Background: an optimization exercise with open tools, aiming at small area. Do not read the settings as production practice. At most, simulation tests tie the RTL to the original design; equivalence was not proved. The series may have gaps, and a smaller design here may also do less where the tests do not look. For runs 11 to 15, only the layout was checked, not whether the RTL still works. Power is estimated from default activity; no workload was simulated.

[flow/flow/run.sh]
#!/bin/bash
# Layout flow: the standard synthesis, then an area-oriented re-mapping of the
# combinational logic only (every register instance is kept as synthesis made it),
# then the standard layout steps on the re-mapped netlist.
set -euo pipefail
W=$(pwd)
RES=$W/orfs/results/$FLOW_PLATFORM/i2c_core/base
PDK=$FLOW_HOME/platforms/$FLOW_PLATFORM
export LIB=$PDK/lib/sky130_fd_sc_hd__tt_025C_1v80.lib
YOSYS=$(command -v yosys || echo "$FLOW_HOME/../tools/install/yosys/bin/yosys")
export DONT_USE=$(sed -n '/DONT_USE_CELLS/,/^$/p' $PDK/config.mk | grep -o "sky130_fd_sc_hd__[A-Za-z0-9_]*" | sed 's/^/-dont_use /' | tr '\n' ' ')

# 1. standard synthesis
bash standard.sh synth > $W/synth.log 2>&1
cp $RES/1_2_yosys.v $W/std_synth.v

# 2. re-map the combinational logic for area, then prove it equal to the standard netlist
$YOSYS -c $W/flow/remap.tcl > $W/remap.log 2>&1
$YOSYS -c $W/flow/equiv.tcl > $W/equiv.log 2>&1
cp $W/remap.v $RES/1_2_yosys.v
touch $RES/1_2_yosys.v

# 3. standard layout from the re-mapped netlist
export CTS_ARGS="-sink_clustering_enable -repair_clock_nets -sink_clustering_size 24 -sink_clustering_max_diameter 60 -buf_list sky130_fd_sc_hd__clkbuf_16 -dont_use_dummy_load"
bash standard.sh > $W/layout.log 2>&1
[flow/flow/equiv.tcl]
yosys -import
read_liberty -ignore_miss_func $::env(LIB)
read_verilog std_synth.v
yosys rename $::env(FLOW_TOP) gold
read_verilog remap.v
yosys rename $::env(FLOW_TOP) gate
flatten gold gate
yosys rename -hide w:_*
async2sync
opt_clean
equiv_make gold gate eq
hierarchy -top eq
equiv_simple -seq 2
equiv_induct
equiv_status -assert
[flow/flow/remap.tcl]
yosys -import
read_liberty -ignore_miss_func $::env(LIB)
blackbox sky130_fd_sc_hd__df* sky130_fd_sc_hd__edf* sky130_fd_sc_hd__sdf* sky130_fd_sc_hd__dl*
read_verilog std_synth.v
hierarchy -top $::env(FLOW_TOP)
flatten
opt -fast
stat -liberty $::env(LIB)
abc -liberty $::env(LIB) {*}$::env(DONT_USE) -script "+strash;dch,-f;amap,-A,10,-F,5;topo;stime,-c"
opt_clean -purge
hilomap -singleton -hicell sky130_fd_sc_hd__conb_1 HI -locell sky130_fd_sc_hd__conb_1 LO
insbuf -buf sky130_fd_sc_hd__buf_4 A X
splitnets
opt_clean -purge
stat -liberty $::env(LIB)
write_verilog -noattr -nohex -nodec remap.v
[flow/standard.sh]
#!/bin/bash
# synth_recipe.tcl (not shown) runs the flow's synth.tcl, then flattens the netlist and writes it again
# the make line also repeats each setting of config.mk as NAME=value (left out here)
make -C /OpenROAD-flow-scripts/flow DESIGN_CONFIG=/design/flow/config.mk WORK_HOME=/design/flow/orfs CLKGATE_MAP_FILE= SYNTH_SCRIPT=/design/flow/synth_recipe.tcl "${@:-finish}"
[flow/config.mk]
export PLATFORM = sky130hd
export DESIGN_NAME = i2c_core
export DESIGN_NICKNAME = i2c_core
export VERILOG_FILES = /design/flow/design.v
export SDC_FILE = /design/flow/constraint.sdc
export NUM_CORES = 4
export LEC_CHECK = 0
export CAP_MARGIN = 20
export CORE_MARGIN = 2
export CORE_UTILIZATION = 70
export PLACE_DENSITY = 0.8
export SLEW_MARGIN = 20
[flow/constraint.sdc]
create_clock -name core_clock -period 10.0 [get_ports {pclk}]
set_input_delay 2.0000 -clock core_clock [delete_from_list [all_inputs] [get_ports {pclk}]]
set_output_delay 2.0000 -clock core_clock [all_outputs]
set_load 0.01 [all_outputs]
[flow/design.v]
module i2c_clock(
	apb_csel, pclk, prst_n, i_clock_en, i_clock_stop,
	i_clk
	);
input [1:0]apb_csel;
input pclk;
input prst_n;
input i_clock_en;
input i_clock_stop;
  output i_clk; 
wire ice_down;
wire ics_down;
wire ice_enable;
wire ics_enable;
wire clear;
wire pre_iclk;
wire [8:0]clock_rate;
reg [1:0] ice_counter;
reg [1:0] ics_counter;
reg [8:0]clock_counter;
reg i_clock_en_pre;
reg i_clock_stop_longer_edge_pre;
assign ice_down = i_clock_en_pre & (~i_clock_en);
assign ics_down = i_clock_stop_longer_edge_pre & (~i_clock_stop);
assign ice_enable = (ice_counter > 0); 
assign ics_enable = (ics_counter > 0);
assign clock_rate = apb_csel[1] ? (apb_csel[0] ? 15 : 125) : (apb_csel[0] ? 50 : 500);
assign pre_iclk = (clock_counter >= clock_rate/2);
assign clear = (clock_counter == clock_rate);
assign i_clk = (ics_enable | ~ice_enable | i_clock_en)?1'b1:pre_iclk;
always @(posedge pclk,negedge prst_n) 
begin
	if(~prst_n) 
	begin 
		i_clock_en_pre <= 1'b0;
		i_clock_stop_longer_edge_pre <= 1'b0;
	end
    else 
	begin 
        i_clock_en_pre <= i_clock_en;
        i_clock_stop_longer_edge_pre <= i_clock_stop;
	end
end
always @(posedge pclk, negedge prst_n)
begin
	if(~prst_n) ice_counter <= 2'b0;
	else 
	begin
	casex({ice_down, ics_down})
		2'b01: ice_counter <= 2'b00;
		2'b11: ice_counter <= 2'b00;
		2'b10: ice_counter <= ice_counter + 1'd1;
		2'b00: ice_counter <= ice_counter;
		default: ice_counter <= ice_counter;
	endcase
	end
end
always @(posedge pclk, negedge prst_n)
begin
	if(~prst_n) ics_counter <= 2'b0;
	else 
	begin
	case({ics_down, ice_down})
		2'b01: ics_counter <= 2'b00;
		2'b11: ics_counter <= 2'b00;
		2'b10: ics_counter <= ics_counter + 1'd1;
		2'b00: ics_counter <= ics_counter;
	default: ics_counter <= ics_counter;
	endcase
	end
end
always @(posedge pclk, negedge prst_n)
begin
	if (~prst_n) clock_counter <= 9'd0;
	else
	begin
		if ((~ice_enable)) 
			clock_counter <= 9'd0;
		else 
			clock_counter <= clock_counter + 9'd1; 
	end 
end
endmodule
module i2c_txff(
	txff_data,
	txff_txnf,
	txff_empty,
	pclk,
	prst_n,
	apb_ctx,
	i_txff_rd,
	apb_data,
	apb_txff_wr);
output [7:0] txff_data;
output txff_txnf;
output txff_empty;
input [7:0] apb_data;
input pclk;
input prst_n;
input apb_ctx;
input i_txff_rd;
input apb_txff_wr;
reg [4:0] txff_wptr, txff_rptr;
reg apb_ctx1;
reg dt_we_txfifo1, dt_we_txfifo2, dt_we_txfifo3;
reg dt_re_txfifo1, dt_re_txfifo2, dt_re_txfifo3;
wire apb_ctx_up   = apb_ctx & ~apb_ctx1;
wire fbit_comp    = txff_wptr[4] ^ txff_rptr[4];
wire equal        = (txff_wptr[3:0] == txff_rptr[3:0]);
wire txff_full    = fbit_comp & equal;
assign txff_empty = ~fbit_comp & equal;
assign txff_txnf  = ~txff_full;
wire dt_we_txfifo = ~txff_full & apb_txff_wr;
wire dt_re_txfifo = ~txff_empty & i_txff_rd;
wire mem_we       = dt_we_txfifo | dt_we_txfifo1;
wire [127:0] txff_memory;
genvar i;
generate
	for (i = 0; i < 16; i = i + 1) begin : g_ent
		reg [7:0] ent;
		always @(posedge pclk or negedge prst_n)
		begin
			if (~prst_n)
				ent <= 8'd0;
			else if (mem_we & (txff_wptr[3:0] == i))
				ent <= apb_data;
		end
		assign txff_memory[i*8 +: 8] = ent;
	end
endgenerate
assign txff_data = txff_memory[txff_rptr[3:0]*8 +: 8];
always @(posedge pclk or negedge prst_n)
begin
	if (~prst_n)
		txff_rptr <= 5'd0;
	else if (apb_ctx_up)
		txff_rptr <= 5'd0;
	else if (dt_re_txfifo3)
		txff_rptr <= txff_rptr + 5'd1;
end
always @(posedge pclk or negedge prst_n)
begin
	if (~prst_n)
		txff_wptr <= 5'd0;
	else if (apb_ctx_up)
		txff_wptr <= txff_rptr;
	else if (dt_we_txfifo3)
		txff_wptr <= txff_wptr + 5'd1;
end
always @(posedge pclk or negedge prst_n)
begin
	if (~prst_n) begin
		apb_ctx1 <= 1'b0;
		dt_we_txfifo1 <= 1'b0;
		dt_we_txfifo2 <= 1'b0;
		dt_we_txfifo3 <= 1'b0;
		dt_re_txfifo1 <= 1'b0;
		dt_re_txfifo2 <= 1'b0;
		dt_re_txfifo3 <= 1'b0;
	end
	else begin
		apb_ctx1 <= apb_ctx;
		dt_we_txfifo1 <= dt_we_txfifo;
		dt_we_txfifo2 <= dt_we_txfifo1;
		dt_we_txfifo3 <= dt_we_txfifo2;
		dt_re_txfifo1 <= dt_re_txfifo;
		dt_re_txfifo2 <= dt_re_txfifo1;
		dt_re_txfifo3 <= dt_re_txfifo2;
	end
end
endmodule
module i2c_rxff(
  rxff_data,
  rxff_rxne,
  rxff_ov,
  pclk,
  prst_n,
  apb_crx,
  i_rxff_wr,
  rxff_din,
  apb_rxff_rd);
output [7:0]rxff_data;
output rxff_rxne;
output reg rxff_ov;
input [7:0] rxff_din;
input   pclk;
input   prst_n;
input   apb_crx;
input   i_rxff_wr;
input   apb_rxff_rd;
wire  fbit_comp;
wire  equal;
wire dt_we_rxfifo, dt_re_rxfifo;
wire overflow_set;
wire rxff_full;
wire rxff_threshold;	
wire apb_crx_up;
reg [4:0]rxff_wptr,rxff_rptr;
reg [127:0]rxff_memory;
reg apb_crx1;
reg dt_we_rxfifo1;
reg dt_we_rxfifo2;
reg dt_we_rxfifo3;
assign dt_we_rxfifo = (~rxff_full)& i_rxff_wr;
assign dt_re_rxfifo = rxff_rxne & apb_rxff_rd;
assign overflow_set = rxff_full & i_rxff_wr;
assign rxff_data =  rxff_memory[rxff_rptr[3:0]*8 +: 8]; 
assign fbit_comp =  (rxff_wptr[4] ^rxff_rptr[4]);
assign equal = (rxff_wptr[3:0] - rxff_rptr[3:0])? 1'b1 : 1'b0; 
assign rxff_full = fbit_comp & equal;
assign rxff_rxne = (~fbit_comp & equal);
assign apb_crx_up = apb_crx & ~apb_crx1;
always @(posedge pclk or negedge prst_n) 
begin
	if(~prst_n)
        rxff_memory <= 128'd0;
	else if(dt_we_rxfifo | dt_we_rxfifo) 
        rxff_memory[rxff_wptr[3:0]*8 +: 8] <= rxff_din;
end
always @(posedge pclk or negedge prst_n) 
begin
    if(~prst_n) 
        rxff_rptr <= 5'd0;
	else if (apb_crx_up)
		rxff_rptr <= 5'd0;
	else begin
		if(dt_re_rxfifo) 
			rxff_rptr <= rxff_rptr + 5'd1;
        else 
			rxff_rptr <= rxff_rptr;
	end
end
always @(posedge pclk or negedge prst_n) 
begin
	if(~prst_n) 
		rxff_wptr <= 5'd0;
	else begin
	case ({apb_crx_up , dt_we_rxfifo3})
		2'b00:  rxff_wptr <= rxff_wptr;
		2'b01:  rxff_wptr <= rxff_wptr + 5'd1;
		2'b10:  rxff_wptr <= rxff_rptr;
		2'b11:  rxff_wptr <= rxff_rptr;          
	endcase
	end
end
always @(posedge pclk or negedge prst_n) 
begin
	if(~prst_n)
		rxff_ov <= 1'b0; 
	else begin
	case ({overflow_set , dt_we_rxfifo})
		2'b00:  rxff_ov <= rxff_ov;
		2'b01:  rxff_ov <= 1'b0;
		2'b10:  rxff_ov <= 1'b1;
		2'b11:  rxff_ov <= 1'b0;          
	endcase
    end
end    
always @(posedge pclk or negedge prst_n)
begin
	if(~prst_n) begin
	apb_crx1 <= 1'b0;
	dt_we_rxfifo1 <= 1'b0;
	dt_we_rxfifo2 <= 1'b0;
	dt_we_rxfifo3 <= 1'b0;
	end else begin
	apb_crx1 <= apb_crx; 
	dt_we_rxfifo1 <= dt_we_rxfifo;
	dt_we_rxfifo2 <= dt_we_rxfifo1;
	dt_we_rxfifo3 <= dt_we_rxfifo2;
	end
end
endmodule
module i2c_apb(
	prst_n		, pclk		, psel		, penable	, pwrite	, paddr		, pwdata, 
	rxff_data	, 	rxff_ov	, i_rx_busy	, i_tx_busy	, rxff_rxne	, txff_txnf	, i_mrs	,
    prdata	, apb_ctx	, apb_crx		, apb_ms		, apb_en, 
	apb_csel, apb_tadd	, apb_txff_wr	, apb_rxff_rd	, i2c_if,
	apb_add	, apb_rw	, apb_sp		, apb_rs		, apb_data
	);
input prst_n;
input pclk;
input psel;
input penable;
input pwrite;
input [7:0] paddr;
input [31:0] pwdata;
input [7:0] rxff_data;
input rxff_ov;
input i_rx_busy;
input i_tx_busy;
input rxff_rxne;
input txff_txnf;
input i_mrs;
output reg [31:0] prdata;
output apb_ctx;
output apb_crx;
output apb_ms;
output apb_en;
output reg [6:0] apb_add;
output apb_rw;
output apb_sp;
output apb_rs;
output reg [7:0] apb_data;
output [1:0]apb_csel;
output reg [6:0] apb_tadd;
output apb_txff_wr;
output apb_rxff_rd;
output i2c_if;
wire apb_oie;
wire apb_tie;
wire apb_rie; 
wire apb_busy;
wire i2c_tf;
wire i2c_rf;
wire i2c_of; 
wire i2c_te;
wire i2c_re; 
wire we;
wire read; 
wire result;
reg con_we;
reg se_we;
reg add_we;
reg com_we;
reg dt_we;
reg ie_we;
reg cd_we;
reg tadd_we;
reg [6:0] apb_con;
reg [1:0] apb_se;
reg [2:0] apb_com;
reg [2:0] apb_ie;
reg [1:0] apb_clk;
assign apb_ctx =  apb_con[0];
assign apb_crx = apb_con[1];
assign apb_ms =  apb_con[2];
assign apb_en = apb_se[0];
assign apb_busy = i_tx_busy | i_rx_busy;
assign apb_rw = apb_com[0];
assign apb_sp = apb_com[1];
assign apb_rs = apb_com[2];
assign apb_csel = apb_clk;
assign apb_rie = apb_ie[1];
assign apb_tie = apb_ie[1];
assign apb_oie = apb_ie[0];
assign apb_txff_wr = dt_we & txff_txnf;
assign read = psel & penable &(~pwrite);
assign result = (paddr[7:0]==8'h2C);
assign apb_rxff_rd =read & result;
assign i2c_te = txff_txnf;
assign i2c_re = rxff_rxne;
assign i2c_tf = apb_tie & i2c_te;
assign i2c_rf = apb_rie & i2c_re;
assign i2c_of = apb_oie & rxff_ov; 
assign i2c_if = i2c_tf | i2c_rf | i2c_of;	   
assign we= psel & pwrite & penable;
always @(*) 
begin
	case(paddr[7:0])
	8'h1C:begin
		con_we= we;
		se_we = 1'b0;
		add_we = 1'b0;
		com_we = 1'b0;
		dt_we = 1'b0;
		ie_we = 1'b0;
		cd_we = 1'b0;
		tadd_we = 1'b0;
	end
	8'h20: begin
		con_we= 1'b0;
		se_we = we;
		add_we = 1'b0;
		com_we = 1'b0;
		dt_we = 1'b0;
		ie_we = 1'b0;
		cd_we = 1'b0;
		tadd_we = 1'b0;
	end
	8'h24: begin
		con_we= 1'b0;
		se_we = 1'b0;
		add_we = we;
		com_we = 1'b0;
		dt_we = 1'b0;
		ie_we = 1'b0;
		cd_we = 1'b0;
		tadd_we = 1'b0;    
	end
	8'h28: begin 
		con_we= 1'b0;
		se_we = 1'b0;
		add_we = 1'b0;
		com_we = we;
		dt_we = 1'b0;
		ie_we = 1'b0;
		cd_we = 1'b0;
		tadd_we = 1'b0;
	end
	8'h2C: begin
		con_we= 1'b0;
		se_we = 1'b0;
		add_we = 1'b0;
		com_we = 1'b0;
		dt_we = we;
		ie_we = 1'b0;
		cd_we = 1'b0;
		tadd_we = 1'b0;
	end
	8'h30: begin
		con_we= 1'b0;
		se_we = 1'b0;
		add_we = 1'b0;
		com_we = 1'b0;
		dt_we = 1'b0;
		ie_we = we;
		cd_we = 1'b0;
		tadd_we = 1'b0;
	end
	8'h3C: begin
		con_we= 1'b0;
		se_we = 1'b0;
		add_we = 1'b0;
		com_we = 1'b0;
		dt_we = 1'b0;
		ie_we = 1'b0;
		cd_we = we;
		tadd_we = 1'b0;
	end
	8'h40: begin
		con_we= 1'b0;
		se_we = 1'b0;
		add_we = 1'b0;
		com_we = 1'b0;
		dt_we = 1'b0;
		ie_we = 1'b0;
		cd_we = 1'b0;
		tadd_we = we;
	end
	default:begin
		con_we= 1'b0;
		se_we = 1'b0;
		add_we = 1'b0;
		com_we = 1'b0;
		dt_we = 1'b0;
		ie_we = 1'b0;
		cd_we = 1'b0;
		tadd_we = 1'b0;
	end
    endcase
end
always @(posedge pclk,negedge prst_n) 
begin
    if(~prst_n) 
		apb_con<= 3'd0;
    else if(con_we) 
		apb_con<= pwdata[2:0];
end
always @(posedge pclk,negedge prst_n) 
begin
    if(~prst_n) 
		apb_se<= 2'd0;
    else if(se_we) 
		apb_se<= pwdata[1:0];
end
always @(posedge pclk,negedge prst_n) 
begin
    if(~prst_n) 
		apb_add<= 7'd0;
    else if(add_we) 
		apb_add<= pwdata[6:0];
end
always @(posedge pclk,negedge prst_n) 
begin
    if(~prst_n) 
		apb_com<= 3'd0;
    else if (i_mrs)
		apb_com[2] <= 1'b0;
	else if(com_we) 
		apb_com<= pwdata[2:0];
end
always @(posedge pclk,negedge prst_n) 
begin
	if(~prst_n)
		apb_data<= 8'd0;
	else if(dt_we) 
		apb_data<= pwdata[7:0];
end
always @(posedge pclk,negedge prst_n) 
begin
    if(~prst_n) 
		apb_ie<= 3'd0;
    else if(ie_we) 
		apb_ie<= pwdata[2:0];
end
always @(posedge pclk,negedge prst_n) 
begin
    if(~prst_n) 
		apb_clk<= 2'd0;
    else if(cd_we) 
		apb_clk<= pwdata[1:0];
end
always @(posedge pclk,negedge prst_n) 
begin
    if(~prst_n) 
		apb_tadd<= 7'd0;
    else if(tadd_we) 
		apb_tadd<= pwdata[6:0];
end
always @(*) 
begin
	casez(paddr[7:0])
		8'h1C:prdata={25'd0,apb_con[6:0]};
		8'h20:prdata={27'd0,apb_busy,rxff_rxne,txff_txnf,apb_se[1:0]};
		8'h24:prdata={25'd0,apb_add[6:0]};
		8'h28:prdata={29'd0,apb_com[2:0]};
		8'h2C:prdata={24'd0,rxff_data[7:0]};
		8'h30:prdata={29'd0,apb_ie[2:0]};
		8'h34:prdata={29'd0,i2c_re,i2c_te,rxff_ov};
		8'h38:prdata={29'd0,i2c_tf,i2c_rf,i2c_of};
		8'h3C:prdata={25'd0,apb_clk[1:0]};
		8'h40:prdata={25'd0,apb_tadd[6:0]};
		default: prdata = 32'd0;
    endcase
end
endmodule  
module i2c_interface(
	pclk, prst_n, i_clk, txff_data, apb_en, apb_ms, apb_sp,
	apb_rs, apb_rw,	apb_add, apb_tadd, apb_csel, rxff_ov,txff_empty,
	i_rx_busy, i_tx_busy, i_txff_rd, i_rxff_wr, rxff_din,
	i_clock_en, i_clock_stop, i_mrs, scl_o, scl_oe, sda_o, sda_oe, scl_i, sda_i
	);
parameter
	M_IDLE      = 3'b000,
	M_FIRSTBYTE = 3'b001,
	M_RECEIVE   = 3'b010,
	M_TRANSMIT  = 3'b011,
	S_IDLE      = 3'b100,
	S_FIRSTBYTE = 3'b101,
	S_RECEIVE   = 3'b110,
	S_TRANSMIT  = 3'b111;
input pclk;
input prst_n;
input i_clk;
input [7:0] txff_data;
input apb_en;
input apb_ms;
input apb_sp;
input apb_rs;
input apb_rw;
input [1:0] apb_csel;
input [6:0] apb_add;
input [6:0] apb_tadd;
input rxff_ov;
input txff_empty;
output i_rx_busy;
output i_tx_busy;
output i_txff_rd;
output i_rxff_wr;
output [7:0] rxff_din;
output i_clock_en;
output i_mrs;
output i_clock_stop;
output sda_o;
output sda_oe;
output scl_o;
output scl_oe;
input sda_i;
input scl_i;
wire sda = sda_i;
wire scl = scl_i;
reg [3:0] bc_down;
reg [3:0] bc_up;
reg [15:0] m_start_count;
reg [15:0] rs_count;
reg [7:0] rx_shift_data;
reg [8:0] tx_shift_data;
reg [2:0] cur_state;
reg [2:0] next_state;
reg [7:0] byte_count;
reg [10:0] ics_counter;    
reg [10:0] s_scl_counter;
reg [10:0] s_cd;
reg [10:0] bcd9_counter;
reg [4:0] ics_enable;
reg [7:0] s_init_value;
reg scl1, sda1, mrs2, mrs3, apb_ms1, apb_ms2, apb_ms3, m_stop1;
reg mrs_one1, mrs_one2, mrs_three1, mrs_three2;
reg s_r1, s_w1, m_r1, m_w1;
wire scl_down = ~scl & scl1;
wire scl_up   = scl & ~scl1;
wire sda_down = ~sda & sda1;
wire sda_up   = sda & ~sda1;
wire bcd0 = (bc_down == 4'd0);
wire bcd9 = bc_down[3] & bc_down[0];
wire bcd8 = bc_down[3] & ~bc_down[0];
wire bcd_gt2 = bc_down[3] | bc_down[2] | (bc_down[1] & bc_down[0]);
wire bcu0 = (bc_up == 4'd0);
wire bcu9 = bc_up[3] & bc_up[0];
wire bcu8 = bc_up[3] & ~bc_up[0];
wire bcu6 = bc_up[2] & bc_up[1] & ~bc_up[0];
wire apb_ms_down = ~apb_ms & apb_ms3;
wire apb_ms_up   = apb_ms & ~apb_ms3;
wire m_fsm_receive   = (cur_state == M_RECEIVE);
wire m_fsm_firstbyte = (cur_state == M_FIRSTBYTE);
wire m_fsm_transmit  = (cur_state == M_TRANSMIT);
wire s_fsm_idle      = (cur_state == S_IDLE);
wire s_fsm_receive   = (cur_state == S_RECEIVE);
wire s_fsm_firstbyte = (cur_state == S_FIRSTBYTE);
wire s_fsm_transmit  = (cur_state == S_TRANSMIT);
wire bytec0 = (byte_count == 8'd0);
wire bytec1 = (byte_count == 8'd1);
wire c0 = ~apb_csel[1] & ~apb_csel[0];
wire c1 = ~apb_csel[1] &  apb_csel[0];
wire c2 =  apb_csel[1] & ~apb_csel[0];
wire c3 =  apb_csel[1] &  apb_csel[0];
wire [10:0] ic = ics_counter;
wire ics_nz  = |ic;
wire ics_one = ics_nz & (c0 & (ic < 500) | c1 & (ic < 50) | c2 & (ic < 125) | c3 & (ic < 15));
wire ics_two = ics_nz & (c0 & (ic < 1000) | c1 & (ic < 100) | c2 & (ic < 250) | c3 & (ic < 30));
wire ics_three = ics_nz & (c0 & (ic < 1500) | c1 & (ic < 150) | c2 & (ic < 375) | c3 & (ic < 45));
wire ics_eq1 = c0 & (ic == 500) | c1 & (ic == 50) | c2 & (ic == 125) | c3 & (ic == 15);
wire ics_clr = c0 & (ic == 1500) | c1 & (ic == 150) | c2 & (ic == 375) | c3 & (ic == 45);
wire rs_hi0 = ~|rs_count[15:11];
wire [10:0] rc = rs_count[10:0];
wire rs_nz = |rs_count;
wire mrs_one   = rs_nz & rs_hi0 & (c0 & (rc < 500) | c1 & (rc < 50) | c2 & (rc < 125) | c3 & (rc < 15));
wire mrs_two   = rs_nz & rs_hi0 & (c0 & (rc < 1000) | c1 & (rc < 100) | c2 & (rc < 250) | c3 & (rc < 30));
wire mrs_three = rs_nz & rs_hi0 & (c0 & (rc <= 1500) | c1 & (rc <= 150) | c2 & (rc <= 375) | c3 & (rc <= 45));
wire rs_clr    = rs_hi0 & (c0 & (rc == 1504) | c1 & (rc == 154) | c2 & (rc == 379) | c3 & (rc == 49));
wire mrs_one_down   = ~mrs_one & mrs_one2;
wire mrs_three_down = ~mrs_three & mrs_three2;
wire ms_hi0 = ~|m_start_count[15:11];
wire [10:0] mc = m_start_count[10:0];
wire start_complete = ms_hi0 & (c0 & (mc == 1000) | c1 & (mc == 100) | c2 & (mc == 250) | c3 & (mc == 30));
wire ms_lo = |m_start_count & ms_hi0 & (c0 & (mc <= 500) | c1 & (mc <= 50) | c2 & (mc <= 125) | c3 & (mc <= 15));
wire s_start = scl & sda_down & ~apb_ms;
wire s_stop  = scl & sda_up & ~apb_ms;
assign i_rxff_wr = (m_fsm_receive | s_fsm_receive) & bcu8 & scl_down;
assign i_txff_rd = ~txff_empty & (((s_fsm_firstbyte & rx_shift_data[0]) | s_fsm_transmit |
			((m_fsm_transmit | m_fsm_firstbyte) & ~apb_rw)) & scl_up & bcd8);
wire ack_edge = scl_up & bcd0;
wire m_ack_ok = ack_edge ? (~(~sda & (m_fsm_transmit | m_fsm_firstbyte)) & ~m_fsm_receive) : 1'b1;
wire s_ack_ok = s_fsm_transmit & ack_edge & ~sda;
wire m_r = apb_rw & ~m_ack_ok;
wire m_w = ~apb_rw & ~m_ack_ok;
wire s_right_addr = ~bytec0 & s_fsm_firstbyte & (rx_shift_data[7:1] == apb_add[6:0]);
wire s_r = s_right_addr & bcu9 & ~rx_shift_data[0];
wire s_w = s_right_addr & bcu9 & rx_shift_data[0];
wire m_tx_shift_en = scl_down & (m_fsm_firstbyte | m_fsm_transmit) & ~bcu8;
wire m_rx_shift_en = scl_up & m_fsm_receive & ~(bcd0 | bcd9);
wire s_tx_shift_en = scl_down & (s_fsm_firstbyte | s_fsm_transmit) & ~bcu8;
wire s_rx_shift_en = scl_up & (s_fsm_firstbyte | s_fsm_receive) & ~bcu8;
always @(posedge pclk or negedge prst_n)
begin
	if (~prst_n)
		s_init_value <= 8'd0;
	else if (bcu6)
		s_init_value <= txff_data[7:0];
end
wire [7:0] m_init_value = (m_fsm_firstbyte & bytec0) ? {apb_tadd[6:0], apb_rw} : txff_data[7:0];
wire m_stop    = apb_ms & ~apb_sp & bcd0 & ~bytec0;
wire m_stop_up = m_stop & ~m_stop1;
wire ics_en    = m_stop_up | (m_ack_ok & ack_edge & (m_fsm_firstbyte | m_fsm_transmit));
wire m_rs_interval = apb_rs & bcd0;
wire m_restart     = m_rs_interval & ~mrs3;
assign i_mrs       = mrs_three_down;
assign i_tx_busy = (cur_state == S_TRANSMIT) | (~cur_state[2] & cur_state[0]);
assign i_rx_busy = (cur_state[2] & (cur_state[1] ^ cur_state[0])) | m_fsm_receive;
assign i_clock_en   = ms_lo | (mrs_three & ~mrs_two);
assign i_clock_stop = apb_ms & ics_eq1 | mrs_one_down;
wire s_rs_detect   = (bcd9_counter > s_cd);
wire [11:0] s_cd54 = {1'b0, s_cd} + {3'b0, s_cd[10:2]};
wire s_stop_detect = ~apb_ms & ({1'b0, bcd9_counter} == s_cd54);
wire ack_return = ics_one | (((bcd0 | bcd9) & ~s_rs_detect & (s_fsm_firstbyte | s_fsm_receive |
			(apb_sp & m_fsm_receive & ~bytec1))) | ((s_fsm_transmit | s_fsm_receive) & bytec1));
wire s_firstbyte_to_idle = ack_edge & (~s_right_addr | s_ack_ok);
assign rxff_din = rx_shift_data[7:0];
wire m_hiz = apb_ms & ((m_fsm_receive & (~(bcd0 | bcd9) | (bcu0 & bytec1))) |
			((m_fsm_firstbyte | m_fsm_transmit) & (bcd0 | bcd9)) | mrs_one_down);
wire s_hiz = ~apb_ms & (s_rs_detect | s_fsm_idle | ((s_fsm_receive | s_fsm_firstbyte) & (~(bcd0 | bcd9) | bytec0)) |
			(s_fsm_transmit & (bcd0 | bcd9 | bytec1)));
wire hiz = m_hiz | s_hiz;
wire zero = (ack_return & ~rxff_ov) | ((i_clock_en | (~ics_one & ics_two) | (mrs_one | mrs_three_down)) & apb_ms);
wire one  = (apb_ms & ics_three & ~ics_two) | (ack_return & rxff_ov) | (apb_ms & mrs_two & ~mrs_one);
assign scl_oe = apb_ms | ~prst_n | rxff_ov;
assign scl_o  = apb_ms ? i_clk : ~prst_n;
assign sda_oe = one | zero | ~hiz;
assign sda_o  = one ? 1'b1 : (zero ? 1'b0 : tx_shift_data[8]);
always @(posedge pclk or negedge prst_n)
begin
	if (~prst_n) cur_state <= M_IDLE;
	else if (~apb_en) cur_state <= apb_ms ? M_IDLE : S_IDLE;
	else if (apb_ms_up) cur_state <= M_IDLE;
	else if (apb_ms_down) cur_state <= S_IDLE;
	else cur_state <= next_state;
end
always @(*)
begin
	case (cur_state)
		M_IDLE:
			if (apb_sp) next_state = M_FIRSTBYTE;
			else next_state = cur_state;
		M_FIRSTBYTE:
			if (m_w1) next_state = M_TRANSMIT;
			else if (m_r1) next_state = M_RECEIVE;
			else if (ack_edge & m_ack_ok) next_state = M_IDLE;
			else next_state = cur_state;
		M_TRANSMIT:
			if (ics_enable[4] | i_clock_stop) next_state = M_IDLE;
			else next_state = cur_state;
		M_RECEIVE:
			if (m_stop | i_clock_stop) next_state = M_IDLE;
			else next_state = cur_state;
		S_IDLE:
			if (s_start) next_state = S_FIRSTBYTE;
			else next_state = cur_state;
		S_FIRSTBYTE:
			if (s_w1) next_state = S_TRANSMIT;
			else if (s_r1) next_state = S_RECEIVE;
			else if (s_firstbyte_to_idle) next_state = S_IDLE;
			else next_state = cur_state;
		S_TRANSMIT:
			if (s_start) next_state = S_FIRSTBYTE;
			else if ((~s_ack_ok & ack_edge) | s_stop) next_state = S_IDLE;
			else next_state = cur_state;
		default:  
			if (s_stop) next_state = S_IDLE;
			else if (s_start) next_state = S_FIRSTBYTE;
			else next_state = cur_state;
	endcase
end
always @(posedge pclk or negedge prst_n)
begin
	if (~prst_n) bc_up <= 4'b0;
	else if (bcu9) bc_up <= 4'b0;
	else if (scl_up) bc_up <= bc_up + 4'd1;
end
always @(posedge pclk or negedge prst_n)
begin
	if (~prst_n) bc_down <= 4'b0;
	else if (bcd9) bc_down <= 4'b0;
	else if (scl_down) bc_down <= bc_down + 4'd1;
end
always @(posedge pclk or negedge prst_n)
begin
	if (~prst_n) byte_count <= 8'b0;
	else if (ics_en | m_restart | s_start) byte_count <= 8'b0;
	else if (bcu0 & scl_down) byte_count <= byte_count + 8'd1;
end
always @(posedge pclk or negedge prst_n)
begin
	if (~prst_n) s_scl_counter <= 11'b0;
	else if (scl_up) s_scl_counter <= 11'b0;
	else s_scl_counter <= s_scl_counter + 11'd1;
end
always @(posedge pclk or negedge prst_n)
begin
	if (~prst_n) s_cd <= 11'b0;
	else if (scl_up) s_cd <= s_scl_counter;
end
always @(posedge pclk or negedge prst_n)
begin
	if (~prst_n) m_start_count <= 16'b0;
	else if (~start_complete) m_start_count <= apb_sp ? m_start_count + 16'd1 : 16'b0;
end
always @(posedge pclk or negedge prst_n)
begin
	if (~prst_n) rs_count <= 16'b0;
	else if (m_restart) rs_count <= 16'b0;
	else if (~(rs_clr | (~apb_rs & bcd_gt2))) rs_count <= rs_count + 16'd1;
end
always @(posedge pclk or negedge prst_n)
begin
	if (~prst_n) bcd9_counter <= 11'b0;
	else if (scl_down) bcd9_counter <= 11'b0;
	else if (~s_stop_detect) bcd9_counter <= bcd9_counter + 11'd1;
end
always @(posedge pclk or negedge prst_n)
begin
	if (~prst_n) ics_counter <= 11'b0;
	else if (ics_en) ics_counter <= 11'b0;
	else if (~((ics_clr | apb_sp) & ~bytec0) & ~(ics_counter[10] & ics_counter[9]))
		ics_counter <= ics_counter + 11'd1;
end
always @(posedge pclk or negedge prst_n)
begin
	if (~prst_n) rx_shift_data <= 8'd0;
	else if (m_rx_shift_en | s_rx_shift_en) rx_shift_data <= {rx_shift_data[6:0], sda};
end
always @(posedge pclk or negedge prst_n)
begin
	if (~prst_n)
		tx_shift_data <= {9{1'b1}};
	else if (apb_ms) begin
		if (m_tx_shift_en)
			tx_shift_data <= {tx_shift_data[7:0], 1'b1};
		else if (bcd9 | (m_fsm_firstbyte & bytec0) | m_restart)
			tx_shift_data <= {1'b1, m_init_value};
	end
	else begin
		if (bcu9)
			tx_shift_data <= {1'b0, s_init_value};
		else if (s_tx_shift_en)
			tx_shift_data <= {tx_shift_data[7:0], 1'b1};
	end
end
always @(posedge pclk)
begin
	if (~prst_n) begin
		scl1 <= 1'b0;
		sda1 <= 1'b0;
		m_stop1 <= 1'b0;
		mrs2 <= 1'b0;
		mrs3 <= 1'b0;
		apb_ms1 <= 1'b0;
		apb_ms2 <= 1'b0;
		apb_ms3 <= 1'b0;
		ics_enable <= 5'b0;
		mrs_one1 <= 1'b0;
		mrs_one2 <= 1'b0;
		mrs_three1 <= 1'b0;
		mrs_three2 <= 1'b0;
		s_r1 <= 1'b0;
		s_w1 <= 1'b0;
		m_r1 <= 1'b0;
		m_w1 <= 1'b0;
	end
	else begin
		scl1 <= scl;
		sda1 <= sda;
		m_stop1 <= m_stop;
		mrs2 <= m_rs_interval;
		mrs3 <= mrs2;
		apb_ms1 <= apb_ms;
		apb_ms2 <= apb_ms1;
		apb_ms3 <= apb_ms2;
		ics_enable <= {ics_enable[3:0], i_clock_stop};
		mrs_one1 <= mrs_one;
		mrs_one2 <= mrs_one1;
		mrs_three1 <= mrs_three;
		mrs_three2 <= mrs_three1;
		s_r1 <= s_r;
		s_w1 <= s_w;
		m_r1 <= m_r;
		m_w1 <= m_w;
	end
end
endmodule
module i2c_core ( 
   prdata, i2c_if,
   sda_o, sda_oe, scl_o, scl_oe, sda_i, scl_i,
   pwrite, pwdata, psel, prst_n, penable, pclk, paddr
   );
input [7:0]		paddr;			 
input			pclk;			 
input			penable;		 
input			prst_n;			 
input			psel;			 
input [31:0]		pwdata;			 
input			pwrite;			 
output			i2c_if;			 
output [31:0]		prdata;			 
output sda_o, sda_oe, scl_o, scl_oe;
input sda_i, scl_i;
wire [6:0]		apb_add;		 
wire			apb_crx;		 
wire [1:0]		apb_csel;		 
wire			apb_ctx;		 
wire [7:0]		apb_data;		 
wire			apb_en;			 
wire			apb_ms;			 
wire			apb_rs;			 
wire			apb_rw;			 
wire			apb_rxff_rd;		 
wire			apb_sp;			 
wire [6:0]		apb_tadd;		 
wire			apb_txff_wr;		 
wire			i_clk;			 
wire			i_clock_en;		 
wire			i_clock_stop;		 
wire			i_mrs;			 
wire			i_rx_busy;		 
wire			i_rxff_wr;		 
wire			i_tx_busy;		 
wire			i_txff_rd;		 
wire [7:0]		rxff_data;		 
wire [7:0]		rxff_din;		 
wire			rxff_ov;		 
wire			rxff_rxne;		 
wire [7:0]		txff_data;		 
wire			txff_empty;		 
wire			txff_txnf;		 
i2c_interface 	ii( 
		   .i_rx_busy		(i_rx_busy),
		   .i_tx_busy		(i_tx_busy),
		   .i_txff_rd		(i_txff_rd),
		   .i_rxff_wr		(i_rxff_wr),
		   .rxff_din		(rxff_din[7:0]),
		   .i_clock_en		(i_clock_en),
		   .i_mrs		(i_mrs),
		   .i_clock_stop	(i_clock_stop),
		   .sda_o		(sda_o),
		   .sda_oe		(sda_oe),
		   .scl_o		(scl_o),
		   .scl_oe		(scl_oe),
		   .sda_i		(sda_i),
		   .scl_i		(scl_i),
		   .pclk		(pclk),
		   .prst_n		(prst_n),
		   .i_clk		(i_clk),
		   .txff_data		(txff_data[7:0]),
		   .apb_en		(apb_en),
		   .apb_ms		(apb_ms),
		   .apb_sp		(apb_sp),
		   .apb_rs		(apb_rs),
		   .apb_rw		(apb_rw),
		   .apb_csel		(apb_csel[1:0]),
		   .apb_add		(apb_add[6:0]),
		   .apb_tadd		(apb_tadd[6:0]),
		   .rxff_ov		(rxff_ov),
		   .txff_empty		(txff_empty));
i2c_apb			ia( 
			   .prdata		(prdata[31:0]),
			   .apb_ctx		(apb_ctx),
			   .apb_crx		(apb_crx),
			   .apb_ms		(apb_ms),
			   .apb_en		(apb_en),
			   .apb_add		(apb_add[6:0]),
			   .apb_rw		(apb_rw),
			   .apb_sp		(apb_sp),
			   .apb_rs		(apb_rs),
			   .apb_data		(apb_data[7:0]),
			   .apb_csel		(apb_csel[1:0]),
			   .apb_tadd		(apb_tadd[6:0]),
			   .apb_txff_wr		(apb_txff_wr),
			   .apb_rxff_rd		(apb_rxff_rd),
			   .i2c_if		(i2c_if),
			   .prst_n		(prst_n),
			   .pclk		(pclk),
			   .psel		(psel),
			   .penable		(penable),
			   .pwrite		(pwrite),
			   .paddr		(paddr[7:0]),
			   .pwdata		(pwdata[31:0]),
			   .rxff_data		(rxff_data[7:0]),
			   .rxff_ov		(rxff_ov),
			   .i_rx_busy		(i_rx_busy),
			   .i_tx_busy		(i_tx_busy),
			   .rxff_rxne		(rxff_rxne),
			   .txff_txnf		(txff_txnf),
			   .i_mrs		(i_mrs));
i2c_rxff		ir( 
			   .rxff_data		(rxff_data[7:0]),
			   .rxff_rxne		(rxff_rxne),
			   .rxff_ov		(rxff_ov),
			   .rxff_din		(rxff_din[7:0]),
			   .pclk		(pclk),
			   .prst_n		(prst_n),
			   .apb_crx		(apb_crx),
			   .i_rxff_wr		(i_rxff_wr),
			   .apb_rxff_rd		(apb_rxff_rd));
i2c_txff		it( 
			   .txff_data		(txff_data[7:0]),
			   .txff_txnf		(txff_txnf),
			   .txff_empty		(txff_empty),
			   .apb_data		(apb_data[7:0]),
			   .pclk		(pclk),
			   .prst_n		(prst_n),
			   .apb_ctx		(apb_ctx),
			   .i_txff_rd		(i_txff_rd),
			   .apb_txff_wr		(apb_txff_wr));
i2c_clock		ic( 
			   .i_clk		(i_clk),
			   .apb_csel		(apb_csel[1:0]),
			   .pclk		(pclk),
			   .prst_n		(prst_n),
			   .i_clock_en		(i_clock_en),
			   .i_clock_stop	(i_clock_stop));
endmodule  
==> qor.yml, run 1 <==
status: "timing/DRC/antenna clean"
grt_pass1_vias: 19300
vias: 19800
worstHoldStart: "ir.dt_we_rxfifo2$_DFF_PN0_"
path_clk_slew_ns: 0.05
slowest_stage: "clkdlybuf4s50_1"
gp_congestion: 0.988
wl_per_cell_um: 21.5
cts-root-buf: "clkbuf_16"
setup_viol: 0
globalRouteOverflowTotal: 0
cts_buffers: 37
drc: 0
place.port_buffers: 35
worstPathRequired_ns: 8.00
cts_setup_buffers: 0
clock-sinks: 479
worstPathCellList: "clkdlybuf4s50_1 -> or2_0 -> or3_1 -> nor2_1 -> clkinv_1 -> o21ai_0 -> clkdlybuf4s50_1"
grt_max_degree: 109
cts-htree-levels: 2
placed_area_sq_um: 23100
fp-row-count: 65
cts_hold_buf: 0
grt_pass1_wl_mm: 99.0
drive_above_1_share_pct: 3.08
crit_path_frequent_cell: "clkdlybuf4s50_1"
clkPwrFrac_pct: 27.3
layout_min_cycle_time_ns: 7.31
power.internal_w: 0.00316
setup-tns-final_ns: 0
drv_slew: 0
path_max_fanout: 6
crit_path_max_incr_delay_ns: 0.66
finalCritPeriodShare_pct: 73.1
r2r-start: "ii.rs_count[7]$_DFFE_PN0P_"
final_nets: 2488
tightestPinTransition_ns: 1.10
cts_tree: "done"
first_pass_iters: 7
core_area_sq_um: 31300
cp-end-kind: "output pin"
initial_core_util_pct: 70.7
-- run 1: placed cells by master (no fill, tap or decap), types with 58 or more instances in the layout --
cell      instances
o22ai_1          92
clkinv_1        250
nand3_1          59
dfrtp_1         448
o21ai_0         111
o22a_1          145
nand2_1          91
nor3_1           66
a21oi_1         198
a211oi_1         58
nor2_1          421
o221ai_1         74
-- run 1: final cells by class --
cell class | count | area [sq um]
inverters | 252 | 946
multi-input cells | 1614 | 9220
fillers | 2150 | 7310
well taps | 402 | 503
repair buffers | 57 | 520
clock buffers | 37 | 926
flip-flops and latches | 479 | 11900
-- run 1: flip-flops by register name (all words and copies together), names as in the netlist, 11 cells and up --
| name | count |
|---|---|
| ii.bcd9_counter | 11 |
| ii.ics_counter | 11 |
| ii.m_start_count | 16 |
| ii.rs_count | 16 |
| ii.s_cd | 11 |
| ii.s_scl_counter | 11 |
| ir.rxff_memory | 128 |
| it.g_ent.ent | 128 |
-- run 1: through the flow --
step                      utilization [%]  power [W]  setup WS, ns
final                                76.7    0.00477          2.69
after CTS                            76.6    0.00474          2.89
after global routing                 76.7    0.00497          2.63
after floorplan                         -    0.00304          4.10
after global placement               73.6    0.00343          2.92
after detailed placement             73.6    0.00346          2.70
-- run 1: power groups by stage --
stage / Clock, W / Sequential (W) / Combinational [W]
detailed placement: 0 / 0.00232 / 0.00115
floorplan: 0 / 0.00229 / 0.000748
CTS: 0.00130 / 0.00228 / 0.00115
global route: 0.00137 / 0.00231 / 0.00129
global placement: 0 / 0.00231 / 0.00112
finish: 0.00130 / 0.00229 / 0.00118
-- run 1: worst reg2reg max path, delay by kind of cell (launching register included) --
family / cells / cell delay, ns
simple gates: 19 / 2.68
buf+inv: 11 / 1.22
compound gates: 4 / 0.67
flops: 1 / 0.46
-- run 1: final timing paths --
| check | to | slack (ns) | cells after the start |
|---|---|---|---|
| max | prdata[3] | 2.69 | 7 |
| min | ir.dt_we_rxfifo3$_DFF_PN0_ | 0.35 | 0 |
| max reg2reg | ii.rs_count[15]$_DFFE_PN0P_ | 4.93 | 34 |
| min reg2reg | ir.dt_we_rxfifo3$_DFF_PN0_ | 0.35 | 0 |
| max in group asynchronous | ia.apb_data[1]$_DFFE_PN0P_ | 6.08 | 3 |
| min in group asynchronous | ii.bcd9_counter[5]$_DFFE_PN0P_ | 1.50 | 1 |
-- run 1: layer usage --
| metal | GRT usage, % | vias to the layer above | wire [um] |
|---|---|---|---|
| met5 | 0 | - | 13 |
| met4 | 17.2 | 2 | 2890 |
| met3 | 6.44 | 220 | 5290 |
| met2 | 60.1 | 1039 | 28900 |
| met1 | 50.2 | 9644 | 24100 |
| li1 | - | 8907 | - |
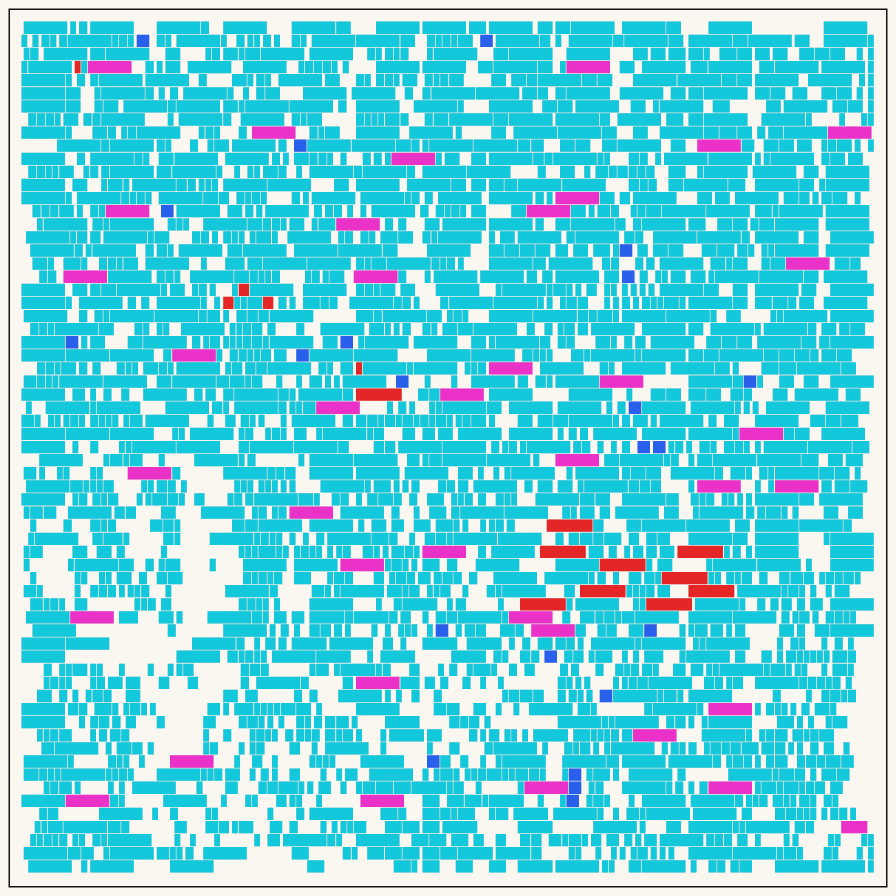
Figure 1: run 1, drive-strength map.
x6 and larger: in magenta, cells 38. x1 and smaller: in cyan, cells 2364. x3 and x4: in blue, cells 22. x2: in red, cells 15.

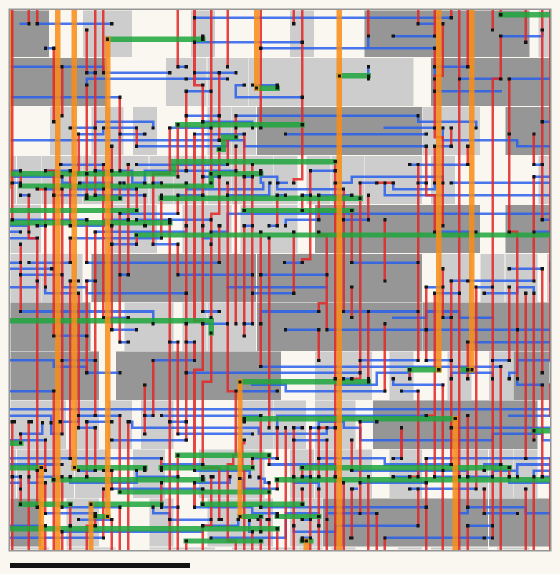
Figure 2: run 1, close-up of the layout.
The bar under the picture is 10 um long. Window x 76 to 106, y 76 to 106 um. Cells in gray, sequential cells in the stronger gray; small squares are vias.
M3: in green. M2: in red. M4: in orange. M1: in blue.
76 logic cells have their middle in the window. Most frequent: dfrtp_1 (12), clkinv_1 (11). Netlist names of flops here include ia.apb_add (6). Sequential cells in the window: 13.

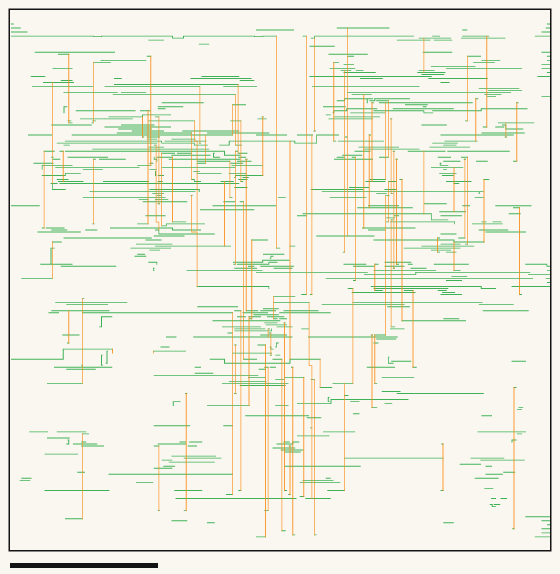
Figure 3: run 1, wiring by layer.
The bar under the picture is 50 um long. Only two layers are drawn.
M3: in green, wire length 5290 um. M4: in orange, wire length 2890 um.

==> run 2, diff against run 1 <==
--- a/flow/flow/run.sh
+++ b/flow/flow/run.sh
@@ -23,3 +23,4 @@
 # 3. standard layout from the re-mapped netlist
-export CTS_ARGS="-sink_clustering_enable -repair_clock_nets -sink_clustering_size 24 -sink_clustering_max_diameter 60 -buf_list sky130_fd_sc_hd__clkbuf_16 -dont_use_dummy_load"
+export CTS_ARGS="-sink_clustering_enable -repair_clock_nets -sink_clustering_size 30 -sink_clustering_max_diameter 80 -buf_list sky130_fd_sc_hd__clkbuf_16 -dont_use_dummy_load"
+export BUFFER_PORTS_ARGS="-buffer_cell sky130_fd_sc_hd__buf_1"
 bash standard.sh > $W/layout.log 2>&1
==> qor.yml, run 2 <==
status: "timing/DRC/antenna clean"
wl_met1_mm: 24.0  # -0.55%
routed.top_layer: "met5"
first_pass_iters: 6  # -1
power.internal_w: 0.00290  # -8.3%
drv_slew: 0  # unchanged
layout_min_cycle_time_ns: 6.44  # -0.874 ns
hold_end: "ir.dt_we_rxfifo2$_DFF_PN0_"
nFillCells: 2209  # +2.7%
grt_max_degree: 91  # -17%
wl_per_cell_um: 21.5  # about the same
final_common_cell: "dfrtp_1"
final_nets: 2474  # -0.56%
worstHoldStart: "ir.dt_we_rxfifo1$_DFF_PN0_"
setup-tns-final_ns: 0  # unchanged
finalCritPeriodShare_pct: 64.4  # -8.7 points
grt_pass1_vias: 18800  # -2.6%
clkPwrFrac_pct: 22.5  # -4.8 points
cts-htree-levels: 1  # -1
top_regs: "ir.rxff_memory: 128 flops, it.g_ent.ent: 128 flops"
cts_tree: "done"
path_max_fanout: 12  # +6
final_cell_mix: "dfrtp_1 (448), nor2_1 (420), clkinv_1 (251), a21oi_1 (198), o22a_1 (145)"
grt_pass1_wl_mm: 98.4  # -0.64%
globalRouteOverflowTotal: 0  # unchanged
reg2reg_slack_ns: 4.93  # about the same
drive_above_1_share_pct: 2.60  # -0.48 points
wl_met3_mm: 5.29  # about the same
gp_congestion: 0.965  # -2.3%
cts_setup_buffers: 0  # unchanged
fp-row-count: 65  # unchanged
## run 2: cell type report
class                      instances  area [sq um]  area share [%]
sequential                       479         11900            50.7
multi-input combinational       1614          9230            39.3
inverter                         252           946            4.03
clock buffer                      23           576            2.45
tap                              402           503            2.14
timing repair buffer              57           308            1.31
antenna                            2          5.00          0.0213
## run 2: routing by layer
| layer | vias up | GRT usage (%) |
|---|---|---|
| met2 | 1113 | 59.8 |
| met5 | - | 0 |
| met3 | 229 | 5.23 |
| li1 | 8864 | - |
| met1 | 9413 | 50.7 |
| met4 | 2 | 16.7 |
## run 2: through the flow
| stage | utilization, % | worst slack, ns | total power (W) | area [sq um] | cells |
|---|---|---|---|---|---|
| after global placement | 73.0 | 3.37 | 0.00341 | 22800 | 2803 |
| after floorplan | - | 4.10 | 0.00304 | 22200 | 2369 |
| final | 74.9 | 3.56 | 0.00446 | 23500 | 2829 |
| after detailed placement | 73.0 | 3.20 | 0.00344 | 22800 | 2803 |
| after CTS | 74.8 | 3.71 | 0.00442 | 23400 | 2826 |
| after global routing | 74.9 | 3.30 | 0.00466 | 23500 | 2827 |
## run 2: how the worst max path moves through the flow
stage,endpoint,slack [ns]
6_report,it.g_ent[13].ent[7]$_DFFE_PN0P_,3.56
5_1_grt,it.g_ent[13].ent[4]$_DFFE_PN0P_,3.30
4_1_cts,prdata[3],3.71
3_5_place_dp,it.g_ent[13].ent[7]$_DFFE_PN0P_,3.20
3_3_place_gp,it.g_ent[12].ent[1]$_DFFE_PN0P_,3.37
2_1_floorplan,prdata[4],4.10
## run 2: worst reg2reg max path, delay by kind of cell, from the launching register on
kind,cells,cell delay [ns]
buffers and inverters,12,1.32
DFF,1,0.46
and+or+nand+nor,19,2.55
AOI/OAI and AO/OA,4,0.65
## run 2: power by group through the flow
stage	clock, W	combinational [W]	sequential (W)
after floorplan	0	0.000748	0.00229
after global placement	0	0.00110	0.00231
after detailed placement	0	0.00113	0.00231
after CTS	0.00101	0.00113	0.00228
after global routing	0.00108	0.00128	0.00231
final	0.00100	0.00117	0.00229
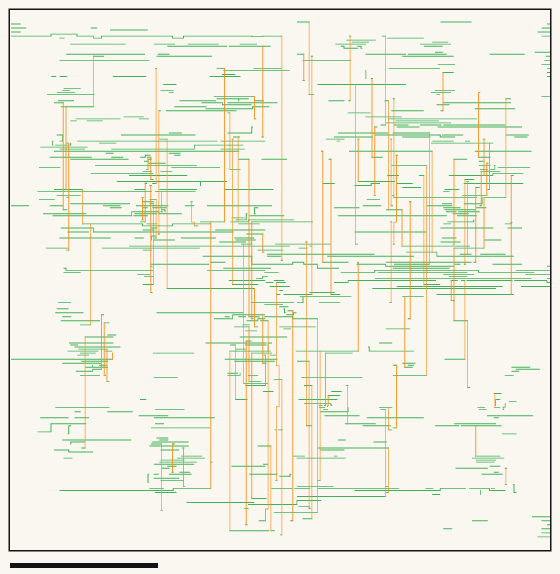
Figure 4: run 2, wiring by layer.
The bar under the picture is 50 um long. Only two layers are drawn.
M4: in orange, wire length 3130 um. M3: in green, wire length 5290 um.

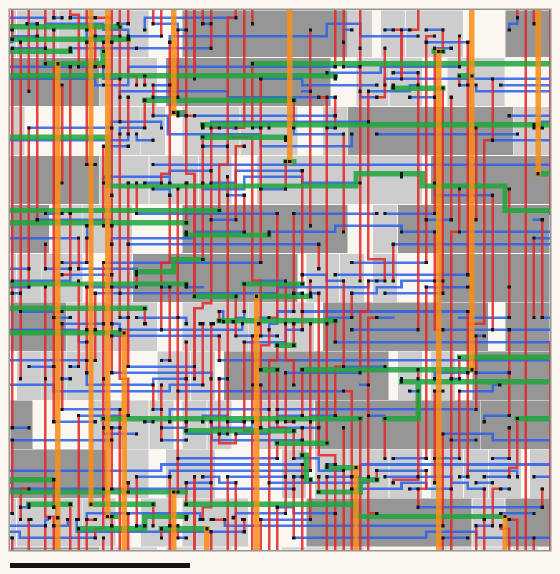
Figure 5: run 2, close-up of the layout.
The bar under the picture is 10 um long. Window x 76 to 106, y 76 to 106 um. Cells in gray, sequential cells in the stronger gray; small squares are vias.
M3: in green. M1: in blue. M2: in red. M4: in orange.
78 logic cells have their middle in the window. Netlist names of flops here include ia.apb_add (4), ii.rx_shift_data (3), ia.apb_data (2). Most frequent: dfrtp_1 (15), clkinv_1 (13), nor2_1 (9). Sequential cells in the window: 15.

==> run 3, diff against run 2 <==
--- a/flow/design.v
+++ b/flow/design.v
@@ -673,4 +673,7 @@
 wire s_rs_detect   = (bcd9_counter > s_cd);
-wire [11:0] s_cd54 = {1'b0, s_cd} + {3'b0, s_cd[10:2]};
-wire s_stop_detect = ~apb_ms & ({1'b0, bcd9_counter} == s_cd54);
+wire [11:0] sx = {1'b0, s_cd};
+wire [11:0] sy = {3'b0, s_cd[10:2]};
+wire [11:0] sz = {1'b0, bcd9_counter};
+wire [11:0] sc = (sx & sy) | ((sx | sy) & ~sz);
+wire s_stop_detect = ~apb_ms & ((sx ^ sy ^ sz) == {sc[10:0], 1'b0});
 wire ack_return = ics_one | (((bcd0 | bcd9) & ~s_rs_detect & (s_fsm_firstbyte | s_fsm_receive |
--- a/flow/flow/run.sh
+++ b/flow/flow/run.sh
@@ -3,3 +3,4 @@
 # combinational logic only (every register instance is kept as synthesis made it),
-# then the standard layout steps on the re-mapped netlist.
+# then the standard layout steps on the re-mapped netlist, with a smaller clock
+# tree and smaller port buffers.
 set -euo pipefail
@@ -16,4 +17,19 @@
 
-# 2. re-map the combinational logic for area, then prove it equal to the standard netlist
-$YOSYS -c $W/flow/remap.tcl > $W/remap.log 2>&1
+# 2. re-map the combinational logic for area with a few ABC scripts, keep the smallest,
+#    then prove it equal to the standard netlist
+best=""; best_area=""
+for n in 1 2 3; do
+  case $n in
+    1) export ABC_SCRIPT="+strash;dch,-f;amap,-A,10,-F,5;topo;stime,-c" ;;
+    2) export ABC_SCRIPT="+strash;dch,-f;amap,-A,10,-F,5;strash;dch,-f;amap,-A,10,-F,5;topo;stime,-c" ;;
+    3) export ABC_SCRIPT="+strash;dch;amap,-A,10,-F,5;topo;stime,-c" ;;
+  esac
+  export REMAP_OUT=remap_$n.v
+  $YOSYS -c $W/flow/remap.tcl > $W/remap_$n.log 2>&1
+  a=$(grep "Chip area for module" $W/remap_$n.log | tail -1 | awk '{print $NF}')
+  echo "script $n area $a" >> $W/remap_choice.log
+  if [[ -z "$best" ]] || awk "BEGIN{exit !($a < $best_area)}"; then best=$n; best_area=$a; fi
+done
+echo "chosen $best" >> $W/remap_choice.log
+cp $W/remap_$best.v $W/remap.v
 $YOSYS -c $W/flow/equiv.tcl > $W/equiv.log 2>&1
@@ -23,3 +39,3 @@
 # 3. standard layout from the re-mapped netlist
-export CTS_ARGS="-sink_clustering_enable -repair_clock_nets -sink_clustering_size 30 -sink_clustering_max_diameter 80 -buf_list sky130_fd_sc_hd__clkbuf_16 -dont_use_dummy_load"
+export CTS_ARGS="-sink_clustering_enable -repair_clock_nets -sink_clustering_size 10 -sink_clustering_max_diameter 40 -buf_list sky130_fd_sc_hd__clkbuf_4 -dont_use_dummy_load"
 export BUFFER_PORTS_ARGS="-buffer_cell sky130_fd_sc_hd__buf_1"
--- a/flow/flow/remap.tcl
+++ b/flow/flow/remap.tcl
@@ -8,3 +8,3 @@
 stat -liberty $::env(LIB)
-abc -liberty $::env(LIB) {*}$::env(DONT_USE) -script "+strash;dch,-f;amap,-A,10,-F,5;topo;stime,-c"
+abc -liberty $::env(LIB) {*}$::env(DONT_USE) -script $::env(ABC_SCRIPT)
 opt_clean -purge
@@ -15,2 +15,2 @@
 stat -liberty $::env(LIB)
-write_verilog -noattr -nohex -nodec remap.v
+write_verilog -noattr -nohex -nodec $::env(REMAP_OUT)
--- a/flow/config.mk
+++ b/flow/config.mk
@@ -7,6 +7,6 @@
 export LEC_CHECK = 0
-export CAP_MARGIN = 20
+export CAP_MARGIN = 0
 export CORE_MARGIN = 2
-export CORE_UTILIZATION = 70
-export PLACE_DENSITY = 0.8
-export SLEW_MARGIN = 20
+export CORE_UTILIZATION = 65
+export PLACE_DENSITY = 0.75
+export SLEW_MARGIN = 0
==> qor.yml, run 3 <==
rsz0062_at_grt: "false"
die_x_um: 188
place.port_buffers: 35
cts-htree-levels: 2  # +1
first_pass_iters: 6  # unchanged
syn_to_final_growth_pct: 5.54
drive_above_1_share_pct: 3.63  # +1.0 points
worstPathRequired_ns: 8.00
layout_min_cycle_time_ns: 6.71  # +0.266 ns
viasPerCell: 6.47
power.leakage_nw: 9.32
cts.repair.resized: 0
finish.instance_area_sq_um: 23200  # -1.2%
fin_skew_ns: 0.0807
top_regs: "ir.rxff_memory: 128 flops, it.g_ent.ent: 128 flops"
core_area_sq_um: 33400
path_clk_slew_ns: 0.10
wl_per_cell_um: 19.8  # -8.1%
grt_pass1_wl_mm: 97.5  # -0.84%
final_cell_mix: "dfrtp_1 (448), nor2_1 (326), clkinv_1 (325), o21ai_0 (281), nand2_1 (264)"
grt_pass1_vias: 19000  # +1.0%
final_nets: 2611  # +5.5%
critPathKind: "flip-flop to output pin"
clockBufferDepth: 3
cts_setup_buffers: 0  # unchanged
placed_area_sq_um: 22700  # -0.49%
final_common_cell: "dfrtp_1"
finalCritPeriodShare_pct: 67.1  # +2.7 points
path_max_fanout: 8  # -4
globalRouteOverflowTotal: 0  # unchanged
drv_cap: 0
p_total_w: 0.00393  # -12%
setup-tns-final_ns: 0  # unchanged
cts_tree: "done"
status: "timing/DRC/antenna clean"
drv_slew: 0  # unchanged
hold_viol: 0
fp-row-count: 67  # +3.1%
nFillCells: 2708  # +23%
grt_max_degree: 189  # +110%
gp_congestion: 0.951  # -1.4%
==> run 3: path summary, 6_finish.rpt <==
check                           depth (start not counted)                  startpoint                           to  slack [ns]
worst max-delay path                                   12   ia.apb_clk[0]$_DFFE_PN0P_                       sda_oe        3.29
worst max register to register                         31   ia.apb_clk[0]$_DFFE_PN0P_  ii.rs_count[15]$_DFFE_PN0P_        4.98
max in group asynchronous                               3                      prst_n  ir.rxff_rptr[0]$_DFFE_PN0P_        6.29
worst min register to register                          0  it.dt_we_txfifo2$_DFF_PN0_   it.dt_we_txfifo3$_DFF_PN0_        0.31
min in group asynchronous                               1                      prst_n  it.txff_wptr[2]$_DFFE_PN0P_        1.21
worst min-delay path                                    0  it.dt_we_txfifo2$_DFF_PN0_   it.dt_we_txfifo3$_DFF_PN0_        0.31
==> run 3: cell type report <==
class | instances | area (sq um) | area share [%]
well taps | 448 | 561 | 2.42
flip-flops and latches | 479 | 11900 | 51.3
diodes | 1 | 2.50 | 0.0108
multi-input cells | 1646 | 8770 | 37.9
inverters | 325 | 1220 | 5.26
clock buffers | 59 | 443 | 1.91
repair buffers | 53 | 283 | 1.22
==> run 3: routing by layer <==
layer | vias to the layer above | GRT usage (%) | part of all wire (%)
li1 | 9028 | - | -
met5 | - | 0 | 0
met4 | 0 | 13.1 | 3.0
met1 | 9381 | 49.7 | 43
met2 | 928 | 53.4 | 45
met3 | 142 | 5.63 | 9.0
==> run 3: where the power goes <==
group          switching (W)  internal, W
Clock               0.000614     0.000269
Sequential          0.000158      0.00208
Combinational       0.000536     0.000266
Total                0.00131      0.00262
==> run 3: per-stage QoR <==
stage / std cells / utilization (%) / hold slack (ns) / setup slack (ns)
final: 3011 / 69.5 / 0.311 / 3.29
after global routing: 3011 / 69.5 / 0.322 / 2.92
after CTS: 3010 / 69.5 / 0.331 / 3.26
after detailed placement: 2951 / 68.1 / 0.335 / 3.25
after global placement: 2951 / 68.1 / 0.333 / 3.43
after floorplan: 2474 / - / 0.331 / 3.89
==> run 3: critical path: stages (launching register included) <==
cell      delay, ns
dfrtp_1        0.61
clkinv_1       0.31
nor2_1         0.40
clkinv_1       0.25
nor2_1         0.24
o21ai_0        0.13
o22a_1         0.21
o221ai_1       0.28
o32ai_1        0.28
or4_1          0.60
nor3_1         0.24
a22oi_1        0.14
buf_1          0.18
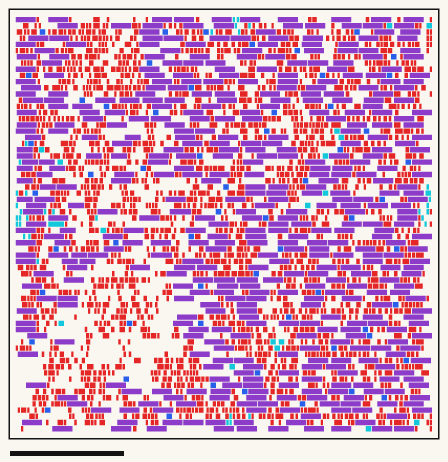
Figure 6: run 3, cells colored by class.
The bar under the picture is 50 um long.
clock-net drivers: in blue, cells 59, share of their area 2.0%. remaining logic cells: in red, cells 1971, share of their area 44%. registers: in purple, cells 479, share of their area 53%. remaining buffers and delay cells: in cyan, cells 53, share of their area 1.3%.

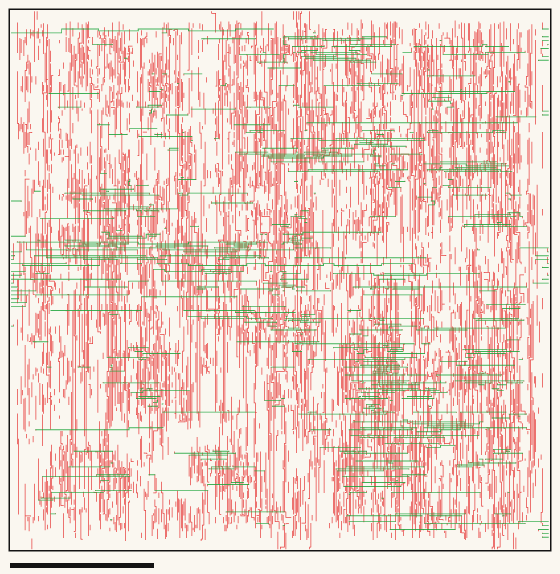
Figure 7: run 3, wiring by layer.
The bar under the picture is 50 um long. Only two layers are drawn.
M3: in green, wire length 5370 um. M2: in red, wire length 27.0 mm.

==> run 4, diff against run 3 <==
--- a/flow/flow/run.sh
+++ b/flow/flow/run.sh
@@ -20,3 +20,3 @@
 best=""; best_area=""
-for n in 1 2 3; do
+for n in 1 2 3 4; do
   case $n in
@@ -25,2 +25,3 @@
     3) export ABC_SCRIPT="+strash;dch;amap,-A,10,-F,5;topo;stime,-c" ;;
+    4) export ABC_SCRIPT="+strash;dch,-f;amap,-A,10,-F,5;strash;dch,-f;amap,-A,10,-F,5;strash;dch,-f;amap,-A,10,-F,5;topo;stime,-c" ;;
   esac
--- a/flow/config.mk
+++ b/flow/config.mk
@@ -9,4 +9,4 @@
 export CORE_MARGIN = 2
-export CORE_UTILIZATION = 65
-export PLACE_DENSITY = 0.75
+export CORE_UTILIZATION = 80
+export PLACE_DENSITY = 0.88
 export SLEW_MARGIN = 0
==> qor.yml, run 4 <==
status: "timing/DRC/antenna clean"
totalWireLength_mm: 62.1
die_x_um: 169  # -9.8%
drv_cap: 0  # unchanged
cts_buffers: 58
seqPwrFrac_pct: 56.7  # -0.4 points
grt_max_degree: 139  # -26%
fin_skew_ns: 0.0809  # +0.000209 ns
place.port_buffers: 35  # unchanged
drive_above_1_share_pct: 3.70  # +0.071 points
multi_input_area_sq_um: 8860  # +0.98%
gp_congestion: 1.05  # +10%
power.internal_w: 0.00264  # +0.70%
path_max_fanout: 6  # -2
nFillCells: 1428  # -47%
regArea_sq_um: 11900  # unchanged
final_common_cell: "dfrtp_1"
finalCritPeriodShare_pct: 65.3  # -1.8 points
clockBufferDepth: 3  # unchanged
finish.instance_area_sq_um: 22900  # -0.98%
final_cell_mix: "dfrtp_1 (448), nor2_1 (362), clkinv_1 (285), a21oi_1 (173), o22a_1 (173)"
hold_viol: 0  # unchanged
cts_tree: "done"
path_clk_slew_ns: 0.10  # about the same
power.leakage_nw: 9.41  # +1.0%
hold_ws_ns: 0.349  # +0.0382 ns
cts_setup_buffers: 0  # unchanged
syn_to_final_growth_pct: 4.77
fp-row-count: 60  # -10%
layout_min_cycle_time_ns: 6.53  # -0.175 ns
final_nets: 2454  # -6.0%
p_total_w: 0.00399  # +1.5%
setup-tns-final_ns: 0  # unchanged
globalRouteOverflowTotal: 0  # unchanged
viasPerCell: 7.41  # +15%
stdcell_count: 2747  # -8.8%
cts-htree-levels: 2  # unchanged
rsz0062_at_grt: "false"
drv_slew: 0  # unchanged
critPathKind: "flip-flop to output pin"
clkPwrFrac_pct: 22.0  # -0.5 points
ys_warn_count: 5
dieArea_sq_um: 28700
first_pass_iters: 8  # +2
wl_per_cell_um: 22.6  # +14%
net-switching-power_w: 0.00135  # +3.1%
worstPathRequired_ns: 8.00  # about the same
grt_pass1_vias: 19400  # +2.3%
placed_area_sq_um: 22500  # -0.97%
[run 4: changes by cell type in the layout (fill, tap and decap cells not counted), moves of 40 or more]
cell	change
o21ai_0	-166
o22a_1	+150
nand2_1	-143
a21oi_1	+56
o22ai_1	-48
clkinv_1	-40
[run 4: layer usage]
layer,vias to the layer above,track usage [%],routed length [um]
li1,8714,-,-
met1,9628,57.8,22100
met2,1650,68.3,28800
met3,356,9.26,7670
met4,0,22.5,3440
met5,-,0,0
[run 4: critical path, stage by stage (launching register included)]
cell      delay [ns]
dfrtp_1         0.36
clkinv_1        0.16
nand2_1         0.14
o21ai_0         0.13
or4_1           0.54
o21ai_0         0.24
nand3_1         0.10
o21ai_0         0.09
nand3b_1        0.09
o21ai_0         0.22
nor2_1          0.11
a222oi_1        0.41
clkinv_1        0.16
or4_1           0.55
o21ai_0         0.10
a22oi_1         0.12
o21ai_0         0.11
buf_1           0.19
[run 4: path summary, 6_finish.rpt]
kind	to	slack [ns]	cells after the start	from
min	it.dt_we_txfifo2$_DFF_PN0_	0.35	0	it.dt_we_txfifo1$_DFF_PN0_
max	sda_o	3.47	17	ii.s_cd[4]$_DFFE_PN0P_
min in group asynchronous	ic.ics_counter[1]$_DFFE_PN0P_	1.31	1	prst_n
max in group asynchronous	ir.rxff_memory[5]$_DFFE_PN0P_	5.71	4	prst_n
max reg2reg	ii.rs_count[15]$_DFFE_PN0P_	5.51	26	ia.apb_clk[0]$_DFFE_PN0P_
min reg2reg	it.dt_we_txfifo2$_DFF_PN0_	0.35	0	it.dt_we_txfifo1$_DFF_PN0_
[run 4: metrics by stage]
| stage | setup slack, ns | util [%] |
|---|---|---|
| 2_1_floorplan | 4.09 | - |
| 3_3_place_gp | 3.34 | 83.5 |
| 3_5_place_dp | 3.08 | 83.5 |
| 4_1_cts | 3.54 | 85.1 |
| 5_1_grt | 3.22 | 85.2 |
| 6_report | 3.47 | 85.2 |
[run 4: area by class of cell]
class / count / share of cell area (%)
Multi-Input combinational cell: 1533 / 38.6
Timing Repair Buffer: 50 / 1.13
Sequential cell: 479 / 51.8
Inverter: 285 / 4.66
Antenna cell: 1 / 0.0109
Clock buffer: 58 / 1.90
Tap cell: 341 / 1.86
[run 4: power by group through the flow]
stage / sequential [W] / combinational, W / clock (W)
6_report: 0.00226 / 0.000848 / 0.000877
5_1_grt: 0.00228 / 0.000936 / 0.000944
4_1_cts: 0.00225 / 0.000820 / 0.000863
3_5_place_dp: 0.00229 / 0.000818 / 0
3_3_place_gp: 0.00228 / 0.000781 / 0
2_1_floorplan: 0.00224 / 0.000598 / 0
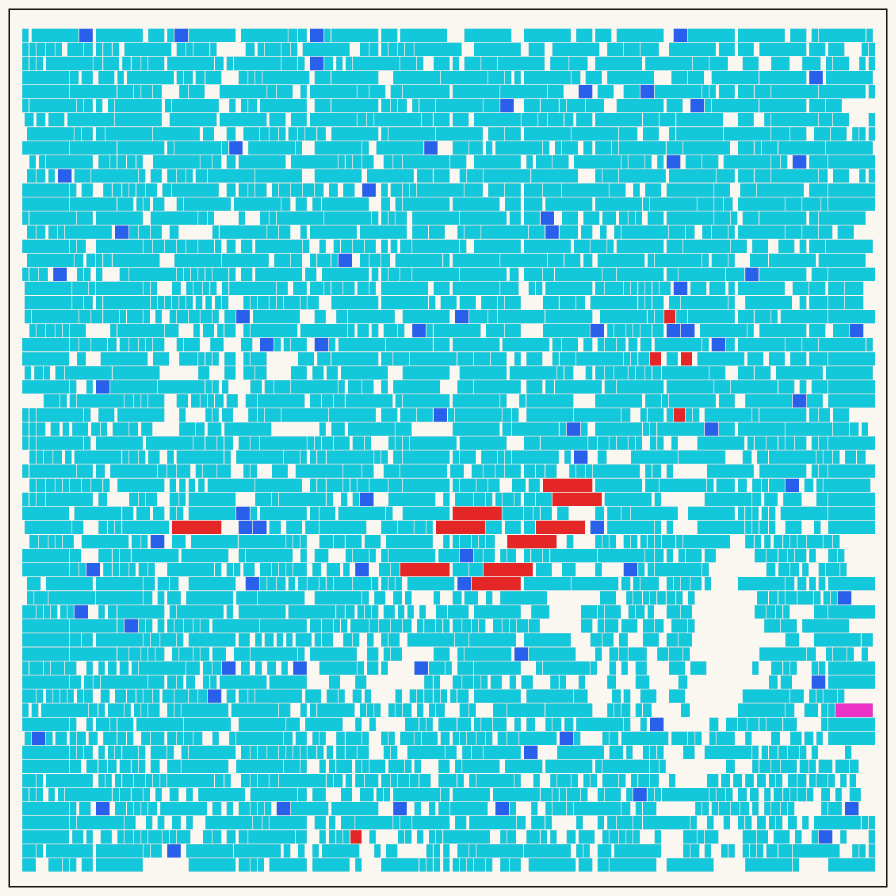
Figure 8: run 4, drive-strength map.
x1 and smaller: in cyan, cells 2316. x3 and x4: in blue, cells 73. x2: in red, cells 15. x6 and larger: in magenta, cells 1.

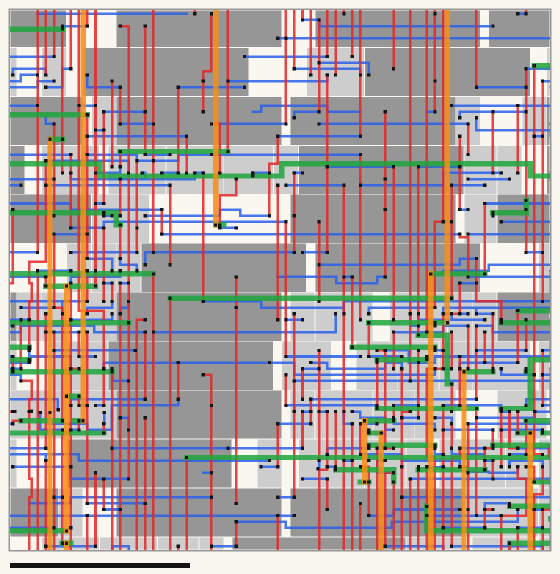
Figure 9: run 4, close-up of the layout.
The bar under the picture is 10 um long. Window x 70 to 100, y 70 to 100 um. Cells in gray, sequential cells in the stronger gray; small squares are vias.

==> run 5, diff against run 4 <==
--- a/flow/flow/run.sh
+++ b/flow/flow/run.sh
@@ -17,16 +17,23 @@
 
-# 2. re-map the combinational logic for area with a few ABC scripts, keep the smallest,
-#    then prove it equal to the standard netlist
+# 2. re-map the combinational logic for area with a few ABC scripts in parallel, keep
+#    the smallest, then prove it equal to the standard netlist
+AMAP="dch,-f;amap,-A,10,-F,5"
+script() {
+  case $1 in
+    1) echo "+strash;$AMAP;strash;$AMAP;strash;$AMAP;topo;stime,-c" ;;
+    2) echo "+&get,-n;&st;&deepsyn,-T,600,-S,0;&put;$AMAP;strash;$AMAP;topo;stime,-c" ;;
+    3) echo "+&get,-n;&st;&deepsyn,-T,600,-S,1;&put;$AMAP;strash;$AMAP;topo;stime,-c" ;;
+    4) echo "+&get,-n;&st;&deepsyn,-T,600,-S,2;&put;$AMAP;strash;$AMAP;topo;stime,-c" ;;
+  esac
+}
+for n in 1 2 3 4; do
+  ( export ABC_SCRIPT="$(script $n)" REMAP_OUT=remap_$n.v
+    $YOSYS -c $W/flow/remap.tcl > $W/remap_$n.log 2>&1 || true ) &
+done
+wait
 best=""; best_area=""
 for n in 1 2 3 4; do
-  case $n in
-    1) export ABC_SCRIPT="+strash;dch,-f;amap,-A,10,-F,5;topo;stime,-c" ;;
-    2) export ABC_SCRIPT="+strash;dch,-f;amap,-A,10,-F,5;strash;dch,-f;amap,-A,10,-F,5;topo;stime,-c" ;;
-    3) export ABC_SCRIPT="+strash;dch;amap,-A,10,-F,5;topo;stime,-c" ;;
-    4) export ABC_SCRIPT="+strash;dch,-f;amap,-A,10,-F,5;strash;dch,-f;amap,-A,10,-F,5;strash;dch,-f;amap,-A,10,-F,5;topo;stime,-c" ;;
-  esac
-  export REMAP_OUT=remap_$n.v
-  $YOSYS -c $W/flow/remap.tcl > $W/remap_$n.log 2>&1
   a=$(grep "Chip area for module" $W/remap_$n.log | tail -1 | awk '{print $NF}')
-  echo "script $n area $a" >> $W/remap_choice.log
+  echo "script $n area ${a:-failed}" >> $W/remap_choice.log
+  [[ -n "$a" && -f $W/remap_$n.v ]] || continue
   if [[ -z "$best" ]] || awk "BEGIN{exit !($a < $best_area)}"; then best=$n; best_area=$a; fi
@@ -40,3 +47,3 @@
 # 3. standard layout from the re-mapped netlist
-export CTS_ARGS="-sink_clustering_enable -repair_clock_nets -sink_clustering_size 10 -sink_clustering_max_diameter 40 -buf_list sky130_fd_sc_hd__clkbuf_4 -dont_use_dummy_load"
+export CTS_ARGS="-sink_clustering_enable -repair_clock_nets -sink_clustering_size 9 -sink_clustering_max_diameter 40 -buf_list sky130_fd_sc_hd__clkbuf_4 -dont_use_dummy_load"
 export BUFFER_PORTS_ARGS="-buffer_cell sky130_fd_sc_hd__buf_1"
==> qor.yml, run 5 <==
fp-row-count: 59  # -1.7%
rsz0062_at_grt: "false"
peakVddDrop_mv: 0.163
final_common_cell: "dfrtp_1"
final_nets: 2359  # -3.9%
cts_setup_buffers: 0  # unchanged
drive_above_1_share_pct: 3.98  # +0.28 points
gp_congestion: 1.03  # -1.6%
ys_warn_count: 5  # unchanged
fin_skew_ns: 0.0740  # -0.00686 ns
path_max_fanout: 11  # +5
setup-tns-final_ns: 0  # unchanged
clockBufferDepth: 3  # unchanged
globalRouteOverflowTotal: 0  # unchanged
grt_pass1_wl_mm: 95.2
setup_ws_ns: 3.36  # -0.109 ns
cts-htree-levels: 2  # unchanged
worstPathCellList: "buf_1 -> or3_1 -> or2_0 -> nor3_1 -> clkinv_1 -> nor2_1 -> clkinv_1 -> nor2_1 -> clkinv_1 -> nor2_1 -> nor2_1 -> or3_1 -> nor2_1 -> clkinv_1 -> o22a_1"
drv_slew: 0  # unchanged
placed_area_sq_um: 22100  # -2.0%
power.leakage_nw: 9.42  # about the same
totalWireLength_mm: 59.3  # -4.4%
cts_tree: "done"
grt_max_degree: 179  # +29%
final_cell_mix: "dfrtp_1 (449), nor2_1 (355), clkinv_1 (310), o22a_1 (210), a21oi_1 (161)"
die_x_um: 168  # -1.1%
finalCritPeriodShare_pct: 66.4  # +1.1 points
cts_buffers: 61  # +5.2%
pre_cts_slack_ns: 2.79  # -0.294 ns
hold_viol: 0  # unchanged
wl_per_cell_um: 22.4  # -0.81%
grt_pass1_vias: 18500  # -4.5%
layout_min_cycle_time_ns: 6.64  # +0.109 ns
crit_path_frequent_cell: "nor2_1"
stdcell_count: 2647  # -3.6%
final_util_pct: 85.9  # +0.76 points
path_clk_slew_ns: 0.10  # about the same
critPathKind: "input pin to flip-flop"
status: "timing/DRC/antenna clean"
place.port_buffers: 35  # unchanged
slowest_stage: "nor2_1"
worstPathRequired_ns: 10.64  # +2.64 ns
crit_path_max_incr_delay_ns: 0.64  # +0.09 ns
first_pass_iters: 10  # +2
finish.instance_area_sq_um: 22500  # -1.9%
viasPerCell: 7.19  # -3.0%
## run 5: final timing paths
kind	startpoint	to	slack, ns	cells past startpoint
setup reg to reg	ia.apb_clk[1]$_DFFE_PN0P_	ii.rs_count[15]$_DFFE_PN0P_	5.50	19
hold / removal	it.dt_re_txfifo1$_DFF_PN0_	it.dt_re_txfifo2$_DFF_PN0_	0.36	0
setup / recovery	paddr[0]	it.g_ent[4].ent[0]$_DFFE_PN0P_	3.36	15
hold reg to reg	it.dt_re_txfifo1$_DFF_PN0_	it.dt_re_txfifo2$_DFF_PN0_	0.36	0
min in group asynchronous	prst_n	it.g_ent[8].ent[7]$_DFFE_PN0P_	1.19	1
max in group asynchronous	prst_n	ir.rxff_memory[127]$_DFFE_PN0P_	5.75	4
## run 5: layer usage
layer,part of all wire (%),global-route usage [%]
met5,0,0
met4,5.6,21.4
met3,13,10.0
met2,45,66.7
met1,36,57.5
## run 5: metrics by stage
step / total power, W / hold slack (ns)
after floorplan: 0.00278 / 0.331
after detailed placement: 0.00302 / 0.335
after CTS: 0.00387 / 0.356
after global routing: 0.00407 / 0.373
final: 0.00389 / 0.357
after global placement: 0.00296 / 0.332
## run 5: layout make-up
type                    instances  area [sq um]
multi-input cells            1407          8290
inverters                     310          1160
flip-flops and latches        479         11900
diodes                          2          5.00
fillers                      1408          3690
clock buffers                  61           458
well taps                     335           419
repair buffers                 53           283
## run 5: worst max-delay path: cells and delay by family
kind            cells  cell delay (ns)
compound gates      1             0.30
buf+inv             5             1.53
simple gates        9             3.44
## run 5: where the power goes
group / internal [W] / leakage (nW) / switching, W / total, W
Combinational: 0.000269 / 3.06 / 0.000495 / 0.000764
Clock: 0.000278 / 0.281 / 0.000608 / 0.000886
Sequential: 0.00209 / 6.08 / 0.000154 / 0.00224
Total: 0.00264 / 9.42 / 0.00126 / 0.00389
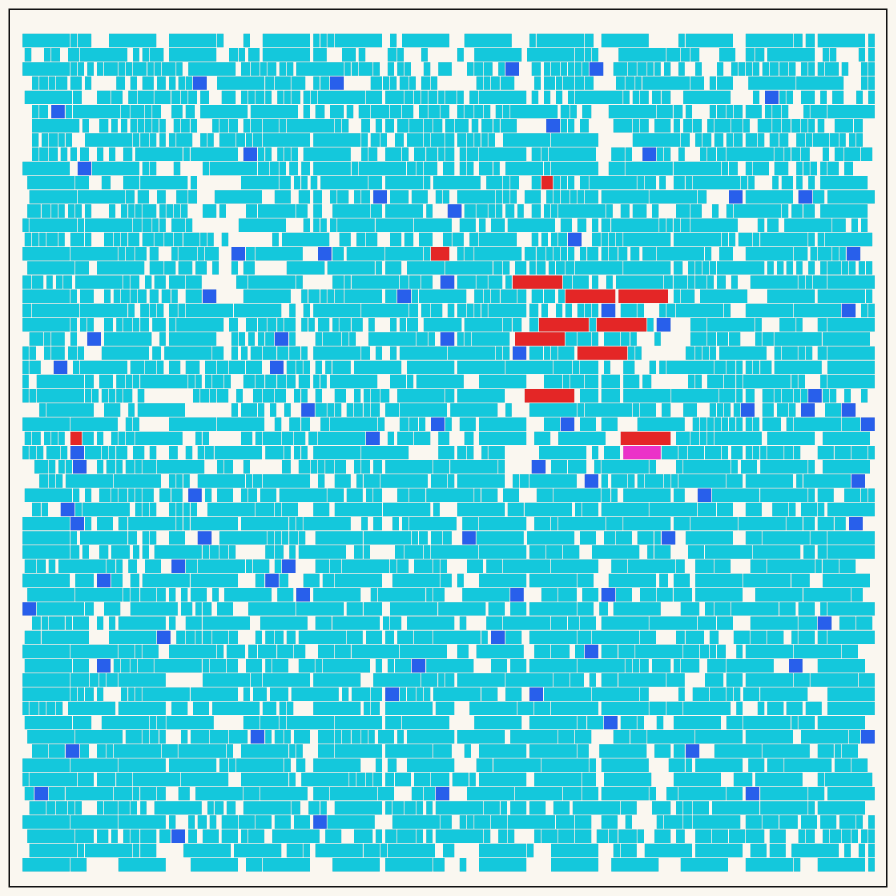
Figure 10: run 5, drive-strength map.
x3 and x4: in blue, cells 79. x6 and larger: in magenta, cells 1. x2: in red, cells 12. x1 and smaller: in cyan, cells 2218.

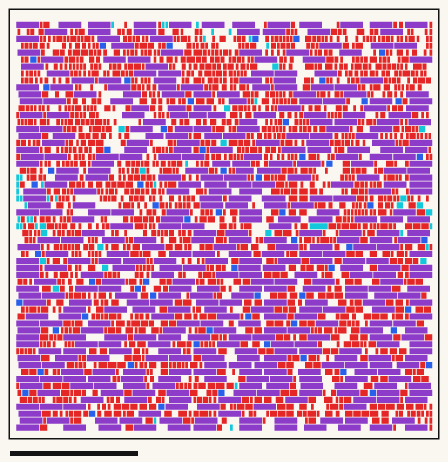
Figure 11: run 5, cells colored by class.
The bar under the picture is 50 um long.
remaining logic cells: in red, cells 1717, share of their area 43%. registers: in purple, cells 479, share of their area 54%. remaining buffers and delay cells: in cyan, cells 53, share of their area 1.3%. clock-net drivers: in blue, cells 61, share of their area 2.1%.

==> run 6, diff against run 5 <==
--- a/flow/flow/run.sh
+++ b/flow/flow/run.sh
@@ -35,3 +35,3 @@
 for n in 1 2 3 4; do
-  a=$(grep "Chip area for module" $W/remap_$n.log | tail -1 | awk '{print $NF}')
+  a=$(grep "Chip area for module" $W/remap_$n.log 2>/dev/null | tail -1 | awk "{print \$NF}" || true)
   echo "script $n area ${a:-failed}" >> $W/remap_choice.log
==> qor.yml, run 6 <==
rsz0062_at_grt: "false"
globalRouteOverflowTotal: 0  # unchanged
grt_pass1_wl_mm: 95.2  # unchanged
grt_max_degree: 179  # unchanged
final_nets: 2359  # unchanged
wl_met3_mm: 7.50  # unchanged
fin_skew_ns: 0.0740  # unchanged
final_common_cell: "dfrtp_1"
drive_above_1_share_pct: 3.98  # unchanged
peakVddDrop_mv: 0.163  # unchanged
cts_buffers: 61  # unchanged
wl_met1_mm: 21.6  # unchanged
final_cell_mix: "dfrtp_1 (449), nor2_1 (355), clkinv_1 (310), o22a_1 (210), a21oi_1 (161)"
place.port_buffers: 35  # unchanged
cts-htree-levels: 2  # unchanged
path_clk_slew_ns: 0.10  # about the same
status: "timing/DRC/antenna clean"
cts_tree: "done"
ys_warn_count: 5  # unchanged
wl_per_cell_um: 22.4  # unchanged
hold_viol: 0  # unchanged
gp_congestion: 1.03  # unchanged
finalCritPeriodShare_pct: 66.4  # unchanged
cts_setup_buffers: 0  # unchanged
power.internal_w: 0.00264  # unchanged
die_x_um: 168  # unchanged
hold_ws_ns: 0.357  # unchanged
layout_min_cycle_time_ns: 6.64  # unchanged
first_pass_iters: 10  # unchanged
power.leakage_nw: 9.42  # unchanged
net-switching-power_w: 0.00126  # unchanged
seqPwrFrac_pct: 57.6  # about the same
clkPwrFrac_pct: 22.7  # about the same
p_total_w: 0.00389  # unchanged
worstPathRequired_ns: 10.64  # about the same
path_max_fanout: 11  # unchanged
grt_pass1_vias: 18500  # unchanged
[run 6: critical path: stages]
cell      delay, ns
buf_1          0.06
or3_1          0.40
or2_0          0.24
nor3_1         0.33
clkinv_1       0.27
nor2_1         0.29
clkinv_1       0.22
nor2_1         0.63
clkinv_1       0.45
nor2_1         0.29
nor2_1         0.11
or3_1          0.51
nor2_1         0.64
clkinv_1       0.53
o22a_1         0.30
[run 6: power groups by stage]
stage	logic (W)	registers, W	clock network [W]
finish	0.000764	0.00224	0.000886
global route	0.000855	0.00226	0.000953
CTS	0.000748	0.00224	0.000884
detailed placement	0.000745	0.00227	0
global placement	0.000703	0.00226	0
floorplan	0.000547	0.00223	0
[run 6: layer usage]
metal	vias up	GRT usage [%]
met2	1337	66.7
met1	9104	57.5
met4	0	21.4
met3	297	10.0
li1	8283	-
met5	-	0
[run 6: per-stage QoR]
stage | cells | area, sq um | setup slack, ns | utilization, %
after floorplan | 2220 | 21500 | 4.37 | -
after global placement | 2584 | 22100 | 2.97 | 84.1
after detailed placement | 2584 | 22100 | 2.79 | 84.1
after CTS | 2645 | 22500 | 3.58 | 85.9
after global routing | 2646 | 22500 | 3.03 | 85.9
final | 2647 | 22500 | 3.36 | 85.9
[run 6: final cells by class]
class	instances	area [sq um]
fill	1408	3690
tap	335	419
multi-input combinational	1407	8290
timing repair buffer	53	283
antenna	2	5.00
clock buffer	61	458
inverter	310	1160
sequential	479	11900
[run 6: path summary, 6_finish.rpt]
| kind | startpoint | slack, ns | end | cells after the start |
|---|---|---|---|---|
| worst max-delay path | paddr[0] | 3.36 | it.g_ent[4].ent[0]$_DFFE_PN0P_ | 15 |
| worst min-delay path | it.dt_re_txfifo1$_DFF_PN0_ | 0.36 | it.dt_re_txfifo2$_DFF_PN0_ | 0 |
| worst max register to register | ia.apb_clk[1]$_DFFE_PN0P_ | 5.50 | ii.rs_count[15]$_DFFE_PN0P_ | 19 |
| worst min register to register | it.dt_re_txfifo1$_DFF_PN0_ | 0.36 | it.dt_re_txfifo2$_DFF_PN0_ | 0 |
| max in group asynchronous | prst_n | 5.75 | ir.rxff_memory[127]$_DFFE_PN0P_ | 4 |
| min in group asynchronous | prst_n | 1.19 | it.g_ent[8].ent[7]$_DFFE_PN0P_ | 1 |
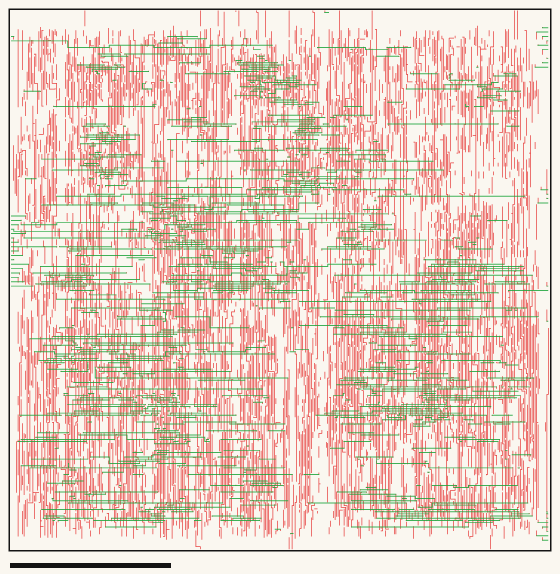
Figure 12: run 6, wiring by layer.
The bar under the picture is 50 um long. Only two layers are drawn.
M2: in red, wire length 26.9 mm. M3: in green, wire length 7500 um.

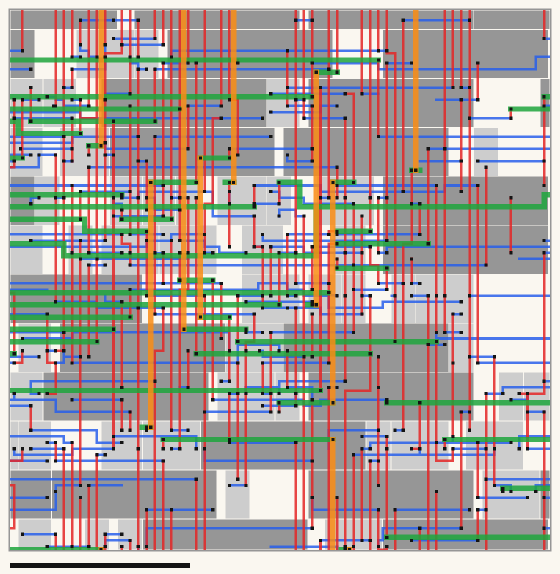
Figure 13: run 6, close-up of the layout.
The bar under the picture is 10 um long. Window x 69 to 99, y 69 to 99 um. Cells in gray, sequential cells in the stronger gray; small squares are vias.
M3: in green. M2: in red. M4: in orange. M1: in blue.
64 logic cells have their middle in the window. Netlist names of flops here include ia.apb_data (6), ia.apb_add (4), ia.apb_tadd (4). Most frequent: dfrtp_1 (18), o22a_1 (12), a21oi_1 (11). Sequential cells in the window: 18.

==> run 7, diff against run 6 <==
--- a/flow/flow/run.sh
+++ b/flow/flow/run.sh
@@ -23,5 +23,5 @@
     1) echo "+strash;$AMAP;strash;$AMAP;strash;$AMAP;topo;stime,-c" ;;
-    2) echo "+&get,-n;&st;&deepsyn,-T,600,-S,0;&put;$AMAP;strash;$AMAP;topo;stime,-c" ;;
-    3) echo "+&get,-n;&st;&deepsyn,-T,600,-S,1;&put;$AMAP;strash;$AMAP;topo;stime,-c" ;;
-    4) echo "+&get,-n;&st;&deepsyn,-T,600,-S,2;&put;$AMAP;strash;$AMAP;topo;stime,-c" ;;
+    2) echo "+&get,-n;&st;&deepsyn,-T,300,-S,0;&put;$AMAP;strash;$AMAP;topo;stime,-c" ;;
+    3) echo "+&get,-n;&st;&deepsyn,-T,300,-S,1;&put;$AMAP;strash;$AMAP;topo;stime,-c" ;;
+    4) echo "+&get,-n;&st;&deepsyn,-T,300,-S,2;&put;$AMAP;strash;$AMAP;topo;stime,-c" ;;
   esac
--- a/flow/config.mk
+++ b/flow/config.mk
@@ -9,4 +9,4 @@
 export CORE_MARGIN = 2
-export CORE_UTILIZATION = 80
-export PLACE_DENSITY = 0.88
+export CORE_UTILIZATION = 72
+export PLACE_DENSITY = 0.82
 export SLEW_MARGIN = 0
==> qor.yml, run 7 <==
status: "timing/DRC/antenna clean"
r2r-start: "ia.apb_clk[0]$_DFFE_PN0P_"
path_clk_slew_ns: 0.09  # about the same
worstPathRequired_ns: 8.00  # -2.64 ns
tightestPinTransition_ns: 1.30
reg2reg_slack_ns: 5.45  # -0.05 ns
cts-htree-levels: 3  # +1
hold_viol: 0  # unchanged
globalRouteOverflowTotal: 0  # unchanged
cts_buffers: 67  # +9.8%
power.leakage_nw: 9.63  # +2.2%
ys_warn_count: 5  # unchanged
p_total_w: 0.00394  # +1.2%
crit_path_end: "sda_oe"
ios: 84
dieArea_sq_um: 31000
regArea_sq_um: 11900  # unchanged
grt_pass1_vias: 18500  # +0.076%
top_regs: "ir.rxff_memory: 128 flops, it.g_ent.ent: 128 flops"
pre_cts_slack_ns: 2.97  # +0.183 ns
final_nets: 2544  # +7.8%
cts_setup_buffers: 0  # unchanged
layout_min_cycle_time_ns: 6.78  # +0.136 ns
finalCritPeriodShare_pct: 67.8  # +1.4 points
rsz0062_at_grt: "false"
final_common_cell: "nor2_1"
crit_path_max_incr_delay_ns: 0.75  # +0.11 ns
setup_ws_ns: 3.22  # -0.136 ns
peakVddDrop_mv: 0.125  # -23%
finish.instance_area_sq_um: 22600  # +0.24%
nFillCells: 2008  # +43%
cts_tree: "done"
slowest_stage: "dfrtp_1"
path_max_fanout: 12  # +1
gp_congestion: 0.993  # -3.7%
cp-startpoint: "ia.apb_clk[0]$_DFFE_PN0P_"
worstPathCellList: "clkinv_1 -> nor2_1 -> a22oi_1 -> a31o_1 -> nor2_1 -> nor3_1 -> a21oi_1 -> clkinv_1 -> a2111oi_0 -> o21ai_0 -> a31oi_1 -> o311ai_0 -> buf_1"
multi_input_area_sq_um: 8350  # +0.62%
grt_max_degree: 188  # +5.0%
reg2reg_depth: 19  # unchanged
cts.repair.resized: 0
fin_skew_ns: 0.117  # +0.0426 ns
drive_above_1_share_pct: 4.21  # +0.23 points
first_pass_iters: 9  # -1
final_cell_mix: "nor2_1 (561), dfrtp_1 (449), a21oi_1 (347), clkinv_1 (262), nand2_1 (102)"
grt_pass1_wl_mm: 93.3  # -1.9%
die_x_um: 176  # +5.0%
placed_area_sq_um: 22100  # unchanged
place.port_buffers: 35  # unchanged
[run 7: worst min path at each step]
stage | startpoint | endpoint | cells after the start
2_1_floorplan | ir.dt_we_rxfifo1$_DFF_PN0_ | ir.dt_we_rxfifo2$_DFF_PN0_ | 0
3_3_place_gp | ir.dt_we_rxfifo2$_DFF_PN0_ | ir.dt_we_rxfifo3$_DFF_PN0_ | 0
3_5_place_dp | it.dt_we_txfifo2$_DFF_PN0_ | it.dt_we_txfifo3$_DFF_PN0_ | 0
4_1_cts | it.dt_we_txfifo2$_DFF_PN0_ | it.dt_we_txfifo3$_DFF_PN0_ | 0
5_1_grt | it.dt_we_txfifo2$_DFF_PN0_ | it.dt_we_txfifo3$_DFF_PN0_ | 0
6_report | ir.dt_we_rxfifo1$_DFF_PN0_ | ir.dt_we_rxfifo2$_DFF_PN0_ | 0
[run 7: area by class of cell]
cell class	count	area share, %
multi-input cells	1625	37.0
inverters	262	4.36
clock buffers	67	2.23
repair buffers	62	1.55
flip-flops and latches	479	52.7
diodes	6	0.0665
well taps	384	2.13
[run 7: stage by stage]
stage	utilization [%]	cells	hold slack [ns]
6_report	78.0	2885	0.358
3_3_place_gp	76.2	2812	0.332
5_1_grt	78.0	2883	0.378
4_1_cts	78.0	2879	0.363
3_5_place_dp	76.2	2812	0.339
2_1_floorplan	-	2390	0.331
[run 7: worst max-delay path: cells and delay by family (launching register included)]
kind                   cells  cell delay [ns]
AOI/OAI and AO/OA          7             1.74
DFF                        1             0.75
buffers and inverters      3             0.93
and+or+nand+nor            3             0.67
[run 7: power by group]
part / internal, W / switching [W]
combinational: 0.000259 / 0.000519
clock: 0.000309 / 0.000623
sequential: 0.00209 / 0.000138
total: 0.00266 / 0.00128
[run 7: layer usage]
| layer | wire, um | vias to the layer above | global-route usage, % |
|---|---|---|---|
| met4 | 2850 | 0 | 18.8 |
| met1 | 22200 | 8978 | 51.1 |
| met3 | 5610 | 211 | 6.78 |
| met2 | 26800 | 1097 | 60.3 |
| met5 | 0 | - | 0 |
| li1 | - | 8646 | - |
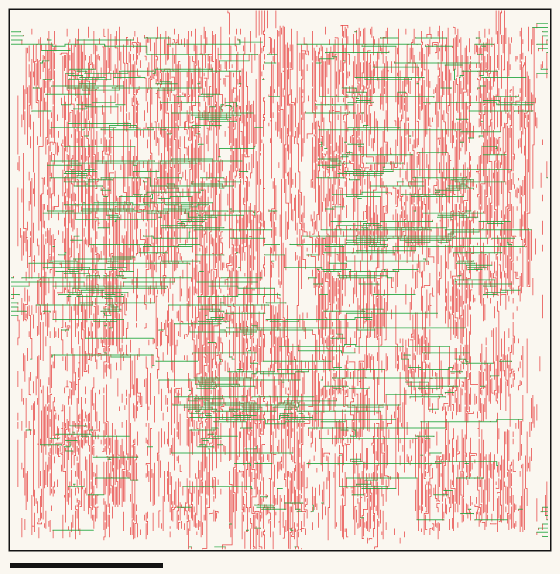
Figure 14: run 7, wiring by layer.
The bar under the picture is 50 um long. Only two layers are drawn.
routed wire length: 57.5 mm
DR WL/cell: 19.9 um

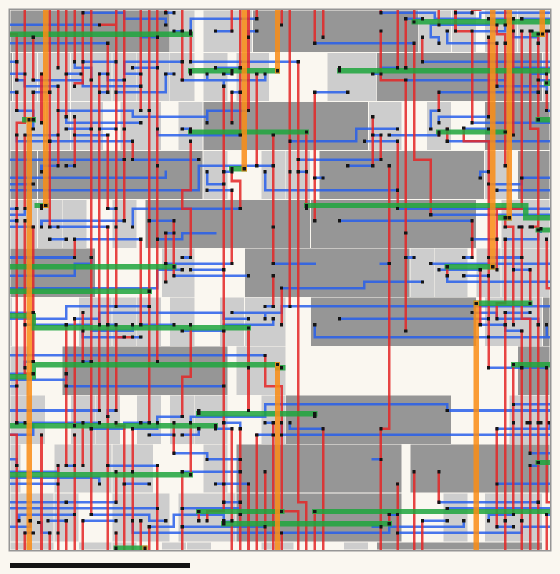
Figure 15: run 7, close-up of the layout.
The bar under the picture is 10 um long. Window x 73 to 103, y 73 to 103 um. Cells in gray, sequential cells in the stronger gray; small squares are vias.
M4: in orange. M2: in red. M1: in blue. M3: in green.
Netlist names of flops here include ia.apb_tadd (5), ia.apb_add (4), ii.s_init_value (3). 77 logic cells have their middle in the window. Most frequent: nor2_1 (16), dfrtp_1 (16), clkinv_1 (13). Sequential cells in the window: 16.

==> run 8, diff against run 7 <==
--- a/flow/flow/run.sh
+++ b/flow/flow/run.sh
@@ -22,6 +22,7 @@
   case $1 in
-    1) echo "+strash;$AMAP;strash;$AMAP;strash;$AMAP;topo;stime,-c" ;;
-    2) echo "+&get,-n;&st;&deepsyn,-T,300,-S,0;&put;$AMAP;strash;$AMAP;topo;stime,-c" ;;
-    3) echo "+&get,-n;&st;&deepsyn,-T,300,-S,1;&put;$AMAP;strash;$AMAP;topo;stime,-c" ;;
-    4) echo "+&get,-n;&st;&deepsyn,-T,300,-S,2;&put;$AMAP;strash;$AMAP;topo;stime,-c" ;;
+    1) echo "+&get,-n;&st;&deepsyn,-T,300,-S,0;&put;$AMAP;strash;$AMAP;topo;stime,-c" ;;
+    2) echo "+&get,-n;&st;&deepsyn,-T,300,-S,1;&put;$AMAP;strash;$AMAP;topo;stime,-c" ;;
+    3) echo "+&get,-n;&st;&deepsyn,-T,300,-S,2;&put;$AMAP;strash;$AMAP;topo;stime,-c" ;;
+    4) echo "+&get,-n;&st;&deepsyn,-T,300,-S,3,-o;&put;$AMAP;strash;$AMAP;topo;stime,-c" ;;
+    5) echo "+strash;$AMAP;strash;$AMAP;strash;$AMAP;topo;stime,-c" ;;
   esac
@@ -33,3 +34,4 @@
 wait
-best=""; best_area=""
+# candidates from smallest to largest area; the first that the equivalence check proves is used
+: > $W/remap_choice.log
 for n in 1 2 3 4; do
@@ -37,8 +39,15 @@
   echo "script $n area ${a:-failed}" >> $W/remap_choice.log
-  [[ -n "$a" && -f $W/remap_$n.v ]] || continue
-  if [[ -z "$best" ]] || awk "BEGIN{exit !($a < $best_area)}"; then best=$n; best_area=$a; fi
+  [[ -n "$a" && -f $W/remap_$n.v ]] && echo "$a $n" >> $W/remap_cands.txt || true
 done
-echo "chosen $best" >> $W/remap_choice.log
-cp $W/remap_$best.v $W/remap.v
-$YOSYS -c $W/flow/equiv.tcl > $W/equiv.log 2>&1
+( export ABC_SCRIPT="$(script 5)" REMAP_OUT=remap_5.v; $YOSYS -c $W/flow/remap.tcl > $W/remap_5.log 2>&1 ) || true
+a=$(grep "Chip area for module" $W/remap_5.log 2>/dev/null | tail -1 | awk "{print \$NF}" || true)
+echo "script 5 area ${a:-failed}" >> $W/remap_choice.log
+[[ -n "$a" && -f $W/remap_5.v ]] && echo "$a 5" >> $W/remap_cands.txt || true
+chosen=""
+for n in $(sort -g $W/remap_cands.txt | awk '{print $2}'); do
+  cp $W/remap_$n.v $W/remap.v
+  if $YOSYS -c $W/flow/equiv.tcl > $W/equiv_$n.log 2>&1; then chosen=$n; break; fi
+done
+[[ -n "$chosen" ]] || { echo "no re-mapped netlist passed the equivalence check" >> $W/remap_choice.log; cp $W/std_synth.v $W/remap.v; }
+echo "chosen ${chosen:-standard}" >> $W/remap_choice.log
 cp $W/remap.v $RES/1_2_yosys.v
--- a/flow/config.mk
+++ b/flow/config.mk
@@ -9,4 +9,4 @@
 export CORE_MARGIN = 2
-export CORE_UTILIZATION = 72
-export PLACE_DENSITY = 0.82
+export CORE_UTILIZATION = 76
+export PLACE_DENSITY = 0.85
 export SLEW_MARGIN = 0
==> qor.yml, run 8 <==
grt_max_degree: 85  # -55%
placed_area_sq_um: 22000  # about the same
final_common_cell: "nor2_1"
path_max_fanout: 12  # unchanged
ios: 84  # unchanged
grt_pass1_vias: 18700  # +1.0%
place.port_buffers: 35  # unchanged
finalCritPeriodShare_pct: 67.5  # -0.30 points
cts_tree: "done"
rsz0062_at_grt: "false"
worstPathRequired_ns: 8.00  # about the same
fin_skew_ns: 0.131  # +0.0141 ns
cts-htree-levels: 3  # unchanged
tightestPinTransition_ns: 1.41  # +0.105 ns
totalWireLength_mm: 58.2  # +1.1%
swShare_pct: 32.5  # about the same
top_regs: "ir.rxff_memory: 128 flops, it.g_ent.ent: 128 flops"
power_frac_comb_pct: 19.7  # about the same
r2r-start: "ia.apb_clk[0]$_DFFE_PN0P_"
grt_pass1_wl_mm: 92.9  # -0.49%
cts.repair.resized: 0  # unchanged
drive_above_1_share_pct: 4.17  # -0.040 points
ys_warn_count: 5  # unchanged
dieArea_sq_um: 29400  # -5.1%
cts_buffers: 66  # -1.5%
status: "timing/DRC/antenna clean"
reg2reg_depth: 18  # -1
peakVddDrop_mv: 0.161  # +29%
wl_per_cell_um: 20.2  # +1.5%
globalRouteOverflowTotal: 0  # unchanged
worstHoldStart: "ir.dt_we_rxfifo2$_DFF_PN0_"
power.internal_w: 0.00266  # -0.17%
final_cell_mix: "nor2_1 (562), dfrtp_1 (449), a21oi_1 (347), clkinv_1 (262), nand2_1 (102)"
net-switching-power_w: 0.00128  # about the same
final_nets: 2544  # unchanged
-- run 8: power groups by stage --
stage / sequential [W] / clock (W) / combinational (W)
after CTS: 0.00223 / 0.000928 / 0.000763
after detailed placement: 0.00226 / 0 / 0.000760
after floorplan: 0.00223 / 0 / 0.000553
after global routing: 0.00225 / 0.000999 / 0.000865
final: 0.00223 / 0.000928 / 0.000775
after global placement: 0.00225 / 0 / 0.000729
-- run 8: how the worst max path moves through the flow --
stage / startpoint / slack (ns) / end / cells past startpoint
floorplan: paddr[0] / 4.50 / prdata[7] / 6
global placement: paddr[0] / 3.14 / it.g_ent[2].ent[6]$_DFFE_PN0P_ / 14
detailed placement: paddr[0] / 2.87 / it.g_ent[2].ent[6]$_DFFE_PN0P_ / 15
CTS: ia.apb_clk[0]$_DFFE_PN0P_ / 3.35 / sda_oe / 13
global route: ia.apb_clk[0]$_DFFE_PN0P_ / 3.01 / sda_oe / 13
finish: ia.apb_clk[0]$_DFFE_PN0P_ / 3.25 / sda_oe / 13
-- run 8: layout make-up --
| type | instances | area (sq um) |
|---|---|---|
| Sequential cell | 479 | 11900 |
| Multi-Input combinational cell | 1625 | 8340 |
| Fill cell | 1768 | 5170 |
| Inverter | 262 | 983 |
| Clock buffer | 66 | 495 |
| Tap cell | 378 | 473 |
| Timing Repair Buffer | 63 | 345 |
| Antenna cell | 2 | 5.00 |
-- run 8: through the flow --
step	hold slack, ns	total power (W)	instances
5_1_grt	0.362	0.00412	2875
3_5_place_dp	0.338	0.00302	2807
2_1_floorplan	0.331	0.00278	2390
4_1_cts	0.359	0.00392	2873
3_3_place_gp	0.332	0.00298	2807
6_report	0.358	0.00393	2875
-- run 8: per-layer routing --
layer	track usage, %	vias up	part of all wire, %	routed length [um]
li1	-	8658	-	-
met2	63.1	1184	46	27000
met1	53.7	9129	38	22000
met5	0	-	0	0
met4	21.7	0	5.1	2980
met3	8.67	251	11	6180
-- run 8: worst max-delay path, cell delays in order (launching register included) --
cell	delay [ns]
dfrtp_1	0.73
clkinv_1	0.57
nor2_1	0.48
a22oi_1	0.16
a31o_1	0.26
nor2_1	0.10
nor3_1	0.09
a21oi_1	0.29
clkinv_1	0.14
a2111oi_0	0.44
o21ai_0	0.21
a31oi_1	0.18
o311ai_0	0.21
buf_1	0.18
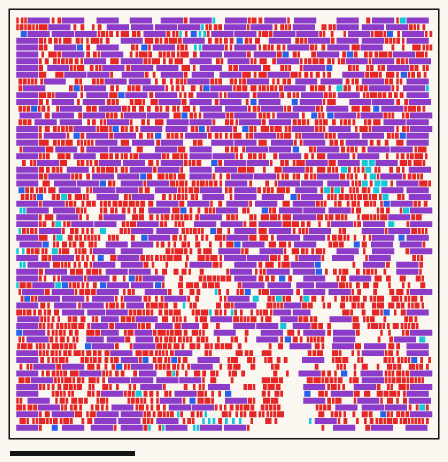
Figure 16: run 8, cells colored by class.
The bar under the picture is 50 um long.
registers: in purple, cells 479, share of their area 54%. clock-net drivers: in blue, cells 66, share of their area 2.2%. remaining logic cells: in red, cells 1887, share of their area 42%. remaining buffers and delay cells: in cyan, cells 63, share of their area 1.6%.

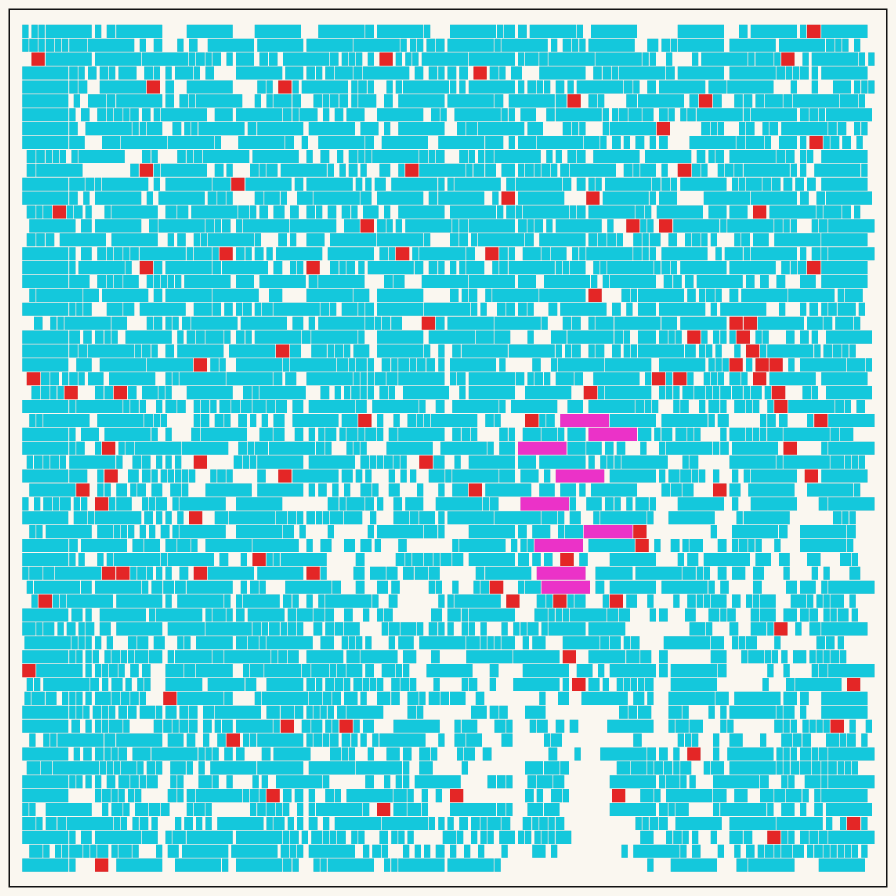
Figure 17: run 8, drive-strength map.
final instance area: 22500 sq um
Non-clk bufs: 63
P&R area growth vs syn: 5.75%

==> run 9, diff against run 8 <==
--- a/flow/flow/run.sh
+++ b/flow/flow/run.sh
@@ -23,5 +23,6 @@
     1) echo "+&get,-n;&st;&deepsyn,-T,300,-S,0;&put;$AMAP;strash;$AMAP;topo;stime,-c" ;;
-    2) echo "+&get,-n;&st;&deepsyn,-T,300,-S,1;&put;$AMAP;strash;$AMAP;topo;stime,-c" ;;
-    3) echo "+&get,-n;&st;&deepsyn,-T,300,-S,2;&put;$AMAP;strash;$AMAP;topo;stime,-c" ;;
-    4) echo "+&get,-n;&st;&deepsyn,-T,300,-S,3,-o;&put;$AMAP;strash;$AMAP;topo;stime,-c" ;;
+    2) echo "+&get,-n;&st;&deepsyn,-T,300,-S,4;&put;$AMAP;strash;$AMAP;topo;stime,-c" ;;
+    3) echo "+&get,-n;&st;&deepsyn,-T,300,-S,5;&put;$AMAP;strash;$AMAP;topo;stime,-c" ;;
+    4) echo "+&get,-n;&st;&deepsyn,-T,300,-S,6;&put;$AMAP;strash;$AMAP;topo;stime,-c" ;;
+    6) echo "+&get,-n;&st;&deepsyn,-T,300,-S,7,-o;&put;$AMAP;strash;$AMAP;topo;stime,-c" ;;
     5) echo "+strash;$AMAP;strash;$AMAP;strash;$AMAP;topo;stime,-c" ;;
@@ -29,3 +30,3 @@
 }
-for n in 1 2 3 4; do
+for n in 1 2 3 4 6; do
   ( export ABC_SCRIPT="$(script $n)" REMAP_OUT=remap_$n.v
@@ -36,3 +37,3 @@
 : > $W/remap_choice.log
-for n in 1 2 3 4; do
+for n in 1 2 3 4 6; do
   a=$(grep "Chip area for module" $W/remap_$n.log 2>/dev/null | tail -1 | awk "{print \$NF}" || true)
==> qor.yml, run 9 <==
status: "timing/DRC/antenna clean"
place.port_buffers: 35  # unchanged
reg2reg_depth: 26  # +8
stdcell_count: 2860  # -0.52%
ios: 84  # unchanged
cts.repair.resized: 0  # unchanged
dp_hpwl_mm: 41.1
power.internal_w: 0.00266  # about the same
final_cell_mix: "dfrtp_1 (449), clkinv_1 (334), nor2_1 (314), o21ai_0 (275), nand2_1 (258)"
core_area_sq_um: 27800
hp-class: "flip-flop to flip-flop"
finalCritPeriodShare_pct: 72.3  # +4.8 points
worstPathRequired_ns: 8.00  # about the same
final_common_cell: "dfrtp_1"
track_usage_pct: 40.9
ant_nets: 0
ys_warn_count: 5  # unchanged
tightestPinTransition_ns: 1.18  # -0.226 ns
rsz0062_at_grt: "false"
setup-tns-final_ns: 0
clockBufferDepth: 3
final_nets: 2529  # -0.59%
path_max_fanout: 5  # -7
totalWireLength_mm: 59.2  # +1.8%
viasPerCell: 6.79
grt_pass1_wl_mm: 94.0  # +1.3%
drive_above_1_share_pct: 3.75  # -0.42 points
synthesis.area_sq_um: 21400
r2r-start: "ia.apb_clk[0]$_DFFE_PN0P_"
power_frac_comb_pct: 19.9  # +0.2 points
net-switching-power_w: 0.00128  # +0.46%
p_per_area_nw_per_um2: 175
dieArea_sq_um: 29500  # +0.34%
globalRouteOverflowTotal: 0  # unchanged
cts-htree-levels: 3  # unchanged
arrival_ns: 5.23
cts_buffers: 66  # unchanged
dp.cells: 2792  # -0.53%
finish.instance_area_sq_um: 22500  # unchanged
peakVddDrop_mv: 0.154  # -4.7%
drc: 0
grt_max_degree: 171  # +100%
syn_to_final_growth_pct: 5.38
grt_pass1_vias: 18500  # -1.3%
worstHoldStart: "ir.dt_we_rxfifo2$_DFF_PN0_"
cts_setup_buffers: 0
layout_min_cycle_time_ns: 7.23
top_regs: "ir.rxff_memory: 128 flops, it.g_ent.ent: 128 flops"
cts_tree: "done"
first_pass_iters: 8
placed_area_sq_um: 22000  # unchanged
fin_skew_ns: 0.105  # -0.0261 ns
swShare_pct: 32.6  # +0.080 points
-- run 9: cell count changes in the layout (fill, tap and decap cells not counted), sizes merged, moves of 23 or more --
cell	before	now
clkinv	262	334
o22ai	90	191
a21oi	347	100
a222oi	55	32
o21ai	100	275
nand2	102	258
nor2	562	315
-- run 9: how the worst max path moves through the flow --
| stage | cells past startpoint | slack (ns) | startpoint | end |
|---|---|---|---|---|
| finish | 12 | 2.77 | paddr[0] | prdata[3] |
| global route | 12 | 2.80 | paddr[0] | prdata[0] |
| CTS | 12 | 2.96 | paddr[0] | prdata[3] |
| detailed placement | 12 | 2.99 | paddr[0] | prdata[0] |
| global placement | 11 | 3.07 | paddr[0] | prdata[1] |
| floorplan | 10 | 3.81 | paddr[0] | prdata[0] |
-- run 9: final cells by class --
cell class	count	area, sq um
fillers	1738	5240
repair buffers	51	268
diodes	2	5.00
multi-input cells	1550	8150
inverters	334	1250
well taps	378	473
flip-flops and latches	479	11900
clock buffers	66	495
-- run 9: metrics by stage --
stage	util (%)	power, W	worst slack [ns]	hold slack (ns)
final	81.1	0.00394	2.77	0.362
after global routing	81.1	0.00414	2.80	0.365
after CTS	81.1	0.00392	2.96	0.357
after detailed placement	79.3	0.00304	2.99	0.336
after global placement	79.3	0.00301	3.07	0.332
after floorplan	-	0.00279	3.81	0.331
-- run 9: worst max-delay path: stages --
cell      delay [ns]
buf_1           0.07
or3_1           0.40
nand2b_1        0.19
or3_1           0.38
or3_1           0.54
or2_0           0.39
nor2_1          0.20
clkinv_1        0.18
nor4_1          0.40
nor3_1          0.18
o31ai_1         0.10
buf_1           0.19
-- run 9: routing by layer --
| metal | part of all wire (%) | track usage, % |
|---|---|---|
| met1 | 39 | 55.3 |
| met5 | 0 | 0 |
| met2 | 45 | 63.0 |
| met4 | 4.4 | 17.1 |
| met3 | 12 | 11.5 |
-- run 9: power groups by stage --
stage / Sequential (W) / Combinational (W) / Clock, W
final: 0.00224 / 0.000785 / 0.000922
after global routing: 0.00226 / 0.000884 / 0.000999
after CTS: 0.00223 / 0.000773 / 0.000919
after detailed placement: 0.00227 / 0.000771 / 0
after global placement: 0.00226 / 0.000744 / 0
after floorplan: 0.00223 / 0.000560 / 0
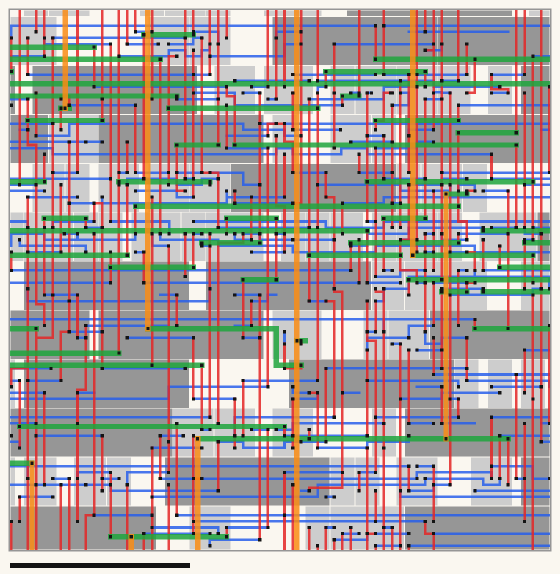
Figure 18: run 9, close-up of the layout.
The bar under the picture is 10 um long. Window x 71 to 101, y 71 to 101 um. Cells in gray, sequential cells in the stronger gray; small squares are vias.
M3: in green. M4: in orange. M1: in blue. M2: in red.
76 logic cells have their middle in the window. Most frequent: o22ai_1 (19), clkinv_1 (18), dfrtp_1 (17). Netlist names of flops here include ia.apb_tadd (6), ia.apb_add (4), ia.apb_data (3). Sequential cells in the window: 17.

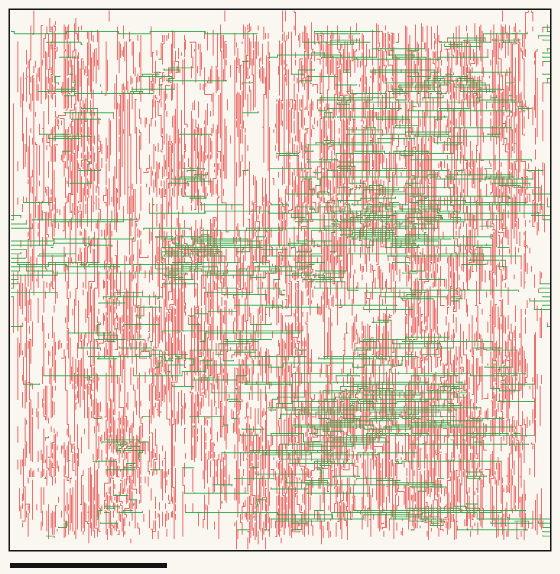
Figure 19: run 9, wiring by layer.
The bar under the picture is 50 um long. Only two layers are drawn.
DR WL/cell: 20.7 um
DR vias: 19400

==> run 10, diff against run 9 <==
--- a/flow/flow/run.sh
+++ b/flow/flow/run.sh
@@ -22,7 +22,6 @@
   case $1 in
-    1) echo "+&get,-n;&st;&deepsyn,-T,300,-S,0;&put;$AMAP;strash;$AMAP;topo;stime,-c" ;;
-    2) echo "+&get,-n;&st;&deepsyn,-T,300,-S,4;&put;$AMAP;strash;$AMAP;topo;stime,-c" ;;
-    3) echo "+&get,-n;&st;&deepsyn,-T,300,-S,5;&put;$AMAP;strash;$AMAP;topo;stime,-c" ;;
-    4) echo "+&get,-n;&st;&deepsyn,-T,300,-S,6;&put;$AMAP;strash;$AMAP;topo;stime,-c" ;;
-    6) echo "+&get,-n;&st;&deepsyn,-T,300,-S,7,-o;&put;$AMAP;strash;$AMAP;topo;stime,-c" ;;
+    1) echo "+&get,-n;&st;&deepsyn,-T,400,-S,0;&put;$AMAP;strash;$AMAP;topo;stime,-c" ;;
+    2) echo "+&get,-n;&st;&deepsyn,-T,400,-S,8;&put;$AMAP;strash;$AMAP;topo;stime,-c" ;;
+    3) echo "+&get,-n;&st;&deepsyn,-T,400,-S,9;&put;$AMAP;strash;$AMAP;topo;stime,-c" ;;
+    4) echo "+&get,-n;&st;&deepsyn,-T,400,-S,1;&put;$AMAP;strash;$AMAP;topo;stime,-c" ;;
     5) echo "+strash;$AMAP;strash;$AMAP;strash;$AMAP;topo;stime,-c" ;;
@@ -30,3 +29,3 @@
 }
-for n in 1 2 3 4 6; do
+for n in 1 2 3 4; do
   ( export ABC_SCRIPT="$(script $n)" REMAP_OUT=remap_$n.v
@@ -37,3 +36,3 @@
 : > $W/remap_choice.log
-for n in 1 2 3 4 6; do
+for n in 1 2 3 4; do
   a=$(grep "Chip area for module" $W/remap_$n.log 2>/dev/null | tail -1 | awk "{print \$NF}" || true)
==> qor.yml, run 10 <==
status: "timing/DRC/antenna clean"
first_pass_iters: 12  # +4
final_cell_mix: "dfrtp_1 (449), clkinv_1 (337), nor2_1 (311), o21ai_0 (285), nand2_1 (261)"
vias: 19300  # -0.49%
power.internal_w: 0.00266  # about the same
ios: 84  # unchanged
cts.repair.resized: 0  # unchanged
setup-tns-final_ns: 0  # unchanged
reg2reg_depth: 22  # -15%
ant_nets: 0  # unchanged
cts_tree: "done"
globalRouteOverflowTotal: 0  # unchanged
peakVddDrop_mv: 0.190  # +24%
grt_pass1_wl_mm: 91.8  # -2.4%
worstPathRequired_ns: 8.00  # about the same
dp_hpwl_mm: 40.0  # -2.5%
drive_above_1_share_pct: 3.60  # -0.15 points
grt_max_degree: 150  # -12%
nFillCells: 1847  # +6.3%
layout_min_cycle_time_ns: 6.91  # -0.322 ns
drc: 0  # unchanged
dieArea_sq_um: 29500  # unchanged
placed_area_sq_um: 22100  # about the same
arrival_ns: 4.91  # -0.32 ns
wl_per_cell_um: 20.2  # -2.3%
p_total_w: 0.00399  # +1.1%
hold_ws_ns: 0.355  # -0.00681 ns
cts_buffers: 60  # -9.1%
crit_path_end: "prdata[2]"
viasPerCell: 6.77  # -0.25%
final_common_cell: "dfrtp_1"
synthesis.area_sq_um: 21400  # unchanged
path_max_fanout: 6  # +1
run 10: metrics by stage:
| stage | cells | setup WS (ns) | util [%] |
|---|---|---|---|
| 2_1_floorplan | 2383 | 4.30 | - |
| 3_3_place_gp | 2791 | 3.02 | 79.4 |
| 3_5_place_dp | 2791 | 2.76 | 79.4 |
| 4_1_cts | 2851 | 3.23 | 81.0 |
| 5_1_grt | 2853 | 3.02 | 81.0 |
| 6_report | 2853 | 3.09 | 81.0 |
run 10: metal layers:
layer	GRT usage [%]	vias up	wire length (um)	part of all wire, %
li1	-	8644	-	-
met1	54.1	9182	22700	39
met2	61.1	1246	26200	45
met3	8.33	254	6120	11
met4	19.3	0	2700	4.7
met5	0	-	0	0
run 10: area by class of cell:
| cell class | instances | area, sq um | area share, % |
|---|---|---|---|
| well taps | 378 | 473 | 2.10 |
| multi-input cells | 1543 | 8140 | 36.1 |
| inverters | 337 | 1260 | 5.62 |
| diodes | 2 | 5.00 | 0.0222 |
| flip-flops and latches | 479 | 11900 | 52.8 |
| clock buffers | 60 | 450 | 2.00 |
| repair buffers | 54 | 290 | 1.29 |
run 10: power groups by stage:
| stage | logic, W | registers, W | clock network, W |
|---|---|---|---|
| floorplan | 0.000594 | 0.00224 | 0 |
| global placement | 0.000792 | 0.00227 | 0 |
| detailed placement | 0.000830 | 0.00228 | 0 |
| CTS | 0.000831 | 0.00224 | 0.000879 |
| global route | 0.000942 | 0.00227 | 0.000953 |
| finish | 0.000849 | 0.00225 | 0.000888 |
run 10: worst max-delay path, stage by stage:
cell and delay, ns:
buf_1 0.06, or3_1 0.37, nand2b_1 0.22, nor3_1 0.35, clkinv_1 0.21, nor2_1 0.41
clkinv_1 0.48, a21oi_1 0.24, a21oi_1 0.11, o21ai_0 0.24, buf_1 0.20
run 10: how the worst min path moves through the flow:
stage,to,slack (ns)
after CTS,it.dt_we_txfifo3$_DFF_PN0_,0.35
after detailed placement,ir.dt_we_rxfifo3$_DFF_PN0_,0.34
after global routing,it.dt_we_txfifo3$_DFF_PN0_,0.36
after floorplan,ir.dt_we_rxfifo2$_DFF_PN0_,0.33
final,it.dt_re_txfifo3$_DFF_PN0_,0.36
after global placement,ir.dt_we_rxfifo3$_DFF_PN0_,0.33
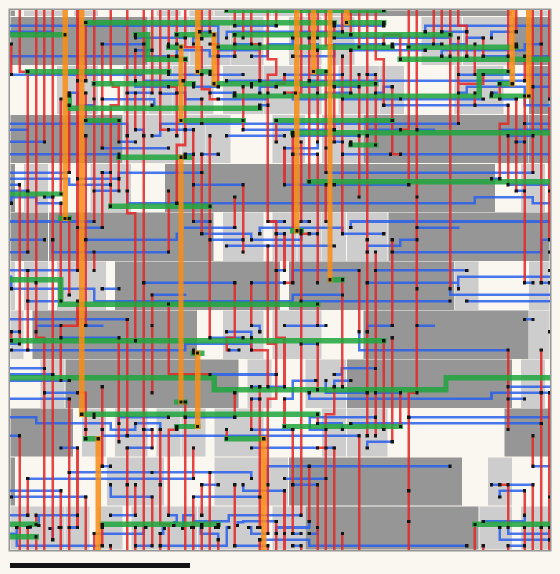
Figure 20: run 10, close-up of the layout.
The bar under the picture is 10 um long. Window x 71 to 101, y 71 to 101 um. Cells in gray, sequential cells in the stronger gray; small squares are vias.

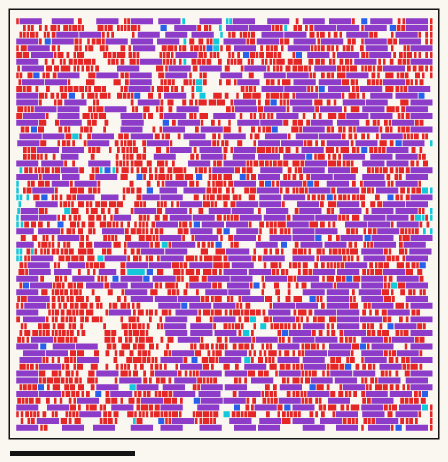
Figure 21: run 10, cells colored by class.
The bar under the picture is 50 um long.
clock-net drivers: in blue, cells 60, share of their area 2.0%. remaining logic cells: in red, cells 1880, share of their area 43%. remaining buffers and delay cells: in cyan, cells 54, share of their area 1.3%. registers: in purple, cells 479, share of their area 54%.

==> run 11, diff against run 10 <==
--- a/flow/design.v
+++ b/flow/design.v
@@ -84,12 +84,12 @@
 module i2c_txff(
-	txff_data,
-	txff_txnf,
-	txff_empty,
-	pclk,
-	prst_n,
-	apb_ctx,
-	i_txff_rd,
-	apb_data,
-	apb_txff_wr);
-output [7:0] txff_data;
+  txff_data,
+  txff_txnf,
+  txff_empty,
+  pclk,
+  prst_n,
+  apb_ctx,
+  i_txff_rd,
+  apb_data,
+  apb_txff_wr);
+output [7:0]txff_data;
 output txff_txnf;
@@ -102,34 +102,40 @@
 input apb_txff_wr;
-reg [4:0] txff_wptr, txff_rptr;
+wire fbit_comp;
+wire equal;
+wire dt_we_txfifo, dt_re_txfifo;
+wire overflow_set;
+wire txff_full;
+wire txff_txne ;  
+wire apb_ctx_up;
+reg [4:0]txff_wptr,txff_rptr;
+reg [127:0]txff_memory;
+reg txff_ov;
 reg apb_ctx1;
-reg dt_we_txfifo1, dt_we_txfifo2, dt_we_txfifo3;
-reg dt_re_txfifo1, dt_re_txfifo2, dt_re_txfifo3;
-wire apb_ctx_up   = apb_ctx & ~apb_ctx1;
-wire fbit_comp    = txff_wptr[4] ^ txff_rptr[4];
-wire equal        = (txff_wptr[3:0] == txff_rptr[3:0]);
-wire txff_full    = fbit_comp & equal;
-assign txff_empty = ~fbit_comp & equal;
-assign txff_txnf  = ~txff_full;
-wire dt_we_txfifo = ~txff_full & apb_txff_wr;
-wire dt_re_txfifo = ~txff_empty & i_txff_rd;
-wire mem_we       = dt_we_txfifo | dt_we_txfifo1;
-wire [127:0] txff_memory;
-genvar i;
-generate
-	for (i = 0; i < 16; i = i + 1) begin : g_ent
-		reg [7:0] ent;
-		always @(posedge pclk or negedge prst_n)
-		begin
-			if (~prst_n)
-				ent <= 8'd0;
-			else if (mem_we & (txff_wptr[3:0] == i))
-				ent <= apb_data;
-		end
-		assign txff_memory[i*8 +: 8] = ent;
-	end
-endgenerate
-assign txff_data = txff_memory[txff_rptr[3:0]*8 +: 8];
-always @(posedge pclk or negedge prst_n)
+reg dt_we_txfifo1;
+reg dt_we_txfifo2;
+reg dt_we_txfifo3;
+reg dt_re_txfifo1;
+reg dt_re_txfifo2;
+reg dt_re_txfifo3;
+assign apb_ctx_up = apb_ctx & ~apb_ctx1;
+assign fbit_comp 	=  (txff_wptr[4] ^txff_rptr[4]);
+assign equal 		= (txff_wptr[3:0] == txff_rptr[3:0]);
+assign txff_full 	= fbit_comp & equal;
+assign txff_txne 	= ~(~fbit_comp & equal);
+assign txff_empty 	= ~fbit_comp & equal;
+assign dt_we_txfifo = (~txff_full)& apb_txff_wr;
+assign dt_re_txfifo = txff_txne & i_txff_rd;
+assign overflow_set = txff_full & dt_we_txfifo;
+assign txff_txnf = ~txff_full;
+assign txff_data =  txff_memory[txff_rptr[3:0]*8 +: 8];
+always @(posedge pclk or negedge prst_n) 
 begin
-	if (~prst_n)
+	if(~prst_n)
+	txff_memory <= 128'd0;
+	else if(dt_we_txfifo|dt_we_txfifo1) 
+	txff_memory[txff_wptr[3:0]*8 +: 8] <= apb_data;
+end
+always @(posedge pclk or negedge prst_n) 
+begin
+	if(~prst_n) 
 		txff_rptr <= 5'd0;
@@ -137,33 +143,54 @@
 		txff_rptr <= 5'd0;
-	else if (dt_re_txfifo3)
-		txff_rptr <= txff_rptr + 5'd1;
+	else begin
+		if(dt_re_txfifo3) 
+			txff_rptr <= txff_rptr + 5'd1;
+        else 
+			txff_rptr <= txff_rptr;
+	end
 end
-always @(posedge pclk or negedge prst_n)
+always @(posedge pclk or negedge prst_n) 
 begin
-	if (~prst_n)
+	if(~prst_n) 
 		txff_wptr <= 5'd0;
-	else if (apb_ctx_up)
-		txff_wptr <= txff_rptr;
-	else if (dt_we_txfifo3)
-		txff_wptr <= txff_wptr + 5'd1;
+	else begin
+	case ({apb_ctx_up,dt_we_txfifo3})
+		2'b00:  txff_wptr <= txff_wptr;
+		2'b01:  txff_wptr <= txff_wptr + 5'd1;
+		2'b10:  txff_wptr <= txff_rptr;
+		2'b11:  txff_wptr <= txff_rptr;          
+	endcase
+	end
 end
-always @(posedge pclk or negedge prst_n)
+always @(posedge pclk or negedge prst_n) 
 begin
-	if (~prst_n) begin
-		apb_ctx1 <= 1'b0;
-		dt_we_txfifo1 <= 1'b0;
-		dt_we_txfifo2 <= 1'b0;
-		dt_we_txfifo3 <= 1'b0;
-		dt_re_txfifo1 <= 1'b0;
-		dt_re_txfifo2 <= 1'b0;
-		dt_re_txfifo3 <= 1'b0;
-	end
-	else begin
-		apb_ctx1 <= apb_ctx;
-		dt_we_txfifo1 <= dt_we_txfifo;
-		dt_we_txfifo2 <= dt_we_txfifo1;
-		dt_we_txfifo3 <= dt_we_txfifo2;
-		dt_re_txfifo1 <= dt_re_txfifo;
-		dt_re_txfifo2 <= dt_re_txfifo1;
-		dt_re_txfifo3 <= dt_re_txfifo2;
+    if(~prst_n)
+		txff_ov <= 1'b0; 
+    else begin
+	case ({overflow_set , dt_re_txfifo})
+		2'b00:  txff_ov <= txff_ov;
+		2'b01:  txff_ov <= 1'b0;
+		2'b10:  txff_ov <= 1'b1;
+		2'b11:  txff_ov <= 1'b0;          
+	endcase
+    end
+end    
+always @(posedge pclk, negedge prst_n)
+begin
+	if(~prst_n) begin
+	apb_ctx1 <= 1'b0;
+	dt_we_txfifo1 <= 1'b0;
+	dt_we_txfifo2 <= 1'b0;
+	dt_we_txfifo3 <= 1'b0;
+	dt_re_txfifo1 <= 1'b0;
+	dt_re_txfifo2 <= 1'b0;
+	dt_re_txfifo3 <= 1'b0;
+	end 
+	else begin	
+	apb_ctx1 <= apb_ctx;
+	dt_we_txfifo1 <= dt_we_txfifo;
+	dt_we_txfifo2 <= dt_we_txfifo1;
+	dt_we_txfifo3 <= dt_we_txfifo2;
+	dt_re_txfifo1 <= dt_re_txfifo;
+	dt_re_txfifo2 <= dt_re_txfifo1;
+	dt_re_txfifo3 <= dt_re_txfifo2;
 	end
@@ -673,7 +700,4 @@
 wire s_rs_detect   = (bcd9_counter > s_cd);
-wire [11:0] sx = {1'b0, s_cd};
-wire [11:0] sy = {3'b0, s_cd[10:2]};
-wire [11:0] sz = {1'b0, bcd9_counter};
-wire [11:0] sc = (sx & sy) | ((sx | sy) & ~sz);
-wire s_stop_detect = ~apb_ms & ((sx ^ sy ^ sz) == {sc[10:0], 1'b0});
+wire [11:0] s_cd54 = {1'b0, s_cd} + {3'b0, s_cd[10:2]};
+wire s_stop_detect = ~apb_ms & ({1'b0, bcd9_counter} == s_cd54);
 wire ack_return = ics_one | (((bcd0 | bcd9) & ~s_rs_detect & (s_fsm_firstbyte | s_fsm_receive |
==> flow/run.sh (new file) <==
#!/bin/bash
# synth_recipe.tcl (not shown) runs the flow's synth.tcl, then flattens the netlist and writes it again
# the make line also repeats each setting of config.mk as NAME=value (left out here)
make -C /OpenROAD-flow-scripts/flow DESIGN_CONFIG=/design/flow/config.mk WORK_HOME=/design/flow/orfs CLKGATE_MAP_FILE= SYNTH_SCRIPT=/design/flow/synth_recipe.tcl finish
--- a/flow/config.mk
+++ b/flow/config.mk
@@ -7,6 +7,9 @@
 export LEC_CHECK = 0
-export CAP_MARGIN = 0
+export CAP_MARGIN = 20
 export CORE_MARGIN = 2
-export CORE_UTILIZATION = 76
-export PLACE_DENSITY = 0.85
-export SLEW_MARGIN = 0
+export CORE_UTILIZATION = 70
+export CTS_BUF_LIST = sky130_fd_sc_hd__clkbuf_16
+export CTS_CLUSTER_DIAMETER = 60
+export CTS_CLUSTER_SIZE = 24
+export PLACE_DENSITY = 0.8
+export SLEW_MARGIN = 20
removed: flow/flow/run.sh
removed: flow/flow/equiv.tcl
removed: flow/flow/remap.tcl
removed: flow/standard.sh
==> qor.yml, run 11 <==
cts_buffers: 35  # -42%
path_max_fanout: 8  # +2
use_met3_pct: 4.17  # -4.2 points
grt_most_used_layer: "met2"
ios: 84  # unchanged
drc: 0  # unchanged
final_cell_mix: "dfrtp_1 (447), mux2_2 (275), nand2_1 (162), nor2_1 (154), o21ai_0 (113)"
worstPathRequired_ns: 8.00  # about the same
first_pass_iters: 6  # -6
setup_ws_ns: 2.76  # -0.338 ns
grt_max_degree: 109  # -27%
final_common_cell: "dfrtp_1"
globalRouteOverflowTotal: 0  # unchanged
status: "timing/DRC/antenna clean"
stdcell_count: 2681  # -6.0%
diodes: 0  # -2
power.internal_w: 0.00312  # +17%
setup-tns-final_ns: 0  # unchanged
wl_per_cell_um: 21.5  # +6.5%
dp_hpwl_mm: 39.4  # -1.7%
dieArea_sq_um: 37600  # +28%
peakVddDrop_mv: 0.207  # +8.8%
met2_usage_pct: 50.8  # -10 points
reg2reg_depth: 11  # -50%
grt_pass1_wl_mm: 94.8  # +3.2%
run 11: kinds of logic after synthesis:
logic type,after synthesis
buffers and inverters,218
adder cells (fa/ha/maj),70
AO/OA/AOI/OAI,327
XOR/XNOR,97
flip-flops,479
AND/OR/NAND/NOR,657
multiplexers,373
other,1
run 11: worst paths after layout:
kind                                        startpoint                              end  slack, ns
max                                           paddr[1]                        prdata[2]       2.76
min                         it.dt_re_txfifo2$_DFF_PN0_       it.dt_re_txfifo3$_DFF_PN0_       0.35
max reg2reg                ir.rxff_rptr[1]$_DFFE_PN0P_   ir.rxff_memory[24]$_DFFE_PN0P_       6.32
min reg2reg                 it.dt_re_txfifo2$_DFF_PN0_       it.dt_re_txfifo3$_DFF_PN0_       0.35
max in group asynchronous                       prst_n      it.txff_rptr[0]$_DFFE_PN0P_       6.19
min in group asynchronous                       prst_n  ii.m_start_count[5]$_DFFE_PN0N_       1.43
run 11: power groups by stage:
stage	clock [W]	combinational (W)	sequential (W)
global placement	0	0.000637	0.00225
floorplan	0	0.000557	0.00214
global route	0.00165	0.000750	0.00224
finish	0.00156	0.000663	0.00222
detailed placement	0	0.000656	0.00225
CTS	0.00158	0.000663	0.00221
run 11: cell type report:
type                            instances  area (sq um)
Multi-Input combinational cell       1548         12500
Tap cell                              461           577
Timing Repair Buffer                   54           498
Clock buffer                           37           926
Clock inverter                         24           309
Fill cell                            2305          8560
Inverter                               78           293
Sequential cell                       479         11900
run 11: per-layer routing:
| metal | wire, um | share of wire, % |
|---|---|---|
| met1 | 24900 | 43 |
| met5 | 0 | 0 |
| met2 | 27900 | 48 |
| met3 | 2940 | 5.1 |
| met4 | 1950 | 3.4 |
run 11: worst max-delay path, cell delays in order:
cell	delay (ns)
clkdlybuf4s50_1	0.39
or2_1	0.35
or3_1	0.43
nor4_2	0.73
a222oi_1	0.25
o21ai_0	0.13
a221oi_1	0.07
o311ai_0	0.22
clkdlybuf4s50_1	0.66
run 11: metrics by stage:
step	utilization [%]	hold slack (ns)	power [W]
after floorplan	-	0.331	0.00270
after global placement	72.5	0.332	0.00289
after detailed placement	72.5	0.345	0.00291
after CTS	75.9	0.349	0.00445
after global routing	75.9	0.359	0.00464
final	75.9	0.348	0.00444
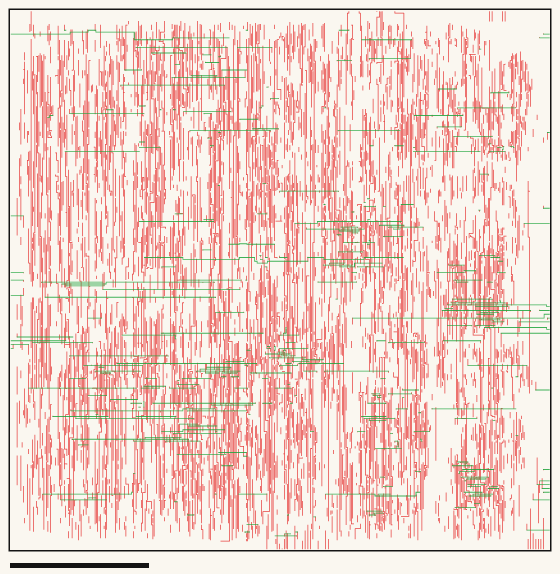
Figure 22: run 11, wiring by layer.
The bar under the picture is 50 um long. Only two layers are drawn.
M3: in green, wire length 2940 um. M2: in red, wire length 27.9 mm.

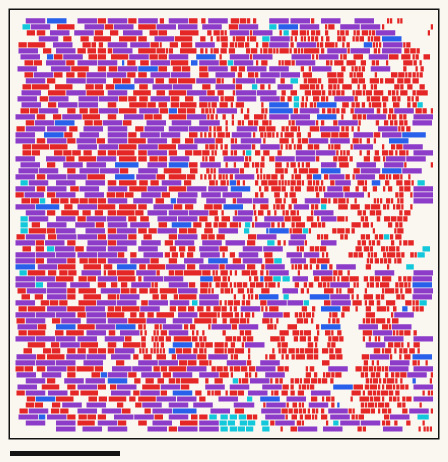
Figure 23: run 11, cells colored by class.
The bar under the picture is 50 um long.
remaining buffers and delay cells: in cyan, cells 54, share of their area 1.9%. remaining logic cells: in red, cells 1626, share of their area 48%. clock drivers and dummy loads: in blue, cells 61, share of their area 4.7%. registers: in purple, cells 479, share of their area 45%.

==> run 12, diff against run 11 <==
--- a/flow/config.mk
+++ b/flow/config.mk
@@ -10,5 +10,5 @@
 export CORE_UTILIZATION = 70
-export CTS_BUF_LIST = sky130_fd_sc_hd__clkbuf_16
-export CTS_CLUSTER_DIAMETER = 60
-export CTS_CLUSTER_SIZE = 24
+export CTS_BUF_LIST = sky130_fd_sc_hd__clkbuf_8
+export CTS_CLUSTER_DIAMETER = 40
+export CTS_CLUSTER_SIZE = 16
 export PLACE_DENSITY = 0.8
==> qor.yml, run 12 <==
stdcell_count: 2730  # +1.8%
path_delay_family: "simple AND/OR/NAND/NOR gates"
die_x_um: 194
ios: 84  # unchanged
path_clk_slew_ns: 0.07
diodes: 0  # unchanged
globalRouteOverflowTotal: 0  # unchanged
cts_buffers: 58  # +66%
drc: 0  # unchanged
fin_skew_ns: 0.0566
track_usage_pct: 31.0
wl_per_cell_um: 21.0  # -2.4%
final_common_cell: "dfrtp_1"
peakVddDrop_mv: 0.193  # -6.6%
drv_cap: 0
clkPwrFrac_pct: 36.7
dp.cells: 2620
synth.most_common_cell: "dfrtp_1"
first_pass_iters: 8  # +2
place.port_buffers: 35
crit_path_frequent_cell: "clkdlybuf4s50_1"
tightestPinTransition_ns: 0.991
initial_core_util_pct: 71.0
cts_hold_buf: 0
setup-tns-final_ns: 0  # unchanged
power_frac_comb_pct: 14.5
path_max_fanout: 8  # unchanged
dp_hpwl_mm: 39.4  # unchanged
power.internal_w: 0.00313  # +0.48%
vias: 17600
fp-row-count: 69
cts-root-buf: "clkbuf_8"
syn_to_final_growth_pct: 7.78
slowest_stage: "nor4_2"
power.leakage_nw: 12.5
clock-sinks: 479
arrival_ns: 5.25
worstPathCellList: "clkdlybuf4s50_1 -> or2_1 -> or3_1 -> nor4_2 -> a222oi_1 -> o21ai_0 -> a221oi_1 -> o311ai_0 -> clkdlybuf4s50_1"
grt_pass1_wl_mm: 93.9  # -0.88%
worst-path-buf-inv: 2  # unchanged
grt_max_degree: 109  # unchanged
fmax_mhz: 138
syn_inst: 2222
status: "timing/DRC/antenna clean"
dieArea_sq_um: 37600  # unchanged
worstPathRequired_ns: 8.00  # about the same
crit_path_max_incr_delay_ns: 0.73  # about the same
final_cell_mix: "dfrtp_1 (447), mux2_2 (275), nand2_1 (162), nor2_1 (154), o21ai_0 (113)"
clkLatencyLatePin_ns: 0.70
synth_seq_area_share_pct: 47.1
[run 12: cell counts after synthesis]
Identical to the previous run, type by type.
[run 12: layout make-up]
type	instances	area, sq um
Clock buffer	63	867
Clock inverter	47	574
Fill cell	2290	8350
Inverter	78	293
Multi-Input combinational cell	1548	12500
Sequential cell	479	11900
Tap cell	461	577
Timing Repair Buffer	54	498
[run 12: final timing paths]
path	from	to	slack, ns	cells past startpoint
worst max-delay path	paddr[1]	prdata[2]	2.75	9
worst min-delay path	ir.dt_we_rxfifo2$_DFF_PN0_	ir.dt_we_rxfifo3$_DFF_PN0_	0.35	0
worst max register to register	ir.rxff_rptr[1]$_DFFE_PN0P_	ir.rxff_memory[37]$_DFFE_PN0P_	6.36	11
worst min register to register	ir.dt_we_rxfifo2$_DFF_PN0_	ir.dt_we_rxfifo3$_DFF_PN0_	0.35	0
max in group asynchronous	prst_n	it.txff_rptr[0]$_DFFE_PN0P_	6.31	3
min in group asynchronous	prst_n	ii.m_start_count[5]$_DFFE_PN0N_	1.32	1
[run 12: stage by stage]
stage          total power (W)  worst slack [ns]  util [%]  hold slack [ns]
2_1_floorplan          0.00270              4.28         -            0.331
3_3_place_gp           0.00289              2.90      72.5            0.332
3_5_place_dp           0.00291              2.80      72.5            0.345
4_1_cts                0.00457              2.78      76.5            0.353
5_1_grt                0.00477              2.59      76.5            0.369
6_report               0.00455              2.75      76.5            0.349
[run 12: power groups by stage]
stage	logic, W	clock network [W]	registers (W)
after floorplan	0.000557	0	0.00214
after global placement	0.000637	0	0.00225
after detailed placement	0.000656	0	0.00225
after CTS	0.000660	0.00170	0.00221
after global routing	0.000748	0.00178	0.00224
final	0.000660	0.00167	0.00222
[run 12: cells by family after synthesis]
logic type	count (synthesis)
xor gates and xnor gates	97
other	1
adders and majority gates	70
AOI/OAI and AO/OA	327
buffers and inverters	218
muxes	373
DFF	479
and+or+nand+nor	657
[run 12: metal layers]
| layer | vias up | wire [um] | track usage (%) |
|---|---|---|---|
| met3 | 118 | 3260 | 4.92 |
| li1 | 7991 | - | - |
| met4 | 0 | 1800 | 11.7 |
| met2 | 579 | 27500 | 49.5 |
| met1 | 8922 | 24900 | 43.6 |
| met5 | - | 0 | 0 |
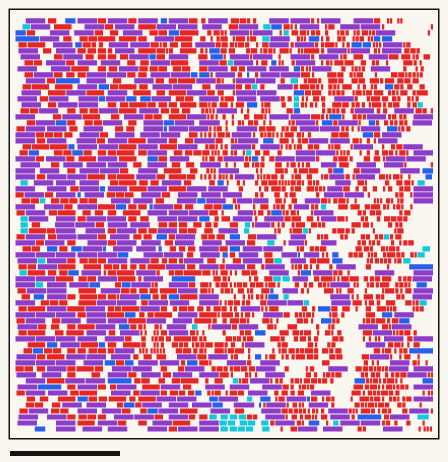
Figure 24: run 12, cells colored by class.
The bar under the picture is 50 um long.
remaining logic cells: in red, cells 1626, share of their area 48%. remaining buffers and delay cells: in cyan, cells 54, share of their area 1.9%. registers: in purple, cells 479, share of their area 45%. clock drivers and dummy loads: in blue, cells 110, share of their area 5.4%.

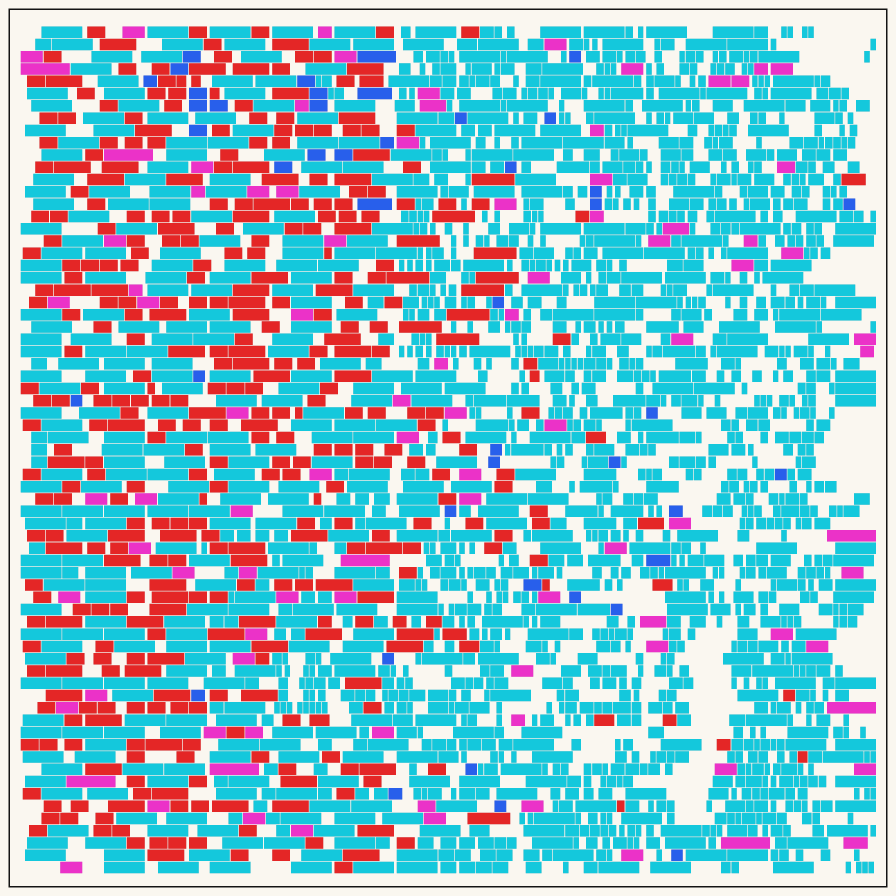
Figure 25: run 12, drive-strength map.
x1 and smaller: in cyan, cells 1736. x6 and larger: in magenta, cells 93. x2: in red, cells 396. x3 and x4: in blue, cells 44.

## Run 13: files that changed since run 12, shown whole
==> flow/design.v <==
module i2c_clock(
	apb_csel, pclk, prst_n, i_clock_en, i_clock_stop,
	i_clk
	);
input [1:0]apb_csel;
input pclk;
input prst_n;
input i_clock_en;
input i_clock_stop;
  output i_clk; 
wire ice_down;
wire ics_down;
wire ice_enable;
wire ics_enable;
wire clear;
wire pre_iclk;
wire [8:0]clock_rate;
reg [1:0] ice_counter;
reg [1:0] ics_counter;
reg [8:0]clock_counter;
reg i_clock_en_pre;
reg i_clock_stop_longer_edge_pre;
assign ice_down = i_clock_en_pre & (~i_clock_en);
assign ics_down = i_clock_stop_longer_edge_pre & (~i_clock_stop);
assign ice_enable = (ice_counter > 0); 
assign ics_enable = (ics_counter > 0);
assign clock_rate = apb_csel[1] ? (apb_csel[0] ? 15 : 125) : (apb_csel[0] ? 50 : 500);
assign pre_iclk = (clock_counter >= clock_rate/2);
assign clear = (clock_counter == clock_rate);
assign i_clk = (ics_enable | ~ice_enable | i_clock_en)?1'b1:pre_iclk;
always @(posedge pclk,negedge prst_n) 
begin
	if(~prst_n) 
	begin 
		i_clock_en_pre <= 1'b0;
		i_clock_stop_longer_edge_pre <= 1'b0;
	end
    else 
	begin 
        i_clock_en_pre <= i_clock_en;
        i_clock_stop_longer_edge_pre <= i_clock_stop;
	end
end
always @(posedge pclk, negedge prst_n)
begin
	if(~prst_n) ice_counter <= 2'b0;
	else 
	begin
	casex({ice_down, ics_down})
		2'b01: ice_counter <= 2'b00;
		2'b11: ice_counter <= 2'b00;
		2'b10: ice_counter <= ice_counter + 1'd1;
		2'b00: ice_counter <= ice_counter;
		default: ice_counter <= ice_counter;
	endcase
	end
end
always @(posedge pclk, negedge prst_n)
begin
	if(~prst_n) ics_counter <= 2'b0;
	else 
	begin
	case({ics_down, ice_down})
		2'b01: ics_counter <= 2'b00;
		2'b11: ics_counter <= 2'b00;
		2'b10: ics_counter <= ics_counter + 1'd1;
		2'b00: ics_counter <= ics_counter;
	default: ics_counter <= ics_counter;
	endcase
	end
end
always @(posedge pclk, negedge prst_n)
begin
	if (~prst_n) clock_counter <= 9'd0;
	else
	begin
		if ((~ice_enable)) 
			clock_counter <= 9'd0;
		else 
			clock_counter <= clock_counter + 9'd1; 
	end 
end
endmodule
module i2c_txff(
  txff_data,
  txff_txnf,
  txff_empty,
  pclk,
  prst_n,
  apb_ctx,
  i_txff_rd,
  apb_data,
  apb_txff_wr);
output [7:0]txff_data;
output txff_txnf;
output txff_empty;
input [7:0] apb_data;
input pclk;
input prst_n;
input apb_ctx;
input i_txff_rd;
input apb_txff_wr;
wire fbit_comp;
wire equal;
wire dt_we_txfifo, dt_re_txfifo;
wire overflow_set;
wire txff_full;
wire txff_txne ;  
wire apb_ctx_up;
reg [4:0]txff_wptr,txff_rptr;
reg [127:0]txff_memory;
reg txff_ov;
reg apb_ctx1;
reg dt_we_txfifo1;
reg dt_we_txfifo2;
reg dt_we_txfifo3;
reg dt_re_txfifo1;
reg dt_re_txfifo2;
reg dt_re_txfifo3;
assign apb_ctx_up = apb_ctx & ~apb_ctx1;
assign fbit_comp 	=  (txff_wptr[4] ^txff_rptr[4]);
assign equal 		= (txff_wptr[3:0] == txff_rptr[3:0]);
assign txff_full 	= fbit_comp & equal;
assign txff_txne 	= ~(~fbit_comp & equal);
assign txff_empty 	= ~fbit_comp & equal;
assign dt_we_txfifo = (~txff_full)& apb_txff_wr;
assign dt_re_txfifo = txff_txne & i_txff_rd;
assign overflow_set = txff_full & dt_we_txfifo;
assign txff_txnf = ~txff_full;
assign txff_data =  txff_memory[txff_rptr[3:0]*8 +: 8];
always @(posedge pclk or negedge prst_n) 
begin
	if(~prst_n)
	txff_memory <= 128'd0;
	else if(dt_we_txfifo|dt_we_txfifo1) 
	txff_memory[txff_wptr[3:0]*8 +: 8] <= apb_data;
end
always @(posedge pclk or negedge prst_n) 
begin
	if(~prst_n) 
		txff_rptr <= 5'd0;
	else if (apb_ctx_up)
		txff_rptr <= 5'd0;
	else begin
		if(dt_re_txfifo3) 
			txff_rptr <= txff_rptr + 5'd1;
        else 
			txff_rptr <= txff_rptr;
	end
end
always @(posedge pclk or negedge prst_n) 
begin
	if(~prst_n) 
		txff_wptr <= 5'd0;
	else begin
	case ({apb_ctx_up,dt_we_txfifo3})
		2'b00:  txff_wptr <= txff_wptr;
		2'b01:  txff_wptr <= txff_wptr + 5'd1;
		2'b10:  txff_wptr <= txff_rptr;
		2'b11:  txff_wptr <= txff_rptr;          
	endcase
	end
end
always @(posedge pclk or negedge prst_n) 
begin
    if(~prst_n)
		txff_ov <= 1'b0; 
    else begin
	case ({overflow_set , dt_re_txfifo})
		2'b00:  txff_ov <= txff_ov;
		2'b01:  txff_ov <= 1'b0;
		2'b10:  txff_ov <= 1'b1;
		2'b11:  txff_ov <= 1'b0;          
	endcase
    end
end    
always @(posedge pclk, negedge prst_n)
begin
	if(~prst_n) begin
	apb_ctx1 <= 1'b0;
	dt_we_txfifo1 <= 1'b0;
	dt_we_txfifo2 <= 1'b0;
	dt_we_txfifo3 <= 1'b0;
	dt_re_txfifo1 <= 1'b0;
	dt_re_txfifo2 <= 1'b0;
	dt_re_txfifo3 <= 1'b0;
	end 
	else begin	
	apb_ctx1 <= apb_ctx;
	dt_we_txfifo1 <= dt_we_txfifo;
	dt_we_txfifo2 <= dt_we_txfifo1;
	dt_we_txfifo3 <= dt_we_txfifo2;
	dt_re_txfifo1 <= dt_re_txfifo;
	dt_re_txfifo2 <= dt_re_txfifo1;
	dt_re_txfifo3 <= dt_re_txfifo2;
	end
end
endmodule
module i2c_rxff(
  rxff_data,
  rxff_rxne,
  rxff_ov,
  pclk,
  prst_n,
  apb_crx,
  i_rxff_wr,
  rxff_din,
  apb_rxff_rd);
output [7:0]rxff_data;
output rxff_rxne;
output reg rxff_ov;
input [7:0] rxff_din;
input   pclk;
input   prst_n;
input   apb_crx;
input   i_rxff_wr;
input   apb_rxff_rd;
wire  fbit_comp;
wire  equal;
wire dt_we_rxfifo, dt_re_rxfifo;
wire overflow_set;
wire rxff_full;
wire rxff_threshold;	
wire apb_crx_up;
reg [4:0]rxff_wptr,rxff_rptr;
reg [127:0]rxff_memory;
reg apb_crx1;
reg dt_we_rxfifo1;
reg dt_we_rxfifo2;
reg dt_we_rxfifo3;
assign dt_we_rxfifo = (~rxff_full)& i_rxff_wr;
assign dt_re_rxfifo = rxff_rxne & apb_rxff_rd;
assign overflow_set = rxff_full & i_rxff_wr;
assign rxff_data =  rxff_memory[rxff_rptr[3:0]*8 +: 8]; 
assign fbit_comp =  (rxff_wptr[4] ^rxff_rptr[4]);
assign equal = (rxff_wptr[3:0] - rxff_rptr[3:0])? 1'b1 : 1'b0; 
assign rxff_full = fbit_comp & equal;
assign rxff_rxne = (~fbit_comp & equal);
assign apb_crx_up = apb_crx & ~apb_crx1;
always @(posedge pclk or negedge prst_n) 
begin
	if(~prst_n)
        rxff_memory <= 128'd0;
	else if(dt_we_rxfifo | dt_we_rxfifo) 
        rxff_memory[rxff_wptr[3:0]*8 +: 8] <= rxff_din;
end
always @(posedge pclk or negedge prst_n) 
begin
    if(~prst_n) 
        rxff_rptr <= 5'd0;
	else if (apb_crx_up)
		rxff_rptr <= 5'd0;
	else begin
		if(dt_re_rxfifo) 
			rxff_rptr <= rxff_rptr + 5'd1;
        else 
			rxff_rptr <= rxff_rptr;
	end
end
always @(posedge pclk or negedge prst_n) 
begin
	if(~prst_n) 
		rxff_wptr <= 5'd0;
	else begin
	case ({apb_crx_up , dt_we_rxfifo3})
		2'b00:  rxff_wptr <= rxff_wptr;
		2'b01:  rxff_wptr <= rxff_wptr + 5'd1;
		2'b10:  rxff_wptr <= rxff_rptr;
		2'b11:  rxff_wptr <= rxff_rptr;          
	endcase
	end
end
always @(posedge pclk or negedge prst_n) 
begin
	if(~prst_n)
		rxff_ov <= 1'b0; 
	else begin
	case ({overflow_set , dt_we_rxfifo})
		2'b00:  rxff_ov <= rxff_ov;
		2'b01:  rxff_ov <= 1'b0;
		2'b10:  rxff_ov <= 1'b1;
		2'b11:  rxff_ov <= 1'b0;          
	endcase
    end
end    
always @(posedge pclk or negedge prst_n)
begin
	if(~prst_n) begin
	apb_crx1 <= 1'b0;
	dt_we_rxfifo1 <= 1'b0;
	dt_we_rxfifo2 <= 1'b0;
	dt_we_rxfifo3 <= 1'b0;
	end else begin
	apb_crx1 <= apb_crx; 
	dt_we_rxfifo1 <= dt_we_rxfifo;
	dt_we_rxfifo2 <= dt_we_rxfifo1;
	dt_we_rxfifo3 <= dt_we_rxfifo2;
	end
end
endmodule
module i2c_apb(
	prst_n		, pclk		, psel		, penable	, pwrite	, paddr		, pwdata, 
	rxff_data	, 	rxff_ov	, i_rx_busy	, i_tx_busy	, rxff_rxne	, txff_txnf	, i_mrs	,
    prdata	, apb_ctx	, apb_crx		, apb_ms		, apb_en, 
	apb_csel, apb_tadd	, apb_txff_wr	, apb_rxff_rd	, i2c_if,
	apb_add	, apb_rw	, apb_sp		, apb_rs		, apb_data
	);
input prst_n;
input pclk;
input psel;
input penable;
input pwrite;
input [7:0] paddr;
input [31:0] pwdata;
input [7:0] rxff_data;
input rxff_ov;
input i_rx_busy;
input i_tx_busy;
input rxff_rxne;
input txff_txnf;
input i_mrs;
output reg [31:0] prdata;
output apb_ctx;
output apb_crx;
output apb_ms;
output apb_en;
output reg [6:0] apb_add;
output apb_rw;
output apb_sp;
output apb_rs;
output reg [7:0] apb_data;
output [1:0]apb_csel;
output reg [6:0] apb_tadd;
output apb_txff_wr;
output apb_rxff_rd;
output i2c_if;
wire apb_oie;
wire apb_tie;
wire apb_rie; 
wire apb_busy;
wire i2c_tf;
wire i2c_rf;
wire i2c_of; 
wire i2c_te;
wire i2c_re; 
wire we;
wire read; 
wire result;
reg con_we;
reg se_we;
reg add_we;
reg com_we;
reg dt_we;
reg ie_we;
reg cd_we;
reg tadd_we;
reg [6:0] apb_con;
reg [1:0] apb_se;
reg [2:0] apb_com;
reg [2:0] apb_ie;
reg [1:0] apb_clk;
assign apb_ctx =  apb_con[0];
assign apb_crx = apb_con[1];
assign apb_ms =  apb_con[2];
assign apb_en = apb_se[0];
assign apb_busy = i_tx_busy | i_rx_busy;
assign apb_rw = apb_com[0];
assign apb_sp = apb_com[1];
assign apb_rs = apb_com[2];
assign apb_csel = apb_clk;
assign apb_rie = apb_ie[1];
assign apb_tie = apb_ie[1];
assign apb_oie = apb_ie[0];
assign apb_txff_wr = dt_we & txff_txnf;
assign read = psel & penable &(~pwrite);
assign result = (paddr[7:0]==8'h2C);
assign apb_rxff_rd =read & result;
assign i2c_te = txff_txnf;
assign i2c_re = rxff_rxne;
assign i2c_tf = apb_tie & i2c_te;
assign i2c_rf = apb_rie & i2c_re;
assign i2c_of = apb_oie & rxff_ov; 
assign i2c_if = i2c_tf | i2c_rf | i2c_of;	   
assign we= psel & pwrite & penable;
always @(*) 
begin
	case(paddr[7:0])
	8'h1C:begin
		con_we= we;
		se_we = 1'b0;
		add_we = 1'b0;
		com_we = 1'b0;
		dt_we = 1'b0;
		ie_we = 1'b0;
		cd_we = 1'b0;
		tadd_we = 1'b0;
	end
	8'h20: begin
		con_we= 1'b0;
		se_we = we;
		add_we = 1'b0;
		com_we = 1'b0;
		dt_we = 1'b0;
		ie_we = 1'b0;
		cd_we = 1'b0;
		tadd_we = 1'b0;
	end
	8'h24: begin
		con_we= 1'b0;
		se_we = 1'b0;
		add_we = we;
		com_we = 1'b0;
		dt_we = 1'b0;
		ie_we = 1'b0;
		cd_we = 1'b0;
		tadd_we = 1'b0;    
	end
	8'h28: begin 
		con_we= 1'b0;
		se_we = 1'b0;
		add_we = 1'b0;
		com_we = we;
		dt_we = 1'b0;
		ie_we = 1'b0;
		cd_we = 1'b0;
		tadd_we = 1'b0;
	end
	8'h2C: begin
		con_we= 1'b0;
		se_we = 1'b0;
		add_we = 1'b0;
		com_we = 1'b0;
		dt_we = we;
		ie_we = 1'b0;
		cd_we = 1'b0;
		tadd_we = 1'b0;
	end
	8'h30: begin
		con_we= 1'b0;
		se_we = 1'b0;
		add_we = 1'b0;
		com_we = 1'b0;
		dt_we = 1'b0;
		ie_we = we;
		cd_we = 1'b0;
		tadd_we = 1'b0;
	end
	8'h3C: begin
		con_we= 1'b0;
		se_we = 1'b0;
		add_we = 1'b0;
		com_we = 1'b0;
		dt_we = 1'b0;
		ie_we = 1'b0;
		cd_we = we;
		tadd_we = 1'b0;
	end
	8'h40: begin
		con_we= 1'b0;
		se_we = 1'b0;
		add_we = 1'b0;
		com_we = 1'b0;
		dt_we = 1'b0;
		ie_we = 1'b0;
		cd_we = 1'b0;
		tadd_we = we;
	end
	default:begin
		con_we= 1'b0;
		se_we = 1'b0;
		add_we = 1'b0;
		com_we = 1'b0;
		dt_we = 1'b0;
		ie_we = 1'b0;
		cd_we = 1'b0;
		tadd_we = 1'b0;
	end
    endcase
end
always @(posedge pclk,negedge prst_n) 
begin
    if(~prst_n) 
		apb_con<= 3'd0;
    else if(con_we) 
		apb_con<= pwdata[2:0];
end
always @(posedge pclk,negedge prst_n) 
begin
    if(~prst_n) 
		apb_se<= 2'd0;
    else if(se_we) 
		apb_se<= pwdata[1:0];
end
always @(posedge pclk,negedge prst_n) 
begin
    if(~prst_n) 
		apb_add<= 7'd0;
    else if(add_we) 
		apb_add<= pwdata[6:0];
end
always @(posedge pclk,negedge prst_n) 
begin
    if(~prst_n) 
		apb_com<= 3'd0;
    else if (i_mrs)
		apb_com[2] <= 1'b0;
	else if(com_we) 
		apb_com<= pwdata[2:0];
end
always @(posedge pclk,negedge prst_n) 
begin
	if(~prst_n)
		apb_data<= 8'd0;
	else if(dt_we) 
		apb_data<= pwdata[7:0];
end
always @(posedge pclk,negedge prst_n) 
begin
    if(~prst_n) 
		apb_ie<= 3'd0;
    else if(ie_we) 
		apb_ie<= pwdata[2:0];
end
always @(posedge pclk,negedge prst_n) 
begin
    if(~prst_n) 
		apb_clk<= 2'd0;
    else if(cd_we) 
		apb_clk<= pwdata[1:0];
end
always @(posedge pclk,negedge prst_n) 
begin
    if(~prst_n) 
		apb_tadd<= 7'd0;
    else if(tadd_we) 
		apb_tadd<= pwdata[6:0];
end
always @(*) 
begin
	casez(paddr[7:0])
		8'h1C:prdata={25'd0,apb_con[6:0]};
		8'h20:prdata={27'd0,apb_busy,rxff_rxne,txff_txnf,apb_se[1:0]};
		8'h24:prdata={25'd0,apb_add[6:0]};
		8'h28:prdata={29'd0,apb_com[2:0]};
		8'h2C:prdata={24'd0,rxff_data[7:0]};
		8'h30:prdata={29'd0,apb_ie[2:0]};
		8'h34:prdata={29'd0,i2c_re,i2c_te,rxff_ov};
		8'h38:prdata={29'd0,i2c_tf,i2c_rf,i2c_of};
		8'h3C:prdata={25'd0,apb_clk[1:0]};
		8'h40:prdata={25'd0,apb_tadd[6:0]};
		default: prdata = 32'd0;
    endcase
end
endmodule  
module i2c_interface(	
	pclk, prst_n, i_clk, txff_data, apb_en, apb_ms, apb_sp, 
	apb_rs, apb_rw,	apb_add, apb_tadd, apb_csel, rxff_ov,txff_empty,
	i_rx_busy, i_tx_busy, i_txff_rd, i_rxff_wr, rxff_din, 
	i_clock_en, i_clock_stop, i_mrs, scl_o, scl_oe, sda_o, sda_oe, scl_i, sda_i
	);
parameter 	
    M_IDLE 		   = 3'b000,
	M_FIRSTBYTE = 3'b001,
	M_RECEIVE   = 3'b010,
	M_TRANSMIT 	= 3'b011,
	S_IDLE 		   = 3'b100,
	S_FIRSTBYTE = 3'b101,
	S_RECEIVE 	 = 3'b110,
	S_TRANSMIT 	= 3'b111;
input pclk;				 
input prst_n;			 
input i_clk;			 
input [7:0]txff_data;	 
input apb_en;			 
input apb_ms;			 
input apb_sp;			 
input apb_rs;			 
input apb_rw;			 
input [1:0]apb_csel;			 
input [6:0]apb_add;		 
input [6:0]apb_tadd;	 
input rxff_ov;
input txff_empty;
output i_rx_busy;		 
output i_tx_busy;		 
output i_txff_rd;		 
output i_rxff_wr;		 
output [7:0]rxff_din;	 
output i_clock_en;		 
output i_mrs;			 
output i_clock_stop;	 
output sda_o;			 
output sda_oe;			 
output scl_o;			 
output scl_oe;			 
input sda_i;			 
input scl_i;			 
wire scl_up;			 
wire scl_down;			 
wire sda_down;			 
wire sda_up;			 
wire bc_down_complete;	 
wire bc_up_complete;	 
wire bcd0;				 
wire bcd9;				 
wire bcu0;				 
wire bcu9;				 
wire [31:0] one_cycle;	 
wire [31:0] two_cycle;	 
wire apb_ms_up;			 
wire apb_ms_down;		 
wire s_fsm_idle;		 
wire s_fsm_firstbyte;	 
wire s_fsm_receive;		 
wire s_fsm_transmit;	 
reg [7:0] s_init_value; 
wire s_tx_shift_en;		 
wire s_rx_shift_en;		 
wire s_r;				 
wire s_w;				 
wire s_right_addr;		 
wire s_rx_busy;			 
wire s_tx_busy;			 
wire s_start;			 
wire s_stop;			 
wire s_ack_ok;			 
wire start_complete;	 
wire ack_return;		 
wire s_stop_detect;		 
wire s_rs_detect;		 
wire m_fsm_firstbyte;	 
wire m_fsm_receive;		 
wire m_fsm_transmit;	 
wire [7:0] m_init_value; 
wire m_tx_shift_en;		 
wire m_rx_shift_en;		 
wire m_r;				 
wire m_w;				 
wire m_rx_busy;			 
wire m_tx_busy;			 
wire m_ack_ok;			 
wire m_rs_interval;		 
wire m_restart;			 
wire rs_clr;			 
wire mrs_one;			 
wire mrs_one_down;		 
wire mrs_three_down;		 
wire mrs_two;			 
wire mrs_three;			 
wire m_stop;			 
wire m_stop_up;			 
wire ics_en;			 
wire ics_clr;			 
wire hiz;				 
wire m_hiz;				 
wire s_hiz;				 
wire zero;				 
wire one;				 
wire ics_one;
wire ics_two;
wire ics_three;
wire sda = sda_i;		 
wire scl = scl_i;		 
wire [31:0] clock_rate;
wire s_firstbyte_to_idle;
reg [3:0]bc_down;		 
reg [3:0]bc_up;			 
reg [15:0]m_start_count; 
reg [15:0]rs_count;		 
reg [7:0]rx_shift_data;	 
reg [8:0]tx_shift_data;	 
reg [2:0]cur_state;		 
reg [2:0]next_state;	 
reg [7:0]byte_count;	 
reg [31	:0]ics_counter;	 
reg [10:0]s_scl_counter; 
reg [10:0]s_cd;			 
reg [10:0]bcd9_counter;	 
reg [4:0]ics_enable; 	 
reg scl1;				 
reg sda1;				 
reg mrs2, mrs3;			 
reg apb_ms1;
reg apb_ms2; 
reg apb_ms3;
reg m_stop1;
reg mrs_one1;
reg mrs_one2;
reg mrs_three1;
reg mrs_three2;
reg s_r1;
reg s_w1;
reg m_r1;
reg m_w1;
assign scl_down 		= ~scl & scl1;
assign scl_up 			= scl & ~scl1;
assign sda_down 		= ~sda & sda1;
assign sda_up 			= sda & ~sda1; 
assign clock_rate = apb_csel[1] ? (apb_csel[0] ? 15 : 125) : (apb_csel[0] ? 50 : 500);
assign one_cycle 	= clock_rate;
assign two_cycle 	= 2 * clock_rate;
assign bcd0 		= (bc_down ==0);
assign bcd9 		= (bc_down ==9);
assign bcu0 		= (bc_up ==0);
assign bcu9 		= (bc_up ==9);
assign bc_up_complete 	= bcu9;
assign bc_down_complete = bcd9;
assign apb_ms_down 		= ~apb_ms & apb_ms3;
assign apb_ms_up		= apb_ms & ~apb_ms3;
assign mrs_one_down 	= ~mrs_one & mrs_one2;
assign mrs_three_down 	= ~mrs_three & mrs_three2;
assign s_start 			= scl & sda_down & ~apb_ms;
assign s_stop 			= scl & sda_up & ~apb_ms;
assign i_rxff_wr 		= (m_fsm_receive | s_fsm_receive) & (bc_up == 8) & scl_down;
assign i_txff_rd		= ~txff_empty & (((s_fsm_firstbyte & rx_shift_data[0]) | (s_fsm_transmit | ((m_fsm_transmit |m_fsm_firstbyte) & ~apb_rw)))& scl_up & (bc_down == 8)) ;
assign m_ack_ok 		= scl_up & bcd0 ? ((~(~sda & (m_fsm_transmit | m_fsm_firstbyte))) & ~m_fsm_receive) : 1'b1;
assign s_ack_ok 		= s_fsm_transmit & scl_up & ~sda & bcd0;
assign m_r				= apb_rw & ~m_ack_ok;
assign m_w				= ~apb_rw & ~m_ack_ok;
assign s_right_addr 	= (byte_count != 0) & s_fsm_firstbyte & (rx_shift_data[7:1] == apb_add[6:0]);
assign s_r				= s_right_addr & (bcu9) & ~rx_shift_data[0] & (byte_count != 0) ; 	 
assign s_w				= s_right_addr & (bcu9) & rx_shift_data[0] & (byte_count != 0);		 
assign m_tx_shift_en 	= scl_down & (m_fsm_firstbyte | m_fsm_transmit) & ~(bc_up == 8);
assign m_rx_shift_en	= scl_up & m_fsm_receive & ~( bcd0 | bcd9);
assign s_tx_shift_en 	= scl_down & (s_fsm_firstbyte | s_fsm_transmit) & ~(bc_up == 8);
assign s_rx_shift_en 	= scl_up & (s_fsm_firstbyte | s_fsm_receive) & ~(bc_up == 8);
always @(posedge pclk or negedge prst_n)
begin
 if (~prst_n)
	s_init_value	<= 8'd0;
 else if (bc_up==6)
	s_init_value 	<=  txff_data[7:0] ;
	else 
	s_init_value 	<=	s_init_value;
end
assign m_init_value		= (m_fsm_firstbyte &(byte_count==0)) ? {apb_tadd [6:0]  , apb_rw } : txff_data [7:0] ;
assign m_stop 			= apb_ms & ~apb_sp & bcd0 & (byte_count !=0);
assign m_stop_up 		= m_stop & ~m_stop1;
assign ics_en 	 		= m_stop_up | (m_ack_ok & scl_up & bcd0 & (m_fsm_firstbyte | m_fsm_transmit)) ;
assign ics_one 			= (ics_counter >0) & (ics_counter < one_cycle);
assign ics_two 			= (ics_counter >0) & (ics_counter < two_cycle);
assign ics_three		= (ics_counter >0) & (ics_counter < one_cycle * 3);
assign m_rs_interval	= apb_rs & bcd0;
assign m_restart		= m_rs_interval & ~mrs3;
assign i_mrs	= mrs_three_down;
assign rs_clr			= rs_count == (one_cycle *3+4);
assign mrs_one 			= (rs_count >0) & (rs_count < one_cycle);
assign mrs_two 			= (rs_count >0) & (rs_count < two_cycle);
assign mrs_three		= (rs_count >0) & (rs_count < (one_cycle*3)+1 );
assign i_tx_busy 		= s_tx_busy | m_tx_busy;
assign i_rx_busy 		= s_rx_busy | m_rx_busy;
assign start_complete	= (m_start_count == (2 * clock_rate) );
assign i_clock_en		= ((m_start_count >= 1) & (m_start_count <= one_cycle)) | (mrs_three & ~mrs_two);
assign i_clock_stop		= apb_ms & (ics_counter == one_cycle) | mrs_one_down;
assign ics_clr 			= ics_counter == (one_cycle * 3);
assign s_rs_detect 		= (bcd9_counter > s_cd);
assign s_stop_detect = ~apb_ms & (bcd9_counter == (s_cd*5)>>2);
assign ack_return 	= ics_one | (((bcd0 | bcd9) & ~s_rs_detect  & (s_fsm_firstbyte | s_fsm_receive | (apb_sp & m_fsm_receive & (byte_count!=1)))) | ((s_fsm_transmit|s_fsm_receive)&(byte_count==1)));
assign s_firstbyte_to_idle		= (bcd0 & scl_up) &(~s_right_addr | s_ack_ok);
assign rxff_din 		= rx_shift_data[7:0];
assign m_tx_busy	= ~cur_state[2] & cur_state[0];
assign m_rx_busy	= ~cur_state[2] & cur_state[1] & ~cur_state[0];
assign m_fsm_receive	= ~cur_state[2] & cur_state[1] & ~cur_state[0];
assign m_fsm_firstbyte	= ~cur_state[2] & ~cur_state[1] & cur_state[0];
assign m_fsm_transmit	= ~cur_state[2] & cur_state[1] & cur_state[0];
assign s_tx_busy	= cur_state[2] & cur_state[1] & cur_state[0];
assign s_rx_busy	= cur_state[2] & (cur_state[1] ^ cur_state[0]);
assign s_fsm_idle	= cur_state[2] & ~cur_state[1] & ~cur_state[0];
assign s_fsm_receive	= cur_state[2] & cur_state[1] & ~cur_state[0];
assign s_fsm_firstbyte	= cur_state[2] & ~cur_state[1] & cur_state[0];
assign s_fsm_transmit	= cur_state[2] & cur_state[1] & cur_state[0];
assign hiz 		=  m_hiz | s_hiz;
assign m_hiz 	=  apb_ms & ((m_fsm_receive & (~(bcd0 | bcd9) | (bcu0 & (byte_count==1)))) | ((m_fsm_firstbyte | m_fsm_transmit) & (bcd0 | bcd9)) |mrs_one_down);
assign s_hiz 	= ~apb_ms & ((s_rs_detect & ~apb_ms)	| s_fsm_idle | ((s_fsm_receive | s_fsm_firstbyte) & (~(bcd0 | bcd9) | (byte_count ==0))) | (s_fsm_transmit & (bcd0 | bcd9 | byte_count==1)));
assign zero		= (ack_return & ~rxff_ov) | ((i_clock_en  | (~ics_one & ics_two ) | (mrs_one | mrs_three_down) )& apb_ms);
assign one		= (apb_ms &ics_three & ~ics_two)  | (ack_return &  rxff_ov) | (apb_ms & mrs_two & ~mrs_one) ;
assign scl_oe		= apb_ms | ~prst_n | rxff_ov;
assign scl_o		= apb_ms ? i_clk : ~prst_n;
assign sda_oe		= one | zero | ~hiz;
assign sda_o		= one ? 1'b1 : (zero  ? 1'b0 : tx_shift_data[8]);
always @(posedge pclk or negedge prst_n)
begin
	if(~prst_n) cur_state <= M_IDLE;
	else if (~apb_en) begin
		if (apb_ms) cur_state <= M_IDLE;
		else cur_state <= S_IDLE;
	end
	else if (apb_ms_up)		cur_state <= M_IDLE;
	else if (apb_ms_down) 	cur_state <= S_IDLE;
	else cur_state <= next_state;
end
always @(*)
begin
	case (cur_state)
		M_IDLE: 
			if (apb_sp) next_state <= M_FIRSTBYTE;
			else next_state <= cur_state;
		M_FIRSTBYTE:
			if(m_w1 )			next_state <= M_TRANSMIT;
			else if(m_r1 )	next_state <= M_RECEIVE;
			else if (bcd0 & scl_up & m_ack_ok)
							next_state <= M_IDLE;
			else 			next_state <= cur_state;
		M_TRANSMIT:
			if(ics_enable[4])next_state <= M_IDLE;
			else if(i_clock_stop)	
							next_state <= M_IDLE;
			else 			next_state <= cur_state;
		M_RECEIVE:
			if(m_stop)		next_state <= M_IDLE;
			else if(i_clock_stop)	
							next_state <= M_IDLE;
			else 		next_state <= cur_state;
		S_IDLE:
			if(s_start) next_state <= S_FIRSTBYTE;
			else next_state <= cur_state;
		S_FIRSTBYTE:
			if(s_w1)		next_state <= S_TRANSMIT;
			else if(s_r1)	next_state <= S_RECEIVE;
			else if (s_firstbyte_to_idle)
							next_state <= S_IDLE;
			else 			next_state <= cur_state;
		S_TRANSMIT:
			if(s_start)		next_state <= S_FIRSTBYTE;
			else if((~s_ack_ok & scl_up & bcd0) | s_stop)	
							next_state <= S_IDLE;
			else 			next_state <= cur_state;
		S_RECEIVE:
			if(s_stop)		next_state <= S_IDLE;
			else if(s_start)	
							next_state <= S_FIRSTBYTE;
			else 		next_state <= cur_state;
	endcase
end
always @(posedge pclk or negedge prst_n)
begin
	if(~prst_n) 
		bc_up 		<= 4'b0;
	else begin
		case ({scl_up , bc_up_complete})
			2'b00: 	bc_up <= bc_up;
			2'b01: 	bc_up <= 4'b0;
			2'b10: 	bc_up <= bc_up + 4'd1;
			2'b11: 	bc_up <= 4'b0;
			default:bc_up <= bc_up;
		endcase
	end
end
always @(posedge pclk or negedge prst_n)
begin
	if(~prst_n) 
		bc_down		<= 4'b0;
	else begin
		case ({scl_down , bc_down_complete})
			2'b00: 	bc_down <= bc_down;
			2'b01: 	bc_down <= 4'b0;
			2'b10: 	bc_down <= bc_down + 4'd1;
			2'b11: 	bc_down <= 4'b0;
			default:bc_down <= bc_down;
		endcase
	end
end
always @(posedge pclk or negedge prst_n)
begin
	if(~prst_n)
		byte_count <= 8'b0;
	else begin
		case ({((bc_up==0)&scl_down) , (ics_en | m_restart | s_start)})
			2'b00: 	byte_count <= byte_count;
			2'b01: 	byte_count <= 8'b0;
			2'b10: 	byte_count <= byte_count + 8'd1;
			2'b11: 	byte_count <= 8'b0;
			default:byte_count <= byte_count;
		endcase
	end
end
always @(posedge pclk or negedge prst_n)
begin
	if(~prst_n)
		s_scl_counter <= 10'b0;
	else begin
		if (scl_up) s_scl_counter  <= 10'b0;
		else s_scl_counter <= s_scl_counter + 10'd1;
	end
end
always @(posedge pclk or negedge prst_n)
begin
	if(~prst_n)
		s_cd <= 10'b0;
	else begin
		if (scl_up) s_cd  <= s_scl_counter;
	end
end
always @(posedge pclk or negedge prst_n)
begin
	if(~prst_n)
		m_start_count <= 16'b0;
	else begin
		case ({apb_sp , start_complete })
			2'b00: 	m_start_count <= 16'b0;
			2'b01: 	m_start_count <= m_start_count;
			2'b10: 	m_start_count <= m_start_count + 1'd1;
			2'b11: 	m_start_count <= m_start_count;
			default:m_start_count <= m_start_count;
		endcase
	end
end
always @(posedge pclk or negedge prst_n)
begin
	if(~prst_n)
		rs_count <= 16'b0;
	else begin
		case ({m_restart , rs_clr | (~apb_rs & bc_down>2)})
			2'b00: 	rs_count <= rs_count + 1'd1;
			2'b01: 	rs_count <= rs_count;
			2'b10: 	rs_count <= 16'b0;
			2'b11: 	rs_count <= 16'b0;
			default:rs_count <= rs_count;
		endcase
	end
end
always @(posedge pclk or negedge prst_n)
begin
	if(~prst_n)
		bcd9_counter <= 10'b0;
	else begin
		case ({scl_down, s_stop_detect})
			2'b00: 	bcd9_counter <= bcd9_counter + 1'b1;
			2'b01: 	bcd9_counter <= bcd9_counter;
			2'b10: 	bcd9_counter <= 1'b0;
			2'b11: 	bcd9_counter <= 1'b0;
			default:bcd9_counter <= bcd9_counter;
		endcase
	end
end
always @(posedge pclk or negedge prst_n)
begin
	if(~prst_n)
		ics_counter <= 10'b0;
	else begin
		case ({ics_en, (ics_clr | apb_sp) & byte_count!=0 })
			2'b00: 	ics_counter <= ics_counter + 1'b1;
			2'b01: 	ics_counter <= ics_counter;
			2'b10: 	ics_counter <= 1'b0;
			2'b11: 	ics_counter <= 1'b0;
			default:ics_counter <= ics_counter;
		endcase
	end
end
always @(posedge pclk or negedge prst_n)
begin
	if(~prst_n)
		rx_shift_data <= 8'd0;
	else if(m_rx_shift_en | s_rx_shift_en)
		rx_shift_data <= { rx_shift_data[6:0] , sda};	
end
always @(posedge pclk or negedge prst_n)
begin
	if(~prst_n)
		tx_shift_data <= {9{1'b1}};	
	else 
	begin
		if(apb_ms)
		begin
			case ({(bc_down_complete | (m_fsm_firstbyte &(byte_count==0)) | m_restart)  , m_tx_shift_en})
			2'b00: 	tx_shift_data <= tx_shift_data;
			2'b01: 	tx_shift_data <= { tx_shift_data[7:0] , 1'b1 };
			2'b10: 	tx_shift_data <= {1'b1,m_init_value};
			2'b11: 	tx_shift_data <= { tx_shift_data[7:0] , 1'b1 };
			default:tx_shift_data <= tx_shift_data;
		endcase
		end
		else
		begin
			case ({bc_up_complete , s_tx_shift_en})
			2'b00: 	tx_shift_data <= tx_shift_data;
			2'b01: 	tx_shift_data <= {tx_shift_data[7:0] , 1'b1};
			2'b10: 	tx_shift_data <= s_init_value;
			2'b11: 	tx_shift_data <= s_init_value;
			default:tx_shift_data <= tx_shift_data;
		endcase
		end
	end
end
always @(posedge pclk)
begin
if (~prst_n)
	begin
		scl1 		<= 1'b0;
		sda1 		<= 1'b0;
		m_stop1 	<= 1'b0;
		mrs2 		<= 1'b0;
		mrs3 		<= 1'b0;
		apb_ms1		<= 1'b0;
		apb_ms2		<= 1'b0;
		apb_ms3		<= 1'b0;
		ics_enable[0]		<= 1'b0;
		ics_enable[1]		<= 1'b0;
		ics_enable[2]		<= 1'b0;
		ics_enable[3]		<= 1'b0;
		ics_enable[4]		<= 1'b0;
		mrs_one1	<= 1'b0;
		mrs_one2	<= 1'b0;
		mrs_three1	<= 1'b0;
		mrs_three2	<= 1'b0;
		s_r1		<= 1'b0;
		s_w1		<= 1'b0;
		m_r1		<= 1'b0;
		m_w1		<= 1'b0;
	end
	else begin
		scl1 		<= scl;
		sda1 		<= sda;
		m_stop1 	<= m_stop;
		mrs2 		<= m_rs_interval;
		mrs3 		<= mrs2;
		apb_ms1		<= apb_ms;
		apb_ms2		<= apb_ms1;
		apb_ms3		<= apb_ms2;
		ics_enable[0]		<= i_clock_stop;
		ics_enable[1]		<= ics_enable[0];
		ics_enable[2]		<= ics_enable[1];
		ics_enable[3]		<= ics_enable[2];
		ics_enable[4]		<= ics_enable[3];
		mrs_one1	<= mrs_one;
		mrs_one2	<= mrs_one1;
		mrs_three1	<= mrs_three;
		mrs_three2	<= mrs_three1;
		s_r1		<= s_r;
		s_w1		<= s_w;
		m_r1		<= m_r;
		m_w1		<= m_w;
	end
end
endmodule
module i2c_core ( 
   prdata, i2c_if,
   sda_o, sda_oe, scl_o, scl_oe, sda_i, scl_i,
   pwrite, pwdata, psel, prst_n, penable, pclk, paddr
   );
input [7:0]		paddr;			 
input			pclk;			 
input			penable;		 
input			prst_n;			 
input			psel;			 
input [31:0]		pwdata;			 
input			pwrite;			 
output			i2c_if;			 
output [31:0]		prdata;			 
output sda_o, sda_oe, scl_o, scl_oe;
input sda_i, scl_i;
wire [6:0]		apb_add;		 
wire			apb_crx;		 
wire [1:0]		apb_csel;		 
wire			apb_ctx;		 
wire [7:0]		apb_data;		 
wire			apb_en;			 
wire			apb_ms;			 
wire			apb_rs;			 
wire			apb_rw;			 
wire			apb_rxff_rd;		 
wire			apb_sp;			 
wire [6:0]		apb_tadd;		 
wire			apb_txff_wr;		 
wire			i_clk;			 
wire			i_clock_en;		 
wire			i_clock_stop;		 
wire			i_mrs;			 
wire			i_rx_busy;		 
wire			i_rxff_wr;		 
wire			i_tx_busy;		 
wire			i_txff_rd;		 
wire [7:0]		rxff_data;		 
wire [7:0]		rxff_din;		 
wire			rxff_ov;		 
wire			rxff_rxne;		 
wire [7:0]		txff_data;		 
wire			txff_empty;		 
wire			txff_txnf;		 
i2c_interface 	ii( 
		   .i_rx_busy		(i_rx_busy),
		   .i_tx_busy		(i_tx_busy),
		   .i_txff_rd		(i_txff_rd),
		   .i_rxff_wr		(i_rxff_wr),
		   .rxff_din		(rxff_din[7:0]),
		   .i_clock_en		(i_clock_en),
		   .i_mrs		(i_mrs),
		   .i_clock_stop	(i_clock_stop),
		   .sda_o		(sda_o),
		   .sda_oe		(sda_oe),
		   .scl_o		(scl_o),
		   .scl_oe		(scl_oe),
		   .sda_i		(sda_i),
		   .scl_i		(scl_i),
		   .pclk		(pclk),
		   .prst_n		(prst_n),
		   .i_clk		(i_clk),
		   .txff_data		(txff_data[7:0]),
		   .apb_en		(apb_en),
		   .apb_ms		(apb_ms),
		   .apb_sp		(apb_sp),
		   .apb_rs		(apb_rs),
		   .apb_rw		(apb_rw),
		   .apb_csel		(apb_csel[1:0]),
		   .apb_add		(apb_add[6:0]),
		   .apb_tadd		(apb_tadd[6:0]),
		   .rxff_ov		(rxff_ov),
		   .txff_empty		(txff_empty));
i2c_apb			ia( 
			   .prdata		(prdata[31:0]),
			   .apb_ctx		(apb_ctx),
			   .apb_crx		(apb_crx),
			   .apb_ms		(apb_ms),
			   .apb_en		(apb_en),
			   .apb_add		(apb_add[6:0]),
			   .apb_rw		(apb_rw),
			   .apb_sp		(apb_sp),
			   .apb_rs		(apb_rs),
			   .apb_data		(apb_data[7:0]),
			   .apb_csel		(apb_csel[1:0]),
			   .apb_tadd		(apb_tadd[6:0]),
			   .apb_txff_wr		(apb_txff_wr),
			   .apb_rxff_rd		(apb_rxff_rd),
			   .i2c_if		(i2c_if),
			   .prst_n		(prst_n),
			   .pclk		(pclk),
			   .psel		(psel),
			   .penable		(penable),
			   .pwrite		(pwrite),
			   .paddr		(paddr[7:0]),
			   .pwdata		(pwdata[31:0]),
			   .rxff_data		(rxff_data[7:0]),
			   .rxff_ov		(rxff_ov),
			   .i_rx_busy		(i_rx_busy),
			   .i_tx_busy		(i_tx_busy),
			   .rxff_rxne		(rxff_rxne),
			   .txff_txnf		(txff_txnf),
			   .i_mrs		(i_mrs));
i2c_rxff		ir( 
			   .rxff_data		(rxff_data[7:0]),
			   .rxff_rxne		(rxff_rxne),
			   .rxff_ov		(rxff_ov),
			   .rxff_din		(rxff_din[7:0]),
			   .pclk		(pclk),
			   .prst_n		(prst_n),
			   .apb_crx		(apb_crx),
			   .i_rxff_wr		(i_rxff_wr),
			   .apb_rxff_rd		(apb_rxff_rd));
i2c_txff		it( 
			   .txff_data		(txff_data[7:0]),
			   .txff_txnf		(txff_txnf),
			   .txff_empty		(txff_empty),
			   .apb_data		(apb_data[7:0]),
			   .pclk		(pclk),
			   .prst_n		(prst_n),
			   .apb_ctx		(apb_ctx),
			   .i_txff_rd		(i_txff_rd),
			   .apb_txff_wr		(apb_txff_wr));
i2c_clock		ic( 
			   .i_clk		(i_clk),
			   .apb_csel		(apb_csel[1:0]),
			   .pclk		(pclk),
			   .prst_n		(prst_n),
			   .i_clock_en		(i_clock_en),
			   .i_clock_stop	(i_clock_stop));
endmodule  
==> flow/config.mk <==
export PLATFORM = sky130hd
export DESIGN_NAME = i2c_core
export DESIGN_NICKNAME = i2c_core
export VERILOG_FILES = /design/flow/design.v
export SDC_FILE = /design/flow/constraint.sdc
export NUM_CORES = 4
export LEC_CHECK = 0
export CAP_MARGIN = 20
export CORE_MARGIN = 2
export CORE_UTILIZATION = 40
export PLACE_DENSITY = 0.6
export SLEW_MARGIN = 20
==> qor.yml, run 13 <==
status: "timing/DRC/antenna clean"
first_pass_iters: 5  # -3
rsz0062_at_grt: "false"
crit_path_frequent_cell: "ha_1"
fin_skew_ns: 0.0372  # -0.0194 ns
power.leakage_nw: 13.3  # +6.2%
diodes: 0  # unchanged
final_common_cell: "dfrtp_1"
clkLatencyLatePin_ns: 0.63  # -0.07 ns
slowest_stage: "dfrtp_1"
worstPathCellList: "inv_1 -> ha_1 -> a311oi_1 -> xor2_1 -> ha_1 -> nand2_1 -> o21ai_0 -> a31oi_1 -> a21boi_0 -> a211o_1 -> o21ai_1 -> a311o_1 -> clkdlybuf4s50_1"
place.port_buffers: 35  # unchanged
cts_buffers: 56  # -3.4%
critPathKind: "flip-flop to output pin"
path_max_fanout: 15  # +7
die_x_um: 264  # +36%
worstPathRequired_ns: 8.00  # about the same
synth_edf_count: 0
dieArea_sq_um: 69600  # +85%
peakVddDrop_mv: 0.136  # -29%
setup-tns-final_ns: 0  # unchanged
grt_antenna_before_repair: 1
clkPwrFrac_pct: 41.6  # +4.9 points
track_usage_pct: 19.2  # -12 points
layout_min_cycle_time_ns: 7.83
fp-row-count: 95  # +38%
final_util_pct: 44.7  # -32 points
grt_pass1_wl_mm: 108  # +14%
synth.most_common_cell: "dfrtp_1"
drc: 0  # unchanged
crit_path_max_incr_delay_ns: 0.78  # +0.05 ns
pre_cts_slack_ns: 2.90  # +0.105 ns
clock-sinks: 500  # +4.4%
initial_core_util_pct: 40.3  # -31 points
path_clk_slew_ns: 0.06  # about the same
p_total_w: 0.00510  # +12%
wl_per_cell_um: 20.4  # -3.1%
path_delay_family: "compound AO/OA/AOI/OAI gates"
grt_max_degree: 95  # -13%
arrival_ns: 5.83  # +0.58 ns
cts-root-buf: "clkbuf_16"
drv_cap: 0  # unchanged
top_regs: "ir.rxff_memory: 128 flops, it.txff_memory: 128 flops, ii.ics_counter: 32 flops"
power.internal_w: 0.00365  # +17%
ys_types: 94
synthTopCellsByArea: "dfrtp_1 (44%), mux2_2 (8.8%), mux4_2 (6.7%)"
synth_seq_area_share_pct: 46.0  # -1.1 points
globalRouteOverflowTotal: 0  # unchanged
syn_inst: 2377  # +7.0%
fmax_mhz: 128  # -7.5%
power_frac_comb_pct: 13.5  # -1.0 points
dp_hpwl_mm: 45.4  # +15%
vias: 19000  # +7.7%
ios: 84  # unchanged
cts_hold_buf: 0  # unchanged
final_cell_mix: "dfrtp_1 (468), mux2_2 (212), nand2_1 (177), nor2_1 (161), ha_1 (124)"
worst-path-buf-inv: 2  # unchanged
tightestPinTransition_ns: 1.13  # +0.140 ns
[run 13: worst paths after layout]
check | from | endpoint | slack (ns) | cells past startpoint
max | ia.apb_clk[1]$_DFFE_PN0P_ | sda_o | 2.17 | 13
min | ir.dt_we_rxfifo1$_DFF_PN0_ | ir.dt_we_rxfifo2$_DFF_PN0_ | 0.35 | 0
max reg2reg | ia.apb_clk[1]$_DFFE_PN0P_ | ii.ics_counter[30]$_DFFE_PN0P_ | 5.14 | 12
min reg2reg | ir.dt_we_rxfifo1$_DFF_PN0_ | ir.dt_we_rxfifo2$_DFF_PN0_ | 0.35 | 0
max in group asynchronous | prst_n | ir.rxff_memory[49]$_DFFE_PN0P_ | 6.44 | 3
min in group asynchronous | prst_n | ii.s_scl_counter[4]$_DFF_PN0_ | 1.34 | 1
[run 13: logic make-up (layout without fill, tap and decap cells)]
logic type / count (synthesis) / in the layout / synth area share (%)
AND/OR/NAND/NOR: 696 / 696 / 13.5
buffers and inverters: 229 / 235 / 3.62
XOR/XNOR: 138 / 138 / 4.53
multiplexers: 303 / 303 / 15.9
AO/OA/AOI/OAI: 385 / 385 / 10.6
other: 1 / 25 / 0.0139
adder cells (fa/ha/maj): 125 / 125 / 5.82
flip-flops: 500 / 500 / 46.0
[run 13: per-layer routing]
layer	vias to the layer above	global-route usage, %	routed length [um]
li1	8703	-	-
met1	9729	27.0	30600
met2	450	31.1	31700
met3	80	2.60	3190
met4	2	5.39	1340
met5	-	0	10
[run 13: stage by stage]
| stage | std cells | hold slack, ns |
|---|---|---|
| after global placement | 3178 | 0.333 |
| after CTS | 3280 | 0.348 |
| final | 3280 | 0.347 |
| after detailed placement | 3178 | 0.335 |
| after global routing | 3280 | 0.355 |
| after floorplan | 2401 | 0.331 |
[run 13: layout make-up]
type	instances	area (sq um)
clock inverters	29	395
multi-input cells	1672	13700
inverters	75	282
fillers	6211	37000
repair buffers	58	532
well taps	873	1090
flip-flops and latches	500	12400
clock buffers	73	1540
[run 13: worst reg2reg max path, cell delays in order, from the launching register on]
cell	delay, ns
dfrtp_1	0.78
inv_1	0.47
ha_1	0.46
a311oi_1	0.78
ha_1	0.37
nand3b_1	0.10
nor4_1	0.08
a31oi_1	0.36
o211ai_2	0.23
nor3_1	0.64
and3_1	0.27
xnor2_1	0.12
nor2_1	0.06
[run 13: power by group through the flow]
stage,combinational (W),sequential (W),clock [W]
after CTS,0.000694,0.00229,0.00218
after detailed placement,0.000689,0.00233,0
after global placement,0.000665,0.00232,0
after floorplan,0.000560,0.00223,0
final,0.000689,0.00229,0.00212
after global routing,0.000792,0.00231,0.00226
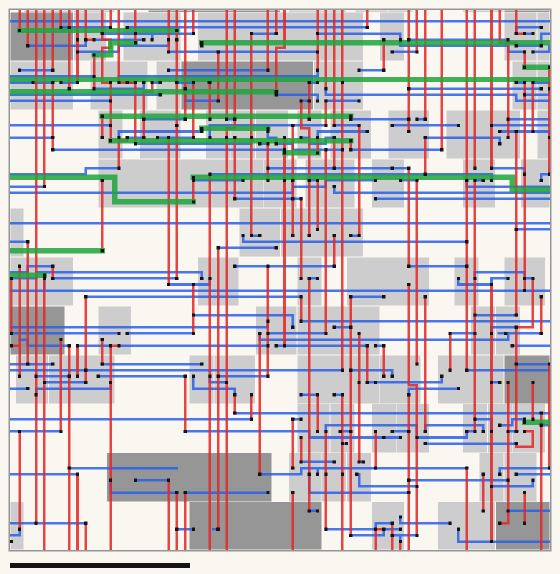
Figure 26: run 13, close-up of the layout.
The bar under the picture is 10 um long. Window x 117 to 147, y 117 to 147 um. Cells in gray, sequential cells in the stronger gray; small squares are vias.
M2: in red. M3: in green. M1: in blue.
Most frequent: nor2_1 (9), nand2_1 (8), nand3_1 (6). 63 logic cells have their middle in the window. Sequential cells in the window: 3.

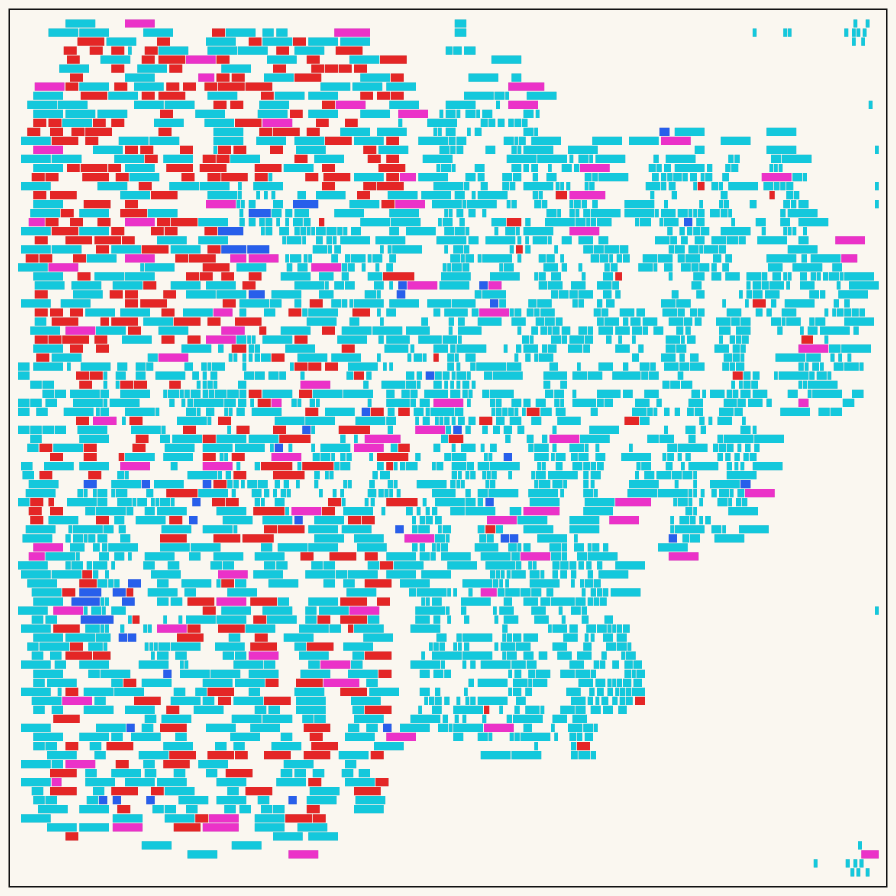
Figure 27: run 13, drive-strength map.
setup ws final: 2.17 ns
final instance area: 30000 sq um
P&R area growth vs syn: 11.1%
Non-clk bufs: 58

==> run 14, diff against run 13 <==
--- a/flow/config.mk
+++ b/flow/config.mk
@@ -10,2 +10,4 @@
 export CORE_UTILIZATION = 40
+export CTS_BUF_LIST = sky130_fd_sc_hd__clkbuf_4
+export CTS_CLUSTER_SIZE = 30
 export PLACE_DENSITY = 0.6
==> qor.yml, run 14 <==
ios: 84  # unchanged
globalRouteOverflowTotal: 0  # unchanged
setup_ws_ns: 1.80  # -0.373 ns
met2_usage_pct: 31.1  # +0.071 points
final_cell_mix: "dfrtp_1 (468), mux2_2 (212), clkbuf_4 (212), nand2_1 (177), nor2_1 (161)"
fp-row-count: 95  # unchanged
ys_types: 94  # unchanged
drc: 0  # unchanged
final_common_cell: "dfrtp_1"
hold_ws_ns: 0.329  # -0.0183 ns
p_total_w: 0.00490  # -3.9%
top_regs: "ir.rxff_memory: 128 flops, it.txff_memory: 128 flops, ii.ics_counter: 32 flops"
path_max_fanout: 15  # unchanged
clock-sinks: 500  # unchanged
setup-tns-final_ns: 0  # unchanged
worstPathRequired_ns: 8.00  # about the same
dieArea_sq_um: 69600  # unchanged
drv_cap: 0  # unchanged
synth_edf_count: 0  # unchanged
status: "timing/DRC/antenna clean"
initial_core_util_pct: 40.3  # unchanged
cts_buffers: 142  # +150%
pre_cts_slack_ns: 2.90  # unchanged
critPathKind: "flip-flop to output pin"
grt_most_used_layer: "met2"
grt_pass1_wl_mm: 109  # +1.3%
worst-path-buf-inv: 2  # unchanged
## run 14: cell types whose count changed in the layout (fill, tap and decap cells not counted), moves of 4 or more
cell | before | now
clkbuf_4 | 0 | 212
clkbuf_16 | 56 | 0
clkinv_1 | 0 | 20
clkbuf_1 | 10 | 0
diode_2 | 0 | 8
clkbuf_8 | 7 | 0
bufinv_16 | 6 | 0
clkinv_8 | 1 | 7
clkinvlp_4 | 8 | 2
clkinv_2 | 7 | 3
## run 14: per-stage QoR
step                      utilization, %  cells
after global placement              41.8   3178
after floorplan                        -   2401
after CTS                           44.6   3428
after global routing                44.7   3435
after detailed placement            41.8   3178
final                               44.7   3436
## run 14: final cells by class
class / instances / share of cell area [%]
clock inverters: 38 / 0.940
multi-input cells: 1672 / 45.9
flip-flops and latches: 500 / 41.5
inverters: 75 / 0.940
clock buffers: 212 / 5.31
well taps: 873 / 3.65
diodes: 8 / 0.0668
repair buffers: 58 / 1.78
## run 14: path summary, 6_finish.rpt
check / start / end / slack (ns) / cells past startpoint
worst max-delay path: ia.apb_clk[1]$_DFFE_PN0P_ / sda_o / 1.80 / 13
worst min-delay path: it.dt_we_txfifo2$_DFF_PN0_ / it.dt_we_txfifo3$_DFF_PN0_ / 0.33 / 0
worst max register to register: ia.apb_clk[1]$_DFFE_PN0P_ / ii.ics_counter[28]$_DFFE_PN0P_ / 5.10 / 12
worst min register to register: it.dt_we_txfifo2$_DFF_PN0_ / it.dt_we_txfifo3$_DFF_PN0_ / 0.33 / 0
max in group asynchronous: prst_n / ir.rxff_memory[84]$_DFFE_PN0P_ / 6.80 / 3
min in group asynchronous: prst_n / it.txff_memory[22]$_DFFE_PN0P_ / 0.98 / 1
## run 14: cells by family (layout without fill, tap and decap cells)
| group | Yosys count | after routing | synth area share, % |
|---|---|---|---|
| AO/OA/AOI/OAI | 385 | 385 | 10.6 |
| XOR/XNOR | 138 | 138 | 4.53 |
| adder cells (fa/ha/maj) | 125 | 125 | 5.82 |
| buffers and inverters | 229 | 383 | 3.62 |
| flip-flops | 500 | 500 | 46.0 |
| multiplexers | 303 | 303 | 15.9 |
| other | 1 | 33 | 0.0139 |
| AND/OR/NAND/NOR | 696 | 696 | 13.5 |
## run 14: per-layer routing
metal	wire (um)	vias to the layer above
li1	-	8970
met1	30500	9898
met2	31700	571
met3	3670	121
met4	1660	4
met5	24	-
## run 14: power by group through the flow
stage | Sequential [W] | Combinational (W) | Clock (W)
3_3_place_gp | 0.00232 | 0.000665 | 0
3_5_place_dp | 0.00233 | 0.000689 | 0
5_1_grt | 0.00231 | 0.000791 | 0.00212
4_1_cts | 0.00229 | 0.000693 | 0.00200
6_report | 0.00229 | 0.000688 | 0.00192
2_1_floorplan | 0.00223 | 0.000560 | 0
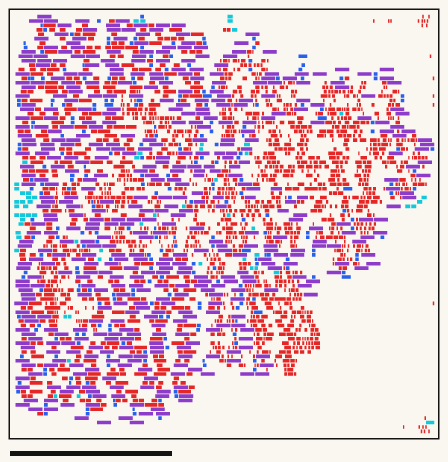
Figure 28: run 14, cells colored by class.
The bar under the picture is 100 um long.
remaining logic cells: in red, cells 1747, share of their area 49%. remaining buffers and delay cells: in cyan, cells 58, share of their area 1.8%. clock drivers and dummy loads: in blue, cells 250, share of their area 6.5%. registers: in purple, cells 500, share of their area 43%.

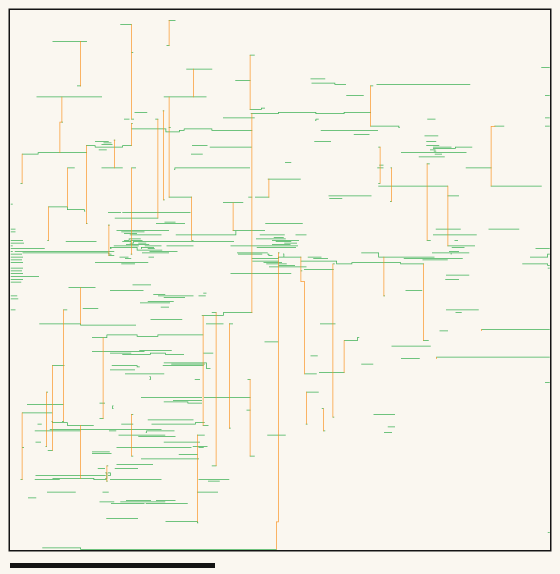
Figure 29: run 14, wiring by layer.
The bar under the picture is 100 um long. Only two layers are drawn.
DR vias: 19600
routed wire length: 67.6 mm
GR Util All Layers: 19.7%
DR WL/cell: 19.7 um

==> run 15, diff against run 14 <==
--- a/flow/config.mk
+++ b/flow/config.mk
@@ -10,4 +10,4 @@
 export CORE_UTILIZATION = 40
-export CTS_BUF_LIST = sky130_fd_sc_hd__clkbuf_4
-export CTS_CLUSTER_SIZE = 30
+export CTS_BUF_LIST = sky130_fd_sc_hd__clkbuf_8
+export CTS_CLUSTER_SIZE = 20
 export PLACE_DENSITY = 0.6
==> qor.yml, run 15 <==
status: "timing/DRC/antenna clean"
ios: 84  # unchanged
stdcell_count: 3340  # -2.8%
ys_warn_count: 5
globalRouteOverflowTotal: 0  # unchanged
path_max_fanout: 15  # unchanged
dp_hpwl_mm: 45.4
cts_tree: "done"
synth_seq_area_share_pct: 46.0
final_util_pct: 44.6  # about the same
rsz0062_at_grt: "false"
net-switching-power_w: 0.00147
clockBufferDepth: 3
power_frac_comb_pct: 14.0
critPathKind: "flip-flop to output pin"
synth_edf_count: 0  # unchanged
top_regs: "ir.rxff_memory: 128 flops, it.txff_memory: 128 flops, ii.ics_counter: 32 flops"
final_cell_mix: "dfrtp_1 (468), mux2_2 (212), nand2_1 (177), nor2_1 (161), ha_1 (124)"
final_common_cell: "dfrtp_1"
wl_per_cell_um: 20.1  # +2.4%
clkPwrFrac_pct: 39.5
crit_path_start_kind: "flip-flop"
drt_iter0_drc: 1428
synth.most_common_cell: "dfrtp_1"
vias: 19300  # -1.5%
drc: 0  # unchanged
dp.cells: 3178  # unchanged
tightestPinTransition_ns: 1.10
synthArstFlopShare_pct: 95.8
worstPathRequired_ns: 8.00  # about the same
layout_min_cycle_time_ns: 7.91
grt_max_degree: 95
arrival_ns: 5.91
cts_buffers: 88  # -38%
drv_slew: 0
cts-root-buf: "clkbuf_8"
die_h_um: 264
viasPerCell: 5.77
grt_antenna_before_repair: 3
initial_core_util_pct: 40.3  # unchanged
p_per_area_nw_per_um2: 165
final_nets: 2567
ys_types: 94  # unchanged
core_area_sq_um: 67000
slew_headroom_pct: 26.3
clock-sinks: 500  # unchanged
drv_cap: 0  # unchanged
dieArea_sq_um: 69600  # unchanged
totalWireLength_mm: 67.3  # -0.46%
syn_inst: 2377
setup_viol: 0
setup-tns-final_ns: 0  # unchanged
fp-row-count: 95  # unchanged
swShare_pct: 29.8
hold_viol: 0
reg2reg_slack_ns: 5.17  # +0.07 ns
drive_above_1_share_pct: 20.1
grt_pass1_wl_mm: 108  # -0.61%
track_usage_pct: 19.4  # -0.30 points
-- run 15: stage by stage --
step / setup slack (ns) / power [W] / hold WS, ns
finish: 2.09 / 0.00493 / 0.347
global route: 1.77 / 0.00520 / 0.356
CTS: 2.14 / 0.00499 / 0.348
detailed placement: 2.90 / 0.00301 / 0.335
global placement: 2.91 / 0.00298 / 0.333
floorplan: 4.71 / 0.00279 / 0.331
-- run 15: kinds of logic (layout without fill, tap and decap cells) --
kind of cell	count (synthesis)	after routing	share of synthesized area, %
buf+inv	229	293	3.62
other cells	1	27	0.0139
compound gates	385	385	10.6
flops	500	500	46.0
fa+ha+maj	125	125	5.82
xor+xnor	138	138	4.53
simple gates	696	696	13.5
mux	303	303	15.9
-- run 15: power groups by stage --
stage	combinational [W]	sequential, W	clock [W]
after floorplan	0.000560	0.00223	0
after global placement	0.000665	0.00232	0
after detailed placement	0.000689	0.00233	0
after CTS	0.000694	0.00229	0.00200
after global routing	0.000793	0.00232	0.00210
final	0.000688	0.00229	0.00195
-- run 15: layout make-up --
class	count	area [sq um]
Clock buffer	112	1540
Tap cell	873	1090
Timing Repair Buffer	58	532
Inverter	75	282
Sequential cell	500	12400
Multi-Input combinational cell	1672	13700
Antenna cell	2	5.00
Fill cell	6269	37100
Clock inverter	48	309
-- run 15: worst max-delay path: stages (launching register included) --
cell,delay [ns]
dfrtp_1,0.78
ha_1,0.68
inv_1,0.24
a311oi_1,0.78
xor2_1,0.15
ha_1,0.32
nand2_1,0.07
o21ai_0,0.07
a31oi_1,0.33
a21boi_0,0.35
a211o_1,0.35
o21ai_1,0.16
a311o_1,0.34
clkdlybuf4s50_1,0.60
-- run 15: layer usage --
metal / share of wire, % / vias up / track usage (%)
li1: - / 8790 / -
met1: 45 / 9828 / 26.9
met2: 47 / 519 / 30.9
met3: 5.2 / 123 / 3.55
met4: 2.4 / 4 / 6.04
met5: 0.039 / - / 0
-- run 15: worst paths after layout --
| path | from | end | cells past startpoint |
|---|---|---|---|
| min | it.dt_we_txfifo2$_DFF_PN0_ | it.dt_we_txfifo3$_DFF_PN0_ | 0 |
| max | ia.apb_clk[1]$_DFFE_PN0P_ | sda_o | 13 |
| max in group asynchronous | prst_n | ir.rxff_memory[97]$_DFFE_PN0P_ | 3 |
| min in group asynchronous | prst_n | ii.s_scl_counter[4]$_DFF_PN0_ | 1 |
| max reg2reg | ia.apb_clk[1]$_DFFE_PN0P_ | ii.ics_counter[30]$_DFFE_PN0P_ | 12 |
| min reg2reg | it.dt_we_txfifo2$_DFF_PN0_ | it.dt_we_txfifo3$_DFF_PN0_ | 0 |
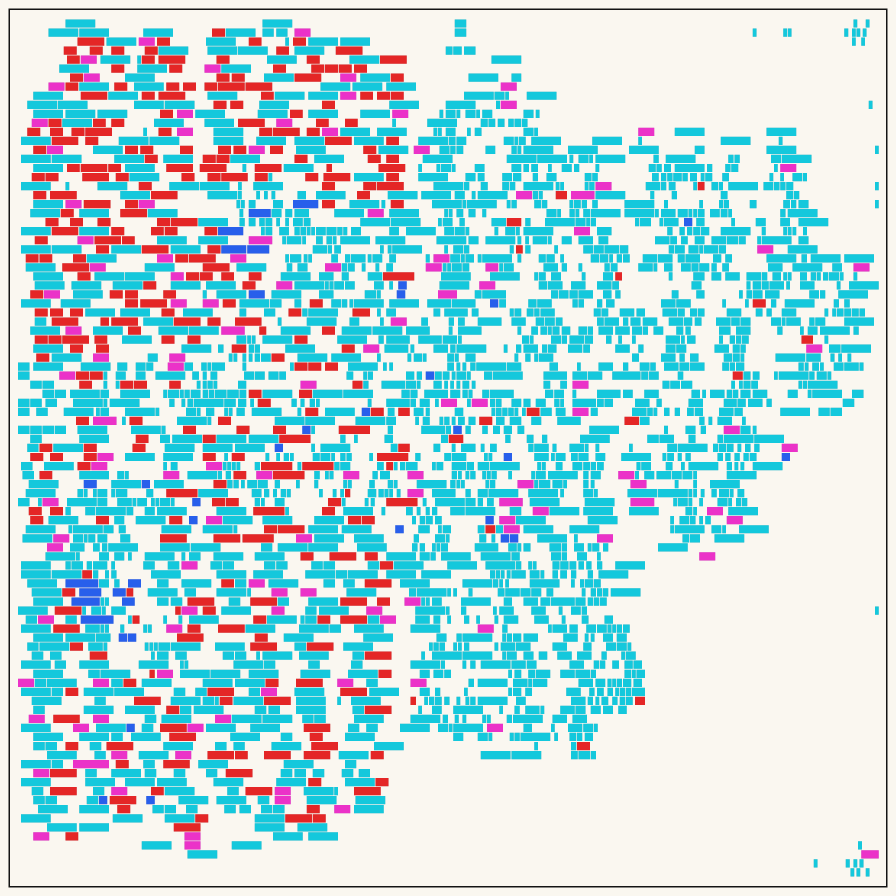
Figure 30: run 15, drive-strength map.
setup ws final: 2.09 ns
P&R area growth vs syn: 10.8%
final instance area: 29900 sq um

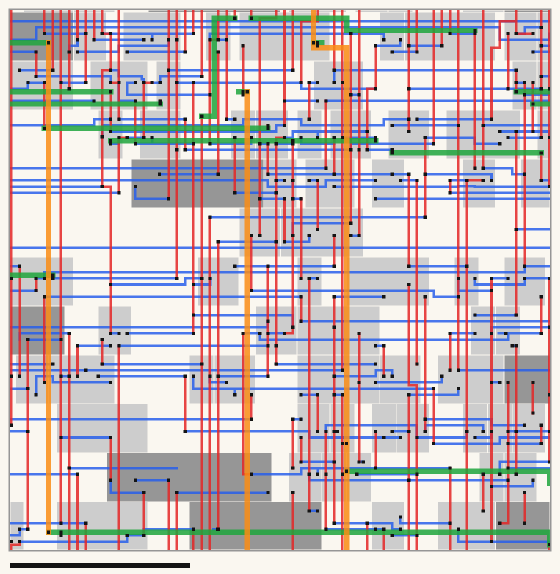
Figure 31: run 15, close-up of the layout.
The bar under the picture is 10 um long. Window x 117 to 147, y 117 to 147 um. Cells in gray, sequential cells in the stronger gray; small squares are vias.
M4: in orange. M2: in red. M1: in blue. M3: in green.
65 logic cells have their middle in the window. Sequential cells in the window: 3. Most frequent: nor2_1 (9), nand2_1 (8), nand3_1 (6).


==> gallery <==
Drive-strength map.
picture 1
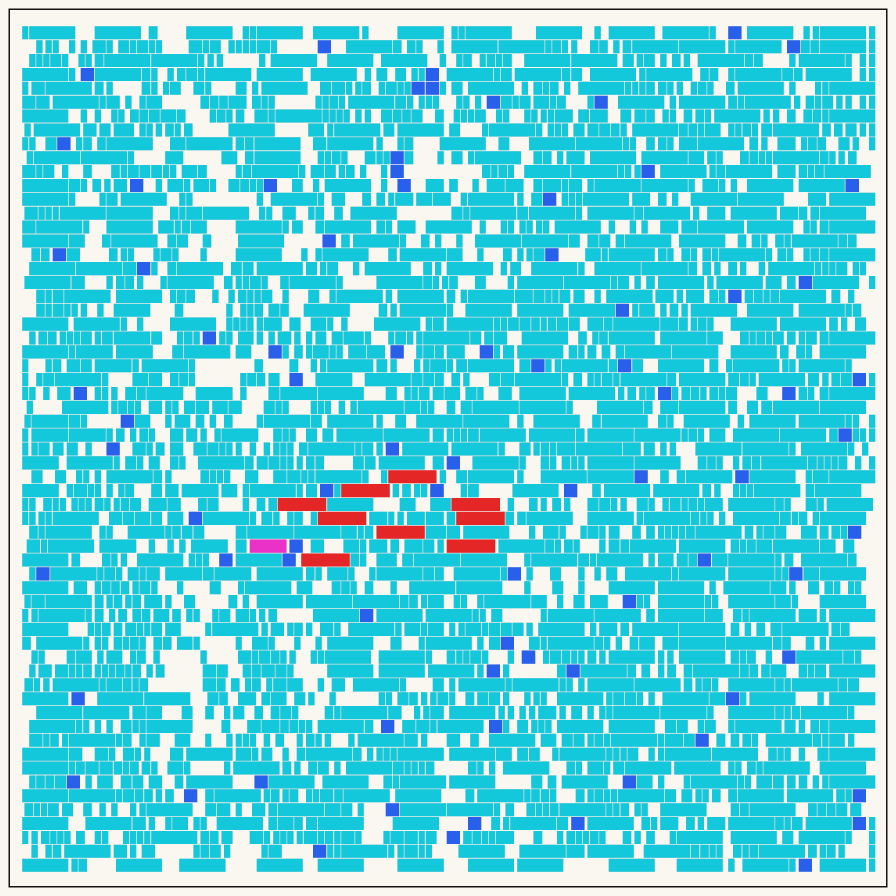
picture 2
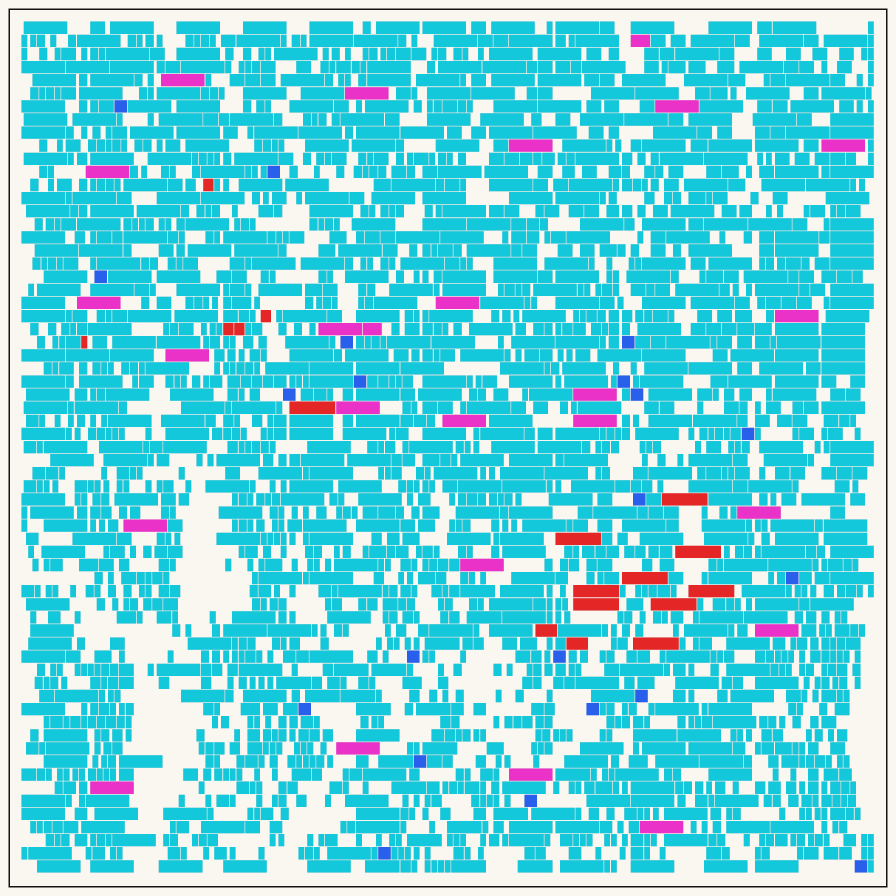
picture 3
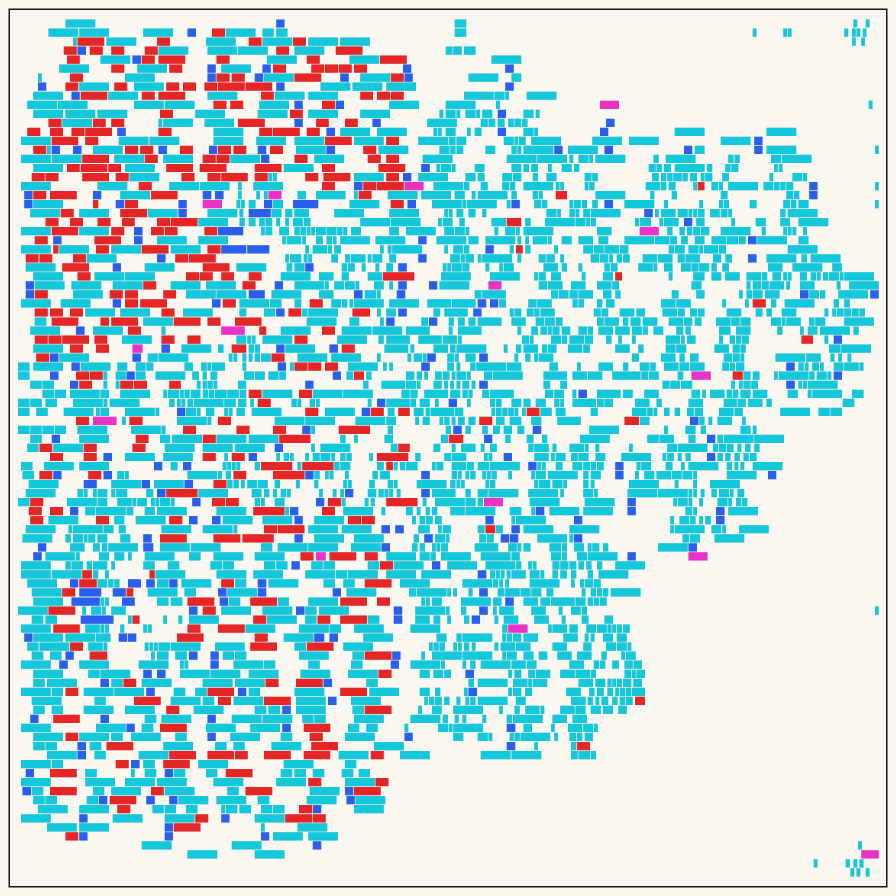
picture 4
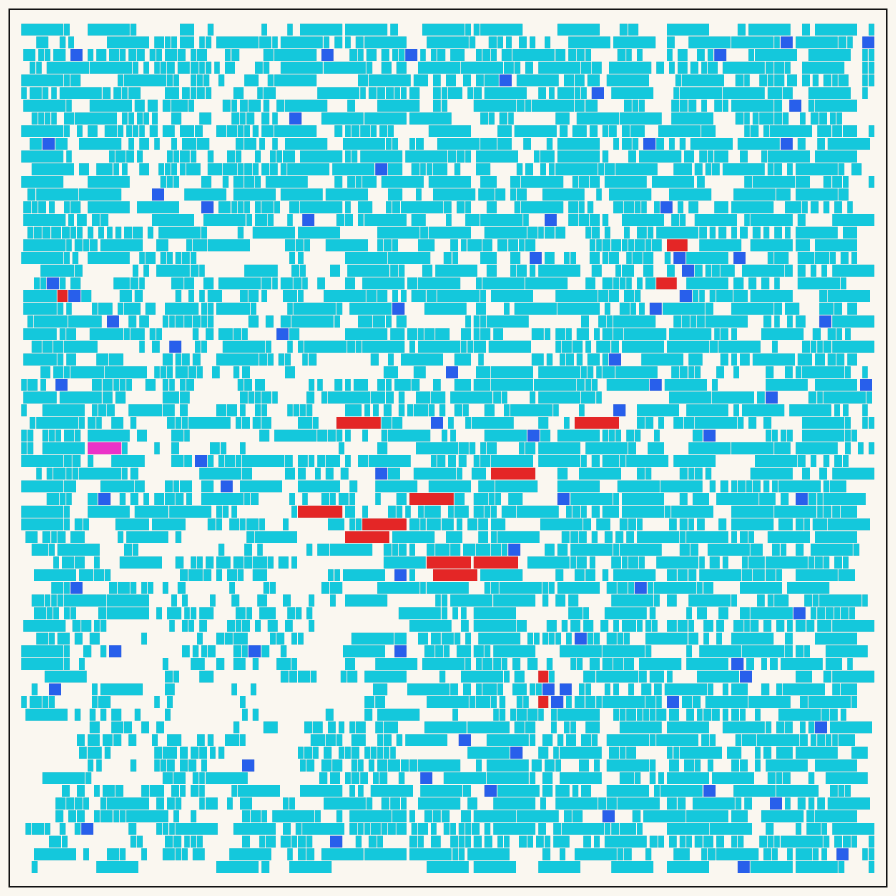
picture 5
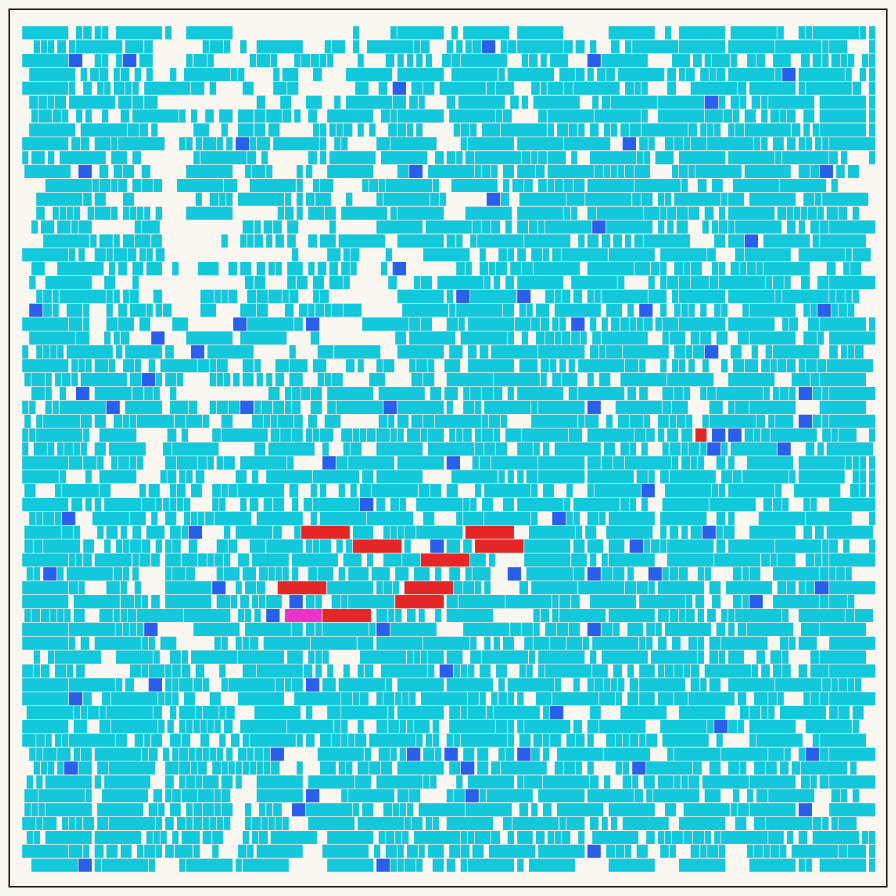
picture 6
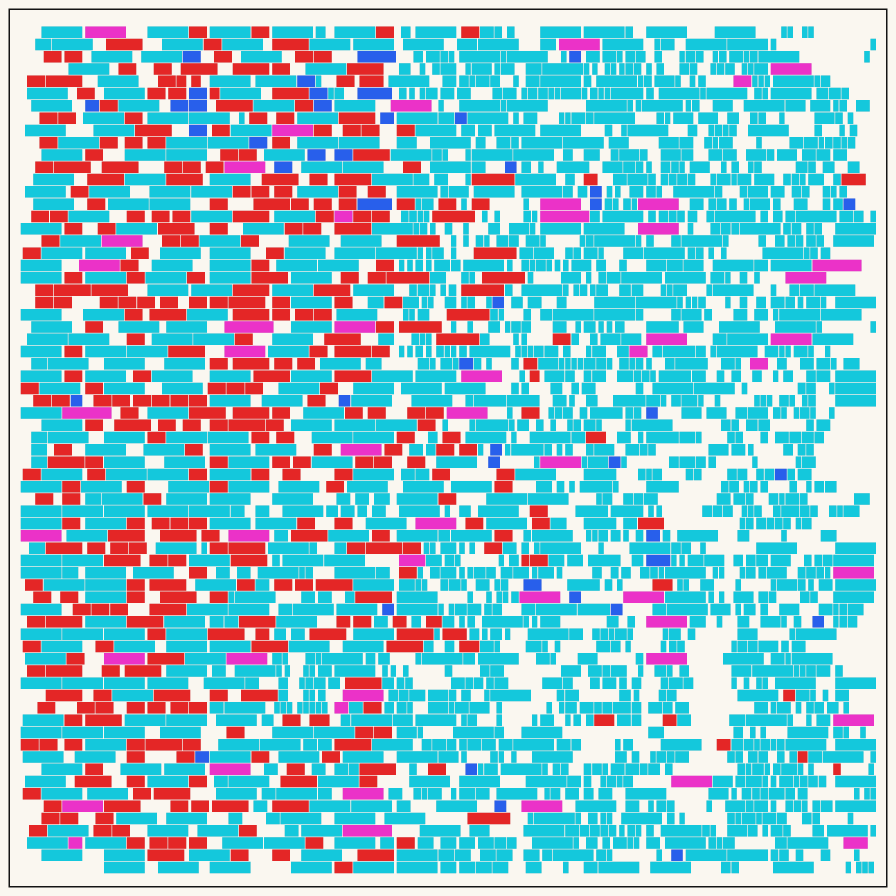
- run 3 = picture 4
- run 2 = picture 2
- run 14 = picture 3
- run 9 = picture 5
- run 11 = picture 6
- run 10 = picture 1


==> layout pictures side by side <==
Cells colored by class.
panel A
The bar under the picture is 50 um long.
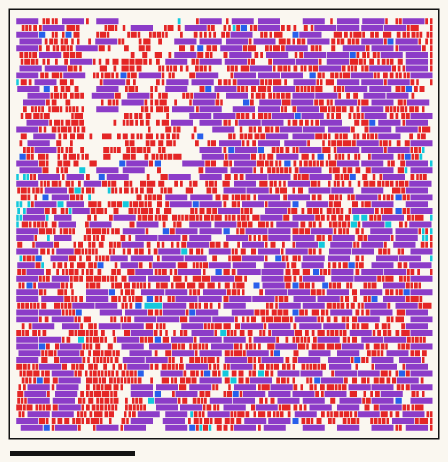
panel B
The bar under the picture is 50 um long.
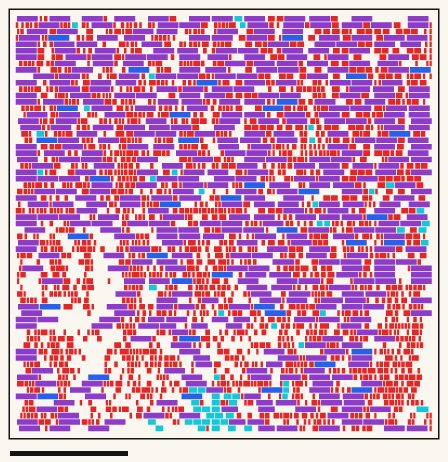
panel C
The bar under the picture is 50 um long.
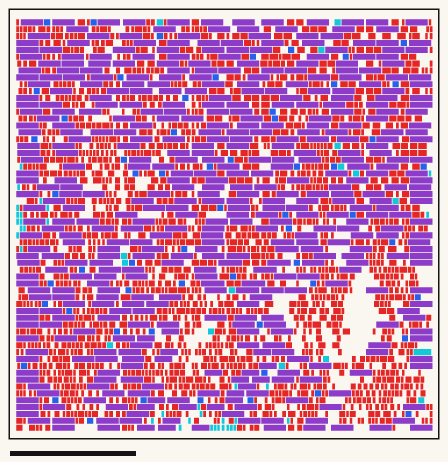
panel D
The bar under the picture is 100 um long.
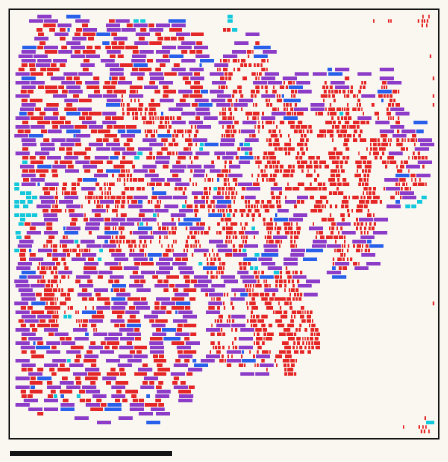
- lowest utilization: panel D
run 1 -> panel B
run 4 -> panel C
run 13 -> panel D
run 9 -> panel A

==> re-timing with driven ports <==
No port has a modelled driver above. Below, the same layouts with a new extraction and two added sets of constraints.
Step 1: set_driving_cell puts a clkbuf_16 on pclk and a buf_2 on each other input, an assumption about the parent block.
Step 2 adds t to the input delays and takes it off the output delays; t is the mean of the earliest and latest rising clock arrival at the registers after step 1. Input paths then give back, and output paths get back, about the clock's delay inside the block.
Slacks: no drivers / after step 1 / after step 2; pairs: no drivers / after step 1.
run	t (ns)	setup slack, ns	worst register clock-pin slew, ns
run 1	0.578	2.685 / 2.664 / 2.549	0.09 / 0.09
run 2	0.599	3.560 / 3.561 / 2.991	0.11 / 0.11
run 3	0.887	3.294 / 3.240 / 3.005	0.11 / 0.11
run 4	0.781	3.469 / 3.420 / 3.041	0.12 / 0.12
run 5	0.793	3.359 / 3.388 / 2.595	0.11 / 0.11
run 6	0.793	3.359 / 3.388 / 2.595	0.11 / 0.11
run 7	0.739	3.224 / 3.173 / 2.817	0.11 / 0.11
run 8	0.750	3.254 / 3.202 / 2.778	0.12 / 0.12
run 9	0.725	2.772 / 2.750 / 2.750	0.11 / 0.11
run 10	0.804	3.095 / 3.075 / 2.490	0.11 / 0.11
run 11	0.615	2.757 / 2.737 / 2.737	0.09 / 0.09
run 12	0.725	2.753 / 2.733 / 2.733	0.09 / 0.09
run 13	0.680	2.169 / 2.113 / 2.793	0.07 / 0.07
run 14	1.034	1.796 / 1.740 / 2.774	0.07 / 0.07
run 15	0.738	2.087 / 2.032 / 2.770	0.06 / 0.06
After both steps setup and hold are still met in every run listed.
